Context: an optimization exercise on an open-source flow, tuned for small area. The choices shown serve that exercise and are no tape-out recipe.
Only simulation tests tie the RTL to the original design; equivalence was not proved.
The series may have gaps, and a smaller design here may also do less where the tests do not look.

==> flow/design.v <==
module pc
(
    input             clk                       ,
    input             rst_n,
    input             ecall_bran_take           ,
    input             ebreak_bran_take          ,
    input             mret_bran_take            ,
    input     [31:0]  trap_addr                 ,
    input             jalr_inst                 ,
    input     [31:0]  target_addr               ,
    input             jalr_bran_take            ,
    input             jal_inst,
    input     [20:0]  jal_imm                   ,
    input             btype_inst                ,
    input             halt_pc                   ,
    input     [12:0]  b_type_imm_ex             ,
    input     [12:0]  pc_off                    ,
    input             pc_jump_en                ,
    output reg[31:0]  pc                        ,
    output            misalign_exception        ,
    input             misalign_bran_take        ,
    output            j_misalign_exception      ,
    input             j_misalign_bran_take      ,
    output            jalr_misalign_exception   ,
    input             jalr_misalign_bran_take   ,
    input             intr_bran_take
);
reg [12:0] pc_off_d;
reg [12:0] pc_off_d1;
always@(posedge clk or negedge rst_n)
    if(~rst_n)  pc_off_d1 <= 13'b0   ; 
    else        pc_off_d1   <= b_type_imm_ex;
wire  [31:0] pc_nxt;
reg   [31:0] pc_save;
reg   [31:0] pc_inc;
wire  [31:0] pc_add = pc_inc+32'h4;
always@(posedge clk or negedge rst_n)
    if(~rst_n)
        pc_inc <= 32'b0;
    else if(jal_inst)
       pc_inc <= pc + {{(11){jal_imm[20]}},jal_imm};
    else if(pc_jump_en)
        pc_inc <= pc + 32'h4;
    else
        pc_inc <= pc_add;
always@(posedge clk or negedge rst_n)
    if(~rst_n)
        pc_save <= 32'b0;
    else if(pc_jump_en)
        pc_save <= pc;
    else if( btype_inst)
        pc_save <= pc_inc;
reg [31:0] pc_save_d;
always@(posedge clk )
     pc_save_d <= pc_save;  
wire [3:0] pc_sel = {(intr_bran_take|misalign_bran_take|jalr_misalign_bran_take|j_misalign_bran_take | mret_bran_take|ebreak_bran_take),ecall_bran_take,jalr_bran_take,pc_jump_en};
always@(*) begin
    pc = pc_inc;
    case(pc_sel)
    4'b0000  : pc = pc_inc;
    4'b0001  : pc = (pc_save_d + {{(19){pc_off_d1[12]}},pc_off_d1});
    4'b0011  : pc = {target_addr[31:1],1'b0};
    4'b0101  : pc = trap_addr;
    4'b1001  : pc = trap_addr;
    default : pc = pc_inc;
    endcase
end
wire [31:0] jal_pc = pc + {{(11){jal_imm[20]}},jal_imm};
assign j_misalign_exception = (jal_inst & (|jal_pc[1:0]));
assign jalr_misalign_exception = (jalr_bran_take&target_addr[1]);
reg    btype_inst_ex;
reg    btype_inst_wb;
always@(posedge clk)begin
    btype_inst_ex <= btype_inst;
    btype_inst_wb <= btype_inst_ex;
end
assign misalign_exception = btype_inst_wb & (|pc[1:0]);
endmodule
module id(
input                clk                          ,
input                rst_n                        ,
input      [31:0]    inst                         ,
output     [ 4:0]    rs1                          ,
output     [ 4:0]    rs2                          ,
output reg [ 4:0]    rs1_ex                       ,
output reg [ 4:0]    rs2_ex                       ,
output reg [ 4:0]    rd_ex                        ,
input      [31:0]    rs1_din                      ,
input      [31:0]    rs2_din                      ,
output     [ 4:0]    rd                           ,
output               rd_val                       ,
output     [31:0]    rd_dat                       ,
output               sw_en                        ,
output     [11:0]    si_type_imm                  ,
output reg           store_ex                     ,
output reg [ 2:0]    s_type_store_funct3_ex       ,
output reg           load_ex                      ,
output reg [ 2:0]    i_type_load_funct3_ex        ,
output reg           i_type_ari_ex                ,
output reg [ 2:0]    i_type_ari_funct3_ex         ,
output reg [ 6:0]    i_type_ari_funct7_ex         ,
output reg           r_type_ex                    ,
output reg [ 2:0]    r_type_funct3_ex             ,
output reg [ 6:0]    r_type_funct7_ex             ,
output reg           lui_ex                       ,
output reg           auipc_ex                     ,
output     [19:0]    u_type_imm                   ,
output               jal_inst                     ,
output reg           jal_ex                       ,
output     [20:0]    jal_imm                      ,
output reg [20:0]    jal_imm_ex                   ,
output reg           jalr_ex                      ,
output               jalr_inst                    ,
output reg [ 2:0]    b_type_funct3_ex             ,
output               btype_inst                   ,
output reg           btype_ex                     ,
output reg [12:0]    b_type_imm_ex                ,
output     [12:0]    pc_off                       ,
output reg           system_ex                    ,
output reg [ 2:0]    system_funct3_ex             ,
output reg [11:0]    system_funct12_ex
);
wire [ 6:0] opcode                       ;                             
wire [ 2:0] funct3                       ;                             
wire [ 6:0] funct7                       ;                             
wire [12:0] funct12                      ;                             
wire        r_type                       ;                             
wire        s_type                       ;                             
wire        u_type_lui                   ;                             
wire        u_type_auipc                 ;                             
wire        b_type                       ;                             
wire        j_type                       ;
wire        i_type                       ;
assign opcode       = inst[6:0];                                                                                       
assign funct3       = inst[14:12];
assign funct7       = inst[31:25];
assign funct12      = inst[31:20];
assign r_type       = opcode == 7'b0110011 ? 1 : 0;
assign s_type       = opcode == 7'b0100011 ? 1 : 0;
assign i_type       = opcode == 7'b0000011 | opcode == 7'b0010011 | opcode == 7'b1100111;
assign u_type_lui   = opcode == 7'b0110111;
assign u_type_auipc = opcode == 7'b0010111;
assign b_type       = opcode == 7'b1100011;
assign j_type       = opcode == 7'b1101111;
assign rd           = b_type | s_type ? 0 :inst[11:7];
assign rd_val       = 1'b0;
assign rd_dat       = 32'b0;
assign u_type_imm   = u_type_lui | u_type_auipc ? inst[31:12] : 0;
assign jal_imm      = j_type ? {inst[31],inst[19:12],inst[20],inst[30:21],1'b0} : 0;
always@(posedge clk or negedge rst_n)
    if(~rst_n) jal_ex <= 0;
    else       jal_ex <= jal_inst;
always@(posedge clk or negedge rst_n)
    if(~rst_n) jal_imm_ex <= 0;
    else       jal_imm_ex <= jal_imm;
wire [11:0] s_type_imm = s_type ? {inst[31:25],inst[11:7]} :0;
assign      sw_en = funct3 == 3'b010 ;
assign      rs1 = u_type_lui | j_type? 0 : inst[19:15];
assign      rs2 = i_type | j_type? 0 : inst[24:20];
always@(posedge clk or negedge rst_n)
    if(~rst_n) i_type_ari_ex <= 0;
    else       i_type_ari_ex <= opcode == 7'b0010011 ;  
always@(posedge clk or negedge rst_n)
    if(~rst_n) i_type_ari_funct3_ex <= 0;
    else       i_type_ari_funct3_ex <= (opcode == 7'b0010011) ? funct3 : 0;  
always@(posedge clk or negedge rst_n)
    if(~rst_n) i_type_ari_funct7_ex <= 0;
    else       i_type_ari_funct7_ex <= (opcode == 7'b0010011)&&(funct3==3'b001 || funct3==3'b101) ? funct7 : 0;  
always@(posedge clk or negedge rst_n)
    if(~rst_n) load_ex <= 0;
    else       load_ex <= opcode == 7'b0000011;  
always@(posedge clk or negedge rst_n)
    if(~rst_n) i_type_load_funct3_ex <= 0;
    else       i_type_load_funct3_ex <= (opcode == 7'b0000011) ? funct3 : 0;  
always@(posedge clk or negedge rst_n)
    if(~rst_n) store_ex <= 0;
    else       store_ex <= s_type;
always@(posedge clk or negedge rst_n)
    if(~rst_n) s_type_store_funct3_ex <= 0;
    else       s_type_store_funct3_ex <= s_type ? funct3 : 0; 
wire[11:0] i_type_imm  = i_type ? inst[31:20] : 0;
assign     si_type_imm = s_type_imm | i_type_imm;
always@(posedge clk or negedge rst_n)
    if(~rst_n) lui_ex <= 0;
    else       lui_ex <= u_type_lui;
always@(posedge clk or negedge rst_n)
    if(~rst_n) auipc_ex <= 0;
    else       auipc_ex <= u_type_auipc;
always@(posedge clk or negedge rst_n)
    if(~rst_n) r_type_ex <= 0;
    else       r_type_ex <= r_type ;
always@(posedge clk or negedge rst_n)
    if(~rst_n) r_type_funct3_ex <= 0;
    else       r_type_funct3_ex <= r_type ? funct3 : 0;
always@(posedge clk or negedge rst_n)
    if(~rst_n) r_type_funct7_ex <= 0;
    else       r_type_funct7_ex <= r_type ? funct7 : 0;
assign jalr_inst =  opcode == 7'b1100111 & funct3 == 3'b000;  
always@(posedge clk or negedge rst_n)
    if(~rst_n) jalr_ex <= 0;
    else       jalr_ex <= jalr_inst;
assign jal_inst = j_type;
always@(posedge clk or negedge rst_n)
    if(~rst_n) begin rd_ex <= 0; rs1_ex <= 0;   rs2_ex <= 0; end
    else       begin rd_ex <= rd;rs1_ex <= rs1; rs2_ex <= rs2; end
wire [12:0] b_type_imm = b_type ? {inst[31],inst[7],inst[30:25],inst[11:8],1'b0} : 0;
assign pc_off = b_type_imm;
assign btype_inst = b_type;
always@(posedge clk or negedge rst_n)
    if(~rst_n) btype_ex <= 0;
    else       btype_ex <= btype_inst;
always@(posedge clk or negedge rst_n)
    if(~rst_n) b_type_funct3_ex <= 0;
    else       b_type_funct3_ex <= funct3 ;
always@(posedge clk or negedge rst_n)
    if(~rst_n) b_type_imm_ex <= 0;
    else       b_type_imm_ex <= b_type_imm;
always@(posedge clk or negedge rst_n)
    if(~rst_n) system_ex <= 0;
    else       system_ex <= opcode == 'h73;
always@(posedge clk or negedge rst_n)
    if(~rst_n) system_funct12_ex <= 0;
    else       system_funct12_ex <=  funct12;
always@(posedge clk or negedge rst_n)
    if(~rst_n) system_funct3_ex <= 0;
    else       system_funct3_ex <=  funct3;
endmodule
module regs (
input         clk                          ,
input         rst_n                        ,
input  [ 4:0] rs1                          ,
input  [ 4:0] rs2                          ,
output [31:0] rs1_dat                      ,
output [31:0] rs2_dat                      ,
output        rs1_dat_val                  ,
output        rs2_dat_val                  ,
input         alu_rd_val                   ,
input  [ 4:0] rd                           ,
input         rd_val                       ,
input  [31:0] rd_dat
);
reg [32*32-1:0] regs;
always@(posedge clk or negedge rst_n) begin
    if(~rst_n) begin
      regs <= {(32*32){1'b0}};
    end else if(rd_val & (|rd))
        regs[rd*32 +: 32] <= rd_dat;
end
assign rs1_dat = regs[rs1*32 +: 32];
assign rs2_dat = regs[rs2*32 +: 32];
assign rs1_dat_val = (alu_rd_val & rd_val) & (rs1 == rd) ? 0 : 1;
assign rs2_dat_val = (alu_rd_val & rd_val) & (rs2 == rd) ? 0 : 1;
endmodule
module alu(
input                  clk,
input                  rst_n,
input                  hazard_rs1,
input                  hazard_rs2,
input                  hazard_rs_rd,
input                  r_type_ex,
input       [2:0]      r_type_funct3_ex,
input       [6:0]      r_type_funct7_ex,
input                  add_ex,
input                  sub_ex,
input                  alu_rd_val,
input       [4:0]      rd,
input       [31:0]     rd_dat,
input       [31:0]     rs2_dat,
input       [31:0]     rs1_dat_ex,
input       [31:0]     rs2_dat_ex,
input       [31:0]     pc,
input                  lui_ex,
input                  auipc_ex,
input       [19:0]     u_type_imm,
input                  jalr_ex,
output reg  [31:0]     target_addr,
output reg             jalr_bran_take,
input                  i_type_ari_ex,
input       [2:0]      i_type_ari_funct3_ex,
input       [6:0]      i_type_ari_funct7_ex,
input       [31:0]     rs1_dat,
input       [11:0]     imm,
output reg             add_res_val,
output reg  [31:0]     add_res,
input                  store_ex,
input       [2:0]      s_type_store_funct3_ex,
output reg  [31:0]     store_wdat,
output reg             dram_we,
output reg  [2:0]      s_type_store_funct3_wb,
input                  load_ex,
input       [2:0]      i_type_load_funct3_ex,
output reg  [31:0]     dram_addr,
output reg             dram_as,
output reg  [2:0]      i_type_load_funct3_wb,  
output                 load_misalign_exception,
output      [31:0]     load_misalign_addr,
output                 store_misalign_exception,
output      [31:0]     store_misalign_addr,
input                  btype_ex, 
output reg             btype_bran_take, 
input       [2:0]      b_type_funct3_ex,
input                  jal_ex,
input       [20:0]     jal_imm_ex
);
reg   [11:0]     imm_d;
wire  [31:0]     alu_res;
reg   [19:0]     u_type_imm_d;
reg   [31:0]     pc_d;
reg   [31:0]     a;
reg   [31:0]     b;
always@(posedge clk or negedge rst_n)
    if(~rst_n)  pc_d <= 32'b0;
    else        pc_d <= pc;
always@(*) begin
   if((store_ex|load_ex | i_type_ari_ex) & hazard_rs1) begin a=rd_dat; b=$signed({{(20){imm_d[11]}},imm_d}); end
   else if((store_ex|load_ex|i_type_ari_ex))           begin a= rs1_dat_ex; b=$signed({{(20){imm_d[11]}},imm_d});end
   else                                                begin a =0 ; b=0;end
end
wire [31:0] sum = a +b;
always@(posedge clk or negedge rst_n)
    if(~rst_n)  add_res <= 32'b0;
    else if(r_type_ex & hazard_rs2 & hazard_rs1)  
                                         case({r_type_funct7_ex,r_type_funct3_ex})  
                                         {10'b0000000_000}:  add_res <= $signed(rd_dat) + $signed(rd_dat);
                                         {10'b0000000_001}:  add_res <= rd_dat<<rd_dat[4:0];
                                         {10'b0000000_010}:  add_res <= 0;
                                         {10'b0000000_011}:  add_res <= 0;
                                         {10'b0000000_100}:  add_res <= rd_dat^rd_dat;
                                         {10'b0000000_101}:  add_res <= rd_dat>>rd_dat[4:0];
                                         {10'b0000000_110}:  add_res <= rd_dat|rd_dat;
                                         {10'b0000000_111}:  add_res <= rd_dat&rd_dat;
                                         {10'b0100000_000}:  add_res <= 0;
                                         {10'b0100000_101}:  add_res <= ({32{rd_dat[31]}}<<(~rd_dat[4:0]))|rd_dat>>rd_dat[4:0];
                                         endcase
    else if(r_type_ex & hazard_rs2)       
                                         case({r_type_funct7_ex,r_type_funct3_ex})  
                                         {10'b0000000_000}:  add_res <= $signed(rs1_dat_ex) + $signed(rd_dat);
                                         {10'b0000000_001}:  add_res <= rs1_dat_ex<<rd_dat[4:0];
                                         {10'b0000000_010}:  add_res <= $signed(rs1_dat_ex)<$signed(rd_dat) ? 1 :0;
                                         {10'b0000000_011}:  add_res <= (rs1_dat_ex)<(rd_dat) ? 1 :0;
                                         {10'b0000000_100}:  add_res <= rs1_dat_ex^rd_dat;
                                         {10'b0000000_101}:  add_res <= rs1_dat_ex>>rd_dat[4:0];
                                         {10'b0000000_110}:  add_res <= rs1_dat_ex|rd_dat;
                                         {10'b0000000_111}:  add_res <= rs1_dat_ex&rd_dat;
                                         {10'b0100000_000}:  add_res <= $signed(rs1_dat_ex) - $signed(rd_dat);
                                         {10'b0100000_101}:  add_res <= ({32{rs1_dat_ex[31]}}<<(~rd_dat[4:0]))|rs1_dat_ex>>rd_dat[4:0];
                                         endcase
    else if(r_type_ex & hazard_rs1)      
                                         case({r_type_funct7_ex,r_type_funct3_ex})  
                                         {10'b0000000_000}:  add_res <= $signed(rs2_dat_ex) + $signed(rd_dat);
                                         {10'b0000000_001}:  add_res <= rd_dat<<rs2_dat_ex[4:0];
                                         {10'b0000000_010}:  add_res <= $signed(rd_dat)<$signed(rs2_dat_ex) ? 1 :0;
                                         {10'b0000000_011}:  add_res <= (rd_dat)<(rs2_dat_ex) ? 1 :0;
                                         {10'b0000000_100}:  add_res <= rd_dat^rs2_dat_ex;
                                         {10'b0000000_101}:  add_res <= rd_dat>>rs2_dat_ex[4:0];
                                         {10'b0000000_110}:  add_res <= rd_dat|rs2_dat_ex;
                                         {10'b0000000_111}:  add_res <= rd_dat&rs2_dat_ex;
                                         {10'b0100000_000}:  add_res <= $signed(rd_dat) - $signed(rs2_dat_ex);
                                         {10'b0100000_101}:  add_res <= ({32{rd_dat[31]}}<<(~rs2_dat_ex[4:0]))|rd_dat>>rs2_dat_ex[4:0];
                                         endcase
    else if(r_type_ex)        
                                         case({r_type_funct7_ex,r_type_funct3_ex})  
                                         {10'b0000000_000}:  add_res <= $signed(rs1_dat_ex) + $signed(rs2_dat_ex);
                                         {10'b0000000_001}:  add_res <= rs1_dat_ex<<rs2_dat_ex[4:0];
                                         {10'b0000000_010}:  add_res <= $signed(rs1_dat_ex)<$signed(rs2_dat_ex) ? 1 :0;
                                         {10'b0000000_011}:  add_res <= (rs1_dat_ex)<(rs2_dat_ex) ? 1 :0;
                                         {10'b0000000_100}:  add_res <= rs1_dat_ex^rs2_dat_ex;
                                         {10'b0000000_101}:  add_res <= rs1_dat_ex>>rs2_dat_ex[4:0];
                                         {10'b0000000_110}:  add_res <= rs1_dat_ex|rs2_dat_ex;
                                         {10'b0000000_111}:  add_res <= rs1_dat_ex&rs2_dat_ex;
                                         {10'b0100000_000}:  add_res <= $signed(rs1_dat_ex) - $signed(rs2_dat_ex);
                                         {10'b0100000_101}:  add_res <= ({32{rs1_dat_ex[31]}}<<(~rs2_dat_ex[4:0]))|rs1_dat_ex>>rs2_dat_ex[4:0];
                                         endcase
    else if(i_type_ari_ex)        
                                         case({i_type_ari_funct7_ex,i_type_ari_funct3_ex})  
                                         {10'b0000000_000}:  add_res <= $signed(a) + $signed(b);
                                         {10'b0000000_001}:  add_res <= a<<b[4:0];
                                         {10'b0000000_010}:  add_res <= $signed(a)<$signed(b) ? 1 :0;
                                         {10'b0000000_011}:  add_res <= (a)<(b) ? 1 :0;
                                         {10'b0000000_100}:  add_res <= a^b;
                                         {10'b0000000_101}:  add_res <= a>>b[4:0];
                                         {10'b0000000_110}:  add_res <= a|b;
                                         {10'b0000000_111}:  add_res <= a&b;
                                         {10'b0100000_101}:  add_res <= ({32{a[31]}}<<(~b[4:0]))|a>>b[4:0];
                                         endcase
    else if(lui_ex)                   add_res <= {u_type_imm_d,12'b0};
    else if(auipc_ex)                 add_res <= {u_type_imm_d,12'b0} + pc_d;
    else if(jalr_ex | jal_ex )        add_res <= $signed(4) + $signed(pc_d);
always@(posedge clk or negedge rst_n)
    if(~rst_n)  target_addr <= 32'b0;
    else if(jalr_ex & hazard_rs1)        target_addr <= $signed(rd_dat) + $signed({{(20){imm_d[11]}},imm_d});
    else if(jalr_ex )                    target_addr <= $signed(rs1_dat_ex) + $signed({{(20){imm_d[11]}},imm_d});
always@(posedge clk or negedge rst_n)
    if(~rst_n)  store_wdat <= 32'b0;
    else if(store_ex & hazard_rs2)       store_wdat <= $signed(rd_dat);
    else if(store_ex)                    store_wdat <= $signed(rs2_dat_ex) ;
always@(posedge clk or negedge rst_n)
    if(~rst_n)                           begin s_type_store_funct3_wb <= 1'b0; dram_we <= 1'b0;end
    else if(store_ex & ~store_misalign_exception)  begin     s_type_store_funct3_wb <= s_type_store_funct3_ex; dram_we <= 1'b1;end
    else                                 begin s_type_store_funct3_wb <= 0;    dram_we <= 1'b0;end
always@(posedge clk or negedge rst_n)
    if(~rst_n)                           dram_addr <= 32'b0;
    else if(load_ex)                     dram_addr <= sum;
    else if(store_ex)                    dram_addr <= sum;
always@(posedge clk or negedge rst_n)
    if(~rst_n)  dram_as <= 1'b0;
    else if(load_ex & hazard_rs1 & ~load_misalign_exception)        dram_as <= 1;
    else if(load_ex & ~load_misalign_exception)                     dram_as <= 1;
    else                                                            dram_as <= 0;
always@(posedge clk or negedge rst_n)
    if(~rst_n)                           i_type_load_funct3_wb <= 1'b0;
    else if(load_ex & hazard_rs1)        i_type_load_funct3_wb <= i_type_load_funct3_ex;
    else if(load_ex)                     i_type_load_funct3_wb <= i_type_load_funct3_ex;
    else                                 i_type_load_funct3_wb <= 0;
assign load_misalign_exception = ( i_type_load_funct3_ex == 2 & (|sum[1:0]) ) |   
                                 ( i_type_load_funct3_ex == 1 & (sum[0])    ) |   
                                 ( i_type_load_funct3_ex == 5 & (sum[0])    );    
assign load_misalign_addr      = sum;
assign store_misalign_exception= ( s_type_store_funct3_ex == 2 & (|sum[1:0]) ) |  
                                 ( s_type_store_funct3_ex == 1 & (sum[0])    );   
assign store_misalign_addr     = sum;
always@(posedge clk or negedge rst_n)
    if(~rst_n)                           jalr_bran_take <= 1'b0;
    else if(jalr_ex & hazard_rs1)        jalr_bran_take <= 1'b1;
    else if(jalr_ex )                    jalr_bran_take <= 1'b1; 
    else                                 jalr_bran_take <= 1'b0; 
always@(posedge clk or negedge rst_n)
    if(~rst_n)                           add_res_val <= 1'b0;
    else if(i_type_ari_ex )              add_res_val <= 1'b1;
    else if(r_type_ex)                   add_res_val <= 1'b1;
    else if(lui_ex | auipc_ex)           add_res_val <= 1'b1;
    else if(jalr_ex | jal_ex)            add_res_val <= 1'b1;
    else                                 add_res_val <= 1'b0;
always@(posedge clk or negedge rst_n)
    if(~rst_n) begin
        imm_d        <= 11'b0;
        u_type_imm_d <= 20'b0;
    end else begin
        imm_d        <= imm;
        u_type_imm_d <= u_type_imm;
    end
always@(posedge clk or negedge rst_n)
    if(~rst_n)  
         btype_bran_take <= 1'b0;
    else if(btype_ex & hazard_rs2 & hazard_rs1)
         btype_bran_take <= 1'b1;
    else if(btype_ex & hazard_rs2 ) begin
         case(b_type_funct3_ex)
         3'b000:
             btype_bran_take <=  $signed(rs1_dat_ex) == $signed(rd_dat);
         3'b001:
             btype_bran_take <=  $signed(rs1_dat_ex) != $signed(rd_dat);
         3'b100:
             btype_bran_take <=  $signed(rs1_dat_ex) < $signed(rd_dat); 
         3'b101:
             btype_bran_take <=  $signed(rs1_dat_ex) >= $signed(rd_dat);
         3'b110:
             btype_bran_take <=  (rs1_dat_ex) < (rd_dat); 
         3'b111:
             btype_bran_take <=  rs1_dat_ex >= rd_dat;  
         default:
             btype_bran_take <=  $signed(rs1_dat_ex) >= $signed(rd_dat);
         endcase
   end else if(btype_ex & hazard_rs1) begin 
         case(b_type_funct3_ex)
         3'b000:
             btype_bran_take <=  $signed(rd_dat) == $signed(rs2_dat_ex);
         3'b001:
             btype_bran_take <=  $signed(rd_dat) != $signed(rs2_dat_ex);
         3'b100:
             btype_bran_take <=  $signed(rd_dat) < $signed(rs2_dat_ex);
         3'b101:
             btype_bran_take <=  $signed(rd_dat) >= $signed(rs2_dat_ex);
         3'b110:
             btype_bran_take <=  (rd_dat) < (rs2_dat_ex);
         3'b111:
             btype_bran_take <=  rd_dat >= rs2_dat_ex;
         default:
             btype_bran_take <=  $signed(rd_dat) >= $signed(rs2_dat_ex);
         endcase
   end else if(btype_ex)begin 
         case(b_type_funct3_ex)
         3'b000:
             btype_bran_take <=  $signed(rs1_dat_ex) == $signed(rs2_dat_ex);
         3'b001:
             btype_bran_take <=  $signed(rs1_dat_ex) != $signed(rs2_dat_ex);
         3'b100:
             btype_bran_take <=  $signed(rs1_dat_ex) < $signed(rs2_dat_ex);
         3'b101:
             btype_bran_take <=  $signed(rs1_dat_ex) >= $signed(rs2_dat_ex);
         3'b110:
             btype_bran_take <=  (rs1_dat_ex) < (rs2_dat_ex);
         3'b111:
             btype_bran_take <=  (rs1_dat_ex) >= (rs2_dat_ex);
         default:
             btype_bran_take <=  $signed(rs1_dat_ex) >= $signed(rs2_dat_ex);
         endcase
   end else
         btype_bran_take <= 1'b0;
endmodule
module ctrl (
input           clk                          ,
input           rst_n                        ,
input           add_inst                     ,
input           rs1_dat_val                  ,
input           rs2_dat_val                  ,
input  [31:0]   store_wdat                   ,
output [31:0]   dram_wdat                    ,
input           dram_we                      ,
input  [ 2:0]   s_type_store_funct3_wb       ,
output [ 3:0]   dram_we_byte                 ,
input           dram_dout_wb                 ,
input  [31:0]   dram_addr                    ,
input  [31:0]   dram_dout                    ,
input  [ 2:0]   i_type_load_funct3_wb        ,
input  [ 4:0]   inst_rd                      ,
input           inst_rd_val                  ,
input  [31:0]   inst_rd_dat                  ,
input  [ 4:0]   alu_rd                       ,
input           alu_rd_val                   ,
input  [31:0]   alu_rd_dat                   ,
output [ 4:0]   rd                           ,
output          rd_val                       ,
output [31:0]   rd_dat                       ,
output          add_en                       ,
output          halt_pc                      
);                             
wire [31:0] load_data;
reg rd_val_d;
reg add_en_d;                             
always@(posedge clk or negedge rst_n)
    if(~rst_n)
        add_en_d <= 1'b0;                             
    else if(add_inst & ~(rs1_dat_val & rs2_dat_val))
        add_en_d <= 1'b1;                             
    else
        add_en_d <= 1'b0;
assign add_en = (add_inst&rs1_dat_val&rs2_dat_val) | add_en_d;
always@(posedge clk or negedge rst_n)
    if(~rst_n)
        rd_val_d <= 1'b0;
    else if(alu_rd_val & inst_rd_val) 
        rd_val_d <= 1'b1;
    else
        rd_val_d <= 1'b0;
assign load_data = i_type_load_funct3_wb == 3'b000 & dram_addr[1:0]==0? {{(24){dram_dout[7]}},dram_dout[7:0]} :
                   i_type_load_funct3_wb == 3'b000 & dram_addr[1:0]==1? {{(24){dram_dout[15]}},dram_dout[15:8]} :
                   i_type_load_funct3_wb == 3'b000 & dram_addr[1:0]==2? {{(24){dram_dout[23]}},dram_dout[23:16]} :
                   i_type_load_funct3_wb == 3'b000 & dram_addr[1:0]==3? {{(24){dram_dout[31]}},dram_dout[31:24]} :
                   i_type_load_funct3_wb == 3'b100 & dram_addr[1:0]==0? {24'b0,dram_dout[7:0]} :
                   i_type_load_funct3_wb == 3'b100 & dram_addr[1:0]==1? {24'b0,dram_dout[15:8]} :
                   i_type_load_funct3_wb == 3'b100 & dram_addr[1:0]==2? {24'b0,dram_dout[23:16]} :
                   i_type_load_funct3_wb == 3'b100 & dram_addr[1:0]==3? {24'b0,dram_dout[31:24]} :
                   i_type_load_funct3_wb == 3'b001 & dram_addr[1:0]==0? {{(16){dram_dout[15]}},dram_dout[15:0]} :
                   i_type_load_funct3_wb == 3'b001 & dram_addr[1:0]==2? {{(16){dram_dout[31]}},dram_dout[31:16]} :
                   i_type_load_funct3_wb == 3'b101 & dram_addr[1:0]==0? {16'b0,dram_dout[15:0]} :  
                   i_type_load_funct3_wb == 3'b101 & dram_addr[1:0]==2? {16'b0,dram_dout[31:16]} :
                   i_type_load_funct3_wb == 3'b010 & dram_addr[1:0]==0? {dram_dout} : 
                   0;
assign halt_pc = 1'b0;
assign rd_val =  dram_dout_wb | alu_rd_val; 
assign rd     =  alu_rd       ;
assign rd_dat =  dram_dout_wb ? load_data : alu_rd_dat; 
assign dram_we_byte = s_type_store_funct3_wb == 3'b000 & dram_addr[1:0]==0? {3'b0,dram_we}  : 
                      s_type_store_funct3_wb == 3'b000 & dram_addr[1:0]==1? {2'b0,dram_we,1'b0}  : 
                      s_type_store_funct3_wb == 3'b000 & dram_addr[1:0]==2? {1'b0,dram_we,2'b0}  : 
                      s_type_store_funct3_wb == 3'b000 & dram_addr[1:0]==3? {dram_we,3'b0}       : 
                      s_type_store_funct3_wb == 3'b001 & dram_addr[1:0]==0? {2'b0,dram_we,dram_we}  : 
                      s_type_store_funct3_wb == 3'b001 & dram_addr[1:0]==1? {1'b0,dram_we,dram_we,1'b0}  : 
                      s_type_store_funct3_wb == 3'b001 & dram_addr[1:0]==2? {dram_we,dram_we,2'b0}  : 
                      s_type_store_funct3_wb == 3'b010 ? {4{dram_we}}  : 
                      0;
assign  dram_wdat = s_type_store_funct3_wb == 3'b000 & dram_addr[1:0]==0 ? {24'b0,store_wdat[7:0]} :
                    s_type_store_funct3_wb == 3'b000 & dram_addr[1:0]==1 ? {16'b0,store_wdat[7:0],8'b0} :
                    s_type_store_funct3_wb == 3'b000 & dram_addr[1:0]==2 ? {8'b0,store_wdat[7:0],16'b0} :
                    s_type_store_funct3_wb == 3'b000 & dram_addr[1:0]==3 ? {store_wdat[7:0],24'b0} :
                    s_type_store_funct3_wb == 3'b001 & dram_addr[1:0]==0 ? {16'b0,store_wdat[15:0]} :
                    s_type_store_funct3_wb == 3'b001 & dram_addr[1:0]==1 ? {8'b0,store_wdat[15:0],8'b0} :
                    s_type_store_funct3_wb == 3'b001 & dram_addr[1:0]==2 ? {store_wdat[15:0],16'b0} :
                    s_type_store_funct3_wb == 3'b010  ? {store_wdat} :
                    0;
endmodule
module machine (
input               clk                          ,
input               rst_n                        ,
input       [31:0]  rs1_dat_ex                   ,
input       [31:0]  rd_dat                       ,
input               hazard_rs1                   ,
input       [31:0]  pc                           ,
input               system_ex                    ,
input       [ 2:0]  system_funct3_ex             ,
input       [11:0]  system_funct12_ex            ,
output  reg         ecall_bran_take              ,
output  reg         ebreak_bran_take             ,
output  reg         mret_bran_take               ,
output      [31:0]  trap_addr                    ,
output  reg         csrr_rd_en                   ,
output  reg [31:0]  csrr_rd_dat                  ,
input               store_misalign_exception     ,
input       [31:0]  store_misalign_addr          ,
input               load_misalign_exception      ,
input       [31:0]  load_misalign_addr           ,
input               misalign_exception           ,
output  reg         misalign_bran_take           ,
input               jalr_misalign_exception      ,
output  reg         jalr_misalign_bran_take      ,
input               j_misalign_exception         ,
output  reg         j_misalign_bran_take         ,
input               intr                         ,
output  reg         intr_bran_take
);
reg  [31:0] mtvec                        ;                             
reg  [31:0] mcause                       ;                             
reg  [31:0] mepc                         ;                             
reg  [31:0] mstatus                      ;                             
wire        mret_ex                      ;                             
reg  [31:0] mtval                        ;
reg  [31:0] mret_addr                    ;
wire [6:0]  system_funct7_ex = system_funct12_ex[11:5];
assign trap_addr = mret_bran_take ? mret_addr : mtvec;
reg intr_d;
always@(posedge clk or negedge rst_n)
    if(~rst_n) 
        intr_d <= 0;
    else
        intr_d <= intr;
always@(posedge clk or negedge rst_n)
    if(~rst_n) 
        ecall_bran_take <= 0;
    else if(system_ex & system_funct12_ex==0 &&system_funct3_ex==0)
        ecall_bran_take <= 1;
    else
        ecall_bran_take <= 0;
always@(posedge clk or negedge rst_n)
    if(~rst_n) 
        ebreak_bran_take <= 0;
    else if(system_ex & system_funct12_ex==1 &&system_funct3_ex==0)
        ebreak_bran_take <= 1;
    else
        ebreak_bran_take <= 0;
always@(posedge clk or negedge rst_n)
    if(~rst_n) 
        mret_addr <= 0;
    else if(system_ex & system_funct7_ex=='h18 &&system_funct3_ex==0)
        mret_addr <= mepc;
always@(posedge clk or negedge rst_n)
    if(~rst_n) 
        mret_bran_take <= 0;
    else if(system_ex & system_funct7_ex=='h18 &&system_funct3_ex==0)
        mret_bran_take <= 1;
    else
        mret_bran_take <= 0;
reg [31:0] pc_ex;
always@(posedge clk or negedge rst_n)
    if(~rst_n)   pc_ex <= 0;
    else         pc_ex <= pc;
always@(posedge clk or negedge rst_n)
    if(~rst_n) 
        mcause <= 32'h0; 
    else if(system_ex & system_funct12_ex==0 &&system_funct3_ex==0)
        mcause <= 11;
    else if(system_ex & system_funct12_ex==1 &&system_funct3_ex==0) 
        mcause <= 3;
    else if(load_misalign_exception)
        mcause <= 4;
    else if(store_misalign_exception)
        mcause <= 6;
    else if(misalign_exception)
        mcause <= 0;
always@(posedge clk or negedge rst_n)
    if(~rst_n) 
        csrr_rd_en <= 0;
    else if(system_ex &&(system_funct3_ex==2 || system_funct3_ex==1
                                             || system_funct3_ex==7 ))  
        csrr_rd_en <= 1;
    else
        csrr_rd_en <= 0;
always@(posedge clk or negedge rst_n)
    if(~rst_n) 
        csrr_rd_dat <= 0;
    else if(system_ex &&system_funct3_ex==2)
        case (system_funct12_ex)
        12'h300 :  csrr_rd_dat <= mstatus;
        12'h305 :  csrr_rd_dat <= mtvec;
        12'h341 :  csrr_rd_dat <= mepc;
        12'h342 :  csrr_rd_dat <= mcause;
        12'h343 :  csrr_rd_dat <= mtval;
        default:   csrr_rd_dat <= 0;
        endcase
    else
        csrr_rd_dat <= 0;
always@(posedge clk or negedge rst_n)
    if(~rst_n) 
        mtvec <= 4;
    else if(system_ex && (system_funct3_ex==1) && system_funct12_ex == 'h305)
        mtvec <= hazard_rs1 ? rd_dat : rs1_dat_ex;
always@(posedge clk or negedge rst_n)
    if(~rst_n) 
        mstatus <= 0;
    else if(system_ex && (system_funct3_ex==1) && system_funct12_ex == 'h300)
        mstatus <= hazard_rs1 ? rd_dat : rs1_dat_ex;
wire MIE = mstatus[3]; 
always@(posedge clk or negedge rst_n)
    if(~rst_n) 
        mepc <= 0;
    else if(system_ex & system_funct12_ex==0 &&system_funct3_ex==0) 
        mepc <= pc_ex;
    else if(system_ex & system_funct12_ex==1 &&system_funct3_ex==0) 
        mepc <= pc_ex;
    else if(system_ex && (system_funct3_ex==1) && system_funct12_ex == 'h341)
        mepc <= hazard_rs1 ? rd_dat : rs1_dat_ex;
    else if (store_misalign_exception | load_misalign_exception | misalign_exception)
        mepc <= pc_ex;
    else if(intr & ~intr_d & MIE)
        mepc <= pc_ex;
reg j_misalign_exception_ex;
always@(posedge clk or negedge rst_n)
    if(~rst_n) 
        j_misalign_exception_ex <= 0;
    else
        j_misalign_exception_ex <= j_misalign_exception;
always@(posedge clk or negedge rst_n)
    if(~rst_n) 
        j_misalign_bran_take <= 0;
    else if(j_misalign_exception_ex)
        j_misalign_bran_take <= 1;
    else
        j_misalign_bran_take <= 0;
always@(posedge clk or negedge rst_n)
    if(~rst_n) 
        mtval <= 0;
    else if (misalign_exception|jalr_misalign_exception | j_misalign_exception_ex)
        mtval <= pc;
    else if (load_misalign_exception)
        mtval <= load_misalign_addr;
    else if (store_misalign_exception)
        mtval <= store_misalign_addr;
always@(posedge clk or negedge rst_n)
    if(~rst_n) 
        jalr_misalign_bran_take <= 0;
    else if(jalr_misalign_exception)
        jalr_misalign_bran_take <= 1;
    else
        jalr_misalign_bran_take <= 0;
always@(posedge clk or negedge rst_n)
    if(~rst_n) 
        misalign_bran_take <= 0;
    else if(misalign_exception | load_misalign_exception| store_misalign_exception)
        misalign_bran_take <= 1;
    else
        misalign_bran_take <= 0;
always@(posedge clk or negedge rst_n)
    if(~rst_n) 
        intr_bran_take <= 0;
    else if(intr & ~intr_d & MIE)
        intr_bran_take <= 1;
    else
        intr_bran_take <= 0;
endmodule
module starsea_core
(
  input          clk                ,
  input          rst_n              ,
  input          intr               ,
  output  [31:0] inst_addr          ,
  input   [31:0] inst_data          ,
  output         dram_we_o          ,
  output  [ 3:0] dram_be_o          ,
  output         dram_rd_o          ,
  output  [31:0] dram_addr_o        ,
  output  [31:0] dram_wdat_o        ,
  input   [31:0] dram_rdat          ,
  output         reg_bus_we         ,
  output  [31:0] reg_bus_addr       ,
  output  [31:0] reg_bus_wdat       ,
  output         reg_bus_rd         ,
  input   [31:0] reg_bus_rdat
);
wire [31:0] pc;
wire [31:0] inst_to_id  ;
wire [31:0] inst_dout = inst_data;
wire [31:0] dram_addr   ;
wire [31:0] dram_dout   ;
wire        dram_as     ;
wire [31:0] dram_wdat   ;
wire        dram_we     ;
wire [ 3:0] dram_we_byte;
wire [ 4:0] rs1         ;
wire [ 4:0] rs2         ;
wire [ 4:0] rd_ex       ;
wire [ 4:0] rs1_ex      ;
wire [ 4:0] rs2_ex      ;
wire [31:0] rs1_dat     ;
wire [31:0] rs2_dat     ;
wire [31:0] rs1_dat_ex  ;
wire [31:0] rs2_dat_ex  ;
reg  [31:0] rs2_dat_d   ;
reg  [31:0] rs2_dat_d_pre;
wire [ 4:0] rd          ;
wire        rd_val      ;
wire [31:0] rd_dat      ;
reg  [ 4:0] rd_d        ;
reg  [ 4:0] rd_d_pre    ;
wire        sw_en       ;
wire [11:0] si_type_imm ;
wire        i_type_ari_ex;
wire [ 2:0] i_type_ari_funct3_ex;
wire [ 6:0] i_type_ari_funct7_ex;
wire        r_type_ex           ;
wire [ 2:0] r_type_funct3_ex    ;
wire [ 6:0] r_type_funct7_ex    ;
wire        lui_ex              ;
wire        auipc_ex            ;
wire [19:0] u_type_imm          ;
wire        add_en              ;
wire        btype_inst          ;
wire        jal_inst            ;
wire        jalr_inst           ;
wire        jalr_ex             ;
wire        jal_ex              ;
wire [20:0] jal_imm             ;
wire [20:0] jal_imm_ex          ;
wire        btype_ex            ;
wire [ 2:0] b_type_funct3_ex    ;                    
wire [12:0] b_type_imm_ex       ;                    
wire [ 4:0] inst_rd             ;                    
wire        inst_rd_val         ;                    
wire [31:0] inst_rd_dat         ;                    
wire        load_ex             ;                    
wire [ 2:0] i_type_load_funct3_ex;                    
wire [ 2:0] i_type_load_funct3_wb;                    
wire        load_misalign_exception;                    
wire [31:0] load_misalign_addr  ;                    
wire        store_misalign_exception;                    
wire [31:0] store_misalign_addr ;                    
wire        store_ex            ;                    
wire [ 2:0] s_type_store_funct3_ex;                    
wire [ 2:0] s_type_store_funct3_wb;                    
wire        system_ex           ;                    
wire [11:0] system_funct12_ex   ;                    
wire [ 2:0] system_funct3_ex    ;                    
wire [12:0] pc_off              ;                    
wire        pc_jump_en          ;                                         
wire        misalign_exception  ;                     
wire        j_misalign_exception;                     
wire        jalr_misalign_exception;                     
wire [31:0] add_res             ;                     
wire        add_res_val         ;                     
wire        btype_bran_take     ;                     
wire        alu_rd_val          ;                     
wire [31:0] alu_rd_dat          ;                     
wire        jalr_bran_take      ;                     
wire [31:0] target_addr         ;                     
wire [31:0] store_wdat          ;                     
wire [31:0] dbus_addr           ;                     
wire [31:0] dbus_dat            ;                     
wire        wr_dub_en           ;                     
wire        wr_rd_en            ;                     
wire        add_inst            ;                     
wire        rs1_dat_val         ;
wire        rs2_dat_val         ;
wire        halt_pc             ;
wire        hazard_rs1          ;
wire        hazard_rs2          ;
wire        hazard_rs_rd        ;
wire        ecall_bran_take     ;
wire        ebreak_bran_take    ;
wire        mret_bran_take      ;
wire        misalign_bran_take  ;
wire        j_misalign_bran_take;
wire        jalr_misalign_bran_take;
wire        intr_bran_take      ;
wire [31:0] trap_addr           ;
wire        csrr_rd_en          ;
wire [31:0] csrr_rd_dat         ;
wire        dram_dout_wb        ;
assign      inst_addr  = pc;
assign      inst_to_id = inst_dout;
assign      dbus_addr  = add_res_val ? add_res   : 0;
assign      dbus_dat   = add_res_val ? rs2_dat_d : 0;
assign rs1_dat  = 32'b0;
assign rs2_dat  = 32'b0;
assign add_inst = 1'b0;
always@(posedge clk or negedge rst_n)
    if(~rst_n)  begin rd_d <= 5'b0; rd_d_pre <= 5'b0;end
    else        begin rd_d <= rd_d_pre; rd_d_pre <= inst_rd;end
always@(posedge clk or negedge rst_n)
    if(~rst_n)  begin rs2_dat_d <= 32'b0;rs2_dat_d_pre <= 32'b0; end
    else        begin rs2_dat_d <= rs2_dat_d_pre;rs2_dat_d_pre <= rs2_dat; end
assign  pc_jump_en = intr_bran_take |   
                    misalign_bran_take |jalr_misalign_bran_take|j_misalign_bran_take | mret_bran_take | ebreak_bran_take | ecall_bran_take | jalr_bran_take | btype_bran_take;
pc u_pc
(
.clk                          (clk                          ),
.rst_n                        (rst_n                        ),
.misalign_bran_take           (misalign_bran_take           ),
.j_misalign_bran_take         (j_misalign_bran_take         ),
.jalr_misalign_bran_take      (jalr_misalign_bran_take      ),
.intr_bran_take               (intr_bran_take               ),
.ecall_bran_take              (ecall_bran_take              ),
.ebreak_bran_take             (ebreak_bran_take             ),
.mret_bran_take               (mret_bran_take               ),
.trap_addr                    (trap_addr                    ),
.jal_inst                     (jal_inst                     ),
.jalr_inst                    (jalr_inst                    ),
.jalr_bran_take               (jalr_bran_take               ),
.target_addr                  (target_addr                  ),
.jal_imm                      (jal_imm                      ),
.halt_pc                      (halt_pc                      ),
.btype_inst                   (btype_inst                   ),
.pc_off                       (pc_off                       ),
.b_type_imm_ex                (b_type_imm_ex                ),
.pc_jump_en                   (pc_jump_en                   ),
.pc                           (pc                           ),
.misalign_exception           (misalign_exception           ),
.j_misalign_exception         (j_misalign_exception         ),
.jalr_misalign_exception      (jalr_misalign_exception      )
);
wire[31:0] dram_dout_to_dbus = dram_rdat;
assign dram_we_o   = dram_we&(~dram_addr[31]);
assign dram_be_o   = dram_we_byte;
assign dram_rd_o   = ~dram_addr[31] & dram_dout_wb;
assign dram_addr_o = dram_addr-'h4000_0000;
assign dram_wdat_o = dram_wdat;
assign dram_dout_wb  = dram_as;
assign reg_bus_we    = dram_addr[31] ? dram_we   : 0;
assign reg_bus_addr  = dram_addr[31] ? dram_addr : 0;
assign reg_bus_wdat  = dram_addr[31] ? dram_wdat : 0;
assign reg_bus_rd    = dram_addr[31] & dram_dout_wb;
assign dram_dout     = dram_addr[31] ? reg_bus_rdat : dram_dout_to_dbus;
id u_id
(
.clk                          (clk                          ),
.rst_n                        (rst_n                        ),
.inst                         (inst_to_id                   ),
.rs1                          (rs1                          ),
.rs2                          (rs2                          ),
.rd_ex                        (rd_ex                        ),
.rs1_ex                       (rs1_ex                       ),
.rs2_ex                       (rs2_ex                       ),
.rs1_din                      (rs1_dat                      ),
.rs2_din                      (rs2_dat                      ),
.rd                           (inst_rd                      ),
.rd_val                       (inst_rd_val                  ),
.rd_dat                       (inst_rd_dat                  ),
.sw_en                        (sw_en                        ),
.si_type_imm                  (si_type_imm                  ),
.store_ex                     (store_ex                     ),
.s_type_store_funct3_ex       (s_type_store_funct3_ex       ),
.load_ex                      (load_ex                      ),
.i_type_load_funct3_ex        (i_type_load_funct3_ex        ),
.i_type_ari_ex                (i_type_ari_ex                ),
.i_type_ari_funct3_ex         (i_type_ari_funct3_ex         ),
.i_type_ari_funct7_ex         (i_type_ari_funct7_ex         ),
.r_type_funct3_ex             (r_type_funct3_ex             ),
.r_type_funct7_ex             (r_type_funct7_ex             ),
.r_type_ex                    (r_type_ex                    ),
.lui_ex                       (lui_ex                       ),
.auipc_ex                     (auipc_ex                     ),
.u_type_imm                   (u_type_imm                   ),
.pc_off                       (pc_off                       ),
.b_type_funct3_ex             (b_type_funct3_ex             ),
.btype_inst                   (btype_inst                   ),
.btype_ex                     (btype_ex                     ),
.b_type_imm_ex                (b_type_imm_ex                ),
.jalr_inst                    (jalr_inst                    ),
.jalr_ex                      (jalr_ex                      ),
.jal_inst                     (jal_inst                     ),
.jal_ex                       (jal_ex                       ),
.jal_imm_ex                   (jal_imm_ex                   ),
.jal_imm                      (jal_imm                      ),
.system_ex                    (system_ex                    ),
.system_funct3_ex             (system_funct3_ex             ),
.system_funct12_ex            (system_funct12_ex            )
);
regs u_regs
(                             
.clk                          (clk                          ),
.rst_n                        (rst_n                        ),
.rs1                          (rs1_ex                       ),
.rs2                          (rs2_ex                       ),
.rs1_dat                      (rs1_dat_ex                   ),
.rs2_dat                      (rs2_dat_ex                   ),
.rs1_dat_val                  (rs1_dat_val                  ),
.rs2_dat_val                  (rs2_dat_val                  ),
.rd                           (rd                           ),
.alu_rd_val                   (add_res_val                  ),
.rd_val                       (rd_val                       ),
.rd_dat                       (rd_dat                       )
);
reg pc_jump_en_d;
always@(posedge                       clk)
    pc_jump_en_d <= pc_jump_en;
wire [4:0] rd_d_wb    = rd_d & ~pc_jump_en_d; 
wire [4:0] rs2_ex_vld = pc_jump_en_d ? 0 : rs2_ex ;  
wire [4:0] rs1_ex_vld = pc_jump_en_d ? 0 : rs1_ex ;  
assign hazard_rs2     = rs2_ex_vld == rd_d_wb && |rd_d_wb;
assign hazard_rs1     = rs1_ex_vld == rd_d_wb && |rd_d_wb;  
assign hazard_rs_rd   = rs1_ex == rd_ex && |rd_ex;  
alu u_alu
(                             
.clk                          (clk                          ),
.rst_n                        (rst_n                        ),
.hazard_rs1                   (hazard_rs1                   ),
.hazard_rs2                   (hazard_rs2                   ),
.hazard_rs_rd                 (hazard_rs_rd                 ),
.r_type_funct3_ex             (r_type_funct3_ex             ),
.r_type_funct7_ex             (r_type_funct7_ex             ),
.r_type_ex                    (r_type_ex & ~pc_jump_en      ),
.rd                           (rd                           ),
.alu_rd_val                   (add_res_val                  ),
.rd_dat                       (rd_dat                       ),
.rs2_dat                      (rs2_dat                      ),
.rs1_dat_ex                   (rs1_dat_ex                   ),
.rs2_dat_ex                   (rs2_dat_ex                   ),
.pc                           (pc                           ),
.lui_ex                       (lui_ex  & ~pc_jump_en        ),
.auipc_ex                     (auipc_ex& ~pc_jump_en        ),
.u_type_imm                   (u_type_imm                   ),
.i_type_ari_funct3_ex         (i_type_ari_funct3_ex         ),
.i_type_ari_funct7_ex         (i_type_ari_funct7_ex         ),
.i_type_ari_ex                (i_type_ari_ex & ~pc_jump_en  ),
.rs1_dat                      (rs1_dat                      ),
.imm                          (si_type_imm                  ),
.add_res_val                  (add_res_val                  ),
.add_res                      (add_res                      ),
.store_ex                     (store_ex& ~pc_jump_en        ),
.s_type_store_funct3_ex       (s_type_store_funct3_ex       ),
.store_wdat                   (store_wdat                   ),
.dram_we                      (dram_we                      ),
.s_type_store_funct3_wb       (s_type_store_funct3_wb       ),
.load_ex                      (load_ex & ~pc_jump_en        ),
.i_type_load_funct3_ex        (i_type_load_funct3_ex        ),
.dram_addr                    (dram_addr                    ),
.dram_as                      (dram_as                      ),
.i_type_load_funct3_wb        (i_type_load_funct3_wb        ),
.load_misalign_addr           (load_misalign_addr           ),
.load_misalign_exception      (load_misalign_exception      ),
.store_misalign_addr          (store_misalign_addr          ),
.store_misalign_exception     (store_misalign_exception     ),
.btype_ex                     (btype_ex & ~pc_jump_en       ),
.btype_bran_take              (btype_bran_take              ),
.b_type_funct3_ex             (b_type_funct3_ex             ),
.jal_ex                       (jal_ex & ~pc_jump_en                      ),
.jalr_ex                      (jalr_ex& ~pc_jump_en         ),
.jalr_bran_take               (jalr_bran_take               ),
.target_addr                  (target_addr                  )
);
ctrl                          u_ctrl(                             
.clk                          (clk                          ),
.rst_n                        (rst_n                        ),
.add_inst                     (add_inst                     ),
.rs1_dat_val                  (rs1_dat_val                  ),
.rs2_dat_val                  (rs2_dat_val                  ),
.inst_rd                      (inst_rd                      ),
.inst_rd_val                  (inst_rd_val                  ),
.inst_rd_dat                  (inst_rd_dat                  ),
.store_wdat                   (store_wdat                   ),
.dram_wdat                    (dram_wdat                    ),
.dram_we                      (dram_we                      ),
.dram_we_byte                 (dram_we_byte                 ),
.s_type_store_funct3_wb       (s_type_store_funct3_wb       ),
.dram_dout_wb                 (dram_dout_wb                 ),
.dram_addr                    (dram_addr                    ),
.dram_dout                    (dram_dout                    ),
.i_type_load_funct3_wb        (i_type_load_funct3_wb        ),
.alu_rd                       (rd_d                         ),
.alu_rd_val                   (add_res_val | csrr_rd_en     ),
.alu_rd_dat                   (csrr_rd_en ? csrr_rd_dat : add_res   ),
.rd                           (rd                           ),
.rd_val                       (rd_val                       ),
.rd_dat                       (rd_dat                       ),
.add_en                       (                             ),
.halt_pc                      (halt_pc                      )
);
machine u_machine(                             
.clk                          (clk                          ),
.rst_n                        (rst_n                        ),
.rs1_dat_ex                   (rs1_dat_ex                   ),
.rd_dat                       (rd_dat                       ),
.hazard_rs1                   (hazard_rs1                   ),
.pc                           (pc                           ),
.system_ex                    (system_ex&~pc_jump_en        ),
.system_funct3_ex             (system_funct3_ex             ),
.system_funct12_ex            (system_funct12_ex            ),
.ecall_bran_take              (ecall_bran_take              ),
.ebreak_bran_take             (ebreak_bran_take             ),
.mret_bran_take               (mret_bran_take               ),
.trap_addr                    (trap_addr                    ),
.store_misalign_exception     (store_misalign_exception     ),
.store_misalign_addr          (store_misalign_addr          ),
.load_misalign_exception      (load_misalign_exception      ),
.load_misalign_addr           (load_misalign_addr           ),
.misalign_exception           (misalign_exception           ),
.misalign_bran_take           (misalign_bran_take           ),
.j_misalign_exception         (j_misalign_exception         ),
.j_misalign_bran_take         (j_misalign_bran_take         ),
.jalr_misalign_exception      (jalr_misalign_exception      ),
.jalr_misalign_bran_take      (jalr_misalign_bran_take      ),
.intr                         (intr                         ),
.intr_bran_take               (intr_bran_take               ),
.csrr_rd_en                   (csrr_rd_en                   ),
.csrr_rd_dat                  (csrr_rd_dat                  )
);
endmodule
==> flow/run.sh <==
#!/bin/bash
# synth_recipe.tcl (not shown) runs the flow's synth.tcl, then flattens the netlist and writes it again
# the make line also repeats each setting of config.mk as NAME=value (left out here)
make -C /OpenROAD-flow-scripts/flow DESIGN_CONFIG=/design/flow/config.mk WORK_HOME=/design/flow/orfs CLKGATE_MAP_FILE= SYNTH_SCRIPT=/design/flow/synth_recipe.tcl finish
==> flow/config.mk <==
export PLATFORM = sky130hd
export DESIGN_NAME = starsea_core
export DESIGN_NICKNAME = starsea_core
export VERILOG_FILES = /design/flow/design.v
export SDC_FILE = /design/flow/constraint.sdc
export NUM_CORES = 4
export LEC_CHECK = 0
export CAP_MARGIN = 35
export CORE_MARGIN = 2
export CORE_UTILIZATION = 30
export SLEW_MARGIN = 35
==> flow/constraint.sdc <==
create_clock -name core_clock -period 12.0 [get_ports {clk}]
set_input_delay 2.4000 -clock core_clock [delete_from_list [all_inputs] [get_ports {clk}]]
set_output_delay 2.4000 -clock core_clock [all_outputs]
set_load 0.01 [all_outputs]
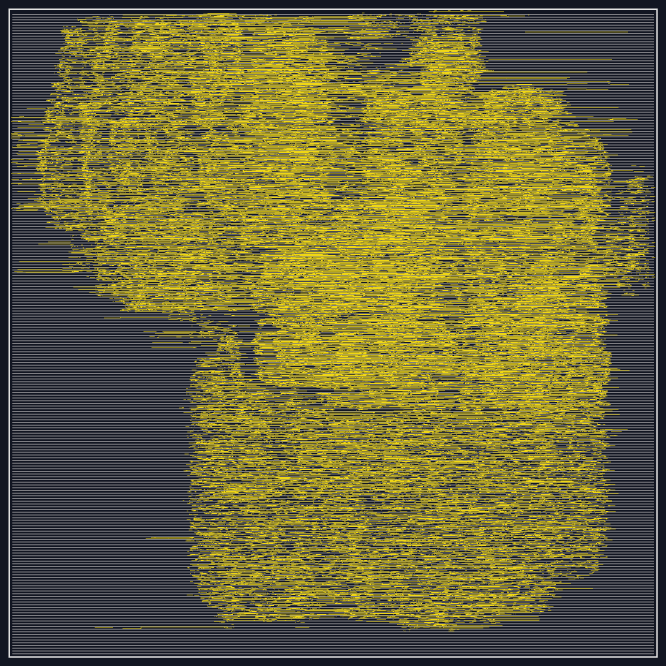
(run_1/m1.png)
Drawn at 1 px/um. Supply wires on this layer in gray.
share of all routed wire: 39%
wire length on this layer: 277 mm
longest straight run: 176 um
nets with wire on the layer: 13682
main direction: horizontal

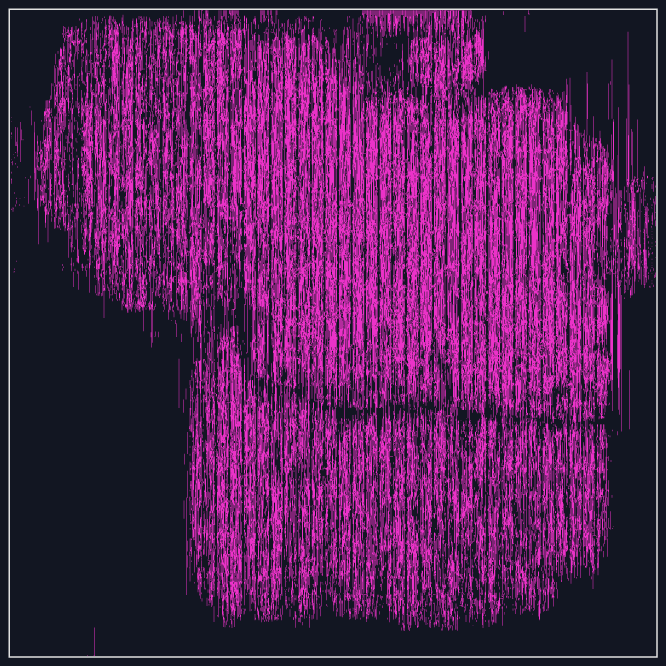
(run_1/m2.png)
Drawn at 1 px/um.
share of all routed wire: 40%
main direction: vertical
nets with wire on the layer: 11340
longest straight run: 174 um
wire length on this layer: 285 mm
total number of vias: 125900
met2 Resource Use GR: 45.89%
WL final: 718.2 mm

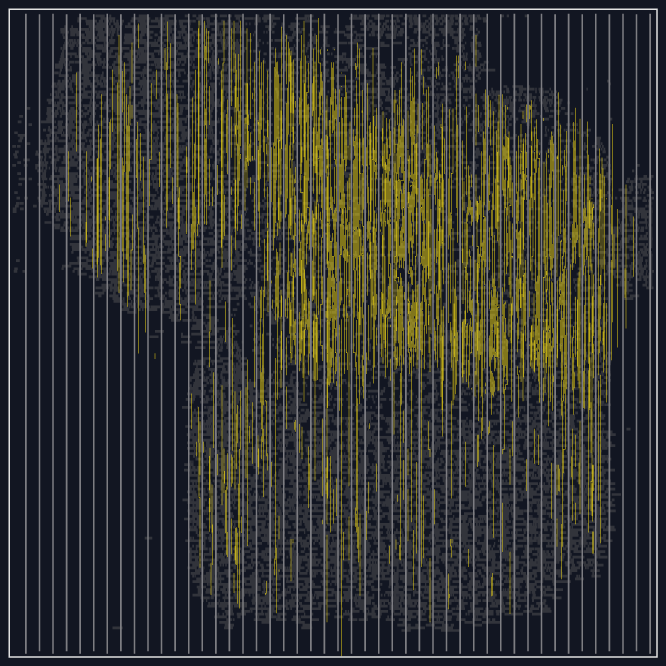
(run_1/m4.png)
Drawn at 1 px/um. Supply wires on this layer in gray. Cells faint in the background.
nets with wire on the layer: 713
share of all routed wire: 8.8%
longest straight run: 337 um
main direction: vertical
wire length on this layer: 62.9 mm

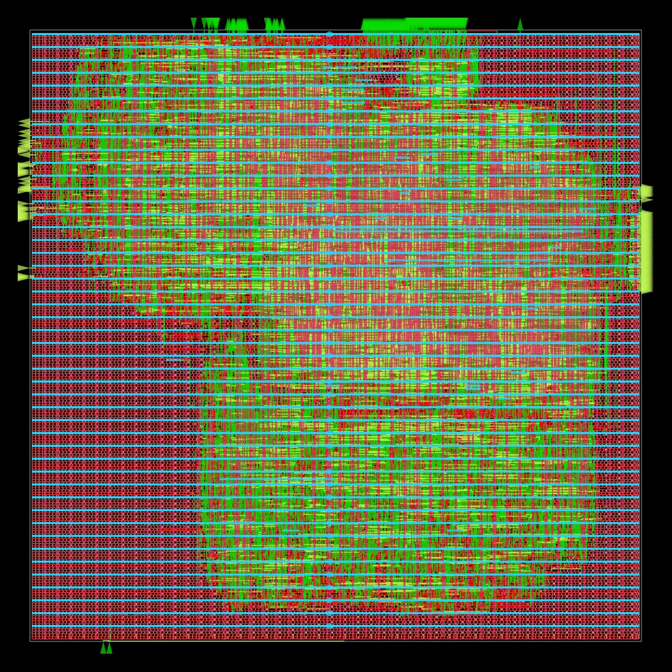
(run_1/top_view.png)
Die H: 646.4 um
final std cells w/o fill: 19700

## run 1: sequential cells by signal (all words and copies together) (netlist names), 20 cells and up
signal / flops
u_alu.add_res: 32
u_alu.dram_addr: 32
u_alu.store_wdat: 32
u_alu.target_addr: 31
u_alu.u_type_imm_d: 20
u_machine.csrr_rd_dat: 32
u_machine.mepc: 32
u_machine.mret_addr: 32
u_machine.mstatus: 32
u_machine.mtval: 32
u_machine.mtvec: 32
u_machine.pc_ex: 32
u_pc.pc_inc: 32
u_pc.pc_save: 32
u_pc.pc_save_d: 32
u_regs.regs: 1024
## run 1: cell families (layout without fill, tap and decap cells)
group                      Yosys count  in the layout
AOI/OAI and AO/OA                 4552           4552
and+or+nand+nor                   4313           4313
DFF                               1626           1626
buffers and inverters             1618           1487
muxes                             1424           1424
adders and majority gates          513            513
xor gates and xnor gates           253            253
other                                0             82
## run 1: cells in the final DEF, fill, tap and decap left out, drive strengths merged, types with 122 or more instances in the layout
master         netlist  final
dfrtp             1590   1590
buf                357    552
mux2i              756    756
a31oi              129    129
o211ai             139    139
a221oi             152    152
xnor2              170    170
mux2               192    192
nand2             2022   2022
ha                 502    502
and2               184    184
mux4               476    476
a21o               122    122
clkbuf             944    272
inv                302    307
nor3               228    228
nand3              225    225
nor2              1080   1080
a22oi              185    185
a211oi             163    163
a21oi              899    899
clkdlybuf4s50        0    265
o21ai             1866   1866
## run 1: critical path: cells and delay by family (launching register included)
family | cells | cell delay, ns
compound gates | 11 | 2.88
xor+xnor | 1 | 0.53
fa+ha+maj | 1 | 0.37
simple gates | 7 | 2.33
flops | 1 | 0.68
buf+inv | 5 | 2.25
## run 1: stage by stage
stage          hold slack [ns]
6_report                0.3267
5_1_grt                 0.3430
4_1_cts                 0.3279
3_5_place_dp            0.3143
3_3_place_gp            0.3102
2_1_floorplan           0.3096
## run 1: metal layers
layer	vias to the layer above	wire (um)
li1	51760	-
met1	62400	277400
met2	9189	285400
met3	2531	91500
met4	55	62940
met5	-	875
==> results_dict.tcl, run 1 <==
set metrics [dict create \
    portBuffers 266 \
    clockBufferDepth 4 \
    clkCellAreaFrac_pct 4.704 \
    slowest_stage "dfrtp_4" \
    crit_path_max_incr_delay_ns 0.68 \
    synth_common_cells "nand2_1 (2020), o21ai_0 (1847), dfrtp_1 (1590)" \
    worstSetupEndpointType "register" \
    synth_edf_count 0 \
    grt_max_degree 172 \
    rsz0062_at_grt "no" \
    buffers 818 \
    path_common_cell "buf_4" \
    drc 0 \
    hold_path.class "register to register" \
    fmax_ghz 0.1070 \
    status "timing/DRC/antenna clean" \
    slew_violations 0 \
    well_tap_count 5451 \
    holdPathStages 0 \
    fin_ws_ns 2.652 \
    arrival_ns 10.08 \
    place_area_um2 133100 \
    area_growth_pct 13.22 \
    start_util_pct 30.18 \
    yosys.cell_count.top_type "nand2_1" \
    yosys.area_share.xor_xnor_pct 1.790 \
    largest_class "multi-input gates" \
    final_util_pct 34.17 \
    rr_endpoint "u_alu.add_res[26]" \
    root_buffer "clkbuf_16" \
    inverters 317 \
    routedWlPerCell_um 36.45 \
    synth_top_area_share_pct 32.14 \
    multi_input_area_um2 77580 \
    antenna_found_initial 98 \
    dp_cells 19260 \
    holdPathEnd "u_pc.btype_inst_wb" \
    pin_count 267 \
    diodes 82 \
    r2r_setup_slack_ns 2.65 \
    drt_iter0_drc 18670 \
    setup_viol 0 \
    core_um2 410200 \
    min_period_ns 9.348 \
    clkTransAtPathRegs_ns 0.06 \
    synthSimpleGateAreaFrac_pct 15.35 \
    post_cts_resized 0 \
    maxCapViolCount 0 \
    ys_ff_latch 1626 \
    grt_pass1_wl_mm 978.4 \
    die_x_um 646.4 \
    tns_ns 0 \
    hpwl_mm 513.6 \
    skew_ns 0.05818 \
    ant_nets 0 \
    drt_first_pass_iters 9 \
    met1_usage_pct 42.02 \
    fp-row-count 235 \
    synth_mux_area_share_pct 16.52 \
    drive_above_1_share_pct 13.13 \
    syn_area_per_cell_um2 8.657 \
    post-cts-setup-buffers 0 \
    syn-num-nets 14910 \
]
## Run 2: files that changed since run 1, shown whole
==> flow/design.v <==
module regs (
input         clk,
input         rst_n,
input  [ 4:0] rs1_nx,      
input  [ 4:0] rs2_nx,
output [31:0] rs1_dat,
output [31:0] rs2_dat,
input         we,
input  [ 4:0] rd,
input  [31:0] rd_dat
);
reg  [31:1] valid;
reg  [32*32-1:32] mem;
reg  [31:1] sel1, sel2;    
wire [31:1] wsel;
genvar i;
generate for (i = 1; i < 32; i = i + 1) begin : g_reg
    assign wsel[i] = we & (rd == i);
    always @(posedge clk or negedge rst_n)
        if (~rst_n)       valid[i] <= 1'b0;
        else if (wsel[i]) valid[i] <= 1'b1;
    always @(posedge clk)
        if (wsel[i]) mem[i*32 +: 32] <= rd_dat;
    always @(posedge clk) begin
        sel1[i] <= (rs1_nx == i) & (valid[i] | wsel[i]);
        sel2[i] <= (rs2_nx == i) & (valid[i] | wsel[i]);
    end
end endgenerate
reg [31:0] r1, r2;
integer k;
always @(*) begin
    r1 = 32'b0;
    r2 = 32'b0;
    for (k = 1; k < 32; k = k + 1) begin
        r1 = r1 | ({32{sel1[k]}} & mem[k*32 +: 32]);
        r2 = r2 | ({32{sel2[k]}} & mem[k*32 +: 32]);
    end
end
assign rs1_dat = r1;
assign rs2_dat = r2;
endmodule
module alu (
input      [31:0] a,
input      [31:0] b,
input      [ 2:0] funct3,
input             arith,      
input             sub,        
input             force_add,  
output     [31:0] sum,
output            eq,
output            lts,
output            ltu,
output reg [31:0] res
);
wire [32:0] s33 = {1'b0, a} + {1'b0, b ^ {32{sub}}} + {32'b0, sub};
assign sum = s33[31:0];
assign eq  = ~|sum;
assign ltu = ~s33[32];
assign lts = (a[31] ^ b[31]) ? a[31] : sum[31];
wire        left = (funct3 == 3'b001);
wire [31:0] a_rev;
wire [31:0] sr;
wire [31:0] sr_rev;
genvar i;
generate for (i = 0; i < 32; i = i + 1) begin : g_rev
    assign a_rev[i]  = a[31-i];
    assign sr_rev[i] = sr[31-i];
end endgenerate
wire [31:0] sin  = left ? a_rev : a;
wire        fill = ~left & arith & a[31];
wire [32:0] sx   = $signed({fill, sin}) >>> b[4:0];
assign sr = sx[31:0];
wire [31:0] shf = left ? sr_rev : sr;
always @(*) begin
    if (force_add) res = sum;
    else case (funct3)
        3'b000: res = sum;
        3'b001: res = shf;
        3'b010: res = {31'b0, lts};
        3'b011: res = {31'b0, ltu};
        3'b100: res = a ^ b;
        3'b101: res = shf;
        3'b110: res = a | b;
        default: res = a & b;
    endcase
end
endmodule
module starsea_core
(
  input          clk                ,
  input          rst_n              ,
  input          intr               ,
  output  [31:0] inst_addr          ,
  input   [31:0] inst_data          ,
  output         dram_we_o          ,
  output  [ 3:0] dram_be_o          ,
  output         dram_rd_o          ,
  output  [31:0] dram_addr_o        ,
  output  [31:0] dram_wdat_o        ,
  input   [31:0] dram_rdat          ,
  output         reg_bus_we         ,
  output  [31:0] reg_bus_addr       ,
  output  [31:0] reg_bus_wdat       ,
  output         reg_bus_rd         ,
  input   [31:0] reg_bus_rdat
);
reg  [31:0] pc_inc;         
reg  [31:0] inst_ex;        
reg  [31:0] pc_d;           
reg         pc_jump_en_d;
reg  [ 4:0] rd_d;           
reg  [31:0] add_res;        
reg         add_res_val;
reg  [31:0] addr;           
reg  [31:0] wdat;           
reg  [ 2:0] funct3_wb;
reg         dram_we;
reg         dram_as;
reg         csrr_rd_en;
reg         btype_inst_wb;
reg         jalr_bran_take;
reg         btype_bran_take;
reg         ecall_bran_take;
reg         ebreak_bran_take;
reg         mret_bran_take;
reg         misalign_bran_take;
reg         jalr_misalign_bran_take;
reg         j_misalign_exception_ex;
reg         j_misalign_bran_take;
reg         intr_d;
reg         intr_bran_take;
reg  [31:0] mtvec;
reg  [31:0] mstatus;
reg  [31:0] mepc;
reg  [31:0] mtval;
reg  [ 3:0] mcause;
wire grp_x      = intr_bran_take | misalign_bran_take | jalr_misalign_bran_take |
                  j_misalign_bran_take | mret_bran_take | ebreak_bran_take;
wire pc_jump_en = grp_x | ecall_bran_take | jalr_bran_take | btype_bran_take;
wire [3:0] pc_sel = {grp_x, ecall_bran_take, jalr_bran_take, pc_jump_en};
reg [31:0] pc;
always @(*) begin
    case (pc_sel)
    4'b0001: pc = addr;
    4'b0011: pc = {addr[31:1], 1'b0};
    4'b0101: pc = mtvec;
    4'b1001: pc = mret_bran_take ? addr : mtvec;
    default: pc = pc_inc;
    endcase
end
assign inst_addr = pc;
wire        jal_inst = inst_data[6:0] == 7'b1101111;
wire [31:0] jal_imm  = {{11{inst_data[31]}}, inst_data[31], inst_data[19:12], inst_data[20], inst_data[30:21], 1'b0};
wire        j_misalign_exception = jal_inst & (pc[0] | (pc[1] ^ inst_data[21]));
always @(posedge clk or negedge rst_n)
    if (~rst_n) pc_inc <= 32'b0;
    else        pc_inc <= pc + (jal_inst ? jal_imm : 32'd4);
always @(posedge clk or negedge rst_n)
    if (~rst_n) inst_ex <= 32'b0;
    else        inst_ex <= inst_data;
always @(posedge clk) begin
    pc_d         <= pc;
    pc_jump_en_d <= pc_jump_en;
end
wire [6:0] op     = inst_ex[6:0];
wire [2:0] f3     = inst_ex[14:12];
wire [6:0] f7     = inst_ex[31:25];
wire [11:0] f12   = inst_ex[31:20];
wire is_r     = op == 7'b0110011;
wire is_iari  = op == 7'b0010011;
wire is_load  = op == 7'b0000011;
wire is_store = op == 7'b0100011;
wire is_lui   = op == 7'b0110111;
wire is_auipc = op == 7'b0010111;
wire is_br    = op == 7'b1100011;
wire is_jal   = op == 7'b1101111;
wire is_jalr  = op == 7'b1100111 && f3 == 3'b000;
wire is_sys   = op == 7'b1110011;
wire is_i     = is_load | is_iari | (op == 7'b1100111);
wire [4:0] rs1_ex = is_lui ? 5'b0 : inst_ex[19:15];
wire [4:0] rs2_ex = inst_ex[24:20];
wire [4:0] rd_ex  = (is_br | is_store) ? 5'b0 : inst_ex[11:7];
wire [31:0] imm_s = {{20{inst_ex[31]}}, inst_ex[31:25], is_store ? inst_ex[11:7] : inst_ex[24:20]};
wire [31:0] imm_u = {inst_ex[31:12], 12'b0};
wire [31:0] imm_b = {{20{inst_ex[31]}}, inst_ex[7], inst_ex[30:25], inst_ex[11:8], 1'b0};
wire go = ~pc_jump_en;
wire [4:0] rs1_nx = (inst_data[6:0] == 7'b0110111) ? 5'b0 : inst_data[19:15];
wire [4:0] rs2_nx = inst_data[24:20];      
wire [31:0] rs1_rf, rs2_rf;
wire [31:0] rd_dat;
wire        rd_val = dram_as | add_res_val | csrr_rd_en;
regs u_regs (
.clk     (clk                ),
.rst_n   (rst_n              ),
.rs1_nx  (rs1_nx             ),
.rs2_nx  (rs2_nx             ),
.rs1_dat (rs1_rf             ),
.rs2_dat (rs2_rf             ),
.we      (rd_val             ),
.rd      (rd_d               ),
.rd_dat  (rd_dat             )
);
wire hazard_rs1 = ~pc_jump_en_d & (rs1_ex == rd_d) & (|rd_d);
wire hazard_rs2 = ~pc_jump_en_d & (rs2_ex == rd_d) & (|rd_d);
wire [31:0] opa = hazard_rs1 ? rd_dat : rs1_rf;
wire [31:0] opb = hazard_rs2 ? rd_dat : rs2_rf;
wire [31:0] alu_b = (is_r | is_br) ? opb : is_lui ? imm_u : imm_s;
wire        alu_sub = is_br | ((is_r | is_iari) & (f3 == 3'b010 | f3 == 3'b011)) |
                      (is_r & f3 == 3'b000 & f7[5]);
wire [31:0] sum, alu_res;
wire        eq, lts, ltu;
alu u_alu (
.a         (opa        ),
.b         (alu_b      ),
.funct3    (f3         ),
.arith     (f7[5]      ),
.sub       (alu_sub    ),
.force_add (is_lui     ),
.sum       (sum        ),
.eq        (eq         ),
.lts       (lts        ),
.ltu       (ltu        ),
.res       (alu_res    )
);
wire op_ok = (f7 == 7'b0000000) |
             (f7 == 7'b0100000 & (f3 == 3'b101 | (is_r & f3 == 3'b000))) |
             (is_iari & f3 != 3'b001 & f3 != 3'b101);
wire [31:0] pc_b   = is_auipc ? imm_u : is_br ? imm_b : 32'd4;
wire [31:0] pc_sum = pc_d + pc_b;
reg br_cond;
always @(*) begin
    case (f3)
    3'b000: br_cond = eq;
    3'b001: br_cond = ~eq;
    3'b100: br_cond = lts;
    3'b110: br_cond = ltu;
    3'b111: br_cond = ~ltu;
    default: br_cond = ~lts;
    endcase
end
wire load_misalign_exception  = go & is_load &
                                ((f3 == 3'b010 & (|sum[1:0])) | ((f3 == 3'b001 | f3 == 3'b101) & sum[0]));
wire store_misalign_exception = go & is_store &
                                ((f3 == 3'b010 & (|sum[1:0])) | (f3 == 3'b001 & sum[0]));
wire misalign_exception       = btype_inst_wb & (|pc[1:0]);
wire jalr_misalign_exception  = jalr_bran_take & addr[1];
wire ecall_ex  = go & is_sys & f12 == 12'h000 & f3 == 3'b000;
wire ebreak_ex = go & is_sys & f12 == 12'h001 & f3 == 3'b000;
wire mret_ex   = go & is_sys & f7 == 7'h18 & f3 == 3'b000;
wire csrw      = go & is_sys & f3 == 3'b001;
wire intr_take = intr & ~intr_d & mstatus[3];
wire upd_res = go & (((is_r | is_iari) & op_ok) | is_lui | is_auipc | is_jal | is_jalr);
always @(posedge clk or negedge rst_n)
    if (~rst_n)       add_res <= 32'b0;
    else if (upd_res) add_res <= (is_auipc | is_jal | is_jalr) ? pc_sum : alu_res;
reg [31:0] csr_rd;
always @(*) begin
    case (f12)
    12'h300: csr_rd = mstatus;
    12'h305: csr_rd = mtvec;
    12'h341: csr_rd = mepc;
    12'h342: csr_rd = {28'b0, mcause};
    12'h343: csr_rd = mtval;
    default: csr_rd = 32'b0;
    endcase
end
always @(posedge clk) begin
    addr          <= is_br ? pc_sum : is_sys ? mepc : sum;
    wdat          <= is_store ? opb : (is_sys & f3 == 3'b010) ? csr_rd : 32'b0;
    funct3_wb     <= f3;
    rd_d          <= rd_ex;
    btype_inst_wb <= is_br;
end
always @(posedge clk or negedge rst_n)
    if (~rst_n) begin
        add_res_val             <= 1'b0;
        dram_we                 <= 1'b0;
        dram_as                 <= 1'b0;
        csrr_rd_en              <= 1'b0;
        jalr_bran_take          <= 1'b0;
        btype_bran_take         <= 1'b0;
        ecall_bran_take         <= 1'b0;
        ebreak_bran_take        <= 1'b0;
        mret_bran_take          <= 1'b0;
        misalign_bran_take      <= 1'b0;
        jalr_misalign_bran_take <= 1'b0;
        j_misalign_exception_ex <= 1'b0;
        j_misalign_bran_take    <= 1'b0;
        intr_d                  <= 1'b0;
        intr_bran_take          <= 1'b0;
    end else begin
        add_res_val             <= go & (is_r | is_iari | is_lui | is_auipc | is_jal | is_jalr);
        dram_we                 <= go & is_store & ~store_misalign_exception;
        dram_as                 <= go & is_load & ~load_misalign_exception;
        csrr_rd_en              <= go & is_sys & (f3 == 3'b001 | f3 == 3'b010 | f3 == 3'b111);
        jalr_bran_take          <= go & is_jalr;
        btype_bran_take         <= go & is_br & ((hazard_rs1 & hazard_rs2) | br_cond);
        ecall_bran_take         <= ecall_ex;
        ebreak_bran_take        <= ebreak_ex;
        mret_bran_take          <= mret_ex;
        misalign_bran_take      <= misalign_exception | load_misalign_exception | store_misalign_exception;
        jalr_misalign_bran_take <= jalr_misalign_exception;
        j_misalign_exception_ex <= j_misalign_exception;
        j_misalign_bran_take    <= j_misalign_exception_ex;
        intr_d                  <= intr;
        intr_bran_take          <= intr_take;
    end
always @(posedge clk or negedge rst_n)
    if (~rst_n)                       mtvec <= 32'd4;
    else if (csrw && f12 == 12'h305)  mtvec <= opa;
always @(posedge clk or negedge rst_n)
    if (~rst_n)                       mstatus <= 32'b0;
    else if (csrw && f12 == 12'h300)  mstatus <= opa;
always @(posedge clk or negedge rst_n)
    if (~rst_n)                       mepc <= 32'b0;
    else if (csrw && f12 == 12'h341)  mepc <= opa;
    else if (ecall_ex | ebreak_ex | store_misalign_exception | load_misalign_exception |
             misalign_exception | intr_take)
                                      mepc <= pc_d;
always @(posedge clk or negedge rst_n)
    if (~rst_n)                       mcause <= 4'd0;
    else if (ecall_ex)                mcause <= 4'd11;
    else if (ebreak_ex)               mcause <= 4'd3;
    else if (load_misalign_exception) mcause <= 4'd4;
    else if (store_misalign_exception) mcause <= 4'd6;
    else if (misalign_exception)      mcause <= 4'd0;
always @(posedge clk or negedge rst_n)
    if (~rst_n) mtval <= 32'b0;
    else if (misalign_exception | jalr_misalign_exception | j_misalign_exception_ex)
                mtval <= pc;
    else if (load_misalign_exception | store_misalign_exception)
                mtval <= sum;
wire [31:0] dout = addr[31] ? reg_bus_rdat : dram_rdat;
reg  [ 7:0] ld_byte;
always @(*) begin
    case (addr[1:0])
    2'd0: ld_byte = dout[ 7: 0];
    2'd1: ld_byte = dout[15: 8];
    2'd2: ld_byte = dout[23:16];
    default: ld_byte = dout[31:24];
    endcase
end
wire [15:0] ld_half = addr[1] ? dout[31:16] : dout[15:0];
reg  [31:0] load_data;
always @(*) begin
    case (funct3_wb)
    3'b000: load_data = {{24{ld_byte[7]}}, ld_byte};
    3'b100: load_data = {24'b0, ld_byte};
    3'b001: load_data = {{16{ld_half[15]}}, ld_half};
    3'b101: load_data = {16'b0, ld_half};
    3'b010: load_data = dout;
    default: load_data = 32'b0;
    endcase
end
assign rd_dat = dram_as ? load_data : csrr_rd_en ? wdat : add_res;
wire sb = funct3_wb == 3'b000;
wire sh = funct3_wb == 3'b001;
wire sw = funct3_wb == 3'b010;
wire [3:0] be;
assign be[0] = (sb & addr[1:0] == 2'd0) | (sh & ~addr[1]) | sw;
assign be[1] = (sb & addr[1:0] == 2'd1) | (sh & ~addr[1]) | sw;
assign be[2] = (sb & addr[1:0] == 2'd2) | (sh &  addr[1]) | sw;
assign be[3] = (sb & addr[1:0] == 2'd3) | (sh &  addr[1]) | sw;
wire [31:0] st_dat;
assign st_dat[ 7: 0] = be[0] ? wdat[7:0] : 8'b0;
assign st_dat[15: 8] = be[1] ? (sb ? wdat[7:0] : wdat[15:8]) : 8'b0;
assign st_dat[23:16] = be[2] ? (sw ? wdat[23:16] : wdat[7:0]) : 8'b0;
assign st_dat[31:24] = be[3] ? (sb ? wdat[7:0] : sh ? wdat[15:8] : wdat[31:24]) : 8'b0;
assign dram_we_o    = dram_we & ~addr[31];
assign dram_rd_o    = dram_as & ~addr[31];
assign dram_be_o    = be;
assign dram_addr_o  = {~addr[30], ~addr[30], addr[29:0]};
assign dram_wdat_o  = st_dat;
assign reg_bus_we   = dram_we & addr[31];
assign reg_bus_rd   = dram_as & addr[31];
assign reg_bus_addr = addr;
assign reg_bus_wdat = st_dat;
endmodule
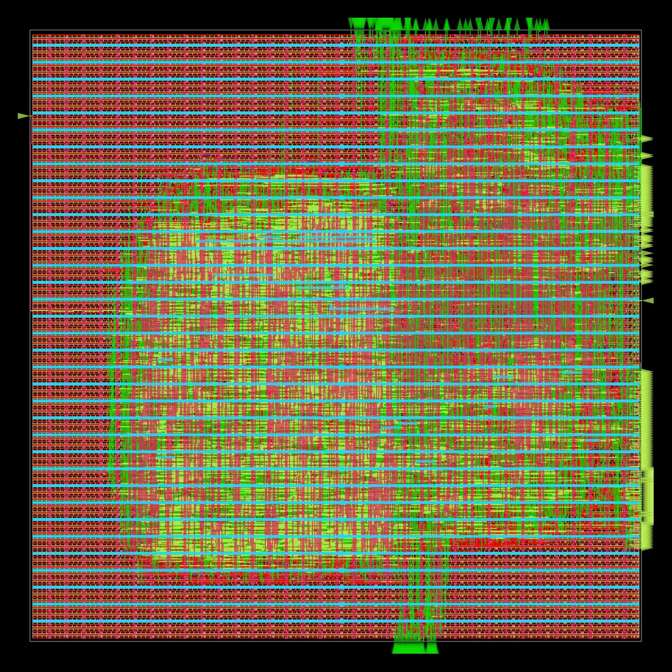
(run_2/top_view.png)
final instance area: 84250 um2
WL final: 405.4 mm
row count: 178
final std cells w/o fill: 9693

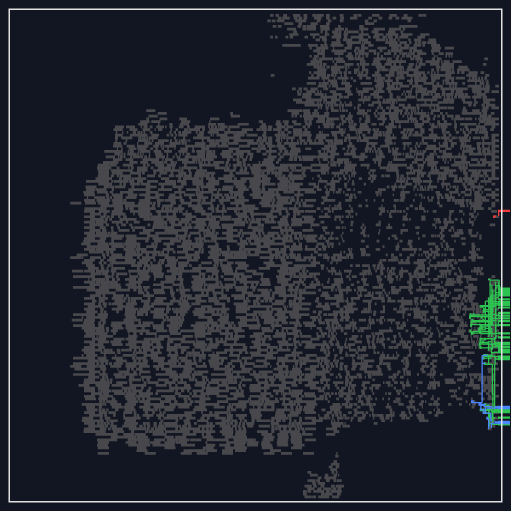
(run_2/port_trees.png)
Drawn at 1 px/um.
| color | port | bits | direction | edge | end cells | buffers | wire |
|---|---|---|---|---|---|---|---|
| green | reg_bus_wdat | 32 | output | right | 32 | 32 | 1250 um |
| blue | dram_be_o | 4 | output | right | 4 | 4 | 171 um |
| red | dram_we_o | 1 | output | right | 1 | 1 | 7.80 um |

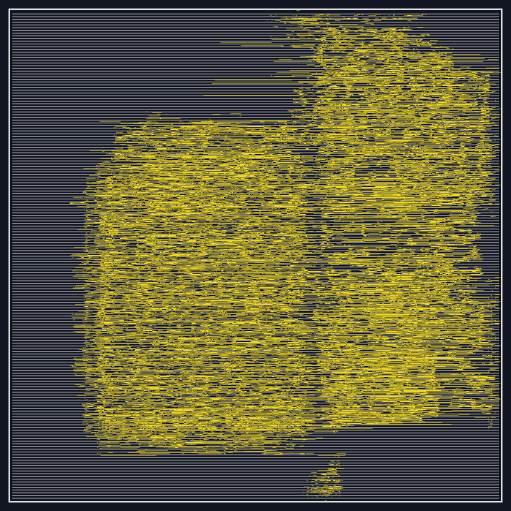
(run_2/m1.png)
Drawn at 1 px/um. Supply wires on this layer in gray.
nets with wire on the layer: 6269
share of all routed wire: 32%
longest straight run: 126 um

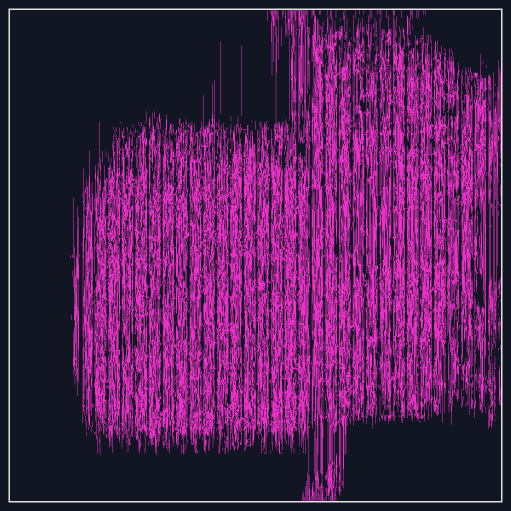
(run_2/m2.png)
Drawn at 1 px/um.
main direction: vertical
nets with wire on the layer: 5736
wire length on this layer: 167 mm
met2 Resource Use GR: 47.46%
total number of vias: 66140

==> results_dict.tcl, run 2 <==
set metrics [dict create \
    crit_path_max_incr_delay_ns 0.72 \
    ys_ff_latch 1434 \
    slowest_stage "o22ai_2" \
    place_ws_ns 2.321 \
    r2r_setup_slack_ns 3.67 \
    slew_violations 0 \
    final_net_count 6666 \
    antenna_found_initial 33 \
    registers.top_by_ff_count "u_regs.mem" \
    setup_viol 0 \
    grt_pass1_vias 62130 \
    drive_above_1_share_pct 12.42 \
    grt_pass1_wl_mm 538.8 \
    drt_first_pass_iters 11 \
    synth_edf_count 992 \
    portBuffers 266 \
    cp_num_buf_inv 2 \
    met1_usage_pct 36.74 \
    tns_ns 0 \
    worstSetupEndpointType "register" \
    hpwl_mm 258.8 \
    synth_top_area_share_pct 41.87 \
    drt_iter0_drc 14120 \
    post_cts_resized 0 \
    cp_num_cells 25 \
    drt-vias-per-instance 6.823 \
    post-cts-setup-buffers 0 \
    status "timing/DRC/antenna clean" \
    pin_count 267 \
    clkTransAtPathRegs_ns 0.06 \
    root_buffer "clkbuf_16" \
    routedWlPerCell_um 41.82 \
    arrival_ns 9.84 \
    rr_endpoint "btype_bran_take" \
    hold_path.class "register to register" \
    crit_family "compound AO/OA/AOI/OAI gates" \
    start_util_pct 30.19 \
    grt_max_degree 85 \
    maxCapViolCount 0 \
    yosys.cell_count.top_type "edfxtp_1" \
    grt_util_all_layers_pct 32.29 \
    layout_common_cells "edfxtp_1 (992), a22oi_1 (433), nand2_1 (379)" \
    die_h_um 491.0 \
    synth_common_cells "edfxtp_1 (992), a22oi_1 (433), nand2_1 (384)" \
    area_growth_pct 18.42 \
    syn-num-nets 6448 \
    min_period_ns 9.086 \
    fin_ws_ns 2.914 \
    dp_cells 9397 \
    path_common_cell "a21o_1" \
    clockBufferDepth 3 \
    largest_reg_flops 992 \
    ant_nets 0 \
    yosys-top-cells-area "edfxtp_1 (42%), dfrtp_1 (9.6%), dfxtp_1 (4.7%), a22oi_1 (4.6%), a221oi_1 (3.7%)" \
    rsz0062_at_grt "no" \
    die_x_um 491.0 \
    fmax_ghz 0.1101 \
    place_area_um2 78800 \
    drc 0 \
    syn_area_per_cell_um2 11.49 \
    core_um2 235600 \
    layout_commonest_cell "edfxtp_1" \
    holdPathStages 0 \
    skew_ns 0.06586 \
]
run 2: area by class of cell:
class / count / area [um2]
fill: 23080 / 151400
sequential: 1434 / 40100
multi-input combinational: 4096 / 29200
timing repair buffer: 559 / 5086
clock buffer: 207 / 4272
tap: 3150 / 3941
clock inverter: 74 / 1015
inverter: 161 / 609.3
antenna: 12 / 30.03
run 2: worst reg2reg max path, cell delays in order (launching register included):
cell	delay [ns]
dfrtp_1	0.64
nor2b_1	0.31
nand3b_1	0.11
buf_4	0.34
buf_4	0.47
mux2i_1	0.89
nor2_1	0.21
a311oi_4	0.29
buf_4	0.41
inv_2	0.09
mux2i_1	0.34
fa_1	0.31
nor2b_1	0.09
o31ai_1	0.57
a211o_1	0.30
nand3_1	0.17
a31oi_1	0.52
o21bai_1	0.16
xnor2_1	0.39
nand2_1	0.09
a2111o_1	0.35
nor4b_2	0.23
nand4_1	0.17
nor4_2	0.23
nand4b_1	0.17
mux2i_1	0.16
a311oi_1	0.29
run 2: per-stage QoR:
stage | util [%] | hold WS (ns)
5_1_grt | 35.75 | 0.3762
3_5_place_dp | 33.44 | 0.3618
2_1_floorplan | - | 0.3454
3_3_place_gp | 33.27 | 0.3607
6_report | 35.76 | 0.3697
4_1_cts | 35.69 | 0.3625
run 2: cells by family (layout without fill, tap and decap cells):
logic type / Yosys count / in the layout / synth area share, %
and+or+nand+nor: 1407 / 1407 / 9.623
AOI/OAI and AO/OA: 2169 / 2169 / 22.28
adders and majority gates: 158 / 158 / 2.810
DFF: 1434 / 1434 / 56.24
xor gates and xnor gates: 117 / 117 / 1.451
muxes: 245 / 245 / 3.698
other: 0 / 12 / 0
buffers and inverters: 661 / 1001 / 3.904
run 2: worst min-delay path by stage:
stage,end,slack [ns],startpoint
after global placement,j_misalign_bran_take,0.36,j_misalign_exception_ex
after floorplan,funct3_wb[0],0.35,inst_ex[12]
after detailed placement,j_misalign_bran_take,0.36,j_misalign_exception_ex
after global routing,j_misalign_bran_take,0.38,j_misalign_exception_ex
final,j_misalign_bran_take,0.37,j_misalign_exception_ex
after CTS,j_misalign_bran_take,0.36,j_misalign_exception_ex
run 2: layer usage:
metal	routed length, um	up-vias
li1	-	25000
met1	131400	32130
met2	167000	6845
met3	62220	2136
met4	44340	30
met5	461	-
==> run 2 -> run 3 <==
--- a/flow/design.v
+++ b/flow/design.v
@@ -253,20 +253,15 @@
 always @(posedge clk or negedge rst_n)
     if (~rst_n)       add_res <= 32'b0;
     else if (upd_res) add_res <= (is_auipc | is_jal | is_jalr) ? pc_sum : alu_res;
-reg [31:0] csr_rd;
-always @(*) begin
-    case (f12)
-    12'h300: csr_rd = mstatus;
-    12'h305: csr_rd = mtvec;
-    12'h341: csr_rd = mepc;
-    12'h342: csr_rd = {28'b0, mcause};
-    12'h343: csr_rd = mtval;
-    default: csr_rd = 32'b0;
-    endcase
-end
+wire csr_r = is_sys & f3 == 3'b010;
+wire [31:0] csr_rd = ({32{csr_r & f12 == 12'h300}} & mstatus) |
+                     ({32{csr_r & f12 == 12'h305}} & mtvec) |
+                     ({32{(csr_r & f12 == 12'h341) | f3 == 3'b000}} & mepc) |
+                     ({32{csr_r & f12 == 12'h342}} & {28'b0, mcause}) |
+                     ({32{csr_r & f12 == 12'h343}} & mtval);
 always @(posedge clk) begin
-    addr          <= is_br ? pc_sum : is_sys ? mepc : sum;
-    wdat          <= is_store ? opb : (is_sys & f3 == 3'b010) ? csr_rd : 32'b0;
+    addr          <= is_br ? pc_sum : is_sys ? csr_rd : sum;
+    wdat          <= opb;
     funct3_wb     <= f3;
     rd_d          <= rd_ex;
     btype_inst_wb <= is_br;
@@ -352,7 +347,7 @@
     default: load_data = 32'b0;
     endcase
 end
-assign rd_dat = dram_as ? load_data : csrr_rd_en ? wdat : add_res;
+assign rd_dat = dram_as ? load_data : csrr_rd_en ? addr : add_res;
 wire sb = funct3_wb == 3'b000;
 wire sh = funct3_wb == 3'b001;
 wire sw = funct3_wb == 3'b010;
==> flow/flow/run.sh (new file) <==
#!/bin/bash
# Standard ORFS layout (standard.sh), with these changes to how it is made:
#  - ABC maps the logic with an area-oriented script (abc_area_nf.script) in place
#    of ORFS's delay-oriented one; registers are mapped before ABC, so they are
#    the standard synthesis's registers;
#  - the port buffers are buf_1 cells instead of clkdlybuf4s50_1;
#  - clock tree synthesis uses small clock buffers and no dummy loads.
# ORFS writes each step's full log to orfs/logs/; make's own output goes to
# flow_make.log in the work folder.
set -euo pipefail
cd "$(dirname "$0")/.."
W=$PWD
rm -rf "$W/scripts_alt"
cp -r "$FLOW_HOME/scripts" "$W/scripts_alt"
cp "$W/flow/abc_area_nf.script" "$W/scripts_alt/abc_speed.script"
bash "$W/standard.sh" "SCRIPTS_DIR=$W/scripts_alt" \
    "BUFFER_PORTS_ARGS=-buffer_cell sky130_fd_sc_hd__buf_1" \
    "CTS_ARGS=-sink_clustering_enable -repair_clock_nets -dont_use_dummy_load -buf_list sky130_fd_sc_hd__clkbuf_4 -root_buf sky130_fd_sc_hd__clkbuf_8" \
    finish > "$W/flow_make.log" 2>&1
==> flow/flow/abc_area_nf.script (new file) <==
&get -n
&st
&dch
&nf -R 1000 -p -F 8 -A 4
&put
==> flow/standard.sh (new file) <==
#!/bin/bash
# synth_recipe.tcl (not shown) runs the flow's synth.tcl, then flattens the netlist and writes it again
# the make line also repeats each setting of config.mk as NAME=value (left out here)
make -C /OpenROAD-flow-scripts/flow DESIGN_CONFIG=/design/flow/config.mk WORK_HOME=/design/flow/orfs CLKGATE_MAP_FILE= SYNTH_SCRIPT=/design/flow/synth_recipe.tcl "${@:-finish}"
==> flow/config.mk (replaced) <==
export PLATFORM = sky130hd
export DESIGN_NAME = starsea_core
export DESIGN_NICKNAME = starsea_core
export VERILOG_FILES = /design/flow/design.v
export SDC_FILE = /design/flow/constraint.sdc
export NUM_CORES = 4
export LEC_CHECK = 0
export CAP_MARGIN = 20
export CORE_MARGIN = 2
export CORE_UTILIZATION = 40
export SLEW_MARGIN = 20
removed: flow/run.sh
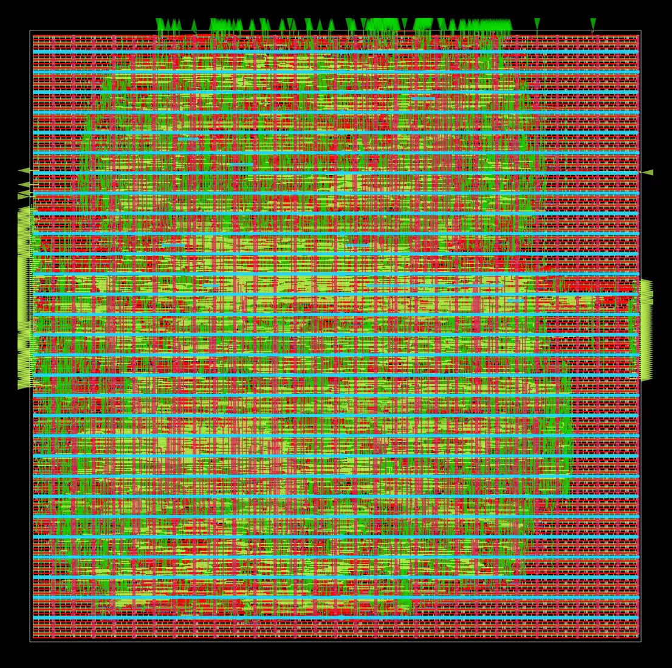
(run_3/top_view.png)
Die Wd: 411.5 um
die footprint: 169300 um2
Die H: 411.5 um
Core Util, Final: 45.61%
WL final: 302.6 mm

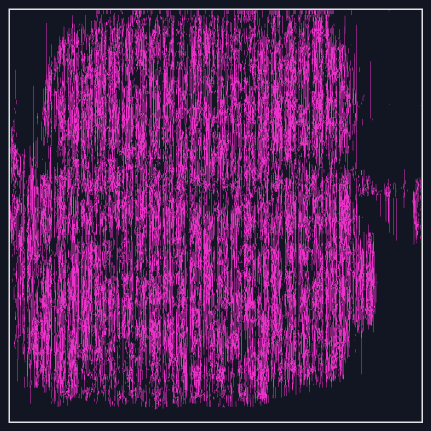
(run_3/m2.png)
Drawn at 1 px/um.
wire length on this layer: 124 mm
nets with wire on the layer: 5758

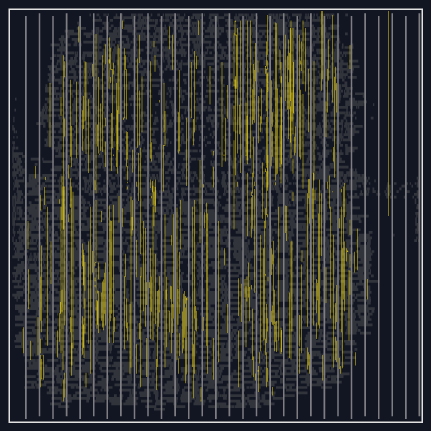
(run_3/m4.png)
Drawn at 1 px/um. Supply wires on this layer in gray. Cells faint in the background.
longest straight run: 205 um
nets with wire on the layer: 293
wire length on this layer: 19200 um
share of all routed wire: 6.4%

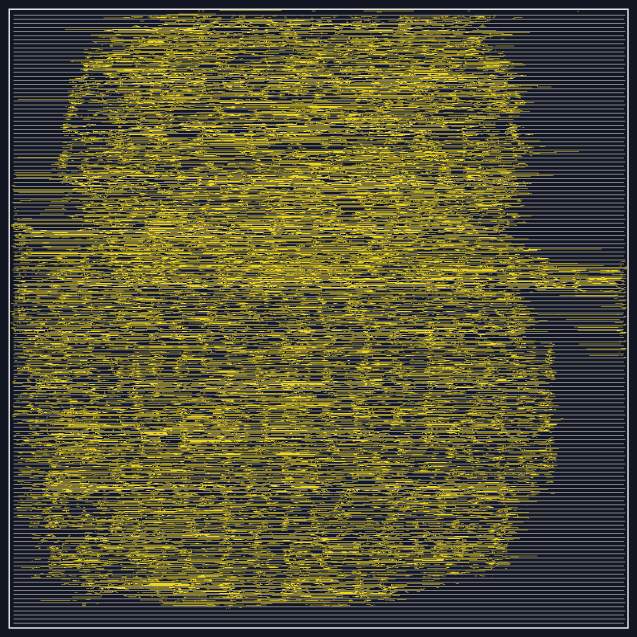
(run_3/m1.png)
Drawn at 1.5 px/um. Supply wires on this layer in gray.
longest straight run: 107 um
wire length on this layer: 112 mm

==> results_dict.tcl, run 3 <==
set metrics [dict create \
    status "timing/DRC/antenna clean" \
    routedWlPerCell_um 34.95 \
    crit_path_max_incr_delay_ns 0.54 \
    syn_area_per_cell_um2 11.83 \
    busiest_layer "met2" \
    synth_edf_count 992 \
    yosys.cell_count.top_type "edfxtp_1" \
    tns_ns 0 \
    tightestPinTransition_ns 1.373 \
    r2r_start "addr[0]" \
    fp-row-count 149 \
    layout_commonest_cell "edfxtp_1" \
    place_congestion 1.036 \
    hold_viol 0 \
    htreeDepth 5 \
    yosys-top-cells-area "edfxtp_1 (45%), dfrtp_1 (10%), a222oi_1 (6.4%), dfxtp_1 (5.1%), nand2_1 (4.2%)" \
    start_kind "input pin" \
    worstSetupEndpointType "register" \
    async_flop_share_pct 19.11 \
    portBuffers 266 \
    hold_path.class "register to register" \
    numClockSinks 1434 \
    synth_common_cells "edfxtp_1 (992), nand2_1 (738), a222oi_1 (422)" \
    clockBufferDepth 4 \
    crit_type "input pin to register" \
    setup.worst_path.start "dram_rdat[25]" \
    grt_pass1_wl_mm 417.9 \
    layout_common_cells "edfxtp_1 (992), nand2_1 (738), a222oi_1 (422)" \
    fmax_ghz 0.1053 \
    pin_count 267 \
    min_from "j_misalign_exception_ex" \
    grt_use_met2_pct 48.52 \
    antenna_found_initial 12 \
    reg2reg_depth 33 \
    synth_cell_types 61 \
    post-cts-setup-buffers 0 \
    cp.required_ns 12.88 \
    yosysSeqAreaShare_pct 60.24 \
    grt_max_degree 68 \
    start_util_pct 40.26 \
    clkTransAtPathRegs_ns 0.05 \
    hold_slack_ns 0.3846 \
    r2r_setup_slack_ns 2.57 \
    min_period_over_period_pct 79.12 \
    hpwl_mm 203.8 \
    drt_first_pass_iters 31 \
    holdPathStages 0 \
    hold_buffers 0 \
    largest_reg_flops 992 \
    grt_util_all_layers_pct 34.75 \
    maxCapViolCount 0 \
    place_ws_ns 1.784 \
    rr_endpoint "btype_bran_take" \
    cts_tree "done" \
    area_growth_pct 13.30 \
    core_um2 165000 \
    drt_iter0_drc 12040 \
    clock_latency_ns 1.06 \
    grt.overflow.total 0 \
    setup_viol 0 \
    grt_pass1_vias 56990 \
    holdPathEnd "j_misalign_bran_take" \
    synth_top_area_share_pct 44.85 \
    min_period_ns 9.494 \
    fin_ws_ns 2.506 \
    path_common_cell "o21ai_0" \
    post_cts_resized 0 \
    registers.top_by_ff_count "u_regs.mem" \
    yosysWarnings 3 \
    crit_fanout 33 \
    relSlewSlack_pct 8.467 \
    root_buffer "clkbuf_8" \
    rsz0062_at_grt "no" \
    syn-num-nets 5872 \
    grtUsageMet3_pct 13.14 \
    synth_area_um2 66420 \
    syn_inst 5615 \
    yosys_most_used_dff "edfxtp_1" \
    ys_ff_latch 1434 \
    slew_violations 0 \
    drt-vias-per-instance 6.897 \
    cts_buffers 379 \
    synth_top_cell_by_area "edfxtp_1" \
    ant_nets 0 \
    met1_usage_pct 45.72 \
    slowest_stage "fa_1" \
    arrival_ns 10.37 \
    skew_ns 0.1081 \
    drc 0 \
    via_count 59710 \
    final_net_count 6717 \
    drive_above_1_share_pct 11.35 \
]
[run 3: worst max path at each step]
stage / depth (start not counted) / slack, ns / end
after global routing: 33 / 1.94 / btype_bran_take
after global placement: 35 / 1.71 / btype_bran_take
final: 32 / 2.51 / btype_bran_take
after CTS: 32 / 2.79 / btype_bran_take
after detailed placement: 32 / 1.78 / btype_bran_take
after floorplan: 20 / 0.80 / mepc[0]
[run 3: area by class of cell]
type | count | area [um2]
Antenna cell | 10 | 25.02
Clock buffer | 379 | 3052
Fill cell | 15220 | 89740
Inverter | 137 | 514.2
Multi-Input combinational cell | 3981 | 25950
Sequential cell | 1434 | 40020
Tap cell | 2189 | 2739
Timing Repair Buffer | 527 | 2959
[run 3: critical path: cells and delay by family]
family                   cells  cell delay [ns]
AO/OA/AOI/OAI               17             4.07
adder cells (fa/ha/maj)      1             0.54
XOR/XNOR                     1             0.31
multiplexers                 1             0.27
AND/OR/NAND/NOR             10             2.33
buffers and inverters        2             0.43
[run 3: metal layers]
| layer | vias to the layer above | routed length, um |
|---|---|---|
| li1 | 24400 | - |
| met1 | 29170 | 111700 |
| met2 | 5226 | 123600 |
| met3 | 892 | 47850 |
| met4 | 17 | 19220 |
| met5 | - | 175 |
[run 3: metrics by stage]
step	instance area (um2)	std cells
after floorplan	66430	5615
after global placement	72110	8267
after detailed placement	72110	8267
after CTS	75170	8646
after global routing	75240	8650
final	75250	8657
[run 3: cell families after synthesis]
family | after synthesis | synth area share (%)
adders and majority gates | 158 | 3.010
and+or+nand+nor | 1715 | 11.57
xor gates and xnor gates | 129 | 1.701
muxes | 138 | 2.134
DFF | 1434 | 60.24
AOI/OAI and AO/OA | 1841 | 19.87
buffers and inverters | 200 | 1.486
==> run 4: a larger rewrite; changed files in full <==
==> flow/design.v <==
module regs (
input         clk,
input         rst_n,
input  [ 4:0] rs1,
input  [ 4:0] rs2,
input         hz1,         
input         hz2,
output [31:0] rs1_dat,
output [31:0] rs2_dat,
input         we,
input  [ 4:0] rd,
input  [31:0] rd_dat
);
reg  [31:1] valid;
reg  [32*32-1:32] mem;
wire [31:1] wsel;
wire [31:1] sel1;
wire [31:1] sel2;
genvar i;
generate for (i = 1; i < 32; i = i + 1) begin : g_reg
    assign wsel[i] = we & (rd == i);
    always @(posedge clk or negedge rst_n)
        if (~rst_n)       valid[i] <= 1'b0;
        else if (wsel[i]) valid[i] <= 1'b1;
    always @(posedge clk)
        if (wsel[i]) mem[i*32 +: 32] <= rd_dat;
    assign sel1[i] = (rs1 == i) & valid[i] & ~hz1;
    assign sel2[i] = (rs2 == i) & valid[i] & ~hz2;
end endgenerate
genvar b;
generate for (b = 0; b < 32; b = b + 1) begin : g_rd
    wire [31:1] t1, t2;
    for (i = 1; i < 32; i = i + 1) begin : g_t
        assign t1[i] = sel1[i] & mem[i*32 + b];
        assign t2[i] = sel2[i] & mem[i*32 + b];
    end
    assign rs1_dat[b] = (|t1) | (hz1 & rd_dat[b]);
    assign rs2_dat[b] = (|t2) | (hz2 & rd_dat[b]);
end endgenerate
endmodule
module alu (
input      [31:0] a,
input      [31:0] b,
input      [ 2:0] funct3,
input             arith,      
input             sub,        
input             force_add,  
output     [31:0] sum,
output            eq,
output            lts,
output            ltu,
output reg [31:0] res
);
wire [32:0] s33 = {1'b0, a} + {1'b0, b ^ {32{sub}}} + {32'b0, sub};
assign sum = s33[31:0];
assign eq  = ~|sum;
assign ltu = ~s33[32];
assign lts = (a[31] ^ b[31]) ? a[31] : sum[31];
wire        left = (funct3 == 3'b001);
wire [31:0] a_rev;
wire [31:0] sr;
wire [31:0] sr_rev;
genvar i;
generate for (i = 0; i < 32; i = i + 1) begin : g_rev
    assign a_rev[i]  = a[31-i];
    assign sr_rev[i] = sr[31-i];
end endgenerate
wire [31:0] sin  = left ? a_rev : a;
wire        fill = ~left & arith & a[31];
wire [32:0] sx   = $signed({fill, sin}) >>> b[4:0];
assign sr = sx[31:0];
wire [31:0] shf = left ? sr_rev : sr;
always @(*) begin
    if (force_add) res = sum;
    else case (funct3)
        3'b000: res = sum;
        3'b001: res = shf;
        3'b010: res = {31'b0, lts};
        3'b011: res = {31'b0, ltu};
        3'b100: res = a ^ b;
        3'b101: res = shf;
        3'b110: res = a | b;
        default: res = a & b;
    endcase
end
endmodule
module starsea_core
(
  input          clk                ,
  input          rst_n              ,
  input          intr               ,
  output  [31:0] inst_addr          ,
  input   [31:0] inst_data          ,
  output         dram_we_o          ,
  output  [ 3:0] dram_be_o          ,
  output         dram_rd_o          ,
  output  [31:0] dram_addr_o        ,
  output  [31:0] dram_wdat_o        ,
  input   [31:0] dram_rdat          ,
  output         reg_bus_we         ,
  output  [31:0] reg_bus_addr       ,
  output  [31:0] reg_bus_wdat       ,
  output         reg_bus_rd         ,
  input   [31:0] reg_bus_rdat
);
reg  [31:0] pc_inc;         
reg  [31:0] inst_ex;        
reg  [31:0] pc_d;           
reg  [ 4:0] rd_d;           
reg  [31:0] add_res;        
reg         add_res_val;
reg  [31:0] addr;           
reg  [31:0] wdat;           
reg  [ 2:0] funct3_wb;
reg         dram_we;
reg         dram_as;
reg         csrr_rd_en;
reg         btype_inst_wb;
reg         jalr_bran_take;
reg         btype_bran_take;
reg         ecall_bran_take;
reg         ebreak_bran_take;
reg         mret_bran_take;
reg         misalign_bran_take;
reg         jalr_misalign_bran_take;
reg         j_misalign_exception_ex;
reg         j_misalign_bran_take;
reg         intr_d;
reg         intr_bran_take;
reg  [31:0] mtvec;
reg  [31:0] mstatus;
reg  [31:0] mepc;
reg  [31:0] mtval;
reg  [ 3:0] mcause;
reg         v_mtvec;
reg         v_mstatus;
reg         started;
reg         v_mepc;
reg         v_mtval;
reg         v_add_res;
wire grp_x      = intr_bran_take | misalign_bran_take | jalr_misalign_bran_take |
                  j_misalign_bran_take | mret_bran_take | ebreak_bran_take;
wire pc_jump_en = grp_x | ecall_bran_take | jalr_bran_take | btype_bran_take;
wire [3:0] pc_sel = {grp_x, ecall_bran_take, jalr_bran_take, pc_jump_en};
wire s_jalr  = pc_sel == 4'b0011;
wire s_addr  = pc_sel == 4'b0001 | s_jalr | (pc_sel == 4'b1001 & mret_bran_take);
wire s_mtvec = pc_sel == 4'b0101 | (pc_sel == 4'b1001 & ~mret_bran_take);
wire s_inc   = ~s_addr & ~s_mtvec & started;
wire [31:0] pc = ({32{s_addr}} & {addr[31:1], addr[0] & ~s_jalr}) |
                 ({32{s_mtvec & v_mtvec}} & mtvec) |
                 ({32{s_mtvec & ~v_mtvec}} & 32'd4) |
                 ({32{s_inc}} & pc_inc);
assign inst_addr = pc;
wire        jal_inst = inst_data[6:0] == 7'b1101111;
wire [31:0] jal_imm  = {{11{inst_data[31]}}, inst_data[31], inst_data[19:12], inst_data[20], inst_data[30:21], 1'b0};
wire        j_misalign_exception = jal_inst & (pc[0] | (pc[1] ^ inst_data[21]));
always @(posedge clk or negedge rst_n)
    if (~rst_n) started <= 1'b0;
    else        started <= 1'b1;
always @(posedge clk) begin
    pc_inc  <= pc + (jal_inst ? jal_imm : 32'd4);
    inst_ex <= inst_data;
end
always @(posedge clk) begin
    pc_d         <= pc;
end
wire [6:0] op     = inst_ex[6:0];
wire [2:0] f3     = inst_ex[14:12];
wire [6:0] f7     = inst_ex[31:25];
wire [11:0] f12   = inst_ex[31:20];
wire is_r     = op == 7'b0110011;
wire is_iari  = op == 7'b0010011;
wire is_load  = op == 7'b0000011;
wire is_store = op == 7'b0100011;
wire is_lui   = op == 7'b0110111;
wire is_auipc = op == 7'b0010111;
wire is_br    = op == 7'b1100011;
wire is_jal   = op == 7'b1101111;
wire is_jalr  = op == 7'b1100111 && f3 == 3'b000;
wire is_sys   = op == 7'b1110011;
wire is_i     = is_load | is_iari | (op == 7'b1100111);
wire [4:0] rs1_ex = is_lui ? 5'b0 : inst_ex[19:15];
wire [4:0] rs2_ex = inst_ex[24:20];
wire [4:0] rd_ex  = (is_br | is_store | ~started) ? 5'b0 : inst_ex[11:7];
wire [31:0] imm_s = {{20{inst_ex[31]}}, inst_ex[31:25], is_store ? inst_ex[11:7] : inst_ex[24:20]};
wire [31:0] imm_u = {inst_ex[31:12], 12'b0};
wire [31:0] imm_b = {{20{inst_ex[31]}}, inst_ex[7], inst_ex[30:25], inst_ex[11:8], 1'b0};
wire go = ~pc_jump_en & started;      
wire [4:0] rs1_nx = (inst_data[6:0] == 7'b0110111) ? 5'b0 : inst_data[19:15];
wire [4:0] rs2_nx = inst_data[24:20];
wire hz1_nx = go & (rs1_nx == rd_ex) & (|rd_ex);
wire hz2_nx = go & (rs2_nx == rd_ex) & (|rd_ex);
always @(posedge clk) begin
    hazard_rs1 <= hz1_nx;
    hazard_rs2 <= hz2_nx;
end
wire [31:0] opa, opb;       
reg         hazard_rs1, hazard_rs2;
wire [31:0] rd_dat;
wire        rd_val = dram_as | add_res_val | csrr_rd_en;
regs u_regs (
.clk     (clk                ),
.rst_n   (rst_n              ),
.rs1     (rs1_ex             ),
.rs2     (rs2_ex             ),
.hz1     (hazard_rs1         ),
.hz2     (hazard_rs2         ),
.rs1_dat (opa                ),
.rs2_dat (opb                ),
.we      (rd_val             ),
.rd      (rd_d               ),
.rd_dat  (rd_dat             )
);
wire [31:0] alu_b = (is_r | is_br) ? opb : is_lui ? imm_u : imm_s;
wire        alu_sub = is_br | ((is_r | is_iari) & (f3 == 3'b010 | f3 == 3'b011)) |
                      (is_r & f3 == 3'b000 & f7[5]);
wire [31:0] sum, alu_res;
wire        eq, lts, ltu;
alu u_alu (
.a         (opa        ),
.b         (alu_b      ),
.funct3    (f3         ),
.arith     (f7[5]      ),
.sub       (alu_sub    ),
.force_add (is_lui     ),
.sum       (sum        ),
.eq        (eq         ),
.lts       (lts        ),
.ltu       (ltu        ),
.res       (alu_res    )
);
wire op_ok = (f7 == 7'b0000000) |
             (f7 == 7'b0100000 & (f3 == 3'b101 | (is_r & f3 == 3'b000))) |
             (is_iari & f3 != 3'b001 & f3 != 3'b101);
wire [31:0] pc_b   = is_auipc ? imm_u : is_br ? imm_b : 32'd4;
wire [31:0] pc_sum = pc_d + pc_b;
reg br_cond;
always @(*) begin
    case (f3)
    3'b000: br_cond = eq;
    3'b001: br_cond = ~eq;
    3'b100: br_cond = lts;
    3'b110: br_cond = ltu;
    3'b111: br_cond = ~ltu;
    default: br_cond = ~lts;
    endcase
end
wire load_misalign_exception  = go & is_load &
                                ((f3 == 3'b010 & (|sum[1:0])) | ((f3 == 3'b001 | f3 == 3'b101) & sum[0]));
wire store_misalign_exception = go & is_store &
                                ((f3 == 3'b010 & (|sum[1:0])) | (f3 == 3'b001 & sum[0]));
wire misalign_exception       = btype_inst_wb & (|pc[1:0]);
wire jalr_misalign_exception  = jalr_bran_take & addr[1];
wire ecall_ex  = go & is_sys & f12 == 12'h000 & f3 == 3'b000;
wire ebreak_ex = go & is_sys & f12 == 12'h001 & f3 == 3'b000;
wire mret_ex   = go & is_sys & f7 == 7'h18 & f3 == 3'b000;
wire csrw      = go & is_sys & f3 == 3'b001;
wire intr_take = intr & ~intr_d & mstatus[3] & v_mstatus;
wire upd_res = go & (((is_r | is_iari) & op_ok) | is_lui | is_auipc | is_jal | is_jalr);
always @(posedge clk)
    if (upd_res) add_res <= (is_auipc | is_jal | is_jalr) ? pc_sum : alu_res;
wire csr_r = is_sys & f3 == 3'b010;
wire [31:0] csr_rd = ({32{csr_r & f12 == 12'h300 & v_mstatus}} & mstatus) |
                     ({32{csr_r & f12 == 12'h305 & v_mtvec}} & mtvec) |
                     ({32{csr_r & f12 == 12'h305 & ~v_mtvec}} & 32'd4) |
                     ({32{((csr_r & f12 == 12'h341) | f3 == 3'b000) & v_mepc}} & mepc) |
                     ({32{csr_r & f12 == 12'h342}} & {28'b0, mcause}) |
                     ({32{csr_r & f12 == 12'h343 & v_mtval}} & mtval);
always @(posedge clk) begin
    addr          <= is_br ? pc_sum : is_sys ? csr_rd : sum;
    wdat          <= opb;
    funct3_wb     <= f3;
    rd_d          <= rd_ex;
    btype_inst_wb <= is_br & started;
end
always @(posedge clk or negedge rst_n)
    if (~rst_n) begin
        add_res_val             <= 1'b0;
        dram_we                 <= 1'b0;
        dram_as                 <= 1'b0;
        csrr_rd_en              <= 1'b0;
        jalr_bran_take          <= 1'b0;
        btype_bran_take         <= 1'b0;
        ecall_bran_take         <= 1'b0;
        ebreak_bran_take        <= 1'b0;
        mret_bran_take          <= 1'b0;
        misalign_bran_take      <= 1'b0;
        jalr_misalign_bran_take <= 1'b0;
        j_misalign_exception_ex <= 1'b0;
        j_misalign_bran_take    <= 1'b0;
        intr_d                  <= 1'b0;
        intr_bran_take          <= 1'b0;
    end else begin
        add_res_val             <= go & (is_r | is_iari | is_lui | is_auipc | is_jal | is_jalr);
        dram_we                 <= go & is_store & ~store_misalign_exception;
        dram_as                 <= go & is_load & ~load_misalign_exception;
        csrr_rd_en              <= go & is_sys & (f3 == 3'b001 | f3 == 3'b010 | f3 == 3'b111);
        jalr_bran_take          <= go & is_jalr;
        btype_bran_take         <= go & is_br & ((hazard_rs1 & hazard_rs2) | br_cond);
        ecall_bran_take         <= ecall_ex;
        ebreak_bran_take        <= ebreak_ex;
        mret_bran_take          <= mret_ex;
        misalign_bran_take      <= misalign_exception | load_misalign_exception | store_misalign_exception;
        jalr_misalign_bran_take <= jalr_misalign_exception;
        j_misalign_exception_ex <= j_misalign_exception;
        j_misalign_bran_take    <= j_misalign_exception_ex;
        intr_d                  <= intr;
        intr_bran_take          <= intr_take;
    end
always @(posedge clk)
    if (wr_mtvec) mtvec <= opa;
wire wr_mtvec   = csrw && f12 == 12'h305;
wire wr_mstatus = csrw && f12 == 12'h300;
wire wr_mepc_rs = csrw && f12 == 12'h341;
wire wr_mepc_pc = ecall_ex | ebreak_ex | store_misalign_exception | load_misalign_exception |
                  misalign_exception | intr_take;
wire wr_mtval_pc  = misalign_exception | jalr_misalign_exception | j_misalign_exception_ex;
wire wr_mtval_sum = load_misalign_exception | store_misalign_exception;
always @(posedge clk)
    if (wr_mstatus) mstatus <= opa;
always @(posedge clk)
    if (wr_mepc_rs)      mepc <= opa;
    else if (wr_mepc_pc) mepc <= pc_d;
always @(posedge clk)
    if (wr_mtval_pc)       mtval <= pc;
    else if (wr_mtval_sum) mtval <= sum;
always @(posedge clk or negedge rst_n)
    if (~rst_n) begin
        v_mtvec   <= 1'b0;
        v_mstatus <= 1'b0;
        v_mepc    <= 1'b0;
        v_mtval   <= 1'b0;
        v_add_res <= 1'b0;
    end else begin
        if (wr_mtvec)                   v_mtvec   <= 1'b1;
        if (wr_mstatus)                 v_mstatus <= 1'b1;
        if (wr_mepc_rs | wr_mepc_pc)    v_mepc    <= 1'b1;
        if (wr_mtval_pc | wr_mtval_sum) v_mtval   <= 1'b1;
        if (upd_res)                    v_add_res <= 1'b1;
    end
always @(posedge clk or negedge rst_n)
    if (~rst_n)                       mcause <= 4'd0;
    else if (ecall_ex)                mcause <= 4'd11;
    else if (ebreak_ex)               mcause <= 4'd3;
    else if (load_misalign_exception) mcause <= 4'd4;
    else if (store_misalign_exception) mcause <= 4'd6;
    else if (misalign_exception)      mcause <= 4'd0;
wire [31:0] dout = addr[31] ? reg_bus_rdat : dram_rdat;
reg  [ 7:0] ld_byte;
always @(*) begin
    case (addr[1:0])
    2'd0: ld_byte = dout[ 7: 0];
    2'd1: ld_byte = dout[15: 8];
    2'd2: ld_byte = dout[23:16];
    default: ld_byte = dout[31:24];
    endcase
end
wire [15:0] ld_half = addr[1] ? dout[31:16] : dout[15:0];
reg  [31:0] load_data;
always @(*) begin
    case (funct3_wb)
    3'b000: load_data = {{24{ld_byte[7]}}, ld_byte};
    3'b100: load_data = {24'b0, ld_byte};
    3'b001: load_data = {{16{ld_half[15]}}, ld_half};
    3'b101: load_data = {16'b0, ld_half};
    3'b010: load_data = dout;
    default: load_data = 32'b0;
    endcase
end
assign rd_dat = dram_as ? load_data : csrr_rd_en ? addr : (add_res & {32{v_add_res}});
wire sb = funct3_wb == 3'b000;
wire sh = funct3_wb == 3'b001;
wire sw = funct3_wb == 3'b010;
wire [3:0] be;
assign be[0] = (sb & addr[1:0] == 2'd0) | (sh & ~addr[1]) | sw;
assign be[1] = (sb & addr[1:0] == 2'd1) | (sh & ~addr[1]) | sw;
assign be[2] = (sb & addr[1:0] == 2'd2) | (sh &  addr[1]) | sw;
assign be[3] = (sb & addr[1:0] == 2'd3) | (sh &  addr[1]) | sw;
wire [31:0] st_dat;
assign st_dat[ 7: 0] = be[0] ? wdat[7:0] : 8'b0;
assign st_dat[15: 8] = be[1] ? (sb ? wdat[7:0] : wdat[15:8]) : 8'b0;
assign st_dat[23:16] = be[2] ? (sw ? wdat[23:16] : wdat[7:0]) : 8'b0;
assign st_dat[31:24] = be[3] ? (sb ? wdat[7:0] : sh ? wdat[15:8] : wdat[31:24]) : 8'b0;
assign dram_we_o    = dram_we & ~addr[31];
assign dram_rd_o    = dram_as & ~addr[31];
assign dram_be_o    = be;
assign dram_addr_o  = {~addr[30], ~addr[30], addr[29:0]};
assign dram_wdat_o  = st_dat;
assign reg_bus_we   = dram_we & addr[31];
assign reg_bus_rd   = dram_as & addr[31];
assign reg_bus_addr = addr;
assign reg_bus_wdat = st_dat;
endmodule
==> flow/flow/run.sh <==
#!/bin/bash
# Standard ORFS layout (standard.sh), with these changes to how it is made:
#  - ABC maps the logic with an area-oriented script (abc_area_nf.script) in place
#    of ORFS's delay-oriented one; registers are mapped before ABC, so they are
#    the standard synthesis's registers; adders are mapped with Yosys's own
#    carry-lookahead instead of ORFS's Kogge-Stone map;
#  - the port buffers are buf_1 cells instead of clkdlybuf4s50_1;
#  - clock tree synthesis uses small clock buffers, larger sink clusters and
#    no dummy loads.
# ORFS writes each step's full log to orfs/logs/; make's own output goes to
# flow_make.log in the work folder.
set -euo pipefail
cd "$(dirname "$0")/.."
W=$PWD
rm -rf "$W/scripts_alt"
cp -r "$FLOW_HOME/scripts" "$W/scripts_alt"
cp "$W/flow/abc_area_nf.script" "$W/scripts_alt/abc_speed.script"
bash "$W/standard.sh" "SCRIPTS_DIR=$W/scripts_alt" \
    "SYNTH_OPERATIONS_ARGS=-nofsm" \
    "BUFFER_PORTS_ARGS=-buffer_cell sky130_fd_sc_hd__buf_1" \
    'CTS_ARGS=-sink_clustering_enable -repair_clock_nets -dont_use_dummy_load -buf_list sky130_fd_sc_hd__clkbuf_8 -root_buf sky130_fd_sc_hd__clkbuf_8 -sink_clustering_size 12 -sink_clustering_max_diameter 60' \
    finish > "$W/flow_make.log" 2>&1
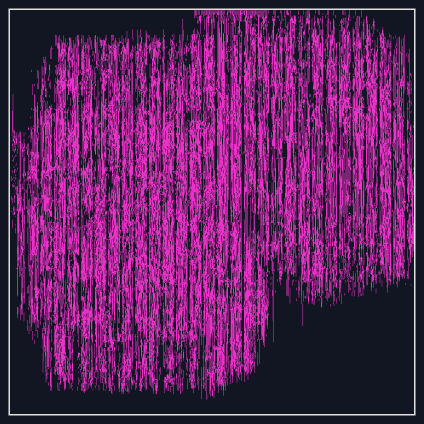
(run_4/m2.png)
Drawn at 1 px/um.
longest straight run: 137 um
nets with wire on the layer: 5081
main direction: vertical
total number of vias: 56840
met2 Resource Use GR: 53.85%
WL final: 324.7 mm

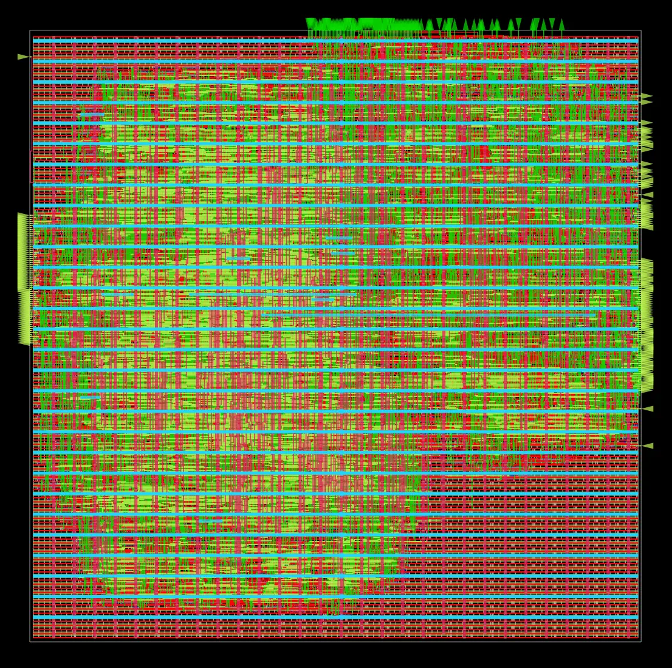
(run_4/top_view.png)
final std cells w/o fill: 7697
final instance area: 71870 um2
row count: 146

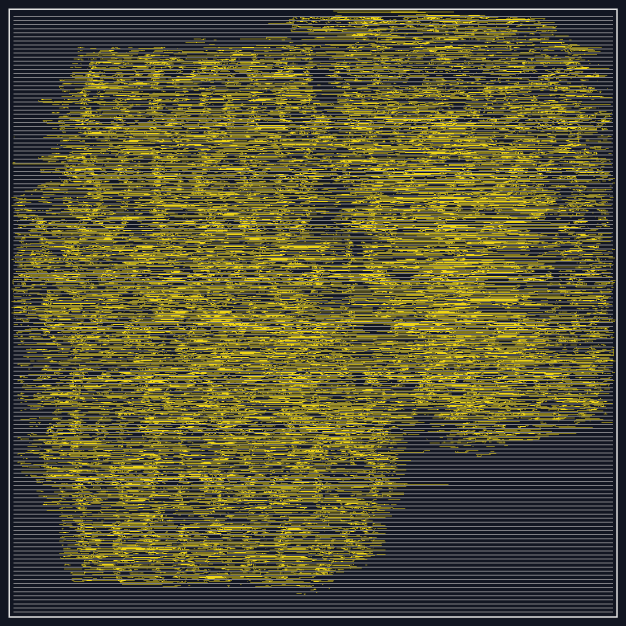
(run_4/m1.png)
Drawn at 1.5 px/um. Supply wires on this layer in gray.
main direction: horizontal
nets with wire on the layer: 5522
wire length on this layer: 112 mm
met1 GRT Util: 48.14%

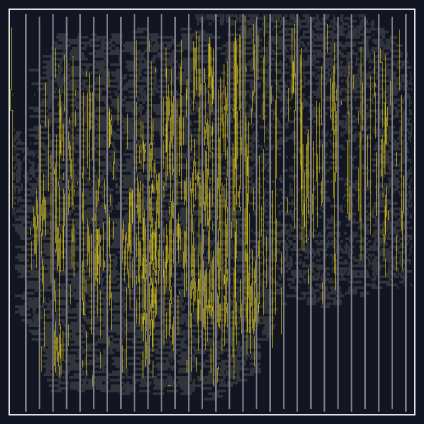
(run_4/m4.png)
Drawn at 1 px/um. Supply wires on this layer in gray. Cells faint in the background.
wire length on this layer: 23.7 mm
nets with wire on the layer: 324
main direction: vertical

==> results_dict.tcl, run 4 <==
set metrics [dict create \
    drc 0 \
    fin_ws_ns 1.155 \
    grtUsageMet3_pct 18.59 \
    fill_cells 14400 \
    htreeDepth 4 \
    synth_top_cell_by_area "edfxtp_1" \
    drive_above_1_share_pct 9.970 \
    yosysWarnings 3 \
    drt-vias-per-instance 7.385 \
    synth_edf_count 1152 \
    die_h_um 404.1 \
    crit_fanout 16 \
    syn_inst 5009 \
    ys_ff_latch 1378 \
    syn-num-nets 5305 \
    tns_ns 0 \
    clkTransAtPathRegs_ns 0.07 \
    layout_common_cells "edfxtp_1 (1152), a22oi_1 (518), nand2_1 (474)" \
    yosysSeqAreaShare_pct 61.53 \
    min_period_ns 10.85 \
    synth_top_area_share_pct 54.02 \
    place_congestion 1.013 \
    cts_buffers 142 \
    root_buffer "clkbuf_8" \
    numClockSinks 1378 \
    start_kind "register" \
    die_x_um 404.1 \
    post_cts_resized 0 \
    synth_area_um2 64040 \
    area_growth_pct 12.23 \
    crit_type "register to register" \
    yosys.cell_count.top_type "edfxtp_1" \
    synth_common_cells "edfxtp_1 (1152), a22oi_1 (518), nand2_1 (474)" \
    drt_first_pass_iters 14 \
    place_ws_ns 0.7893 \
    dieArea_um2 163300 \
    worstSetupEndpointType "register" \
    async_flop_share_pct 4.064 \
    grt_pass1_vias 52700 \
    final_net_count 5905 \
    arrival_ns 11.46 \
    skew_ns 0.1705 \
    portBuffers 266 \
    status "timing/DRC/antenna clean" \
    registers.top_by_ff_count "u_regs.mem" \
    slowest_stage "clkinv_1" \
    place_area_um2 69810 \
    path_common_cell "a211oi_1" \
    maxCapViolCount 0 \
    layout_commonest_cell "edfxtp_1" \
    grt_util_all_layers_pct 38.65 \
    clockBufferDepth 3 \
    dp_cells 7536 \
    drt_iter0_drc 13320 \
    yosys-top-cells-area "edfxtp_1 (54%), a22oi_1 (6.1%), dfxtp_1 (5.3%), a222oi_1 (4.4%), ha_1 (3.0%)" \
    cp.required_ns 12.61 \
    syn_area_per_cell_um2 12.78 \
    cp_num_buf_inv 2 \
    synth_cell_types 61 \
    hold_buffers 0 \
    crit_path_max_incr_delay_ns 0.78 \
    grt_pass1_wl_mm 433.0 \
    fmax_ghz 0.09221 \
    routedWlPerCell_um 42.18 \
    relSlewSlack_pct 12.33 \
    post-cts-setup-buffers 0 \
    tightestPinTransition_ns 1.311 \
    largest_reg_flops 992 \
    yosys_most_used_dff "edfxtp_1" \
    busiest_layer "met2" \
    slew_violations 0 \
    min_period_over_period_pct 90.38 \
    grt.overflow.total 0 \
    clock_latency_ns 0.99 \
    pin_count 267 \
    start_util_pct 40.34 \
    grt_max_degree 66 \
    rsz0062_at_grt "no" \
    hold_viol 0 \
    core_um2 158700 \
    ant_nets 0 \
    cts_tree "done" \
    antenna_found_initial 31 \
    hpwl_mm 211.3 \
    setup_viol 0 \
    hold_path.class "register to register" \
    crit_family "compound AO/OA/AOI/OAI gates" \
]
[run 4: changes by cell type in the layout (fill, tap and decap cells not counted), moves of 44 or more]
cell      delta
clkbuf_4   -346
nand2_1    -264
dfrtp_1    -216
a22oi_1    +206
a21oi_1    -173
edfxtp_1   +160
nor2_1     -142
a222oi_1   -140
o21ai_0    -134
clkbuf_8   +109
nand4_1     +54
a22o_1      +48
nand3_1     -46
and3_2      +44
[run 4: worst reg2reg max path: cells and delay by family, from the launching register on]
kind                     cells  cell delay, ns
AO/OA/AOI/OAI               16            4.42
XOR/XNOR                     1            0.25
adder cells (fa/ha/maj)      2            1.09
buffers and inverters        2            0.97
flip-flops                   1            0.62
multiplexers                 1            0.49
AND/OR/NAND/NOR             10            2.72
[run 4: path summary, 6_finish.rpt]
kind | startpoint | slack, ns | depth (start not counted) | endpoint
setup reg to reg | hazard_rs1 | 1.15 | 32 | add_res[0]
max in group asynchronous | rst_n | 9.63 | 2 | dram_as
hold / removal | j_misalign_exception_ex | 0.38 | 0 | j_misalign_bran_take
setup / recovery | hazard_rs1 | 1.15 | 32 | add_res[0]
min in group asynchronous | rst_n | 1.66 | 2 | u_regs.valid[22]
hold reg to reg | j_misalign_exception_ex | 0.38 | 0 | j_misalign_bran_take
[run 4: stage by stage]
step                utilization, %  hold slack (ns)
global route                 45.25           0.3941
detailed placement           43.97           0.3849
floorplan                        -           0.3476
global placement             43.95           0.3710
finish                       45.27           0.3849
CTS                          45.20           0.3916
[run 4: cells by family after synthesis]
logic type	Yosys count	share of synthesized area [%]
buffers and inverters	223	1.676
other	1	0.005856
multiplexers	123	1.970
XOR/XNOR	85	1.163
adder cells (fa/ha/maj)	197	4.377
flip-flops	1378	61.53
AO/OA/AOI/OAI	1667	19.43
AND/OR/NAND/NOR	1335	9.852
[run 4: layer usage]
layer,vias up,share of wire [%]
li1,21830,-
met1,27930,35
met2,5715,41
met3,1342,17
met4,20,7.3
met5,-,0.14
[run 4: area by class of cell]
class | instances | area (um2) | area share (%)
clock buffers | 142 | 1954 | 2.719
flip-flops and latches | 1378 | 39410 | 54.83
well taps | 2072 | 2592 | 3.607
multi-input cells | 3408 | 24370 | 33.91
repair buffers | 519 | 2899 | 4.034
inverters | 160 | 600.6 | 0.8357
diodes | 18 | 45.04 | 0.06267
==> run 4 -> run 5 <==
--- a/flow/config.mk
+++ b/flow/config.mk
@@ -7,5 +7,5 @@
 export LEC_CHECK = 0
 export CAP_MARGIN = 20
 export CORE_MARGIN = 2
-export CORE_UTILIZATION = 40
+export CORE_UTILIZATION = 50
 export SLEW_MARGIN = 20
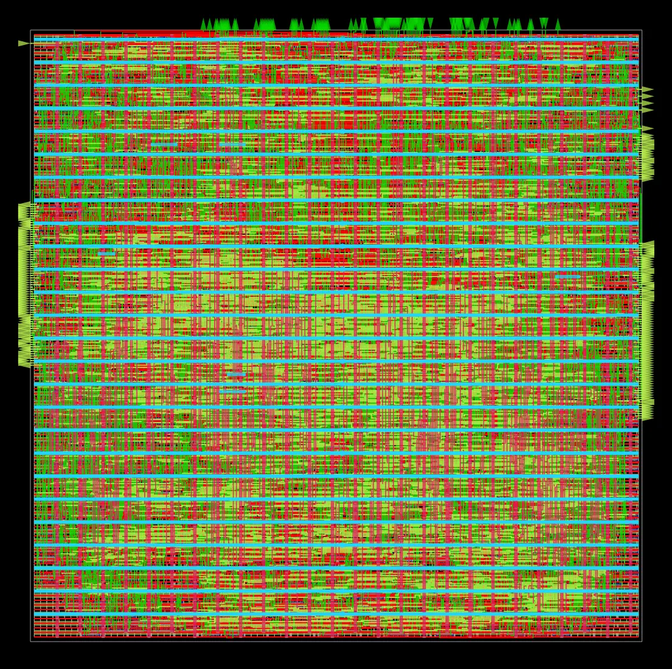
(run_5/top_view.png)
Die Wd: 361.9 um
row count: 131

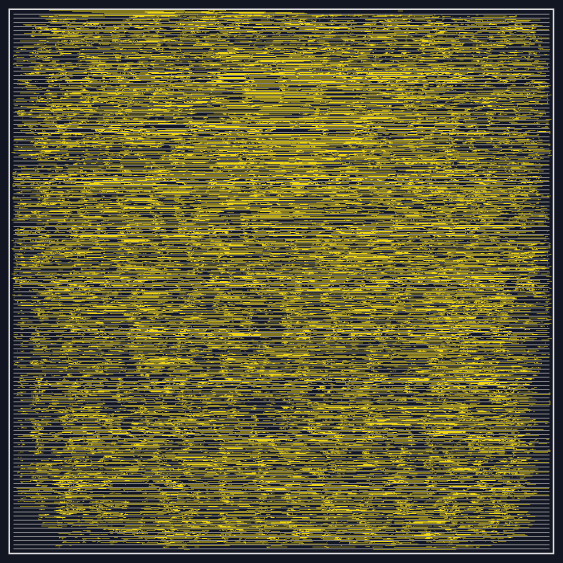
(run_5/m1.png)
Drawn at 1.5 px/um. Supply wires on this layer in gray.
longest straight run: 168 um
share of all routed wire: 37%
nets with wire on the layer: 5478
wire length on this layer: 116 mm
main direction: horizontal
met1 GRT Util: 64.40%
total number of vias: 56470
WL final: 315.6 mm

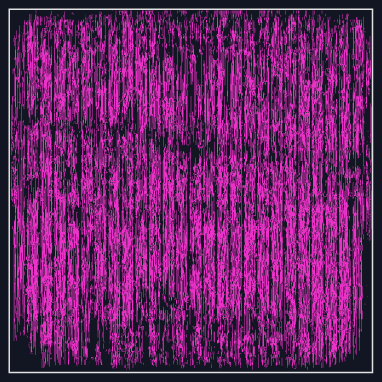
(run_5/m2.png)
Drawn at 1 px/um.
main direction: vertical
longest straight run: 149 um
share of all routed wire: 38%
nets with wire on the layer: 5042

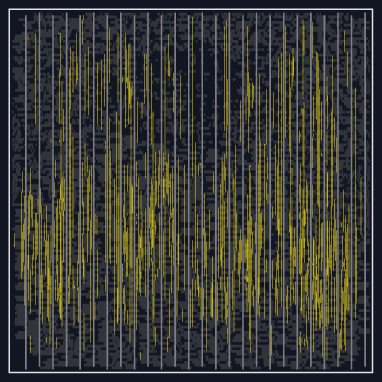
(run_5/m4.png)
Drawn at 1 px/um. Supply wires on this layer in gray. Cells faint in the background.
longest straight run: 234 um
wire length on this layer: 20.9 mm
share of all routed wire: 6.6%

==> results_dict.tcl, run 5 <==
set metrics [dict create \
    holdPathEnd "j_misalign_bran_take" \
    worstSetupEndpointType "register" \
    maxCapViolCount 0 \
    synth_top_area_share_pct 54.02 \
    hold_buffers 0 \
    r2r_setup_slack_ns 1.06 \
    hold_path.class "register to register" \
    skew_ns 0.1287 \
    fin_ws_ns 1.058 \
    synth_edf_count 1152 \
    layout_commonest_cell "edfxtp_1" \
    arrival_ns 11.48 \
    rsz0062_at_grt "no" \
    setup.worst_path.start "inst_ex[6]" \
    yosys.cell_count.top_type "edfxtp_1" \
    ys_ff_latch 1378 \
    area_growth_pct 11.07 \
    crit_path_max_incr_delay_ns 1.08 \
    largest_reg_flops 992 \
    syn-num-nets 5305 \
    tns_ns 0 \
    grt_pass1_vias 51580 \
    yosys_most_used_dff "edfxtp_1" \
    core_um2 127400 \
    root_buffer "clkbuf_8" \
    synth_top_cell_by_area "edfxtp_1" \
    drt-vias-per-instance 7.781 \
    place_ws_ns 1.112 \
    synth_area_um2 64040 \
    setup_viol 0 \
    syn_area_per_cell_um2 12.78 \
    relSlewSlack_pct 8.500 \
    synthSimpleGateAreaFrac_pct 9.852 \
    fill_cells 10710 \
    dieArea_um2 131000 \
    reg2reg_depth 31 \
    synth_common_cells "edfxtp_1 (1152), a22oi_1 (518), nand2_1 (474)" \
    min_period_over_period_pct 91.19 \
    async_flop_share_pct 4.064 \
    start_util_pct 50.28 \
    clockBufferDepth 3 \
    drive_above_1_share_pct 9.494 \
    grt_util_all_layers_pct 47.04 \
    synth_cell_types 61 \
    r2r_start "inst_ex[6]" \
    final_net_count 5891 \
    drc 0 \
    hpwl_mm 207.6 \
    ant_nets 0 \
    cts_tree "done" \
    crit_fanout 17 \
    slowest_stage "a21oi_1" \
    numClockSinks 1378 \
    min_from "j_misalign_exception_ex" \
    place_congestion 1.034 \
    path_common_cell "a211oi_1" \
    crit_type "register to register" \
    layout_common_cells "edfxtp_1 (1152), a22oi_1 (518), nand2_1 (473)" \
    grt.overflow.total 0 \
    rr_endpoint "add_res[0]" \
    drt_first_pass_iters 10 \
    final_area_um2 71120 \
    yosysWarnings 3 \
    hold_slack_ns 0.3624 \
    grt_pass1_wl_mm 423.5 \
    pin_count 267 \
    grt_max_degree 66 \
    yosys-top-cells-area "edfxtp_1 (54%), a22oi_1 (6.1%), dfxtp_1 (5.3%), a222oi_1 (4.4%), ha_1 (3.0%)" \
    post-cts-setup-buffers 0 \
    cp.required_ns 12.53 \
    min_period_ns 10.94 \
    hold_viol 0 \
    htreeDepth 4 \
    post_cts_resized 0 \
    fmax_ghz 0.09139 \
    place_area_um2 69110 \
    synth_compound_area_share_pct 19.43 \
    drt_iter0_drc 13330 \
    portBuffers 266 \
    syn_inst 5009 \
    yosys.area_share.xor_xnor_pct 1.163 \
    yosysSeqAreaShare_pct 61.53 \
    cts_buffers 143 \
    synthAdderAreaFrac_pct 4.377 \
    final_util_pct 55.85 \
    clkTransAtPathRegs_ns 0.08 \
    status "timing/DRC/antenna clean" \
    synth_mux_area_share_pct 1.970 \
    slew_violations 0 \
    antenna_found_initial 21 \
    tightestPinTransition_ns 1.358 \
    registers.top_by_ff_count "u_regs.mem" \
    routedWlPerCell_um 43.49 \
    holdPathStages 0 \
    clock_latency_ns 0.92 \
    synth_top_family_by_area "compound AO/OA/AOI/OAI gates" \
    start_kind "register" \
]
[run 5: cell counts after synthesis]
No cell type changed its count.
[run 5: area by class of cell]
type                       instances  area (um2)  share of cell area [%]
sequential                      1378       39400                   55.40
multi-input combinational       3408       24280                   34.13
timing repair buffer             504        2786                   3.918
tap                             1662        2079                   2.924
clock buffer                     143        1968                   2.767
inverter                         160       600.6                  0.8444
antenna                            3       7.507                 0.01056
[run 5: cell families after synthesis]
group | after synthesis
AO/OA/AOI/OAI | 1667
flip-flops | 1378
AND/OR/NAND/NOR | 1335
buffers and inverters | 223
adder cells (fa/ha/maj) | 197
multiplexers | 123
XOR/XNOR | 85
other | 1
[run 5: how the worst max path moves through the flow]
stage,cells past startpoint,slack [ns],end
finish,31,1.06,add_res[0]
global route,31,0.82,add_res[0]
CTS,31,1.63,add_res[0]
detailed placement,36,1.11,add_res[0]
global placement,36,1.29,add_res[0]
floorplan,26,0.87,add_res[0]
[run 5: routing by layer]
| layer | up-vias | routed length (um) | global-route usage (%) |
|---|---|---|---|
| met1 | 27700 | 115900 | 64.40 |
| met2 | 5902 | 120700 | 61.52 |
| met3 | 1068 | 58020 | 21.74 |
| met5 | - | 71 | 0 |
| li1 | 21790 | - | - |
| met4 | 12 | 20920 | 25.13 |
[run 5: through the flow]
step           cells
2_1_floorplan   5009
3_3_place_gp    7110
3_5_place_dp    7110
4_1_cts         7253
5_1_grt         7256
6_report        7258
[run 5: worst max-delay path, delay by kind of cell, from the launching register on]
kind                       cells  cell delay [ns]
buffers and inverters          1             0.54
muxes                          1             0.63
and+or+nand+nor               10             3.08
AOI/OAI and AO/OA             16             4.84
adders and majority gates      2             0.81
DFF                            1             0.40
xor gates and xnor gates       1             0.25
==> run 5 -> run 6 <==
--- a/flow/design.v
+++ b/flow/design.v
@@ -178,7 +178,6 @@
 wire is_jal   = op == 7'b1101111;
 wire is_jalr  = op == 7'b1100111 && f3 == 3'b000;
 wire is_sys   = op == 7'b1110011;
-wire is_i     = is_load | is_iari | (op == 7'b1100111);
 wire [4:0] rs1_ex = is_lui ? 5'b0 : inst_ex[19:15];
 wire [4:0] rs2_ex = inst_ex[24:20];
 wire [4:0] rd_ex  = (is_br | is_store | ~started) ? 5'b0 : inst_ex[11:7];
@@ -190,12 +189,12 @@
 wire [4:0] rs2_nx = inst_data[24:20];
 wire hz1_nx = go & (rs1_nx == rd_ex) & (|rd_ex);
 wire hz2_nx = go & (rs2_nx == rd_ex) & (|rd_ex);
+reg  hazard_rs1, hazard_rs2;
 always @(posedge clk) begin
     hazard_rs1 <= hz1_nx;
     hazard_rs2 <= hz2_nx;
 end
 wire [31:0] opa, opb;       
-reg         hazard_rs1, hazard_rs2;
 wire [31:0] rd_dat;
 wire        rd_val = dram_as | add_res_val | csrr_rd_en;
 regs u_regs (
--- a/flow/config.mk
+++ b/flow/config.mk
@@ -8,4 +8,5 @@
 export CAP_MARGIN = 20
 export CORE_MARGIN = 2
 export CORE_UTILIZATION = 50
+export PLACE_DENSITY = 0.75
 export SLEW_MARGIN = 20
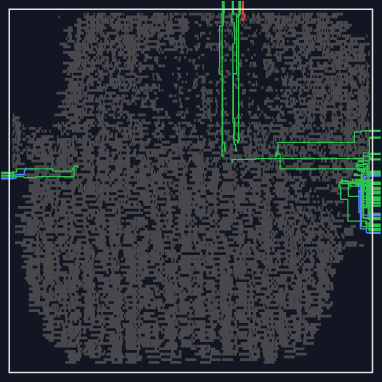
(run_6/port_trees.png)
Drawn at 1 px/um.
| color | port | bits | direction | edge | end cells | buffers | wire |
|---|---|---|---|---|---|---|---|
| blue | dram_be_o | 4 | output | 3 right, 1 left | 4 | 4 | 118 um |
| green | reg_bus_wdat | 32 | output | 25 right, 5 top, 2 left | 32 | 32 | 2270 um |
| red | dram_we_o | 1 | output | top | 1 | 1 | 10.5 um |

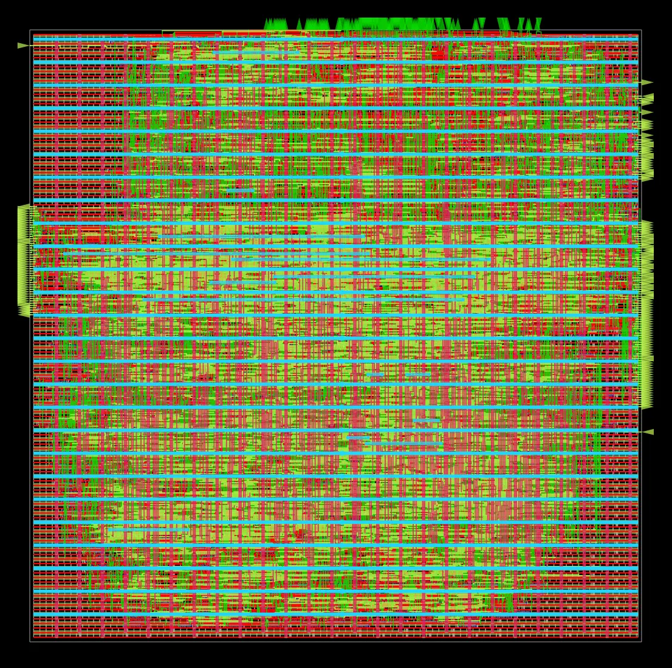
(run_6/top_view.png)
die footprint: 131000 um2
final std cells w/o fill: 7272
final instance area: 71180 um2

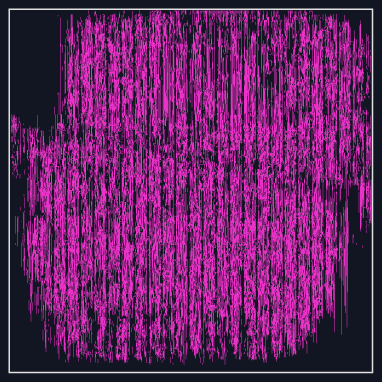
(run_6/m2.png)
Drawn at 1 px/um.
share of all routed wire: 38%
main direction: vertical

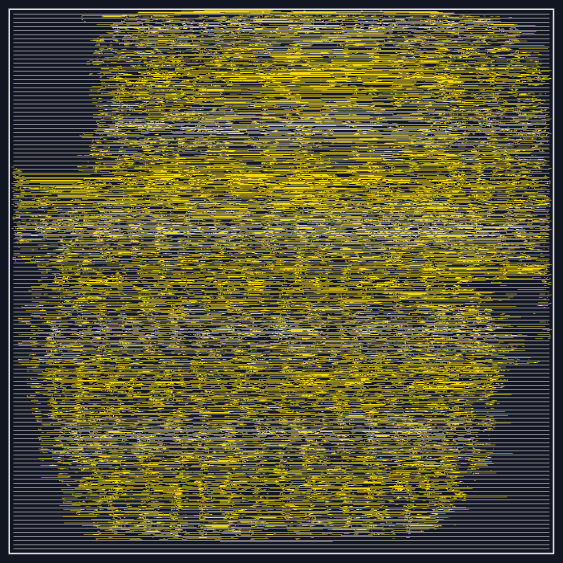
(run_6/m1.png)
Drawn at 1.5 px/um. Supply wires on this layer in gray.
longest straight run: 114 um
share of all routed wire: 34%
nets with wire on the layer: 5446
total number of vias: 57140
met1 GRT Util: 57.35%
WL final: 300.5 mm

==> results_dict.tcl, run 6 <==
set metrics [dict create \
    slowest_stage "a2111oi_1" \
    drc 0 \
    worstSetupEndpointType "register" \
    cts_buffers 143 \
    numClockSinks 1378 \
    clock_latency_ns 0.95 \
    start_kind "input pin" \
    hold_buffers 0 \
    syn-num-nets 5305 \
    area_growth_pct 11.16 \
    synth_top_cell_by_area "edfxtp_1" \
    crit_type "input pin to register" \
    drive_above_1_share_pct 9.070 \
    r2r_start "addr[31]" \
    slew_violations 0 \
    yosys-top-cells-area "edfxtp_1 (54%), a22oi_1 (6.1%), dfxtp_1 (5.3%), a222oi_1 (4.4%), ha_1 (3.0%)" \
    tightestPinTransition_ns 1.341 \
    drt_first_pass_iters 14 \
    htreeDepth 4 \
    ys_ff_latch 1378 \
    place_area_um2 69140 \
    antenna_found_initial 12 \
    cp_num_buf_inv 4 \
    grt_pass1_vias 53580 \
    fmax_ghz 0.09241 \
    cts_tree "done" \
    synth_area_um2 64040 \
    registers.top_by_ff_count "u_regs.mem" \
    maxCapViolCount 0 \
    post-cts-setup-buffers 0 \
    rsz0062_at_grt "no" \
    grt_util_all_layers_pct 44.69 \
    min_from "j_misalign_exception_ex" \
    relSlewSlack_pct 10.36 \
    layout_commonest_cell "edfxtp_1" \
    min_period_over_period_pct 90.17 \
    pin_count 267 \
    clkTransAtPathRegs_ns 0.09 \
    synth_cell_types 61 \
    drt_iter0_drc 14380 \
    routedWlPerCell_um 41.32 \
    synth_top_area_share_pct 54.02 \
    synth_edf_count 1152 \
    min_period_ns 10.82 \
    hold_path.class "register to register" \
    final_net_count 5899 \
    hpwl_mm 195.9 \
    post_cts_resized 0 \
    async_flop_share_pct 4.064 \
    status "timing/DRC/antenna clean" \
    crit_path_max_incr_delay_ns 1.21 \
    arrival_ns 11.47 \
    largest_reg_flops 992 \
    crit_family "compound AO/OA/AOI/OAI gates" \
    crit_fanout 33 \
    grt_max_degree 65 \
    core_um2 127400 \
    root_buffer "clkbuf_8" \
    synth_common_cells "edfxtp_1 (1152), a22oi_1 (518), nand2_1 (474)" \
    setup.worst_path.start "reg_bus_rdat[23]" \
    die_h_um 361.9 \
    yosys_most_used_dff "edfxtp_1" \
    grt.overflow.total 0 \
    r2r_setup_slack_ns 1.52 \
    portBuffers 266 \
    drt-vias-per-instance 7.858 \
    yosysSeqAreaShare_pct 61.53 \
    setup_viol 0 \
    fp-row-count 131 \
    syn_area_per_cell_um2 12.78 \
    yosysWarnings 3 \
    place_congestion 1.088 \
    start_util_pct 50.28 \
    final_util_pct 55.89 \
    syn_inst 5009 \
    grt_pass1_wl_mm 407.4 \
    hold_viol 0 \
    ant_nets 0 \
    cp.required_ns 12.65 \
    skew_ns 0.1214 \
    tns_ns 0 \
    clockBufferDepth 3 \
    die_x_um 361.9 \
    yosys.cell_count.top_type "edfxtp_1" \
    layout_common_cells "edfxtp_1 (1152), a22oi_1 (518), nand2_1 (473)" \
]
## run 6: final cells by class
cell class                 count  area [um2]
clock buffer                 143        1968
multi-input combinational   3408       24260
sequential                  1378       39400
timing repair buffer         512        2844
fill                       10370       56180
inverter                     160       600.6
tap                         1662        2079
antenna                        9       22.52
## run 6: metrics by stage
step                      worst slack, ns  hold slack [ns]  std cells
final                               1.179           0.4172       7272
after global placement              1.029           0.3980       7114
after CTS                           1.810           0.4168       7260
after detailed placement           0.9307           0.3933       7117
after floorplan                    0.8723           0.3476       5009
after global routing                1.015           0.4339       7265
## run 6: worst paths after layout
check / to / cells after the start
hold reg to reg: j_misalign_bran_take / 0
setup / recovery: add_res[0] / 35
hold / removal: j_misalign_bran_take / 0
min in group asynchronous: u_regs.valid[11] / 2
max in group asynchronous: dram_as / 2
setup reg to reg: add_res[0] / 35
## run 6: metal layers
layer  share of wire (%)  vias up  global-route usage [%]
met5                0.33        -                   3.885
met4                 8.3       28                   28.41
met3                  20     1437                   23.50
li1                    -    21810                       -
met1                  34    27310                   57.35
met2                  38     6559                   58.17
## run 6: cell families after synthesis
logic type                 synth area share (%)
AOI/OAI and AO/OA                         19.43
DFF                                       61.53
and+or+nand+nor                           9.852
buffers and inverters                     1.676
adders and majority gates                 4.377
muxes                                     1.970
xor gates and xnor gates                  1.163
other                                  0.005856
==> run 6 -> run 7 <==
--- a/flow/config.mk
+++ b/flow/config.mk
@@ -8,5 +8,5 @@
 export CAP_MARGIN = 20
 export CORE_MARGIN = 2
 export CORE_UTILIZATION = 50
-export PLACE_DENSITY = 0.75
+export PLACE_DENSITY = 0.9
 export SLEW_MARGIN = 20
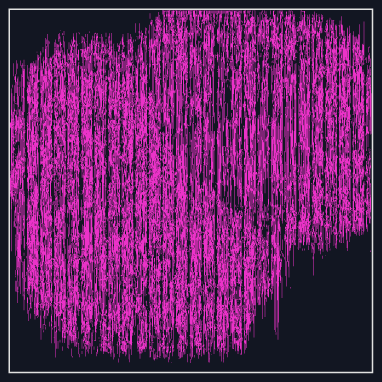
(run_7/m2.png)
Drawn at 1 px/um.
longest straight run: 151 um
main direction: vertical
share of all routed wire: 39%
nets with wire on the layer: 5206
WL final: 299.5 mm
met2 Resource Use GR: 60.55%

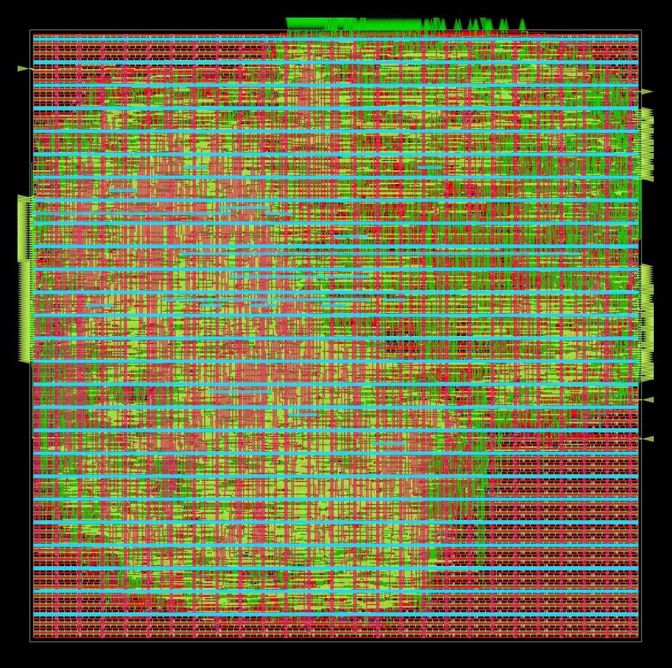
(run_7/top_view.png)
final instance area: 71110 um2
# IOs: 267
Die H: 361.9 um

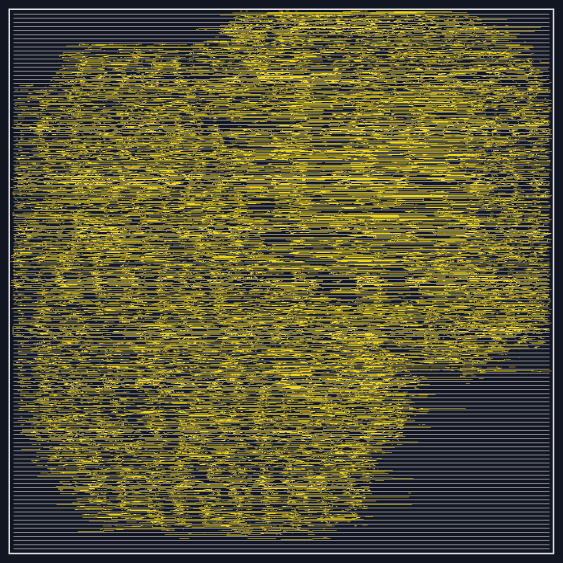
(run_7/m1.png)
Drawn at 1.5 px/um. Supply wires on this layer in gray.
nets with wire on the layer: 5498
wire length on this layer: 94.8 mm
main direction: horizontal
share of all routed wire: 32%
longest straight run: 148 um

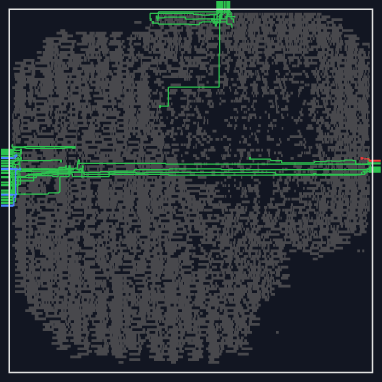
(run_7/port_trees.png)
Drawn at 1 px/um.
| color | port | bits | direction | edge | end cells | buffers | wire |
|---|---|---|---|---|---|---|---|
| red | dram_we_o | 1 | output | right | 1 | 1 | 9.80 um |
| blue | dram_be_o | 4 | output | left | 4 | 4 | 64.7 um |
| green | reg_bus_wdat | 32 | output | 18 left, 9 top, 5 right | 32 | 36 | 3090 um |

==> results_dict.tcl, run 7 <==
set metrics [dict create \
    post-cts-setup-buffers 0 \
    slew_violations 0 \
    grt_pass1_vias 53970 \
    numClockSinks 1378 \
    highest_layer "met5" \
    path_common_cell "nand2_1" \
    hold_path.class "register to register" \
    yosys-top-cells-area "edfxtp_1 (54%), a22oi_1 (6.1%), dfxtp_1 (5.3%), a222oi_1 (4.4%), ha_1 (3.0%)" \
    grt_pass1_wl_mm 407.6 \
    crit_family "compound AO/OA/AOI/OAI gates" \
    layout_common_cells "edfxtp_1 (1152), a22oi_1 (518), nand2_1 (474)" \
    drive_above_1_share_pct 8.867 \
    drt-vias-per-instance 7.896 \
    synth_edf_count 1152 \
    place_congestion 1.053 \
    grt_max_degree 66 \
    status "timing/DRC/antenna clean" \
    synth_top_area_share_pct 54.02 \
    yosysSeqAreaShare_pct 61.53 \
    route.met2.wl_mm 117.6 \
    yosys.cell_count.top_type "edfxtp_1" \
    portBuffers 266 \
    htreeDepth 4 \
    drt_iter0_drc 14540 \
    clkTransAtPathRegs_ns 0.09 \
    hpwl_mm 197.4 \
    layout_commonest_cell "edfxtp_1" \
    via_count 57420 \
    rsz0062_at_grt "no" \
    ys_ff_latch 1378 \
    synth_top_cell_by_area "edfxtp_1" \
    start_util_pct 50.28 \
    hold_buffers 0 \
    drc 0 \
    cts_tree "done" \
    root_buffer "clkbuf_8" \
    crit_fanout 32 \
    fmax_ghz 0.09697 \
    registers.top_by_ff_count "u_regs.mem" \
    final_net_count 5892 \
    grt.overflow.total 0 \
    wl_met3_mm 57.23 \
    slowest_stage "nor4_1" \
    tns_ns 0 \
    fill_cells 10180 \
    cp_num_buf_inv 4 \
    relSlewSlack_pct 11.20 \
    cp.required_ns 12.74 \
    grt_util_all_layers_pct 44.56 \
    largest_reg_flops 992 \
    maxCapViolCount 0 \
    place_area_um2 69020 \
    routedWlPerCell_um 41.19 \
    min_period_over_period_pct 85.93 \
    synth_area_um2 64040 \
    min_period_ns 10.31 \
    crit_path_max_incr_delay_ns 0.84 \
    syn-num-nets 5305 \
    yosysWarnings 3 \
    clock_latency_ns 0.93 \
    area_growth_pct 11.05 \
    synth_common_cells "edfxtp_1 (1152), a22oi_1 (518), nand2_1 (474)" \
    hold_viol 0 \
    post_cts_resized 0 \
    synth_cell_types 61 \
    worstSetupEndpointType "register" \
    setup_viol 0 \
    tightestPinTransition_ns 1.332 \
    core_um2 127400 \
    cts_buffers 143 \
]
## run 7: per-layer routing
metal  vias up  global-route usage (%)
met5         -                   2.738
met4        37                   33.47
met3      1704                   23.15
met2      6688                   60.55
met1     27160                   53.12
li1      21830                       -
## run 7: stage by stage
stage               hold WS, ns  utilization, %  setup slack, ns  std cells
global route             0.4136           55.81            1.133       7260
finish                   0.4052           55.83            1.688       7272
CTS                      0.3997           55.74            1.963       7252
floorplan                0.3476               -           0.8723       5009
detailed placement       0.3760           54.19            1.095       7109
global placement         0.3572           54.19            1.125       7109
## run 7: cell type report
cell class	instances	area (um2)	share of cell area, %
clock buffers	143	1968	2.768
repair buffers	505	2801	3.940
multi-input cells	3408	24220	34.06
well taps	1662	2079	2.924
diodes	16	40.04	0.05631
flip-flops and latches	1378	39400	55.41
inverters	160	600.6	0.8446
## run 7: worst paths after layout
kind                            slack (ns)               startpoint  depth (start not counted)                    to
worst max-delay path                  1.69         reg_bus_rdat[28]                         33       btype_bran_take
worst min-delay path                  0.41  j_misalign_exception_ex                          0  j_misalign_bran_take
worst max register to register        1.74               inst_ex[4]                         29       btype_bran_take
worst min register to register        0.41  j_misalign_exception_ex                          0  j_misalign_bran_take
max in group asynchronous             9.66                    rst_n                          2               dram_as
min in group asynchronous             1.72                    rst_n                          2               dram_we
## run 7: cells by family (layout without fill, tap and decap cells)
logic type / Yosys count / count (layout) / share of synthesized area [%]
compound gates: 1667 / 1667 / 19.43
xor+xnor: 85 / 85 / 1.163
fa+ha+maj: 197 / 197 / 4.377
buf+inv: 223 / 808 / 1.676
flops: 1378 / 1378 / 61.53
mux: 123 / 123 / 1.970
other cells: 1 / 17 / 0.005856
simple gates: 1335 / 1335 / 9.852
==> run 7 -> run 8 <==
--- a/flow/config.mk
+++ b/flow/config.mk
@@ -8,5 +8,5 @@
 export CAP_MARGIN = 20
 export CORE_MARGIN = 2
 export CORE_UTILIZATION = 50
-export PLACE_DENSITY = 0.9
+export GPL_ROUTABILITY_DRIVEN = 0
 export SLEW_MARGIN = 20
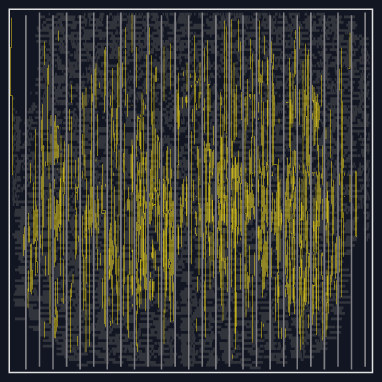
(run_8/m4.png)
Drawn at 1 px/um. Supply wires on this layer in gray. Cells faint in the background.
longest straight run: 249 um
nets with wire on the layer: 365
share of all routed wire: 8.0%
wire length on this layer: 24.8 mm
main direction: vertical

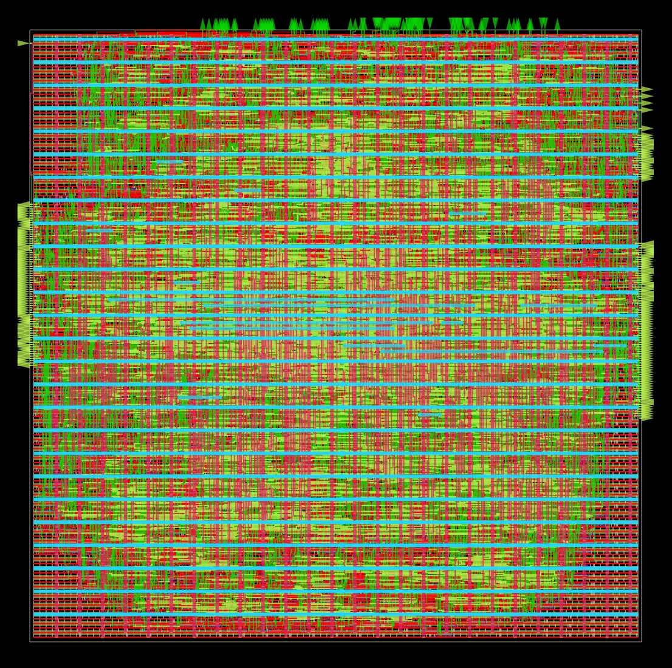
(run_8/top_view.png)
WL final: 309.4 mm
final std cells w/o fill: 7268

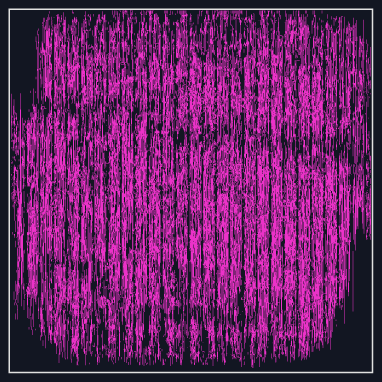
(run_8/m2.png)
Drawn at 1 px/um.
share of all routed wire: 38%
wire length on this layer: 117 mm

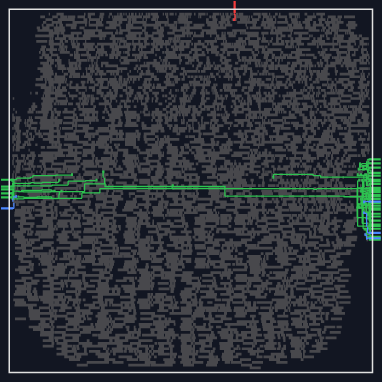
(run_8/port_trees.png)
Drawn at 1 px/um.
| color | port | bits | direction | edge | end cells | buffers | wire |
|---|---|---|---|---|---|---|---|
| red | dram_we_o | 1 | output | top | 1 | 1 | 8.70 um |
| blue | dram_be_o | 4 | output | 3 right, 1 left | 4 | 4 | 58.5 um |
| green | reg_bus_wdat | 32 | output | 27 right, 5 left | 32 | 34 | 1930 um |

==> results_dict.tcl, run 8 <==
set metrics [dict create \
    hold_slack_ns 0.4046 \
    syn_area_per_cell_um2 12.78 \
    syn-num-nets 5305 \
    drt-vias-per-instance 7.915 \
    drt_first_pass_iters 15 \
    relSlewSlack_pct 9.665 \
    yosysSeqAreaShare_pct 61.53 \
    final_net_count 5886 \
    worstSetupEndpointType "register" \
    fmax_ghz 0.09649 \
    registers.top_by_ff_count "u_regs.mem" \
    arrival_ns 11.06 \
    ant_nets 0 \
    yosysWarnings 3 \
    layout_commonest_cell "edfxtp_1" \
    largest_reg_flops 992 \
    drc 0 \
    core_um2 127400 \
    grt_use_met2_pct 59.76 \
    fp-row-count 131 \
    tightestPinTransition_ns 1.345 \
    via_count 57520 \
    clock_latency_ns 0.94 \
    grt_pass1_vias 52690 \
    cts_tree "done" \
    busiest_layer "met1" \
    post_cts_resized 0 \
    hold_path.class "register to register" \
    setup_viol 0 \
    grt_max_degree 66 \
    clockBufferDepth 3 \
    maxCapViolCount 0 \
    hold_viol 0 \
    met1_usage_pct 60.05 \
    grt_util_all_layers_pct 46.06 \
    yosys_most_used_dff "edfxtp_1" \
    slew_violations 0 \
    dp_cells 7107 \
    synth_area_um2 64040 \
    drive_above_1_share_pct 9.341 \
    drt_iter0_drc 14490 \
    area_growth_pct 11.03 \
    post-cts-setup-buffers 0 \
    status "timing/DRC/antenna clean" \
    clkTransAtPathRegs_ns 0.08 \
    multi_input_area_um2 24250 \
    start_kind "register" \
    layout_common_cells "edfxtp_1 (1152), a22oi_1 (518), nand2_1 (474)" \
    regArea_um2 39400 \
    die_h_um 361.9 \
    crit_path_max_incr_delay_ns 1.15 \
    pin_count 267 \
    syn_inst 5009 \
    yosys-top-cells-area "edfxtp_1 (54%), a22oi_1 (6.1%), dfxtp_1 (5.3%), a222oi_1 (4.4%), ha_1 (3.0%)" \
    cp.required_ns 12.69 \
    portBuffers 266 \
    crit_fanout 19 \
    antenna_found_initial 20 \
    path_common_cell "a211oi_1" \
    min_period_ns 10.36 \
    skew_ns 0.1009 \
    min_period_over_period_pct 86.36 \
    numClockSinks 1378 \
    root_buffer "clkbuf_8" \
    synth_common_cells "edfxtp_1 (1152), a22oi_1 (518), nand2_1 (474)" \
    dieArea_um2 131000 \
    crit_type "register to register" \
    hold_buffers 0 \
    async_flop_share_pct 4.064 \
]
[run 8: cell counts after synthesis]
Identical to the previous run, type by type.
[run 8: cell type report]
class / count / share of cell area (%)
clock buffers: 142 / 2.749
multi-input cells: 3408 / 34.11
diodes: 18 / 0.06336
well taps: 1662 / 2.925
repair buffers: 500 / 3.882
inverters: 160 / 0.8447
flip-flops and latches: 1378 / 55.42
[run 8: worst paths after layout]
kind / to / startpoint / slack, ns / cells past startpoint
setup reg to reg: add_res[0] / inst_ex[6] / 1.64 / 32
hold / removal: j_misalign_bran_take / j_misalign_exception_ex / 0.40 / 0
hold reg to reg: j_misalign_bran_take / j_misalign_exception_ex / 0.40 / 0
max in group asynchronous: dram_as / rst_n / 9.67 / 2
setup / recovery: add_res[0] / inst_ex[6] / 1.64 / 32
min in group asynchronous: j_misalign_exception_ex / rst_n / 1.69 / 2
[run 8: critical path, delay by kind of cell (launching register included)]
kind	cells	cell delay, ns
adder cells (fa/ha/maj)	2	0.80
AND/OR/NAND/NOR	11	3.32
flip-flops	1	0.40
multiplexers	1	0.27
buffers and inverters	1	0.18
XOR/XNOR	1	0.52
AO/OA/AOI/OAI	16	4.64
[run 8: per-layer routing]
| layer | up-vias | share of wire (%) |
|---|---|---|
| li1 | 21800 | - |
| met1 | 27850 | 34 |
| met2 | 6374 | 38 |
| met3 | 1462 | 19 |
| met4 | 32 | 8.0 |
| met5 | - | 0.30 |
[run 8: stage by stage]
step,util [%],cell area [um2],setup slack (ns)
after floorplan,-,64040,0.8723
after global placement,54.23,69070,1.675
after detailed placement,54.23,69070,1.489
after CTS,55.77,71020,2.158
after global routing,55.80,71060,1.135
final,55.82,71100,1.637
[run 8: logic make-up (layout without fill, tap and decap cells)]
group | after synthesis | after routing | share of synthesized area, %
AOI/OAI and AO/OA | 1667 | 1667 | 19.43
xor gates and xnor gates | 85 | 85 | 1.163
adders and majority gates | 197 | 197 | 4.377
buffers and inverters | 223 | 802 | 1.676
DFF | 1378 | 1378 | 61.53
muxes | 123 | 123 | 1.970
other | 1 | 19 | 0.005856
and+or+nand+nor | 1335 | 1335 | 9.852
==> run 8 -> run 9 <==
--- a/flow/design.v
+++ b/flow/design.v
@@ -178,6 +178,7 @@
 wire is_jal   = op == 7'b1101111;
 wire is_jalr  = op == 7'b1100111 && f3 == 3'b000;
 wire is_sys   = op == 7'b1110011;
+wire is_i     = is_load | is_iari | (op == 7'b1100111);
 wire [4:0] rs1_ex = is_lui ? 5'b0 : inst_ex[19:15];
 wire [4:0] rs2_ex = inst_ex[24:20];
 wire [4:0] rd_ex  = (is_br | is_store | ~started) ? 5'b0 : inst_ex[11:7];
@@ -189,12 +190,12 @@
 wire [4:0] rs2_nx = inst_data[24:20];
 wire hz1_nx = go & (rs1_nx == rd_ex) & (|rd_ex);
 wire hz2_nx = go & (rs2_nx == rd_ex) & (|rd_ex);
-reg  hazard_rs1, hazard_rs2;
 always @(posedge clk) begin
     hazard_rs1 <= hz1_nx;
     hazard_rs2 <= hz2_nx;
 end
 wire [31:0] opa, opb;       
+reg         hazard_rs1, hazard_rs2;
 wire [31:0] rd_dat;
 wire        rd_val = dram_as | add_res_val | csrr_rd_en;
 regs u_regs (
--- a/flow/flow/run.sh
+++ b/flow/flow/run.sh
@@ -4,6 +4,8 @@
 #    of ORFS's delay-oriented one; registers are mapped before ABC, so they are
 #    the standard synthesis's registers; adders are mapped with Yosys's own
 #    carry-lookahead instead of ORFS's Kogge-Stone map;
+#  - after global routing, gates off the critical paths are downsized
+#    (ORFS's power recovery, RECOVER_POWER 100);
 #  - the port buffers are buf_1 cells instead of clkdlybuf4s50_1;
 #  - clock tree synthesis uses small clock buffers, larger sink clusters and
 #    no dummy loads.
@@ -16,7 +18,7 @@
 cp -r "$FLOW_HOME/scripts" "$W/scripts_alt"
 cp "$W/flow/abc_area_nf.script" "$W/scripts_alt/abc_speed.script"
 bash "$W/standard.sh" "SCRIPTS_DIR=$W/scripts_alt" \
-    "SYNTH_OPERATIONS_ARGS=-nofsm" \
+    "SYNTH_OPERATIONS_ARGS=-nofsm" "RECOVER_POWER=100" \
     "BUFFER_PORTS_ARGS=-buffer_cell sky130_fd_sc_hd__buf_1" \
     'CTS_ARGS=-sink_clustering_enable -repair_clock_nets -dont_use_dummy_load -buf_list sky130_fd_sc_hd__clkbuf_8 -root_buf sky130_fd_sc_hd__clkbuf_8 -sink_clustering_size 12 -sink_clustering_max_diameter 60' \
     finish > "$W/flow_make.log" 2>&1
--- a/flow/config.mk
+++ b/flow/config.mk
@@ -7,6 +7,5 @@
 export LEC_CHECK = 0
 export CAP_MARGIN = 20
 export CORE_MARGIN = 2
-export CORE_UTILIZATION = 50
-export GPL_ROUTABILITY_DRIVEN = 0
+export CORE_UTILIZATION = 40
 export SLEW_MARGIN = 20
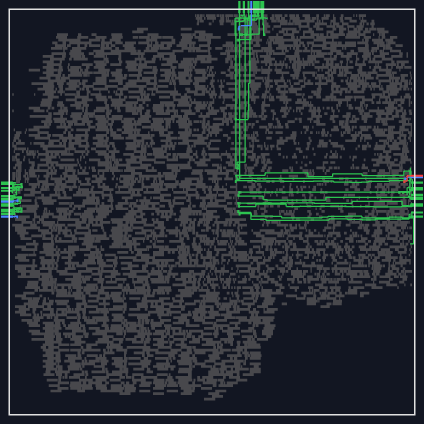
(run_9/port_trees.png)
Drawn at 1 px/um.
| color | port | bits | direction | edge | end cells | buffers | wire |
|---|---|---|---|---|---|---|---|
| blue | dram_be_o | 4 | output | 2 left, 1 right, 1 top | 4 | 4 | 53.5 um |
| red | dram_we_o | 1 | output | right | 1 | 1 | 13.0 um |
| green | reg_bus_wdat | 32 | output | 12 left, 10 right, 10 top | 32 | 32 | 2870 um |

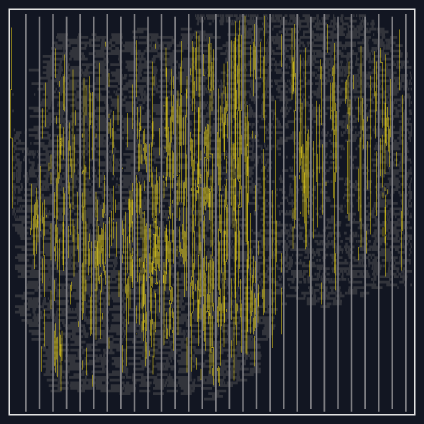
(run_9/m4.png)
Drawn at 1 px/um. Supply wires on this layer in gray. Cells faint in the background.
share of all routed wire: 7.4%
longest straight run: 214 um
main direction: vertical
nets with wire on the layer: 339
wire length on this layer: 24.1 mm
WL final: 324.2 mm
total number of vias: 56840

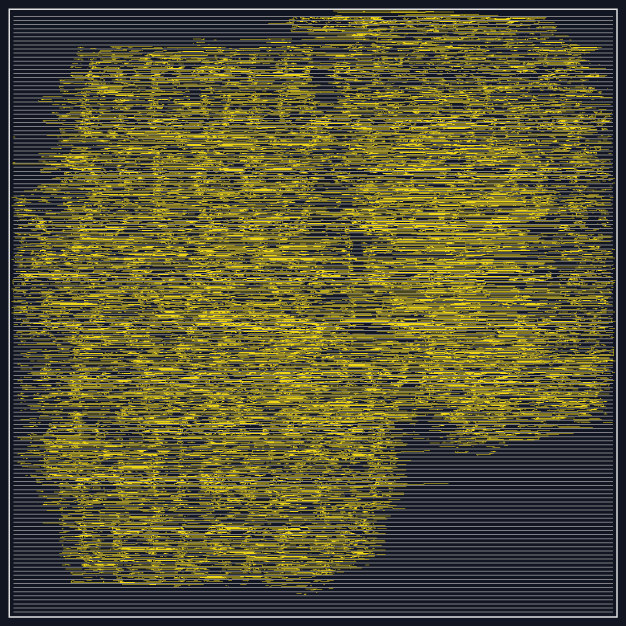
(run_9/m1.png)
Drawn at 1.5 px/um. Supply wires on this layer in gray.
wire length on this layer: 114 mm
main direction: horizontal
nets with wire on the layer: 5514
longest straight run: 98.1 um
met1 GRT Util: 48.14%

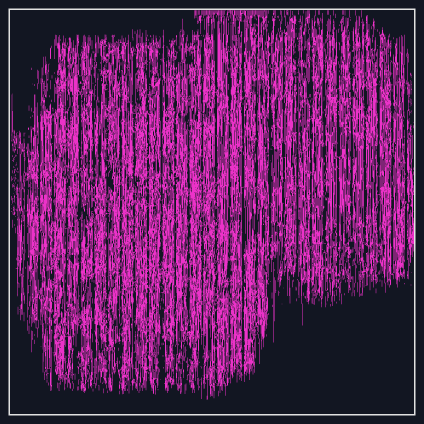
(run_9/m2.png)
Drawn at 1 px/um.
nets with wire on the layer: 5085
share of all routed wire: 40%
wire length on this layer: 131 mm
longest straight run: 134 um

==> results_dict.tcl, run 9 <==
set metrics [dict create \
    dieArea_um2 163300 \
    cts_buffers 142 \
    cts_tree "done" \
    post-cts-setup-buffers 0 \
    synth_cell_types 61 \
    start_kind "input pin" \
    synth_area_um2 64040 \
    yosys_most_used_dff "edfxtp_1" \
    fill_cells 14540 \
    start_util_pct 40.34 \
    area_growth_pct 11.29 \
    syn_inst 5009 \
    holdPathStages 0 \
    drive_above_1_share_pct 7.330 \
    hold_path.class "register to register" \
    yosys.cell_count.top_type "edfxtp_1" \
    final_util_pct 44.89 \
    r2r_setup_slack_ns 0.76 \
    crit_path_max_incr_delay_ns 0.93 \
    slew_violations 1837 \
    relSlewSlack_pct -183.2 \
    final_net_count 5905 \
    registers.top_by_ff_count "u_regs.mem" \
    worstSetupEndpointType "register" \
    cp.required_ns 12.62 \
    endpoint "add_res[0]" \
    slowest_stage "clkbuf_1" \
    grt_use_met2_pct 53.85 \
    crit_type "input pin to register" \
    fp-row-count 146 \
    yosysWarnings 3 \
    place_congestion 1.013 \
    grt_pass1_wl_mm 433.0 \
    synth_edf_count 1152 \
    drt-vias-per-instance 7.363 \
    die_x_um 404.1 \
    synth_common_cells "edfxtp_1 (1152), a22oi_1 (518), nand2_1 (474)" \
    syn-num-nets 5305 \
    ys_ff_latch 1378 \
    core_um2 158700 \
    setup_viol 0 \
    grtUsageMet3_pct 18.59 \
    clock_latency_ns 0.99 \
    syn_area_per_cell_um2 12.78 \
    ant_nets 0 \
    dp_cells 7536 \
    numClockSinks 1378 \
    crit_fanout 32 \
    htreeDepth 4 \
    layout_common_cells "edfxtp_1 (1152), a22oi_1 (518), nand2_1 (474)" \
    largest_reg_flops 992 \
    layout_commonest_cell "edfxtp_1" \
    grt_max_degree 66 \
    synth_top_area_share_pct 54.02 \
    portBuffers 266 \
    yosysSeqAreaShare_pct 61.53 \
    root_buffer "clkbuf_8" \
    reg2reg_depth 29 \
    maxCapViolCount 70 \
    clockBufferDepth 3 \
    hold_buffers 0 \
    r2r_start "csrr_rd_en" \
    antenna_found_initial 33 \
    tns_ns 0 \
    yosys-top-cells-area "edfxtp_1 (54%), a22oi_1 (6.1%), dfxtp_1 (5.3%), a222oi_1 (4.4%), ha_1 (3.0%)" \
    rsz0062_at_grt "no" \
    busiest_layer "met2" \
    arrival_ns 11.96 \
    min_period_ns 11.34 \
    path_common_cell "a211oi_1" \
    tightestPinTransition_ns 4.247 \
    post_cts_resized 0 \
    crit_family "compound AO/OA/AOI/OAI gates" \
    cp_num_buf_inv 4 \
    grt_pass1_vias 52700 \
    clkTransAtPathRegs_ns 0.07 \
    grt.overflow.total 0 \
    status "complete, but fails checks" \
    skew_ns 0.1610 \
    fin_cells 7719 \
    cp_num_cells 36 \
    pin_count 267 \
    hold_viol 0 \
    grt_util_all_layers_pct 38.65 \
    synth_top_cell_by_area "edfxtp_1" \
    drt_iter0_drc 12710 \
    so_faults "capacitance limit, slew limit" \
    drt_first_pass_iters 11 \
    min_period_over_period_pct 94.52 \
    async_flop_share_pct 4.064 \
    rr_endpoint "add_res[0]" \
    drc 0 \
    setup.worst_path.start "dram_rdat[11]" \
    die_h_um 404.1 \
    fmax_ghz 0.08816 \
    routedWlPerCell_um 42.00 \
    hpwl_mm 211.3 \
]
run 9: changes by cell type in the layout (fill, tap and decap cells not counted), sizes merged:
cell and change:
buf -88, clkbuf +107, diode +22
run 9: how the worst min path moves through the flow:
stage | start | end | slack, ns
CTS | j_misalign_exception_ex | j_misalign_bran_take | 0.39
floorplan | j_misalign_exception_ex | j_misalign_bran_take | 0.35
finish | j_misalign_exception_ex | j_misalign_bran_take | 0.38
global route | j_misalign_exception_ex | j_misalign_bran_take | 0.39
global placement | j_misalign_exception_ex | j_misalign_bran_take | 0.37
detailed placement | j_misalign_exception_ex | j_misalign_bran_take | 0.38
run 9: cell families after synthesis:
kind of cell	after synthesis	synth area share, %
xor+xnor	85	1.163
flops	1378	61.53
fa+ha+maj	197	4.377
simple gates	1335	9.852
buf+inv	223	1.676
other cells	1	0.005856
compound gates	1667	19.43
mux	123	1.970
run 9: through the flow:
| stage | area (um2) | hold slack, ns | setup WS (ns) |
|---|---|---|---|
| detailed placement | 69810 | 0.3849 | 0.7893 |
| finish | 71260 | 0.3781 | 0.6575 |
| floorplan | 64040 | 0.3476 | 0.8723 |
| global placement | 69770 | 0.3710 | 1.008 |
| global route | 71210 | 0.3863 | 0.5551 |
| CTS | 71760 | 0.3916 | 1.740 |
run 9: final cells by class:
class	instances	area (um2)	area share (%)
antenna	40	100.1	0.1405
clock buffer	142	1954	2.742
inverter	160	600.6	0.8428
multi-input combinational	3408	24060	33.76
sequential	1378	39400	55.29
tap	2072	2592	3.638
timing repair buffer	519	2554	3.583
run 9: layer usage:
layer  wire [um]  share of wire (%)
met2      130900                 40
met1      113700                 35
met3       54900                 17
met4       24050                7.4
met5         616               0.19
==> run 9 -> run 10 <==
--- a/flow/config.mk
+++ b/flow/config.mk
@@ -7,5 +7,5 @@
 export LEC_CHECK = 0
 export CAP_MARGIN = 20
 export CORE_MARGIN = 2
-export CORE_UTILIZATION = 40
+export CORE_UTILIZATION = 50
 export SLEW_MARGIN = 20
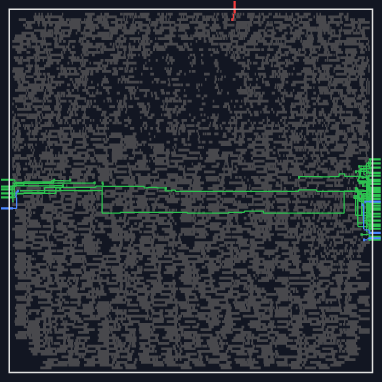
(run_10/port_trees.png)
Drawn at 1 px/um.
| color | port | bits | direction | edge | end cells | buffers | wire |
|---|---|---|---|---|---|---|---|
| red | dram_we_o | 1 | output | top | 1 | 1 | 7.80 um |
| green | reg_bus_wdat | 32 | output | 27 right, 5 left | 32 | 34 | 2020 um |
| blue | dram_be_o | 4 | output | 3 right, 1 left | 4 | 4 | 69.3 um |
I/O Buffers: 266

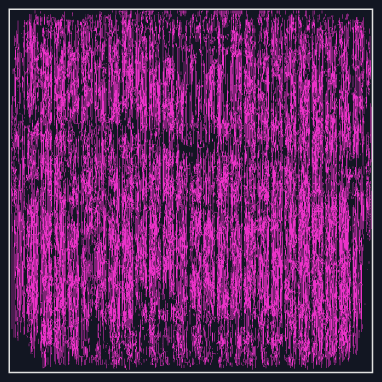
(run_10/m2.png)
Drawn at 1 px/um.
nets with wire on the layer: 5050
longest straight run: 135 um
met2 Resource Use GR: 61.52%
total number of vias: 56400
WL final: 315.8 mm

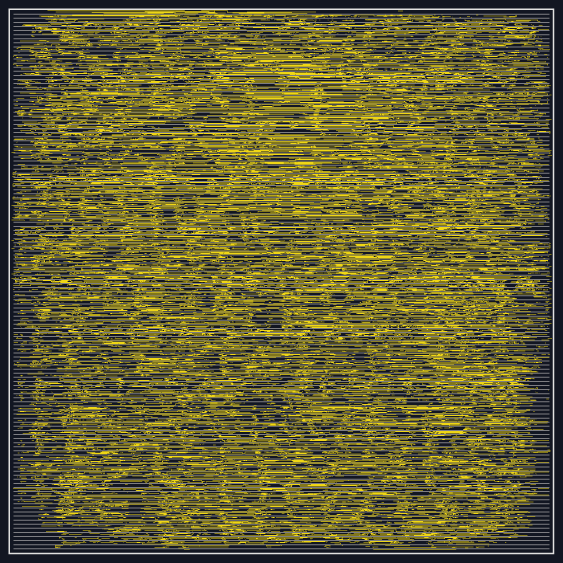
(run_10/m1.png)
Drawn at 1.5 px/um. Supply wires on this layer in gray.
longest straight run: 168 um
wire length on this layer: 115 mm
share of all routed wire: 36%
nets with wire on the layer: 5460
main direction: horizontal
met1 GRT Util: 64.40%

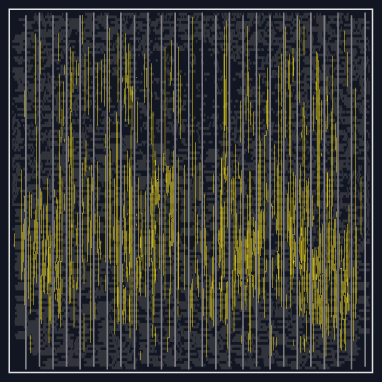
(run_10/m4.png)
Drawn at 1 px/um. Supply wires on this layer in gray. Cells faint in the background.
share of all routed wire: 7.0%
main direction: vertical
nets with wire on the layer: 284
longest straight run: 231 um

==> results_dict.tcl, run 10 <==
set metrics [dict create \
    layout_commonest_cell "edfxtp_1" \
    ant_nets 0 \
    yosysWarnings 3 \
    routedWlPerCell_um 43.48 \
    reg2reg_depth 33 \
    r2r_start "inst_ex[6]" \
    cp_num_cells 33 \
    crit_path_max_incr_delay_ns 1.53 \
    drive_above_1_share_pct 6.991 \
    cts_tree "done" \
    yosys_most_used_dff "edfxtp_1" \
    cts_buffers 143 \
    fp-row-count 131 \
    yosys-top-cells-area "edfxtp_1 (54%), a22oi_1 (6.1%), dfxtp_1 (5.3%), a222oi_1 (4.4%), ha_1 (3.0%)" \
    post-cts-setup-buffers 0 \
    crit_fanout 17 \
    root_buffer "clkbuf_8" \
    ys_ff_latch 1378 \
    numClockSinks 1378 \
    tns_ns 0 \
    grt_pass1_vias 51580 \
    fmax_ghz 0.08858 \
    area_growth_pct 10.20 \
    path_common_cell "a211oi_1" \
    relSlewSlack_pct -188.8 \
    synth_common_cells "edfxtp_1 (1152), a22oi_1 (518), nand2_1 (474)" \
    clkTransAtPathRegs_ns 0.09 \
    syn_inst 5009 \
    setup.worst_path.start "inst_ex[6]" \
    r2r_setup_slack_ns 0.71 \
    cp.required_ns 12.55 \
    synth_top_cell_by_area "edfxtp_1" \
    htreeDepth 4 \
    final_net_count 5891 \
    grt_pass1_wl_mm 423.5 \
    post_cts_resized 0 \
    dieArea_um2 131000 \
    cp_num_buf_inv 2 \
    largest_reg_flops 992 \
    slowest_stage "and3_1" \
    synth_cell_types 61 \
    die_h_um 361.9 \
    synth_edf_count 1152 \
    min_period_ns 11.29 \
    drt_first_pass_iters 14 \
    final_util_pct 55.41 \
    layout_common_cells "edfxtp_1 (1152), a22oi_1 (518), nand2_1 (473)" \
    yosys.cell_count.top_type "edfxtp_1" \
    crit_family "simple AND/OR/NAND/NOR gates" \
    grt_max_degree 66 \
    endpoint "add_res[0]" \
    pin_count 267 \
    slew_violations 2040 \
    synth_top_area_share_pct 54.02 \
    grt.overflow.total 0 \
    syn_area_per_cell_um2 12.78 \
    drt_iter0_drc 13050 \
    start_util_pct 50.28 \
    tightestPinTransition_ns 4.331 \
    syn-num-nets 5305 \
    die_x_um 361.9 \
    synth_area_um2 64040 \
    place_congestion 1.034 \
    so_faults "capacitance limit, slew limit" \
    min_period_over_period_pct 94.07 \
    async_flop_share_pct 4.064 \
    registers.top_by_ff_count "u_regs.mem" \
    core_um2 127400 \
    crit_type "register to register" \
    drt-vias-per-instance 7.764 \
    antenna_found_initial 22 \
    setup_viol 0 \
    rr_endpoint "add_res[0]" \
    clock_latency_ns 0.92 \
    hpwl_mm 207.6 \
    drc 0 \
    clockBufferDepth 3 \
    rsz0062_at_grt "no" \
    worstSetupEndpointType "register" \
    yosysSeqAreaShare_pct 61.53 \
    arrival_ns 11.84 \
    hold_viol 0 \
    status "complete, but fails checks" \
    grt_util_all_layers_pct 47.04 \
    start_kind "register" \
    skew_ns 0.1230 \
    hold_buffers 0 \
    hold_path.class "register to register" \
    maxCapViolCount 70 \
]
## run 10: cell counts after synthesis
Identical to the previous run, type by type.
## run 10: kinds of logic after synthesis
| logic type | share of synthesized area (%) |
|---|---|
| AOI/OAI and AO/OA | 19.43 |
| DFF | 61.53 |
| and+or+nand+nor | 9.852 |
| buffers and inverters | 1.676 |
| adders and majority gates | 4.377 |
| muxes | 1.970 |
| xor gates and xnor gates | 1.163 |
| other | 0.005856 |
## run 10: worst reg2reg max path: cells and delay by family, from the launching register on
kind	cells	cell delay [ns]
simple gates	13	4.27
fa+ha+maj	2	0.86
compound gates	14	3.44
buf+inv	2	1.22
flops	1	0.40
xor+xnor	1	0.25
mux	1	0.56
## run 10: routing by layer
layer  track usage, %  up-vias  wire length, um
met4            25.13       14            22060
met5                0        -               93
met1            64.40    27740           114900
li1                 -    21810                -
met3            21.74     1081            59120
met2            61.52     5756           119600
## run 10: layout make-up
cell class	instances	area (um2)
timing repair buffer	504	2411
sequential	1378	39400
tap	1662	2079
multi-input combinational	3408	24080
fill	10850	56790
clock buffer	143	1968
inverter	160	600.6
antenna	9	22.52
## run 10: metrics by stage
step	worst slack, ns	cells	instance area (um2)	hold WS [ns]
after detailed placement	1.112	7110	69110	0.3641
after global routing	0.4156	7256	70550	0.3835
after CTS	1.627	7253	71080	0.3670
after global placement	1.289	7110	69100	0.3660
after floorplan	0.8723	5009	64040	0.3476
final	0.7112	7264	70570	0.3630
## run 10: how the worst min path moves through the flow
stage,slack [ns],endpoint,from,cells after the start
after floorplan,0.35,j_misalign_bran_take,j_misalign_exception_ex,0
after global routing,0.38,j_misalign_bran_take,j_misalign_exception_ex,0
final,0.36,j_misalign_bran_take,j_misalign_exception_ex,0
after CTS,0.37,j_misalign_bran_take,j_misalign_exception_ex,0
after global placement,0.37,j_misalign_bran_take,j_misalign_exception_ex,0
after detailed placement,0.36,j_misalign_bran_take,j_misalign_exception_ex,0
==> run 10 -> run 11 <==
--- a/flow/design.v
+++ b/flow/design.v
@@ -178,7 +178,6 @@
 wire is_jal   = op == 7'b1101111;
 wire is_jalr  = op == 7'b1100111 && f3 == 3'b000;
 wire is_sys   = op == 7'b1110011;
-wire is_i     = is_load | is_iari | (op == 7'b1100111);
 wire [4:0] rs1_ex = is_lui ? 5'b0 : inst_ex[19:15];
 wire [4:0] rs2_ex = inst_ex[24:20];
 wire [4:0] rd_ex  = (is_br | is_store | ~started) ? 5'b0 : inst_ex[11:7];
@@ -190,12 +189,12 @@
 wire [4:0] rs2_nx = inst_data[24:20];
 wire hz1_nx = go & (rs1_nx == rd_ex) & (|rd_ex);
 wire hz2_nx = go & (rs2_nx == rd_ex) & (|rd_ex);
+reg  hazard_rs1, hazard_rs2;
 always @(posedge clk) begin
     hazard_rs1 <= hz1_nx;
     hazard_rs2 <= hz2_nx;
 end
 wire [31:0] opa, opb;       
-reg         hazard_rs1, hazard_rs2;
 wire [31:0] rd_dat;
 wire        rd_val = dram_as | add_res_val | csrr_rd_en;
 regs u_regs (
==> flow/flow/run.sh (replaced) <==
#!/bin/bash
# Standard ORFS layout (standard.sh), with these changes to how it is made:
#  - ABC maps the logic with an area-oriented script (abc_area_nf.script) in place
#    of ORFS's delay-oriented one; registers are mapped before ABC, so they are
#    the standard synthesis's registers; adders are mapped with Yosys's own
#    carry-lookahead instead of ORFS's Kogge-Stone map;
#  - the port buffers are buf_1 cells instead of clkdlybuf4s50_1;
#  - clock tree synthesis uses small clock buffers, larger sink clusters and
#    no dummy loads.
# ORFS writes each step's full log to orfs/logs/; make's own output goes to
# flow_make.log in the work folder.
set -euo pipefail
cd "$(dirname "$0")/.."
W=$PWD
rm -rf "$W/scripts_alt"
cp -r "$FLOW_HOME/scripts" "$W/scripts_alt"
cp "$W/flow/abc_area_nf.script" "$W/scripts_alt/abc_speed.script"
bash "$W/standard.sh" "SCRIPTS_DIR=$W/scripts_alt" \
    "SYNTH_OPERATIONS_ARGS=-nofsm" \
    "BUFFER_PORTS_ARGS=-buffer_cell sky130_fd_sc_hd__buf_1" \
    'CTS_ARGS=-sink_clustering_enable -repair_clock_nets -dont_use_dummy_load -buf_list sky130_fd_sc_hd__clkbuf_8 -root_buf sky130_fd_sc_hd__clkbuf_8 -sink_clustering_size 14 -sink_clustering_max_diameter 60' \
    finish > "$W/flow_make.log" 2>&1
--- a/flow/config.mk
+++ b/flow/config.mk
@@ -8,4 +8,5 @@
 export CAP_MARGIN = 20
 export CORE_MARGIN = 2
 export CORE_UTILIZATION = 50
+export PLACE_DENSITY = 0.9
 export SLEW_MARGIN = 20
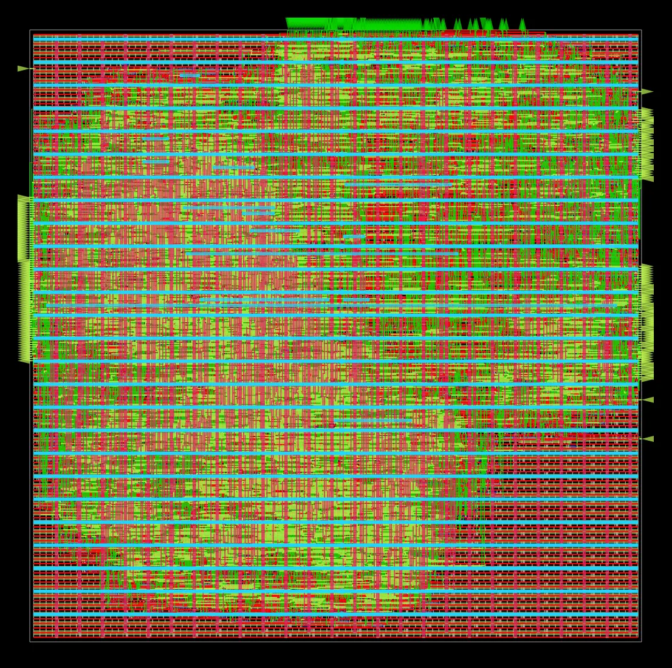
(run_11/top_view.png)
final instance area: 70780 um2
Core Util, Final: 55.57%
final std cells w/o fill: 7255
WL final: 298.7 mm

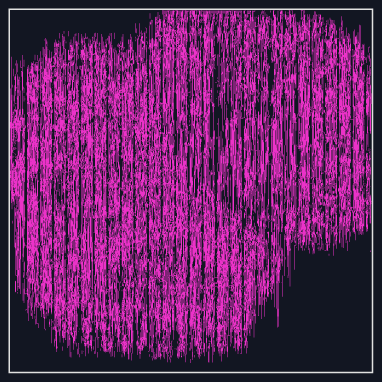
(run_11/m2.png)
Drawn at 1 px/um.
wire length on this layer: 117 mm
share of all routed wire: 39%
nets with wire on the layer: 5159
main direction: vertical

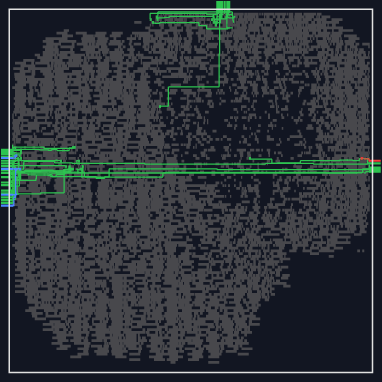
(run_11/port_trees.png)
Drawn at 1 px/um.
| color | port | bits | direction | edge | end cells | buffers | wire |
|---|---|---|---|---|---|---|---|
| green | reg_bus_wdat | 32 | output | 18 left, 9 top, 5 right | 32 | 36 | 3110 um |
| red | dram_we_o | 1 | output | right | 1 | 1 | 9.80 um |
| blue | dram_be_o | 4 | output | left | 4 | 4 | 64.9 um |

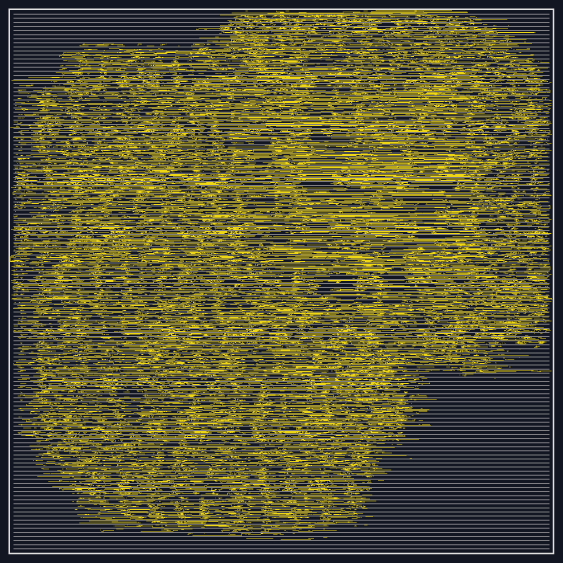
(run_11/m1.png)
Drawn at 1.5 px/um. Supply wires on this layer in gray.
main direction: horizontal
share of all routed wire: 32%
nets with wire on the layer: 5457
wire length on this layer: 95.1 mm
met1 GRT Util: 53.37%
total number of vias: 57350

==> results_dict.tcl, run 11 <==
set metrics [dict create \
    place_area_um2 69020 \
    fp-row-count 131 \
    fmax_ghz 0.09415 \
    synth_edf_count 1152 \
    yosys-top-cells-area "edfxtp_1 (54%), a22oi_1 (6.1%), dfxtp_1 (5.3%), a222oi_1 (4.4%), ha_1 (3.0%)" \
    setup.worst_path.start "reg_bus_rdat[28]" \
    drc 0 \
    rsz0062_at_grt "no" \
    pin_count 267 \
    relSlewSlack_pct 13.85 \
    rr_endpoint "add_res[0]" \
    antenna_found_initial 30 \
    syn_area_per_cell_um2 12.78 \
    tightestPinTransition_ns 1.292 \
    highest_layer "met5" \
    r2r_setup_slack_ns 1.63 \
    cts_tree "done" \
    die_x_um 361.9 \
    place_ws_ns 1.095 \
    grt_max_degree 66 \
    setup_viol 0 \
    cp_num_buf_inv 3 \
    drt_first_pass_iters 15 \
    area_growth_pct 10.53 \
    synth_top_cell_by_area "edfxtp_1" \
    synth_common_cells "edfxtp_1 (1152), a22oi_1 (518), nand2_1 (474)" \
    drive_above_1_share_pct 8.441 \
    status "timing/DRC/antenna clean" \
    ant_nets 0 \
    reg2reg_depth 34 \
    clkTransAtPathRegs_ns 0.08 \
    async_flop_share_pct 4.064 \
    fin_ws_ns 1.379 \
    syn_inst 5009 \
    grt.overflow.total 0 \
    arrival_ns 11.19 \
    portBuffers 266 \
    numClockSinks 1378 \
    maxCapViolCount 0 \
    min_period_ns 10.62 \
    registers.top_by_ff_count "u_regs.mem" \
    tns_ns 0 \
    hold_path.class "register to register" \
    routedWlPerCell_um 41.17 \
    post-cts-setup-buffers 0 \
    crit_type "input pin to register" \
    worstSetupEndpointType "register" \
    htreeDepth 3 \
    post_cts_resized 0 \
    start_util_pct 50.28 \
    crit_path_max_incr_delay_ns 0.67 \
    syn-num-nets 5305 \
    synth_top_area_share_pct 54.02 \
    ys_ff_latch 1378 \
    route.met2.wl_mm 116.9 \
    cp.required_ns 12.57 \
    crit_fanout 32 \
    yosys_most_used_dff "edfxtp_1" \
    layout_commonest_cell "edfxtp_1" \
    root_buffer "clkbuf_8" \
    largest_reg_flops 992 \
    hold_viol 0 \
    m1WireLength_mm 95.09 \
    skew_ns 0.2015 \
    yosysSeqAreaShare_pct 61.53 \
    grt_pass1_vias 53800 \
    endpoint "add_res[0]" \
    synth_area_um2 64040 \
    hold_buffers 0 \
    hpwl_mm 197.4 \
    clockBufferDepth 3 \
    fill_cells 10220 \
    grt_util_all_layers_pct 44.32 \
    min_period_over_period_pct 88.51 \
    holdPathStages 0 \
    drt-vias-per-instance 7.905 \
    slew_violations 0 \
    r2r_start "addr[31]" \
    core_um2 127400 \
    path_common_cell "nand2_1" \
    place_congestion 1.053 \
    slowest_stage "clkinv_1" \
    yosysWarnings 3 \
    synth_cell_types 61 \
    clock_latency_ns 0.97 \
    crit_family "compound AO/OA/AOI/OAI gates" \
    cts_buffers 119 \
    drt_iter0_drc 15140 \
    start_kind "input pin" \
    dieArea_um2 131000 \
    final_net_count 5866 \
    die_h_um 361.9 \
    wl_met3_mm 56.41 \
    grt_pass1_wl_mm 406.2 \
    cp_num_cells 36 \
    yosys.cell_count.top_type "edfxtp_1" \
    layout_common_cells "edfxtp_1 (1152), a22oi_1 (518), nand2_1 (474)" \
]
## run 11: worst min path at each step
stage                                  from              endpoint  slack, ns
detailed placement  j_misalign_exception_ex  j_misalign_bran_take       0.38
finish              j_misalign_exception_ex  j_misalign_bran_take       0.38
floorplan           j_misalign_exception_ex  j_misalign_bran_take       0.35
CTS                 j_misalign_exception_ex  j_misalign_bran_take       0.38
global route        j_misalign_exception_ex  j_misalign_bran_take       0.39
global placement    j_misalign_exception_ex  j_misalign_bran_take       0.36
## run 11: layout make-up
type	count	area, um2	share of cell area, %
Inverter	160	600.6	0.8485
Multi-Input combinational cell	3408	24220	34.22
Tap cell	1662	2079	2.938
Timing Repair Buffer	503	2779	3.926
Sequential cell	1378	39400	55.67
Antenna cell	25	62.56	0.08839
Clock buffer	119	1638	2.314
## run 11: cell families (layout without fill, tap and decap cells)
kind of cell | count (synthesis) | count (layout) | share of synthesized area (%)
XOR/XNOR | 85 | 85 | 1.163
adder cells (fa/ha/maj) | 197 | 197 | 4.377
multiplexers | 123 | 123 | 1.970
AO/OA/AOI/OAI | 1667 | 1667 | 19.43
buffers and inverters | 223 | 782 | 1.676
AND/OR/NAND/NOR | 1335 | 1335 | 9.852
other | 1 | 26 | 0.005856
flip-flops | 1378 | 1378 | 61.53
## run 11: stage by stage
| step | hold slack, ns | cells |
|---|---|---|
| after floorplan | 0.3476 | 5009 |
| after global placement | 0.3572 | 7109 |
| after detailed placement | 0.3760 | 7109 |
| after CTS | 0.3786 | 7228 |
| after global routing | 0.3860 | 7234 |
| final | 0.3817 | 7255 |
## run 11: layer usage
| metal | track usage (%) | vias up |
|---|---|---|
| li1 | - | 21790 |
| met1 | 53.37 | 27060 |
| met2 | 60.41 | 6772 |
| met3 | 22.39 | 1704 |
| met4 | 32.55 | 29 |
| met5 | 2.923 | - |
==> run 11 -> run 12 <==
--- a/flow/config.mk
+++ b/flow/config.mk
@@ -8,5 +8,5 @@
 export CAP_MARGIN = 20
 export CORE_MARGIN = 2
 export CORE_UTILIZATION = 50
-export PLACE_DENSITY = 0.9
+export GPL_ROUTABILITY_DRIVEN = 0
 export SLEW_MARGIN = 20
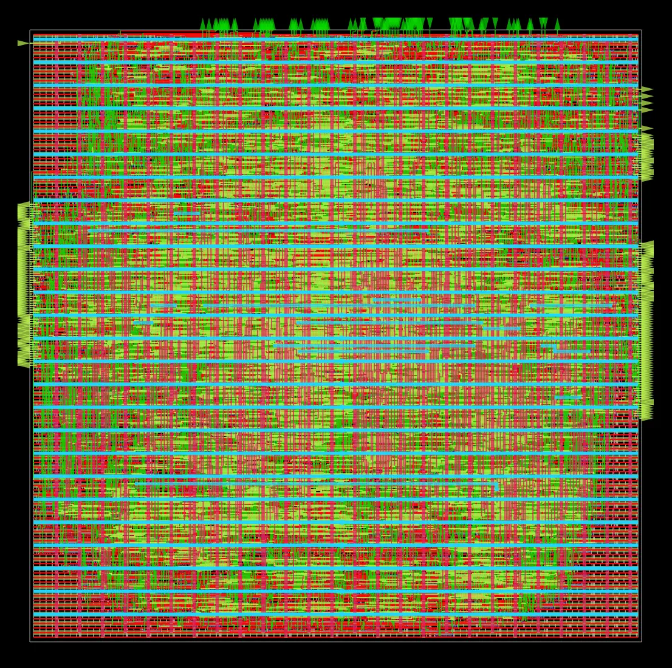
(run_12/top_view.png)
final instance area: 70920 um2
WL final: 309.1 mm

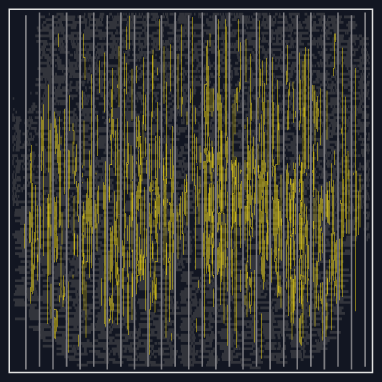
(run_12/m4.png)
Drawn at 1 px/um. Supply wires on this layer in gray. Cells faint in the background.
longest straight run: 249 um
wire length on this layer: 24.2 mm
share of all routed wire: 7.8%
main direction: vertical
nets with wire on the layer: 332
total number of vias: 57060

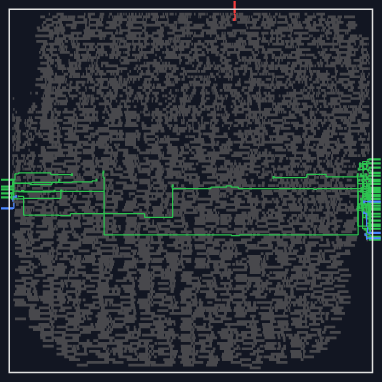
(run_12/port_trees.png)
Drawn at 1 px/um.
| color | port | bits | direction | edge | end cells | buffers | wire |
|---|---|---|---|---|---|---|---|
| green | reg_bus_wdat | 32 | output | 27 right, 5 left | 32 | 34 | 2050 um |
| red | dram_we_o | 1 | output | top | 1 | 1 | 9.40 um |
| blue | dram_be_o | 4 | output | 3 right, 1 left | 4 | 4 | 58.5 um |

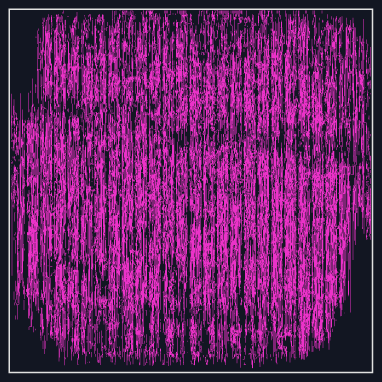
(run_12/m2.png)
Drawn at 1 px/um.
main direction: vertical
share of all routed wire: 38%
nets with wire on the layer: 5099
longest straight run: 160 um
met2 Resource Use GR: 59.95%

==> results_dict.tcl, run 12 <==
set metrics [dict create \
    syn_inst 5009 \
    hold_buffers 0 \
    yosysWarnings 3 \
    r2r_start "inst_ex[6]" \
    area_growth_pct 10.76 \
    ant_nets 0 \
    start_util_pct 50.28 \
    clockBufferDepth 3 \
    fmax_ghz 0.09499 \
    post_cts_resized 0 \
    setup.worst_path.start "inst_ex[6]" \
    crit_fanout 19 \
    post-cts-setup-buffers 0 \
    synth_top_area_share_pct 54.02 \
    skew_ns 0.1094 \
    crit_path_max_incr_delay_ns 1.16 \
    synth_cell_types 61 \
    relSlewSlack_pct 13.04 \
    arrival_ns 11.20 \
    slowest_stage "a21oi_1" \
    drc 0 \
    yosys.cell_count.top_type "edfxtp_1" \
    cts_tree "done" \
    pin_count 267 \
    slew_violations 0 \
    synth_area_um2 64040 \
    min_period_ns 10.53 \
    synth_common_cells "edfxtp_1 (1152), a22oi_1 (518), nand2_1 (474)" \
    path_common_cell "a211oi_1" \
    layout_common_cells "edfxtp_1 (1152), a22oi_1 (518), nand2_1 (474)" \
    min_period_over_period_pct 87.73 \
    antenna_found_initial 19 \
    synth_edf_count 1152 \
    grt_pass1_vias 52530 \
    htreeDepth 4 \
    worstSetupEndpointType "register" \
    drt_first_pass_iters 15 \
    drt_iter0_drc 14390 \
    cp.required_ns 12.67 \
    yosysSeqAreaShare_pct 61.53 \
    syn-num-nets 5305 \
    registers.top_by_ff_count "u_regs.mem" \
    drive_above_1_share_pct 9.163 \
    grt_pass1_wl_mm 417.5 \
    synth_top_cell_by_area "edfxtp_1" \
    yosys_most_used_dff "edfxtp_1" \
    clkTransAtPathRegs_ns 0.09 \
    setup_viol 0 \
    hpwl_mm 200.3 \
    ys_ff_latch 1378 \
    grt_max_degree 66 \
    start_kind "register" \
    async_flop_share_pct 4.064 \
    root_buffer "clkbuf_8" \
    die_x_um 361.9 \
    tns_ns 0 \
    syn_area_per_cell_um2 12.78 \
    yosys-top-cells-area "edfxtp_1 (54%), a22oi_1 (6.1%), dfxtp_1 (5.3%), a222oi_1 (4.4%), ha_1 (3.0%)" \
    fill_cells 10660 \
    drt-vias-per-instance 7.872 \
    die_h_um 361.9 \
    dieArea_um2 131000 \
    cts_buffers 131 \
    core_um2 127400 \
    final_net_count 5875 \
    reg2reg_depth 32 \
    layout_commonest_cell "edfxtp_1" \
    numClockSinks 1378 \
    r2r_setup_slack_ns 1.47 \
    tightestPinTransition_ns 1.294 \
    hold_path.class "register to register" \
    hold_viol 0 \
    status "timing/DRC/antenna clean" \
    grt.overflow.total 0 \
    maxCapViolCount 0 \
    rsz0062_at_grt "no" \
    rr_endpoint "add_res[0]" \
    endpoint "add_res[0]" \
    fp-row-count 131 \
    crit_type "register to register" \
    grt_util_all_layers_pct 46.04 \
    routedWlPerCell_um 42.65 \
    largest_reg_flops 992 \
    portBuffers 266 \
    clock_latency_ns 0.92 \
]
run 12: through the flow:
stage	instance area (um2)	hold WS [ns]	worst slack, ns	utilization (%)	std cells
6_report	70920	0.4071	1.473	55.69	7248
5_1_grt	70910	0.4121	1.044	55.68	7241
4_1_cts	70870	0.4059	2.133	55.65	7238
3_5_place_dp	69070	0.3730	1.489	54.23	7107
3_3_place_gp	69070	0.3780	1.675	54.23	7107
2_1_floorplan	64040	0.3476	0.8723	-	5009
run 12: kinds of logic after synthesis:
group,Yosys count,share of synthesized area (%)
buffers and inverters,223,1.676
XOR/XNOR,85,1.163
AO/OA/AOI/OAI,1667,19.43
AND/OR/NAND/NOR,1335,9.852
flip-flops,1378,61.53
other,1,0.005856
adder cells (fa/ha/maj),197,4.377
multiplexers,123,1.970
run 12: layout make-up:
class | instances | area (um2) | area share (%)
diodes | 9 | 22.52 | 0.03175
clock buffers | 131 | 1803 | 2.542
inverters | 160 | 600.6 | 0.8468
multi-input cells | 3408 | 24250 | 34.19
flip-flops and latches | 1378 | 39400 | 55.56
well taps | 1662 | 2079 | 2.932
repair buffers | 500 | 2763 | 3.895
run 12: worst min-delay path by stage:
stage	from	end	slack [ns]	cells past startpoint
final	j_misalign_exception_ex	j_misalign_bran_take	0.41	0
after global routing	j_misalign_exception_ex	j_misalign_bran_take	0.41	0
after CTS	j_misalign_exception_ex	j_misalign_bran_take	0.41	0
after detailed placement	j_misalign_exception_ex	j_misalign_bran_take	0.37	0
after global placement	j_misalign_exception_ex	j_misalign_bran_take	0.38	0
after floorplan	j_misalign_exception_ex	j_misalign_bran_take	0.35	0
run 12: layer usage:
| layer | up-vias | wire length, um | global-route usage [%] |
|---|---|---|---|
| li1 | 21780 | - | - |
| met1 | 27670 | 106300 | 60.59 |
| met2 | 6245 | 117700 | 59.95 |
| met3 | 1338 | 59880 | 22.37 |
| met4 | 28 | 24200 | 28.50 |
| met5 | - | 1053 | 3.885 |
run 12: worst max-delay path: cells and delay by family (launching register included):
family	cells	cell delay [ns]
adder cells (fa/ha/maj)	2	0.80
flip-flops	1	0.41
multiplexers	1	0.27
AND/OR/NAND/NOR	11	3.43
buffers and inverters	1	0.18
AO/OA/AOI/OAI	16	4.60
XOR/XNOR	1	0.54

==> gallery <==
Met4 routing.
Drawn at 1 px/um. Supply wires on this layer in gray. Cells faint in the background.
panel A
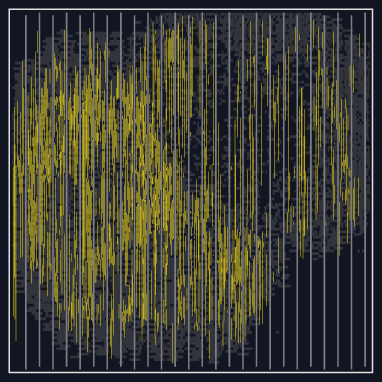
panel B
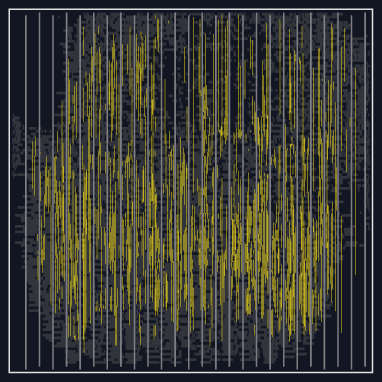
panel C
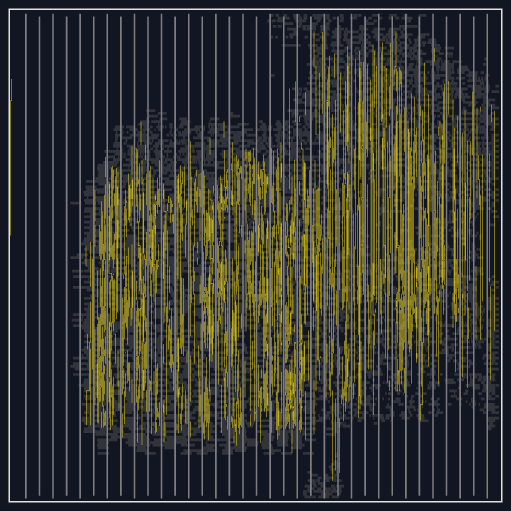
| from | picture |
|---|---|
| run 7 | panel A |
| run 2 | panel C |
| run 6 | panel B |
Of these, largest die: panel C


==> notes/layouts.md <==
Pictures saved along the way, in no particular order.

Port wiring.
Drawn at 1 px/um.
Plate I
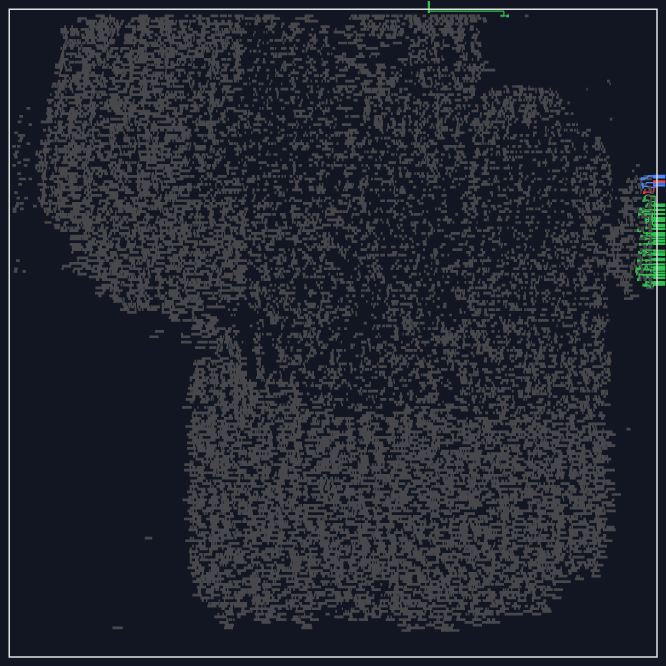
Plate II
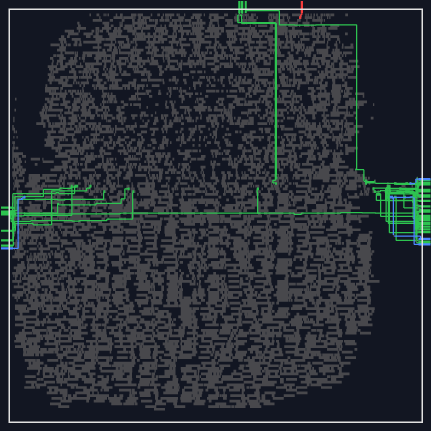
Plate III
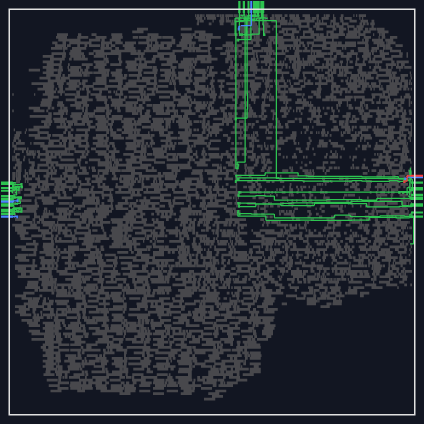
Plate IV
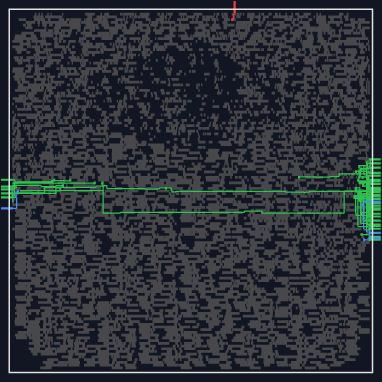
Plate II -> run 3
Plate IV -> run 5
Plate I -> run 1
Plate III -> run 4

Key to Plate II:
| color | port | bits | direction | edge | end cells | buffers | wire |
|---|---|---|---|---|---|---|---|
| green | reg_bus_wdat | 32 | output | 22 right, 7 left, 3 top | 32 | 33 | 3240 um |
| red | dram_we_o | 1 | output | top | 1 | 1 | 6.90 um |
| blue | dram_be_o | 4 | output | 3 right, 1 left | 4 | 4 | 222 um |

-- what the ideal ports hide --
In the flow no input, the clock included, has a driving cell. The finished layouts below were timed again as built, in two steps. Step 1 (the two cells are an assumption about what drives the block):
set clk [get_ports {clk}]
set_driving_cell -lib_cell sky130_fd_sc_hd__clkbuf_16 $clk
set_driving_cell -lib_cell sky130_fd_sc_hd__buf_2 [delete_from_list [all_inputs] $clk]
Step 2 moves the port delays by t, midway between the first and last clock arrival at a register: inputs arrive t later, outputs are due t later. That takes back most of the time a late clock gives input paths. a / b / c = ideal ports / drivers / drivers and shift; a / b = the first two.
run	shift t [ns]	slack for setup (ns)	worst setup path at the end	worst data-port slew with drivers (ns)
run 1	1.016	2.652 / 2.652 / 1.940	input to register	0.10
run 2	0.930	2.914 / 2.978 / 2.048	input to register	0.20
run 3	1.096	2.506 / 2.564 / 1.468	input to register	0.06
run 4	0.997	1.155 / 1.155 / 0.329	input to register	0.06
run 5	0.931	1.057 / 1.057 / 0.536	input to register	0.08
run 6	0.978	1.179 / 1.246 / 0.269	input to register	0.13
run 7	0.939	1.688 / 1.741 / 0.803	input to register	0.06
run 8	0.972	1.637 / 1.637 / 0.966	input to register	0.09
run 9	0.996	0.657 / 0.708 / -0.289	input to register	0.06
run 10	0.944	0.711 / 0.711 / 0.025	input to register	0.08
run 11	0.952	1.379 / 1.443 / 0.491	input to register	0.06
run 12	0.954	1.473 / 1.473 / 0.807	input to register	0.10
The setup slack of run 3, which loses most, moves by +0.058 ns with the drivers and by -1.038 ns with both steps.
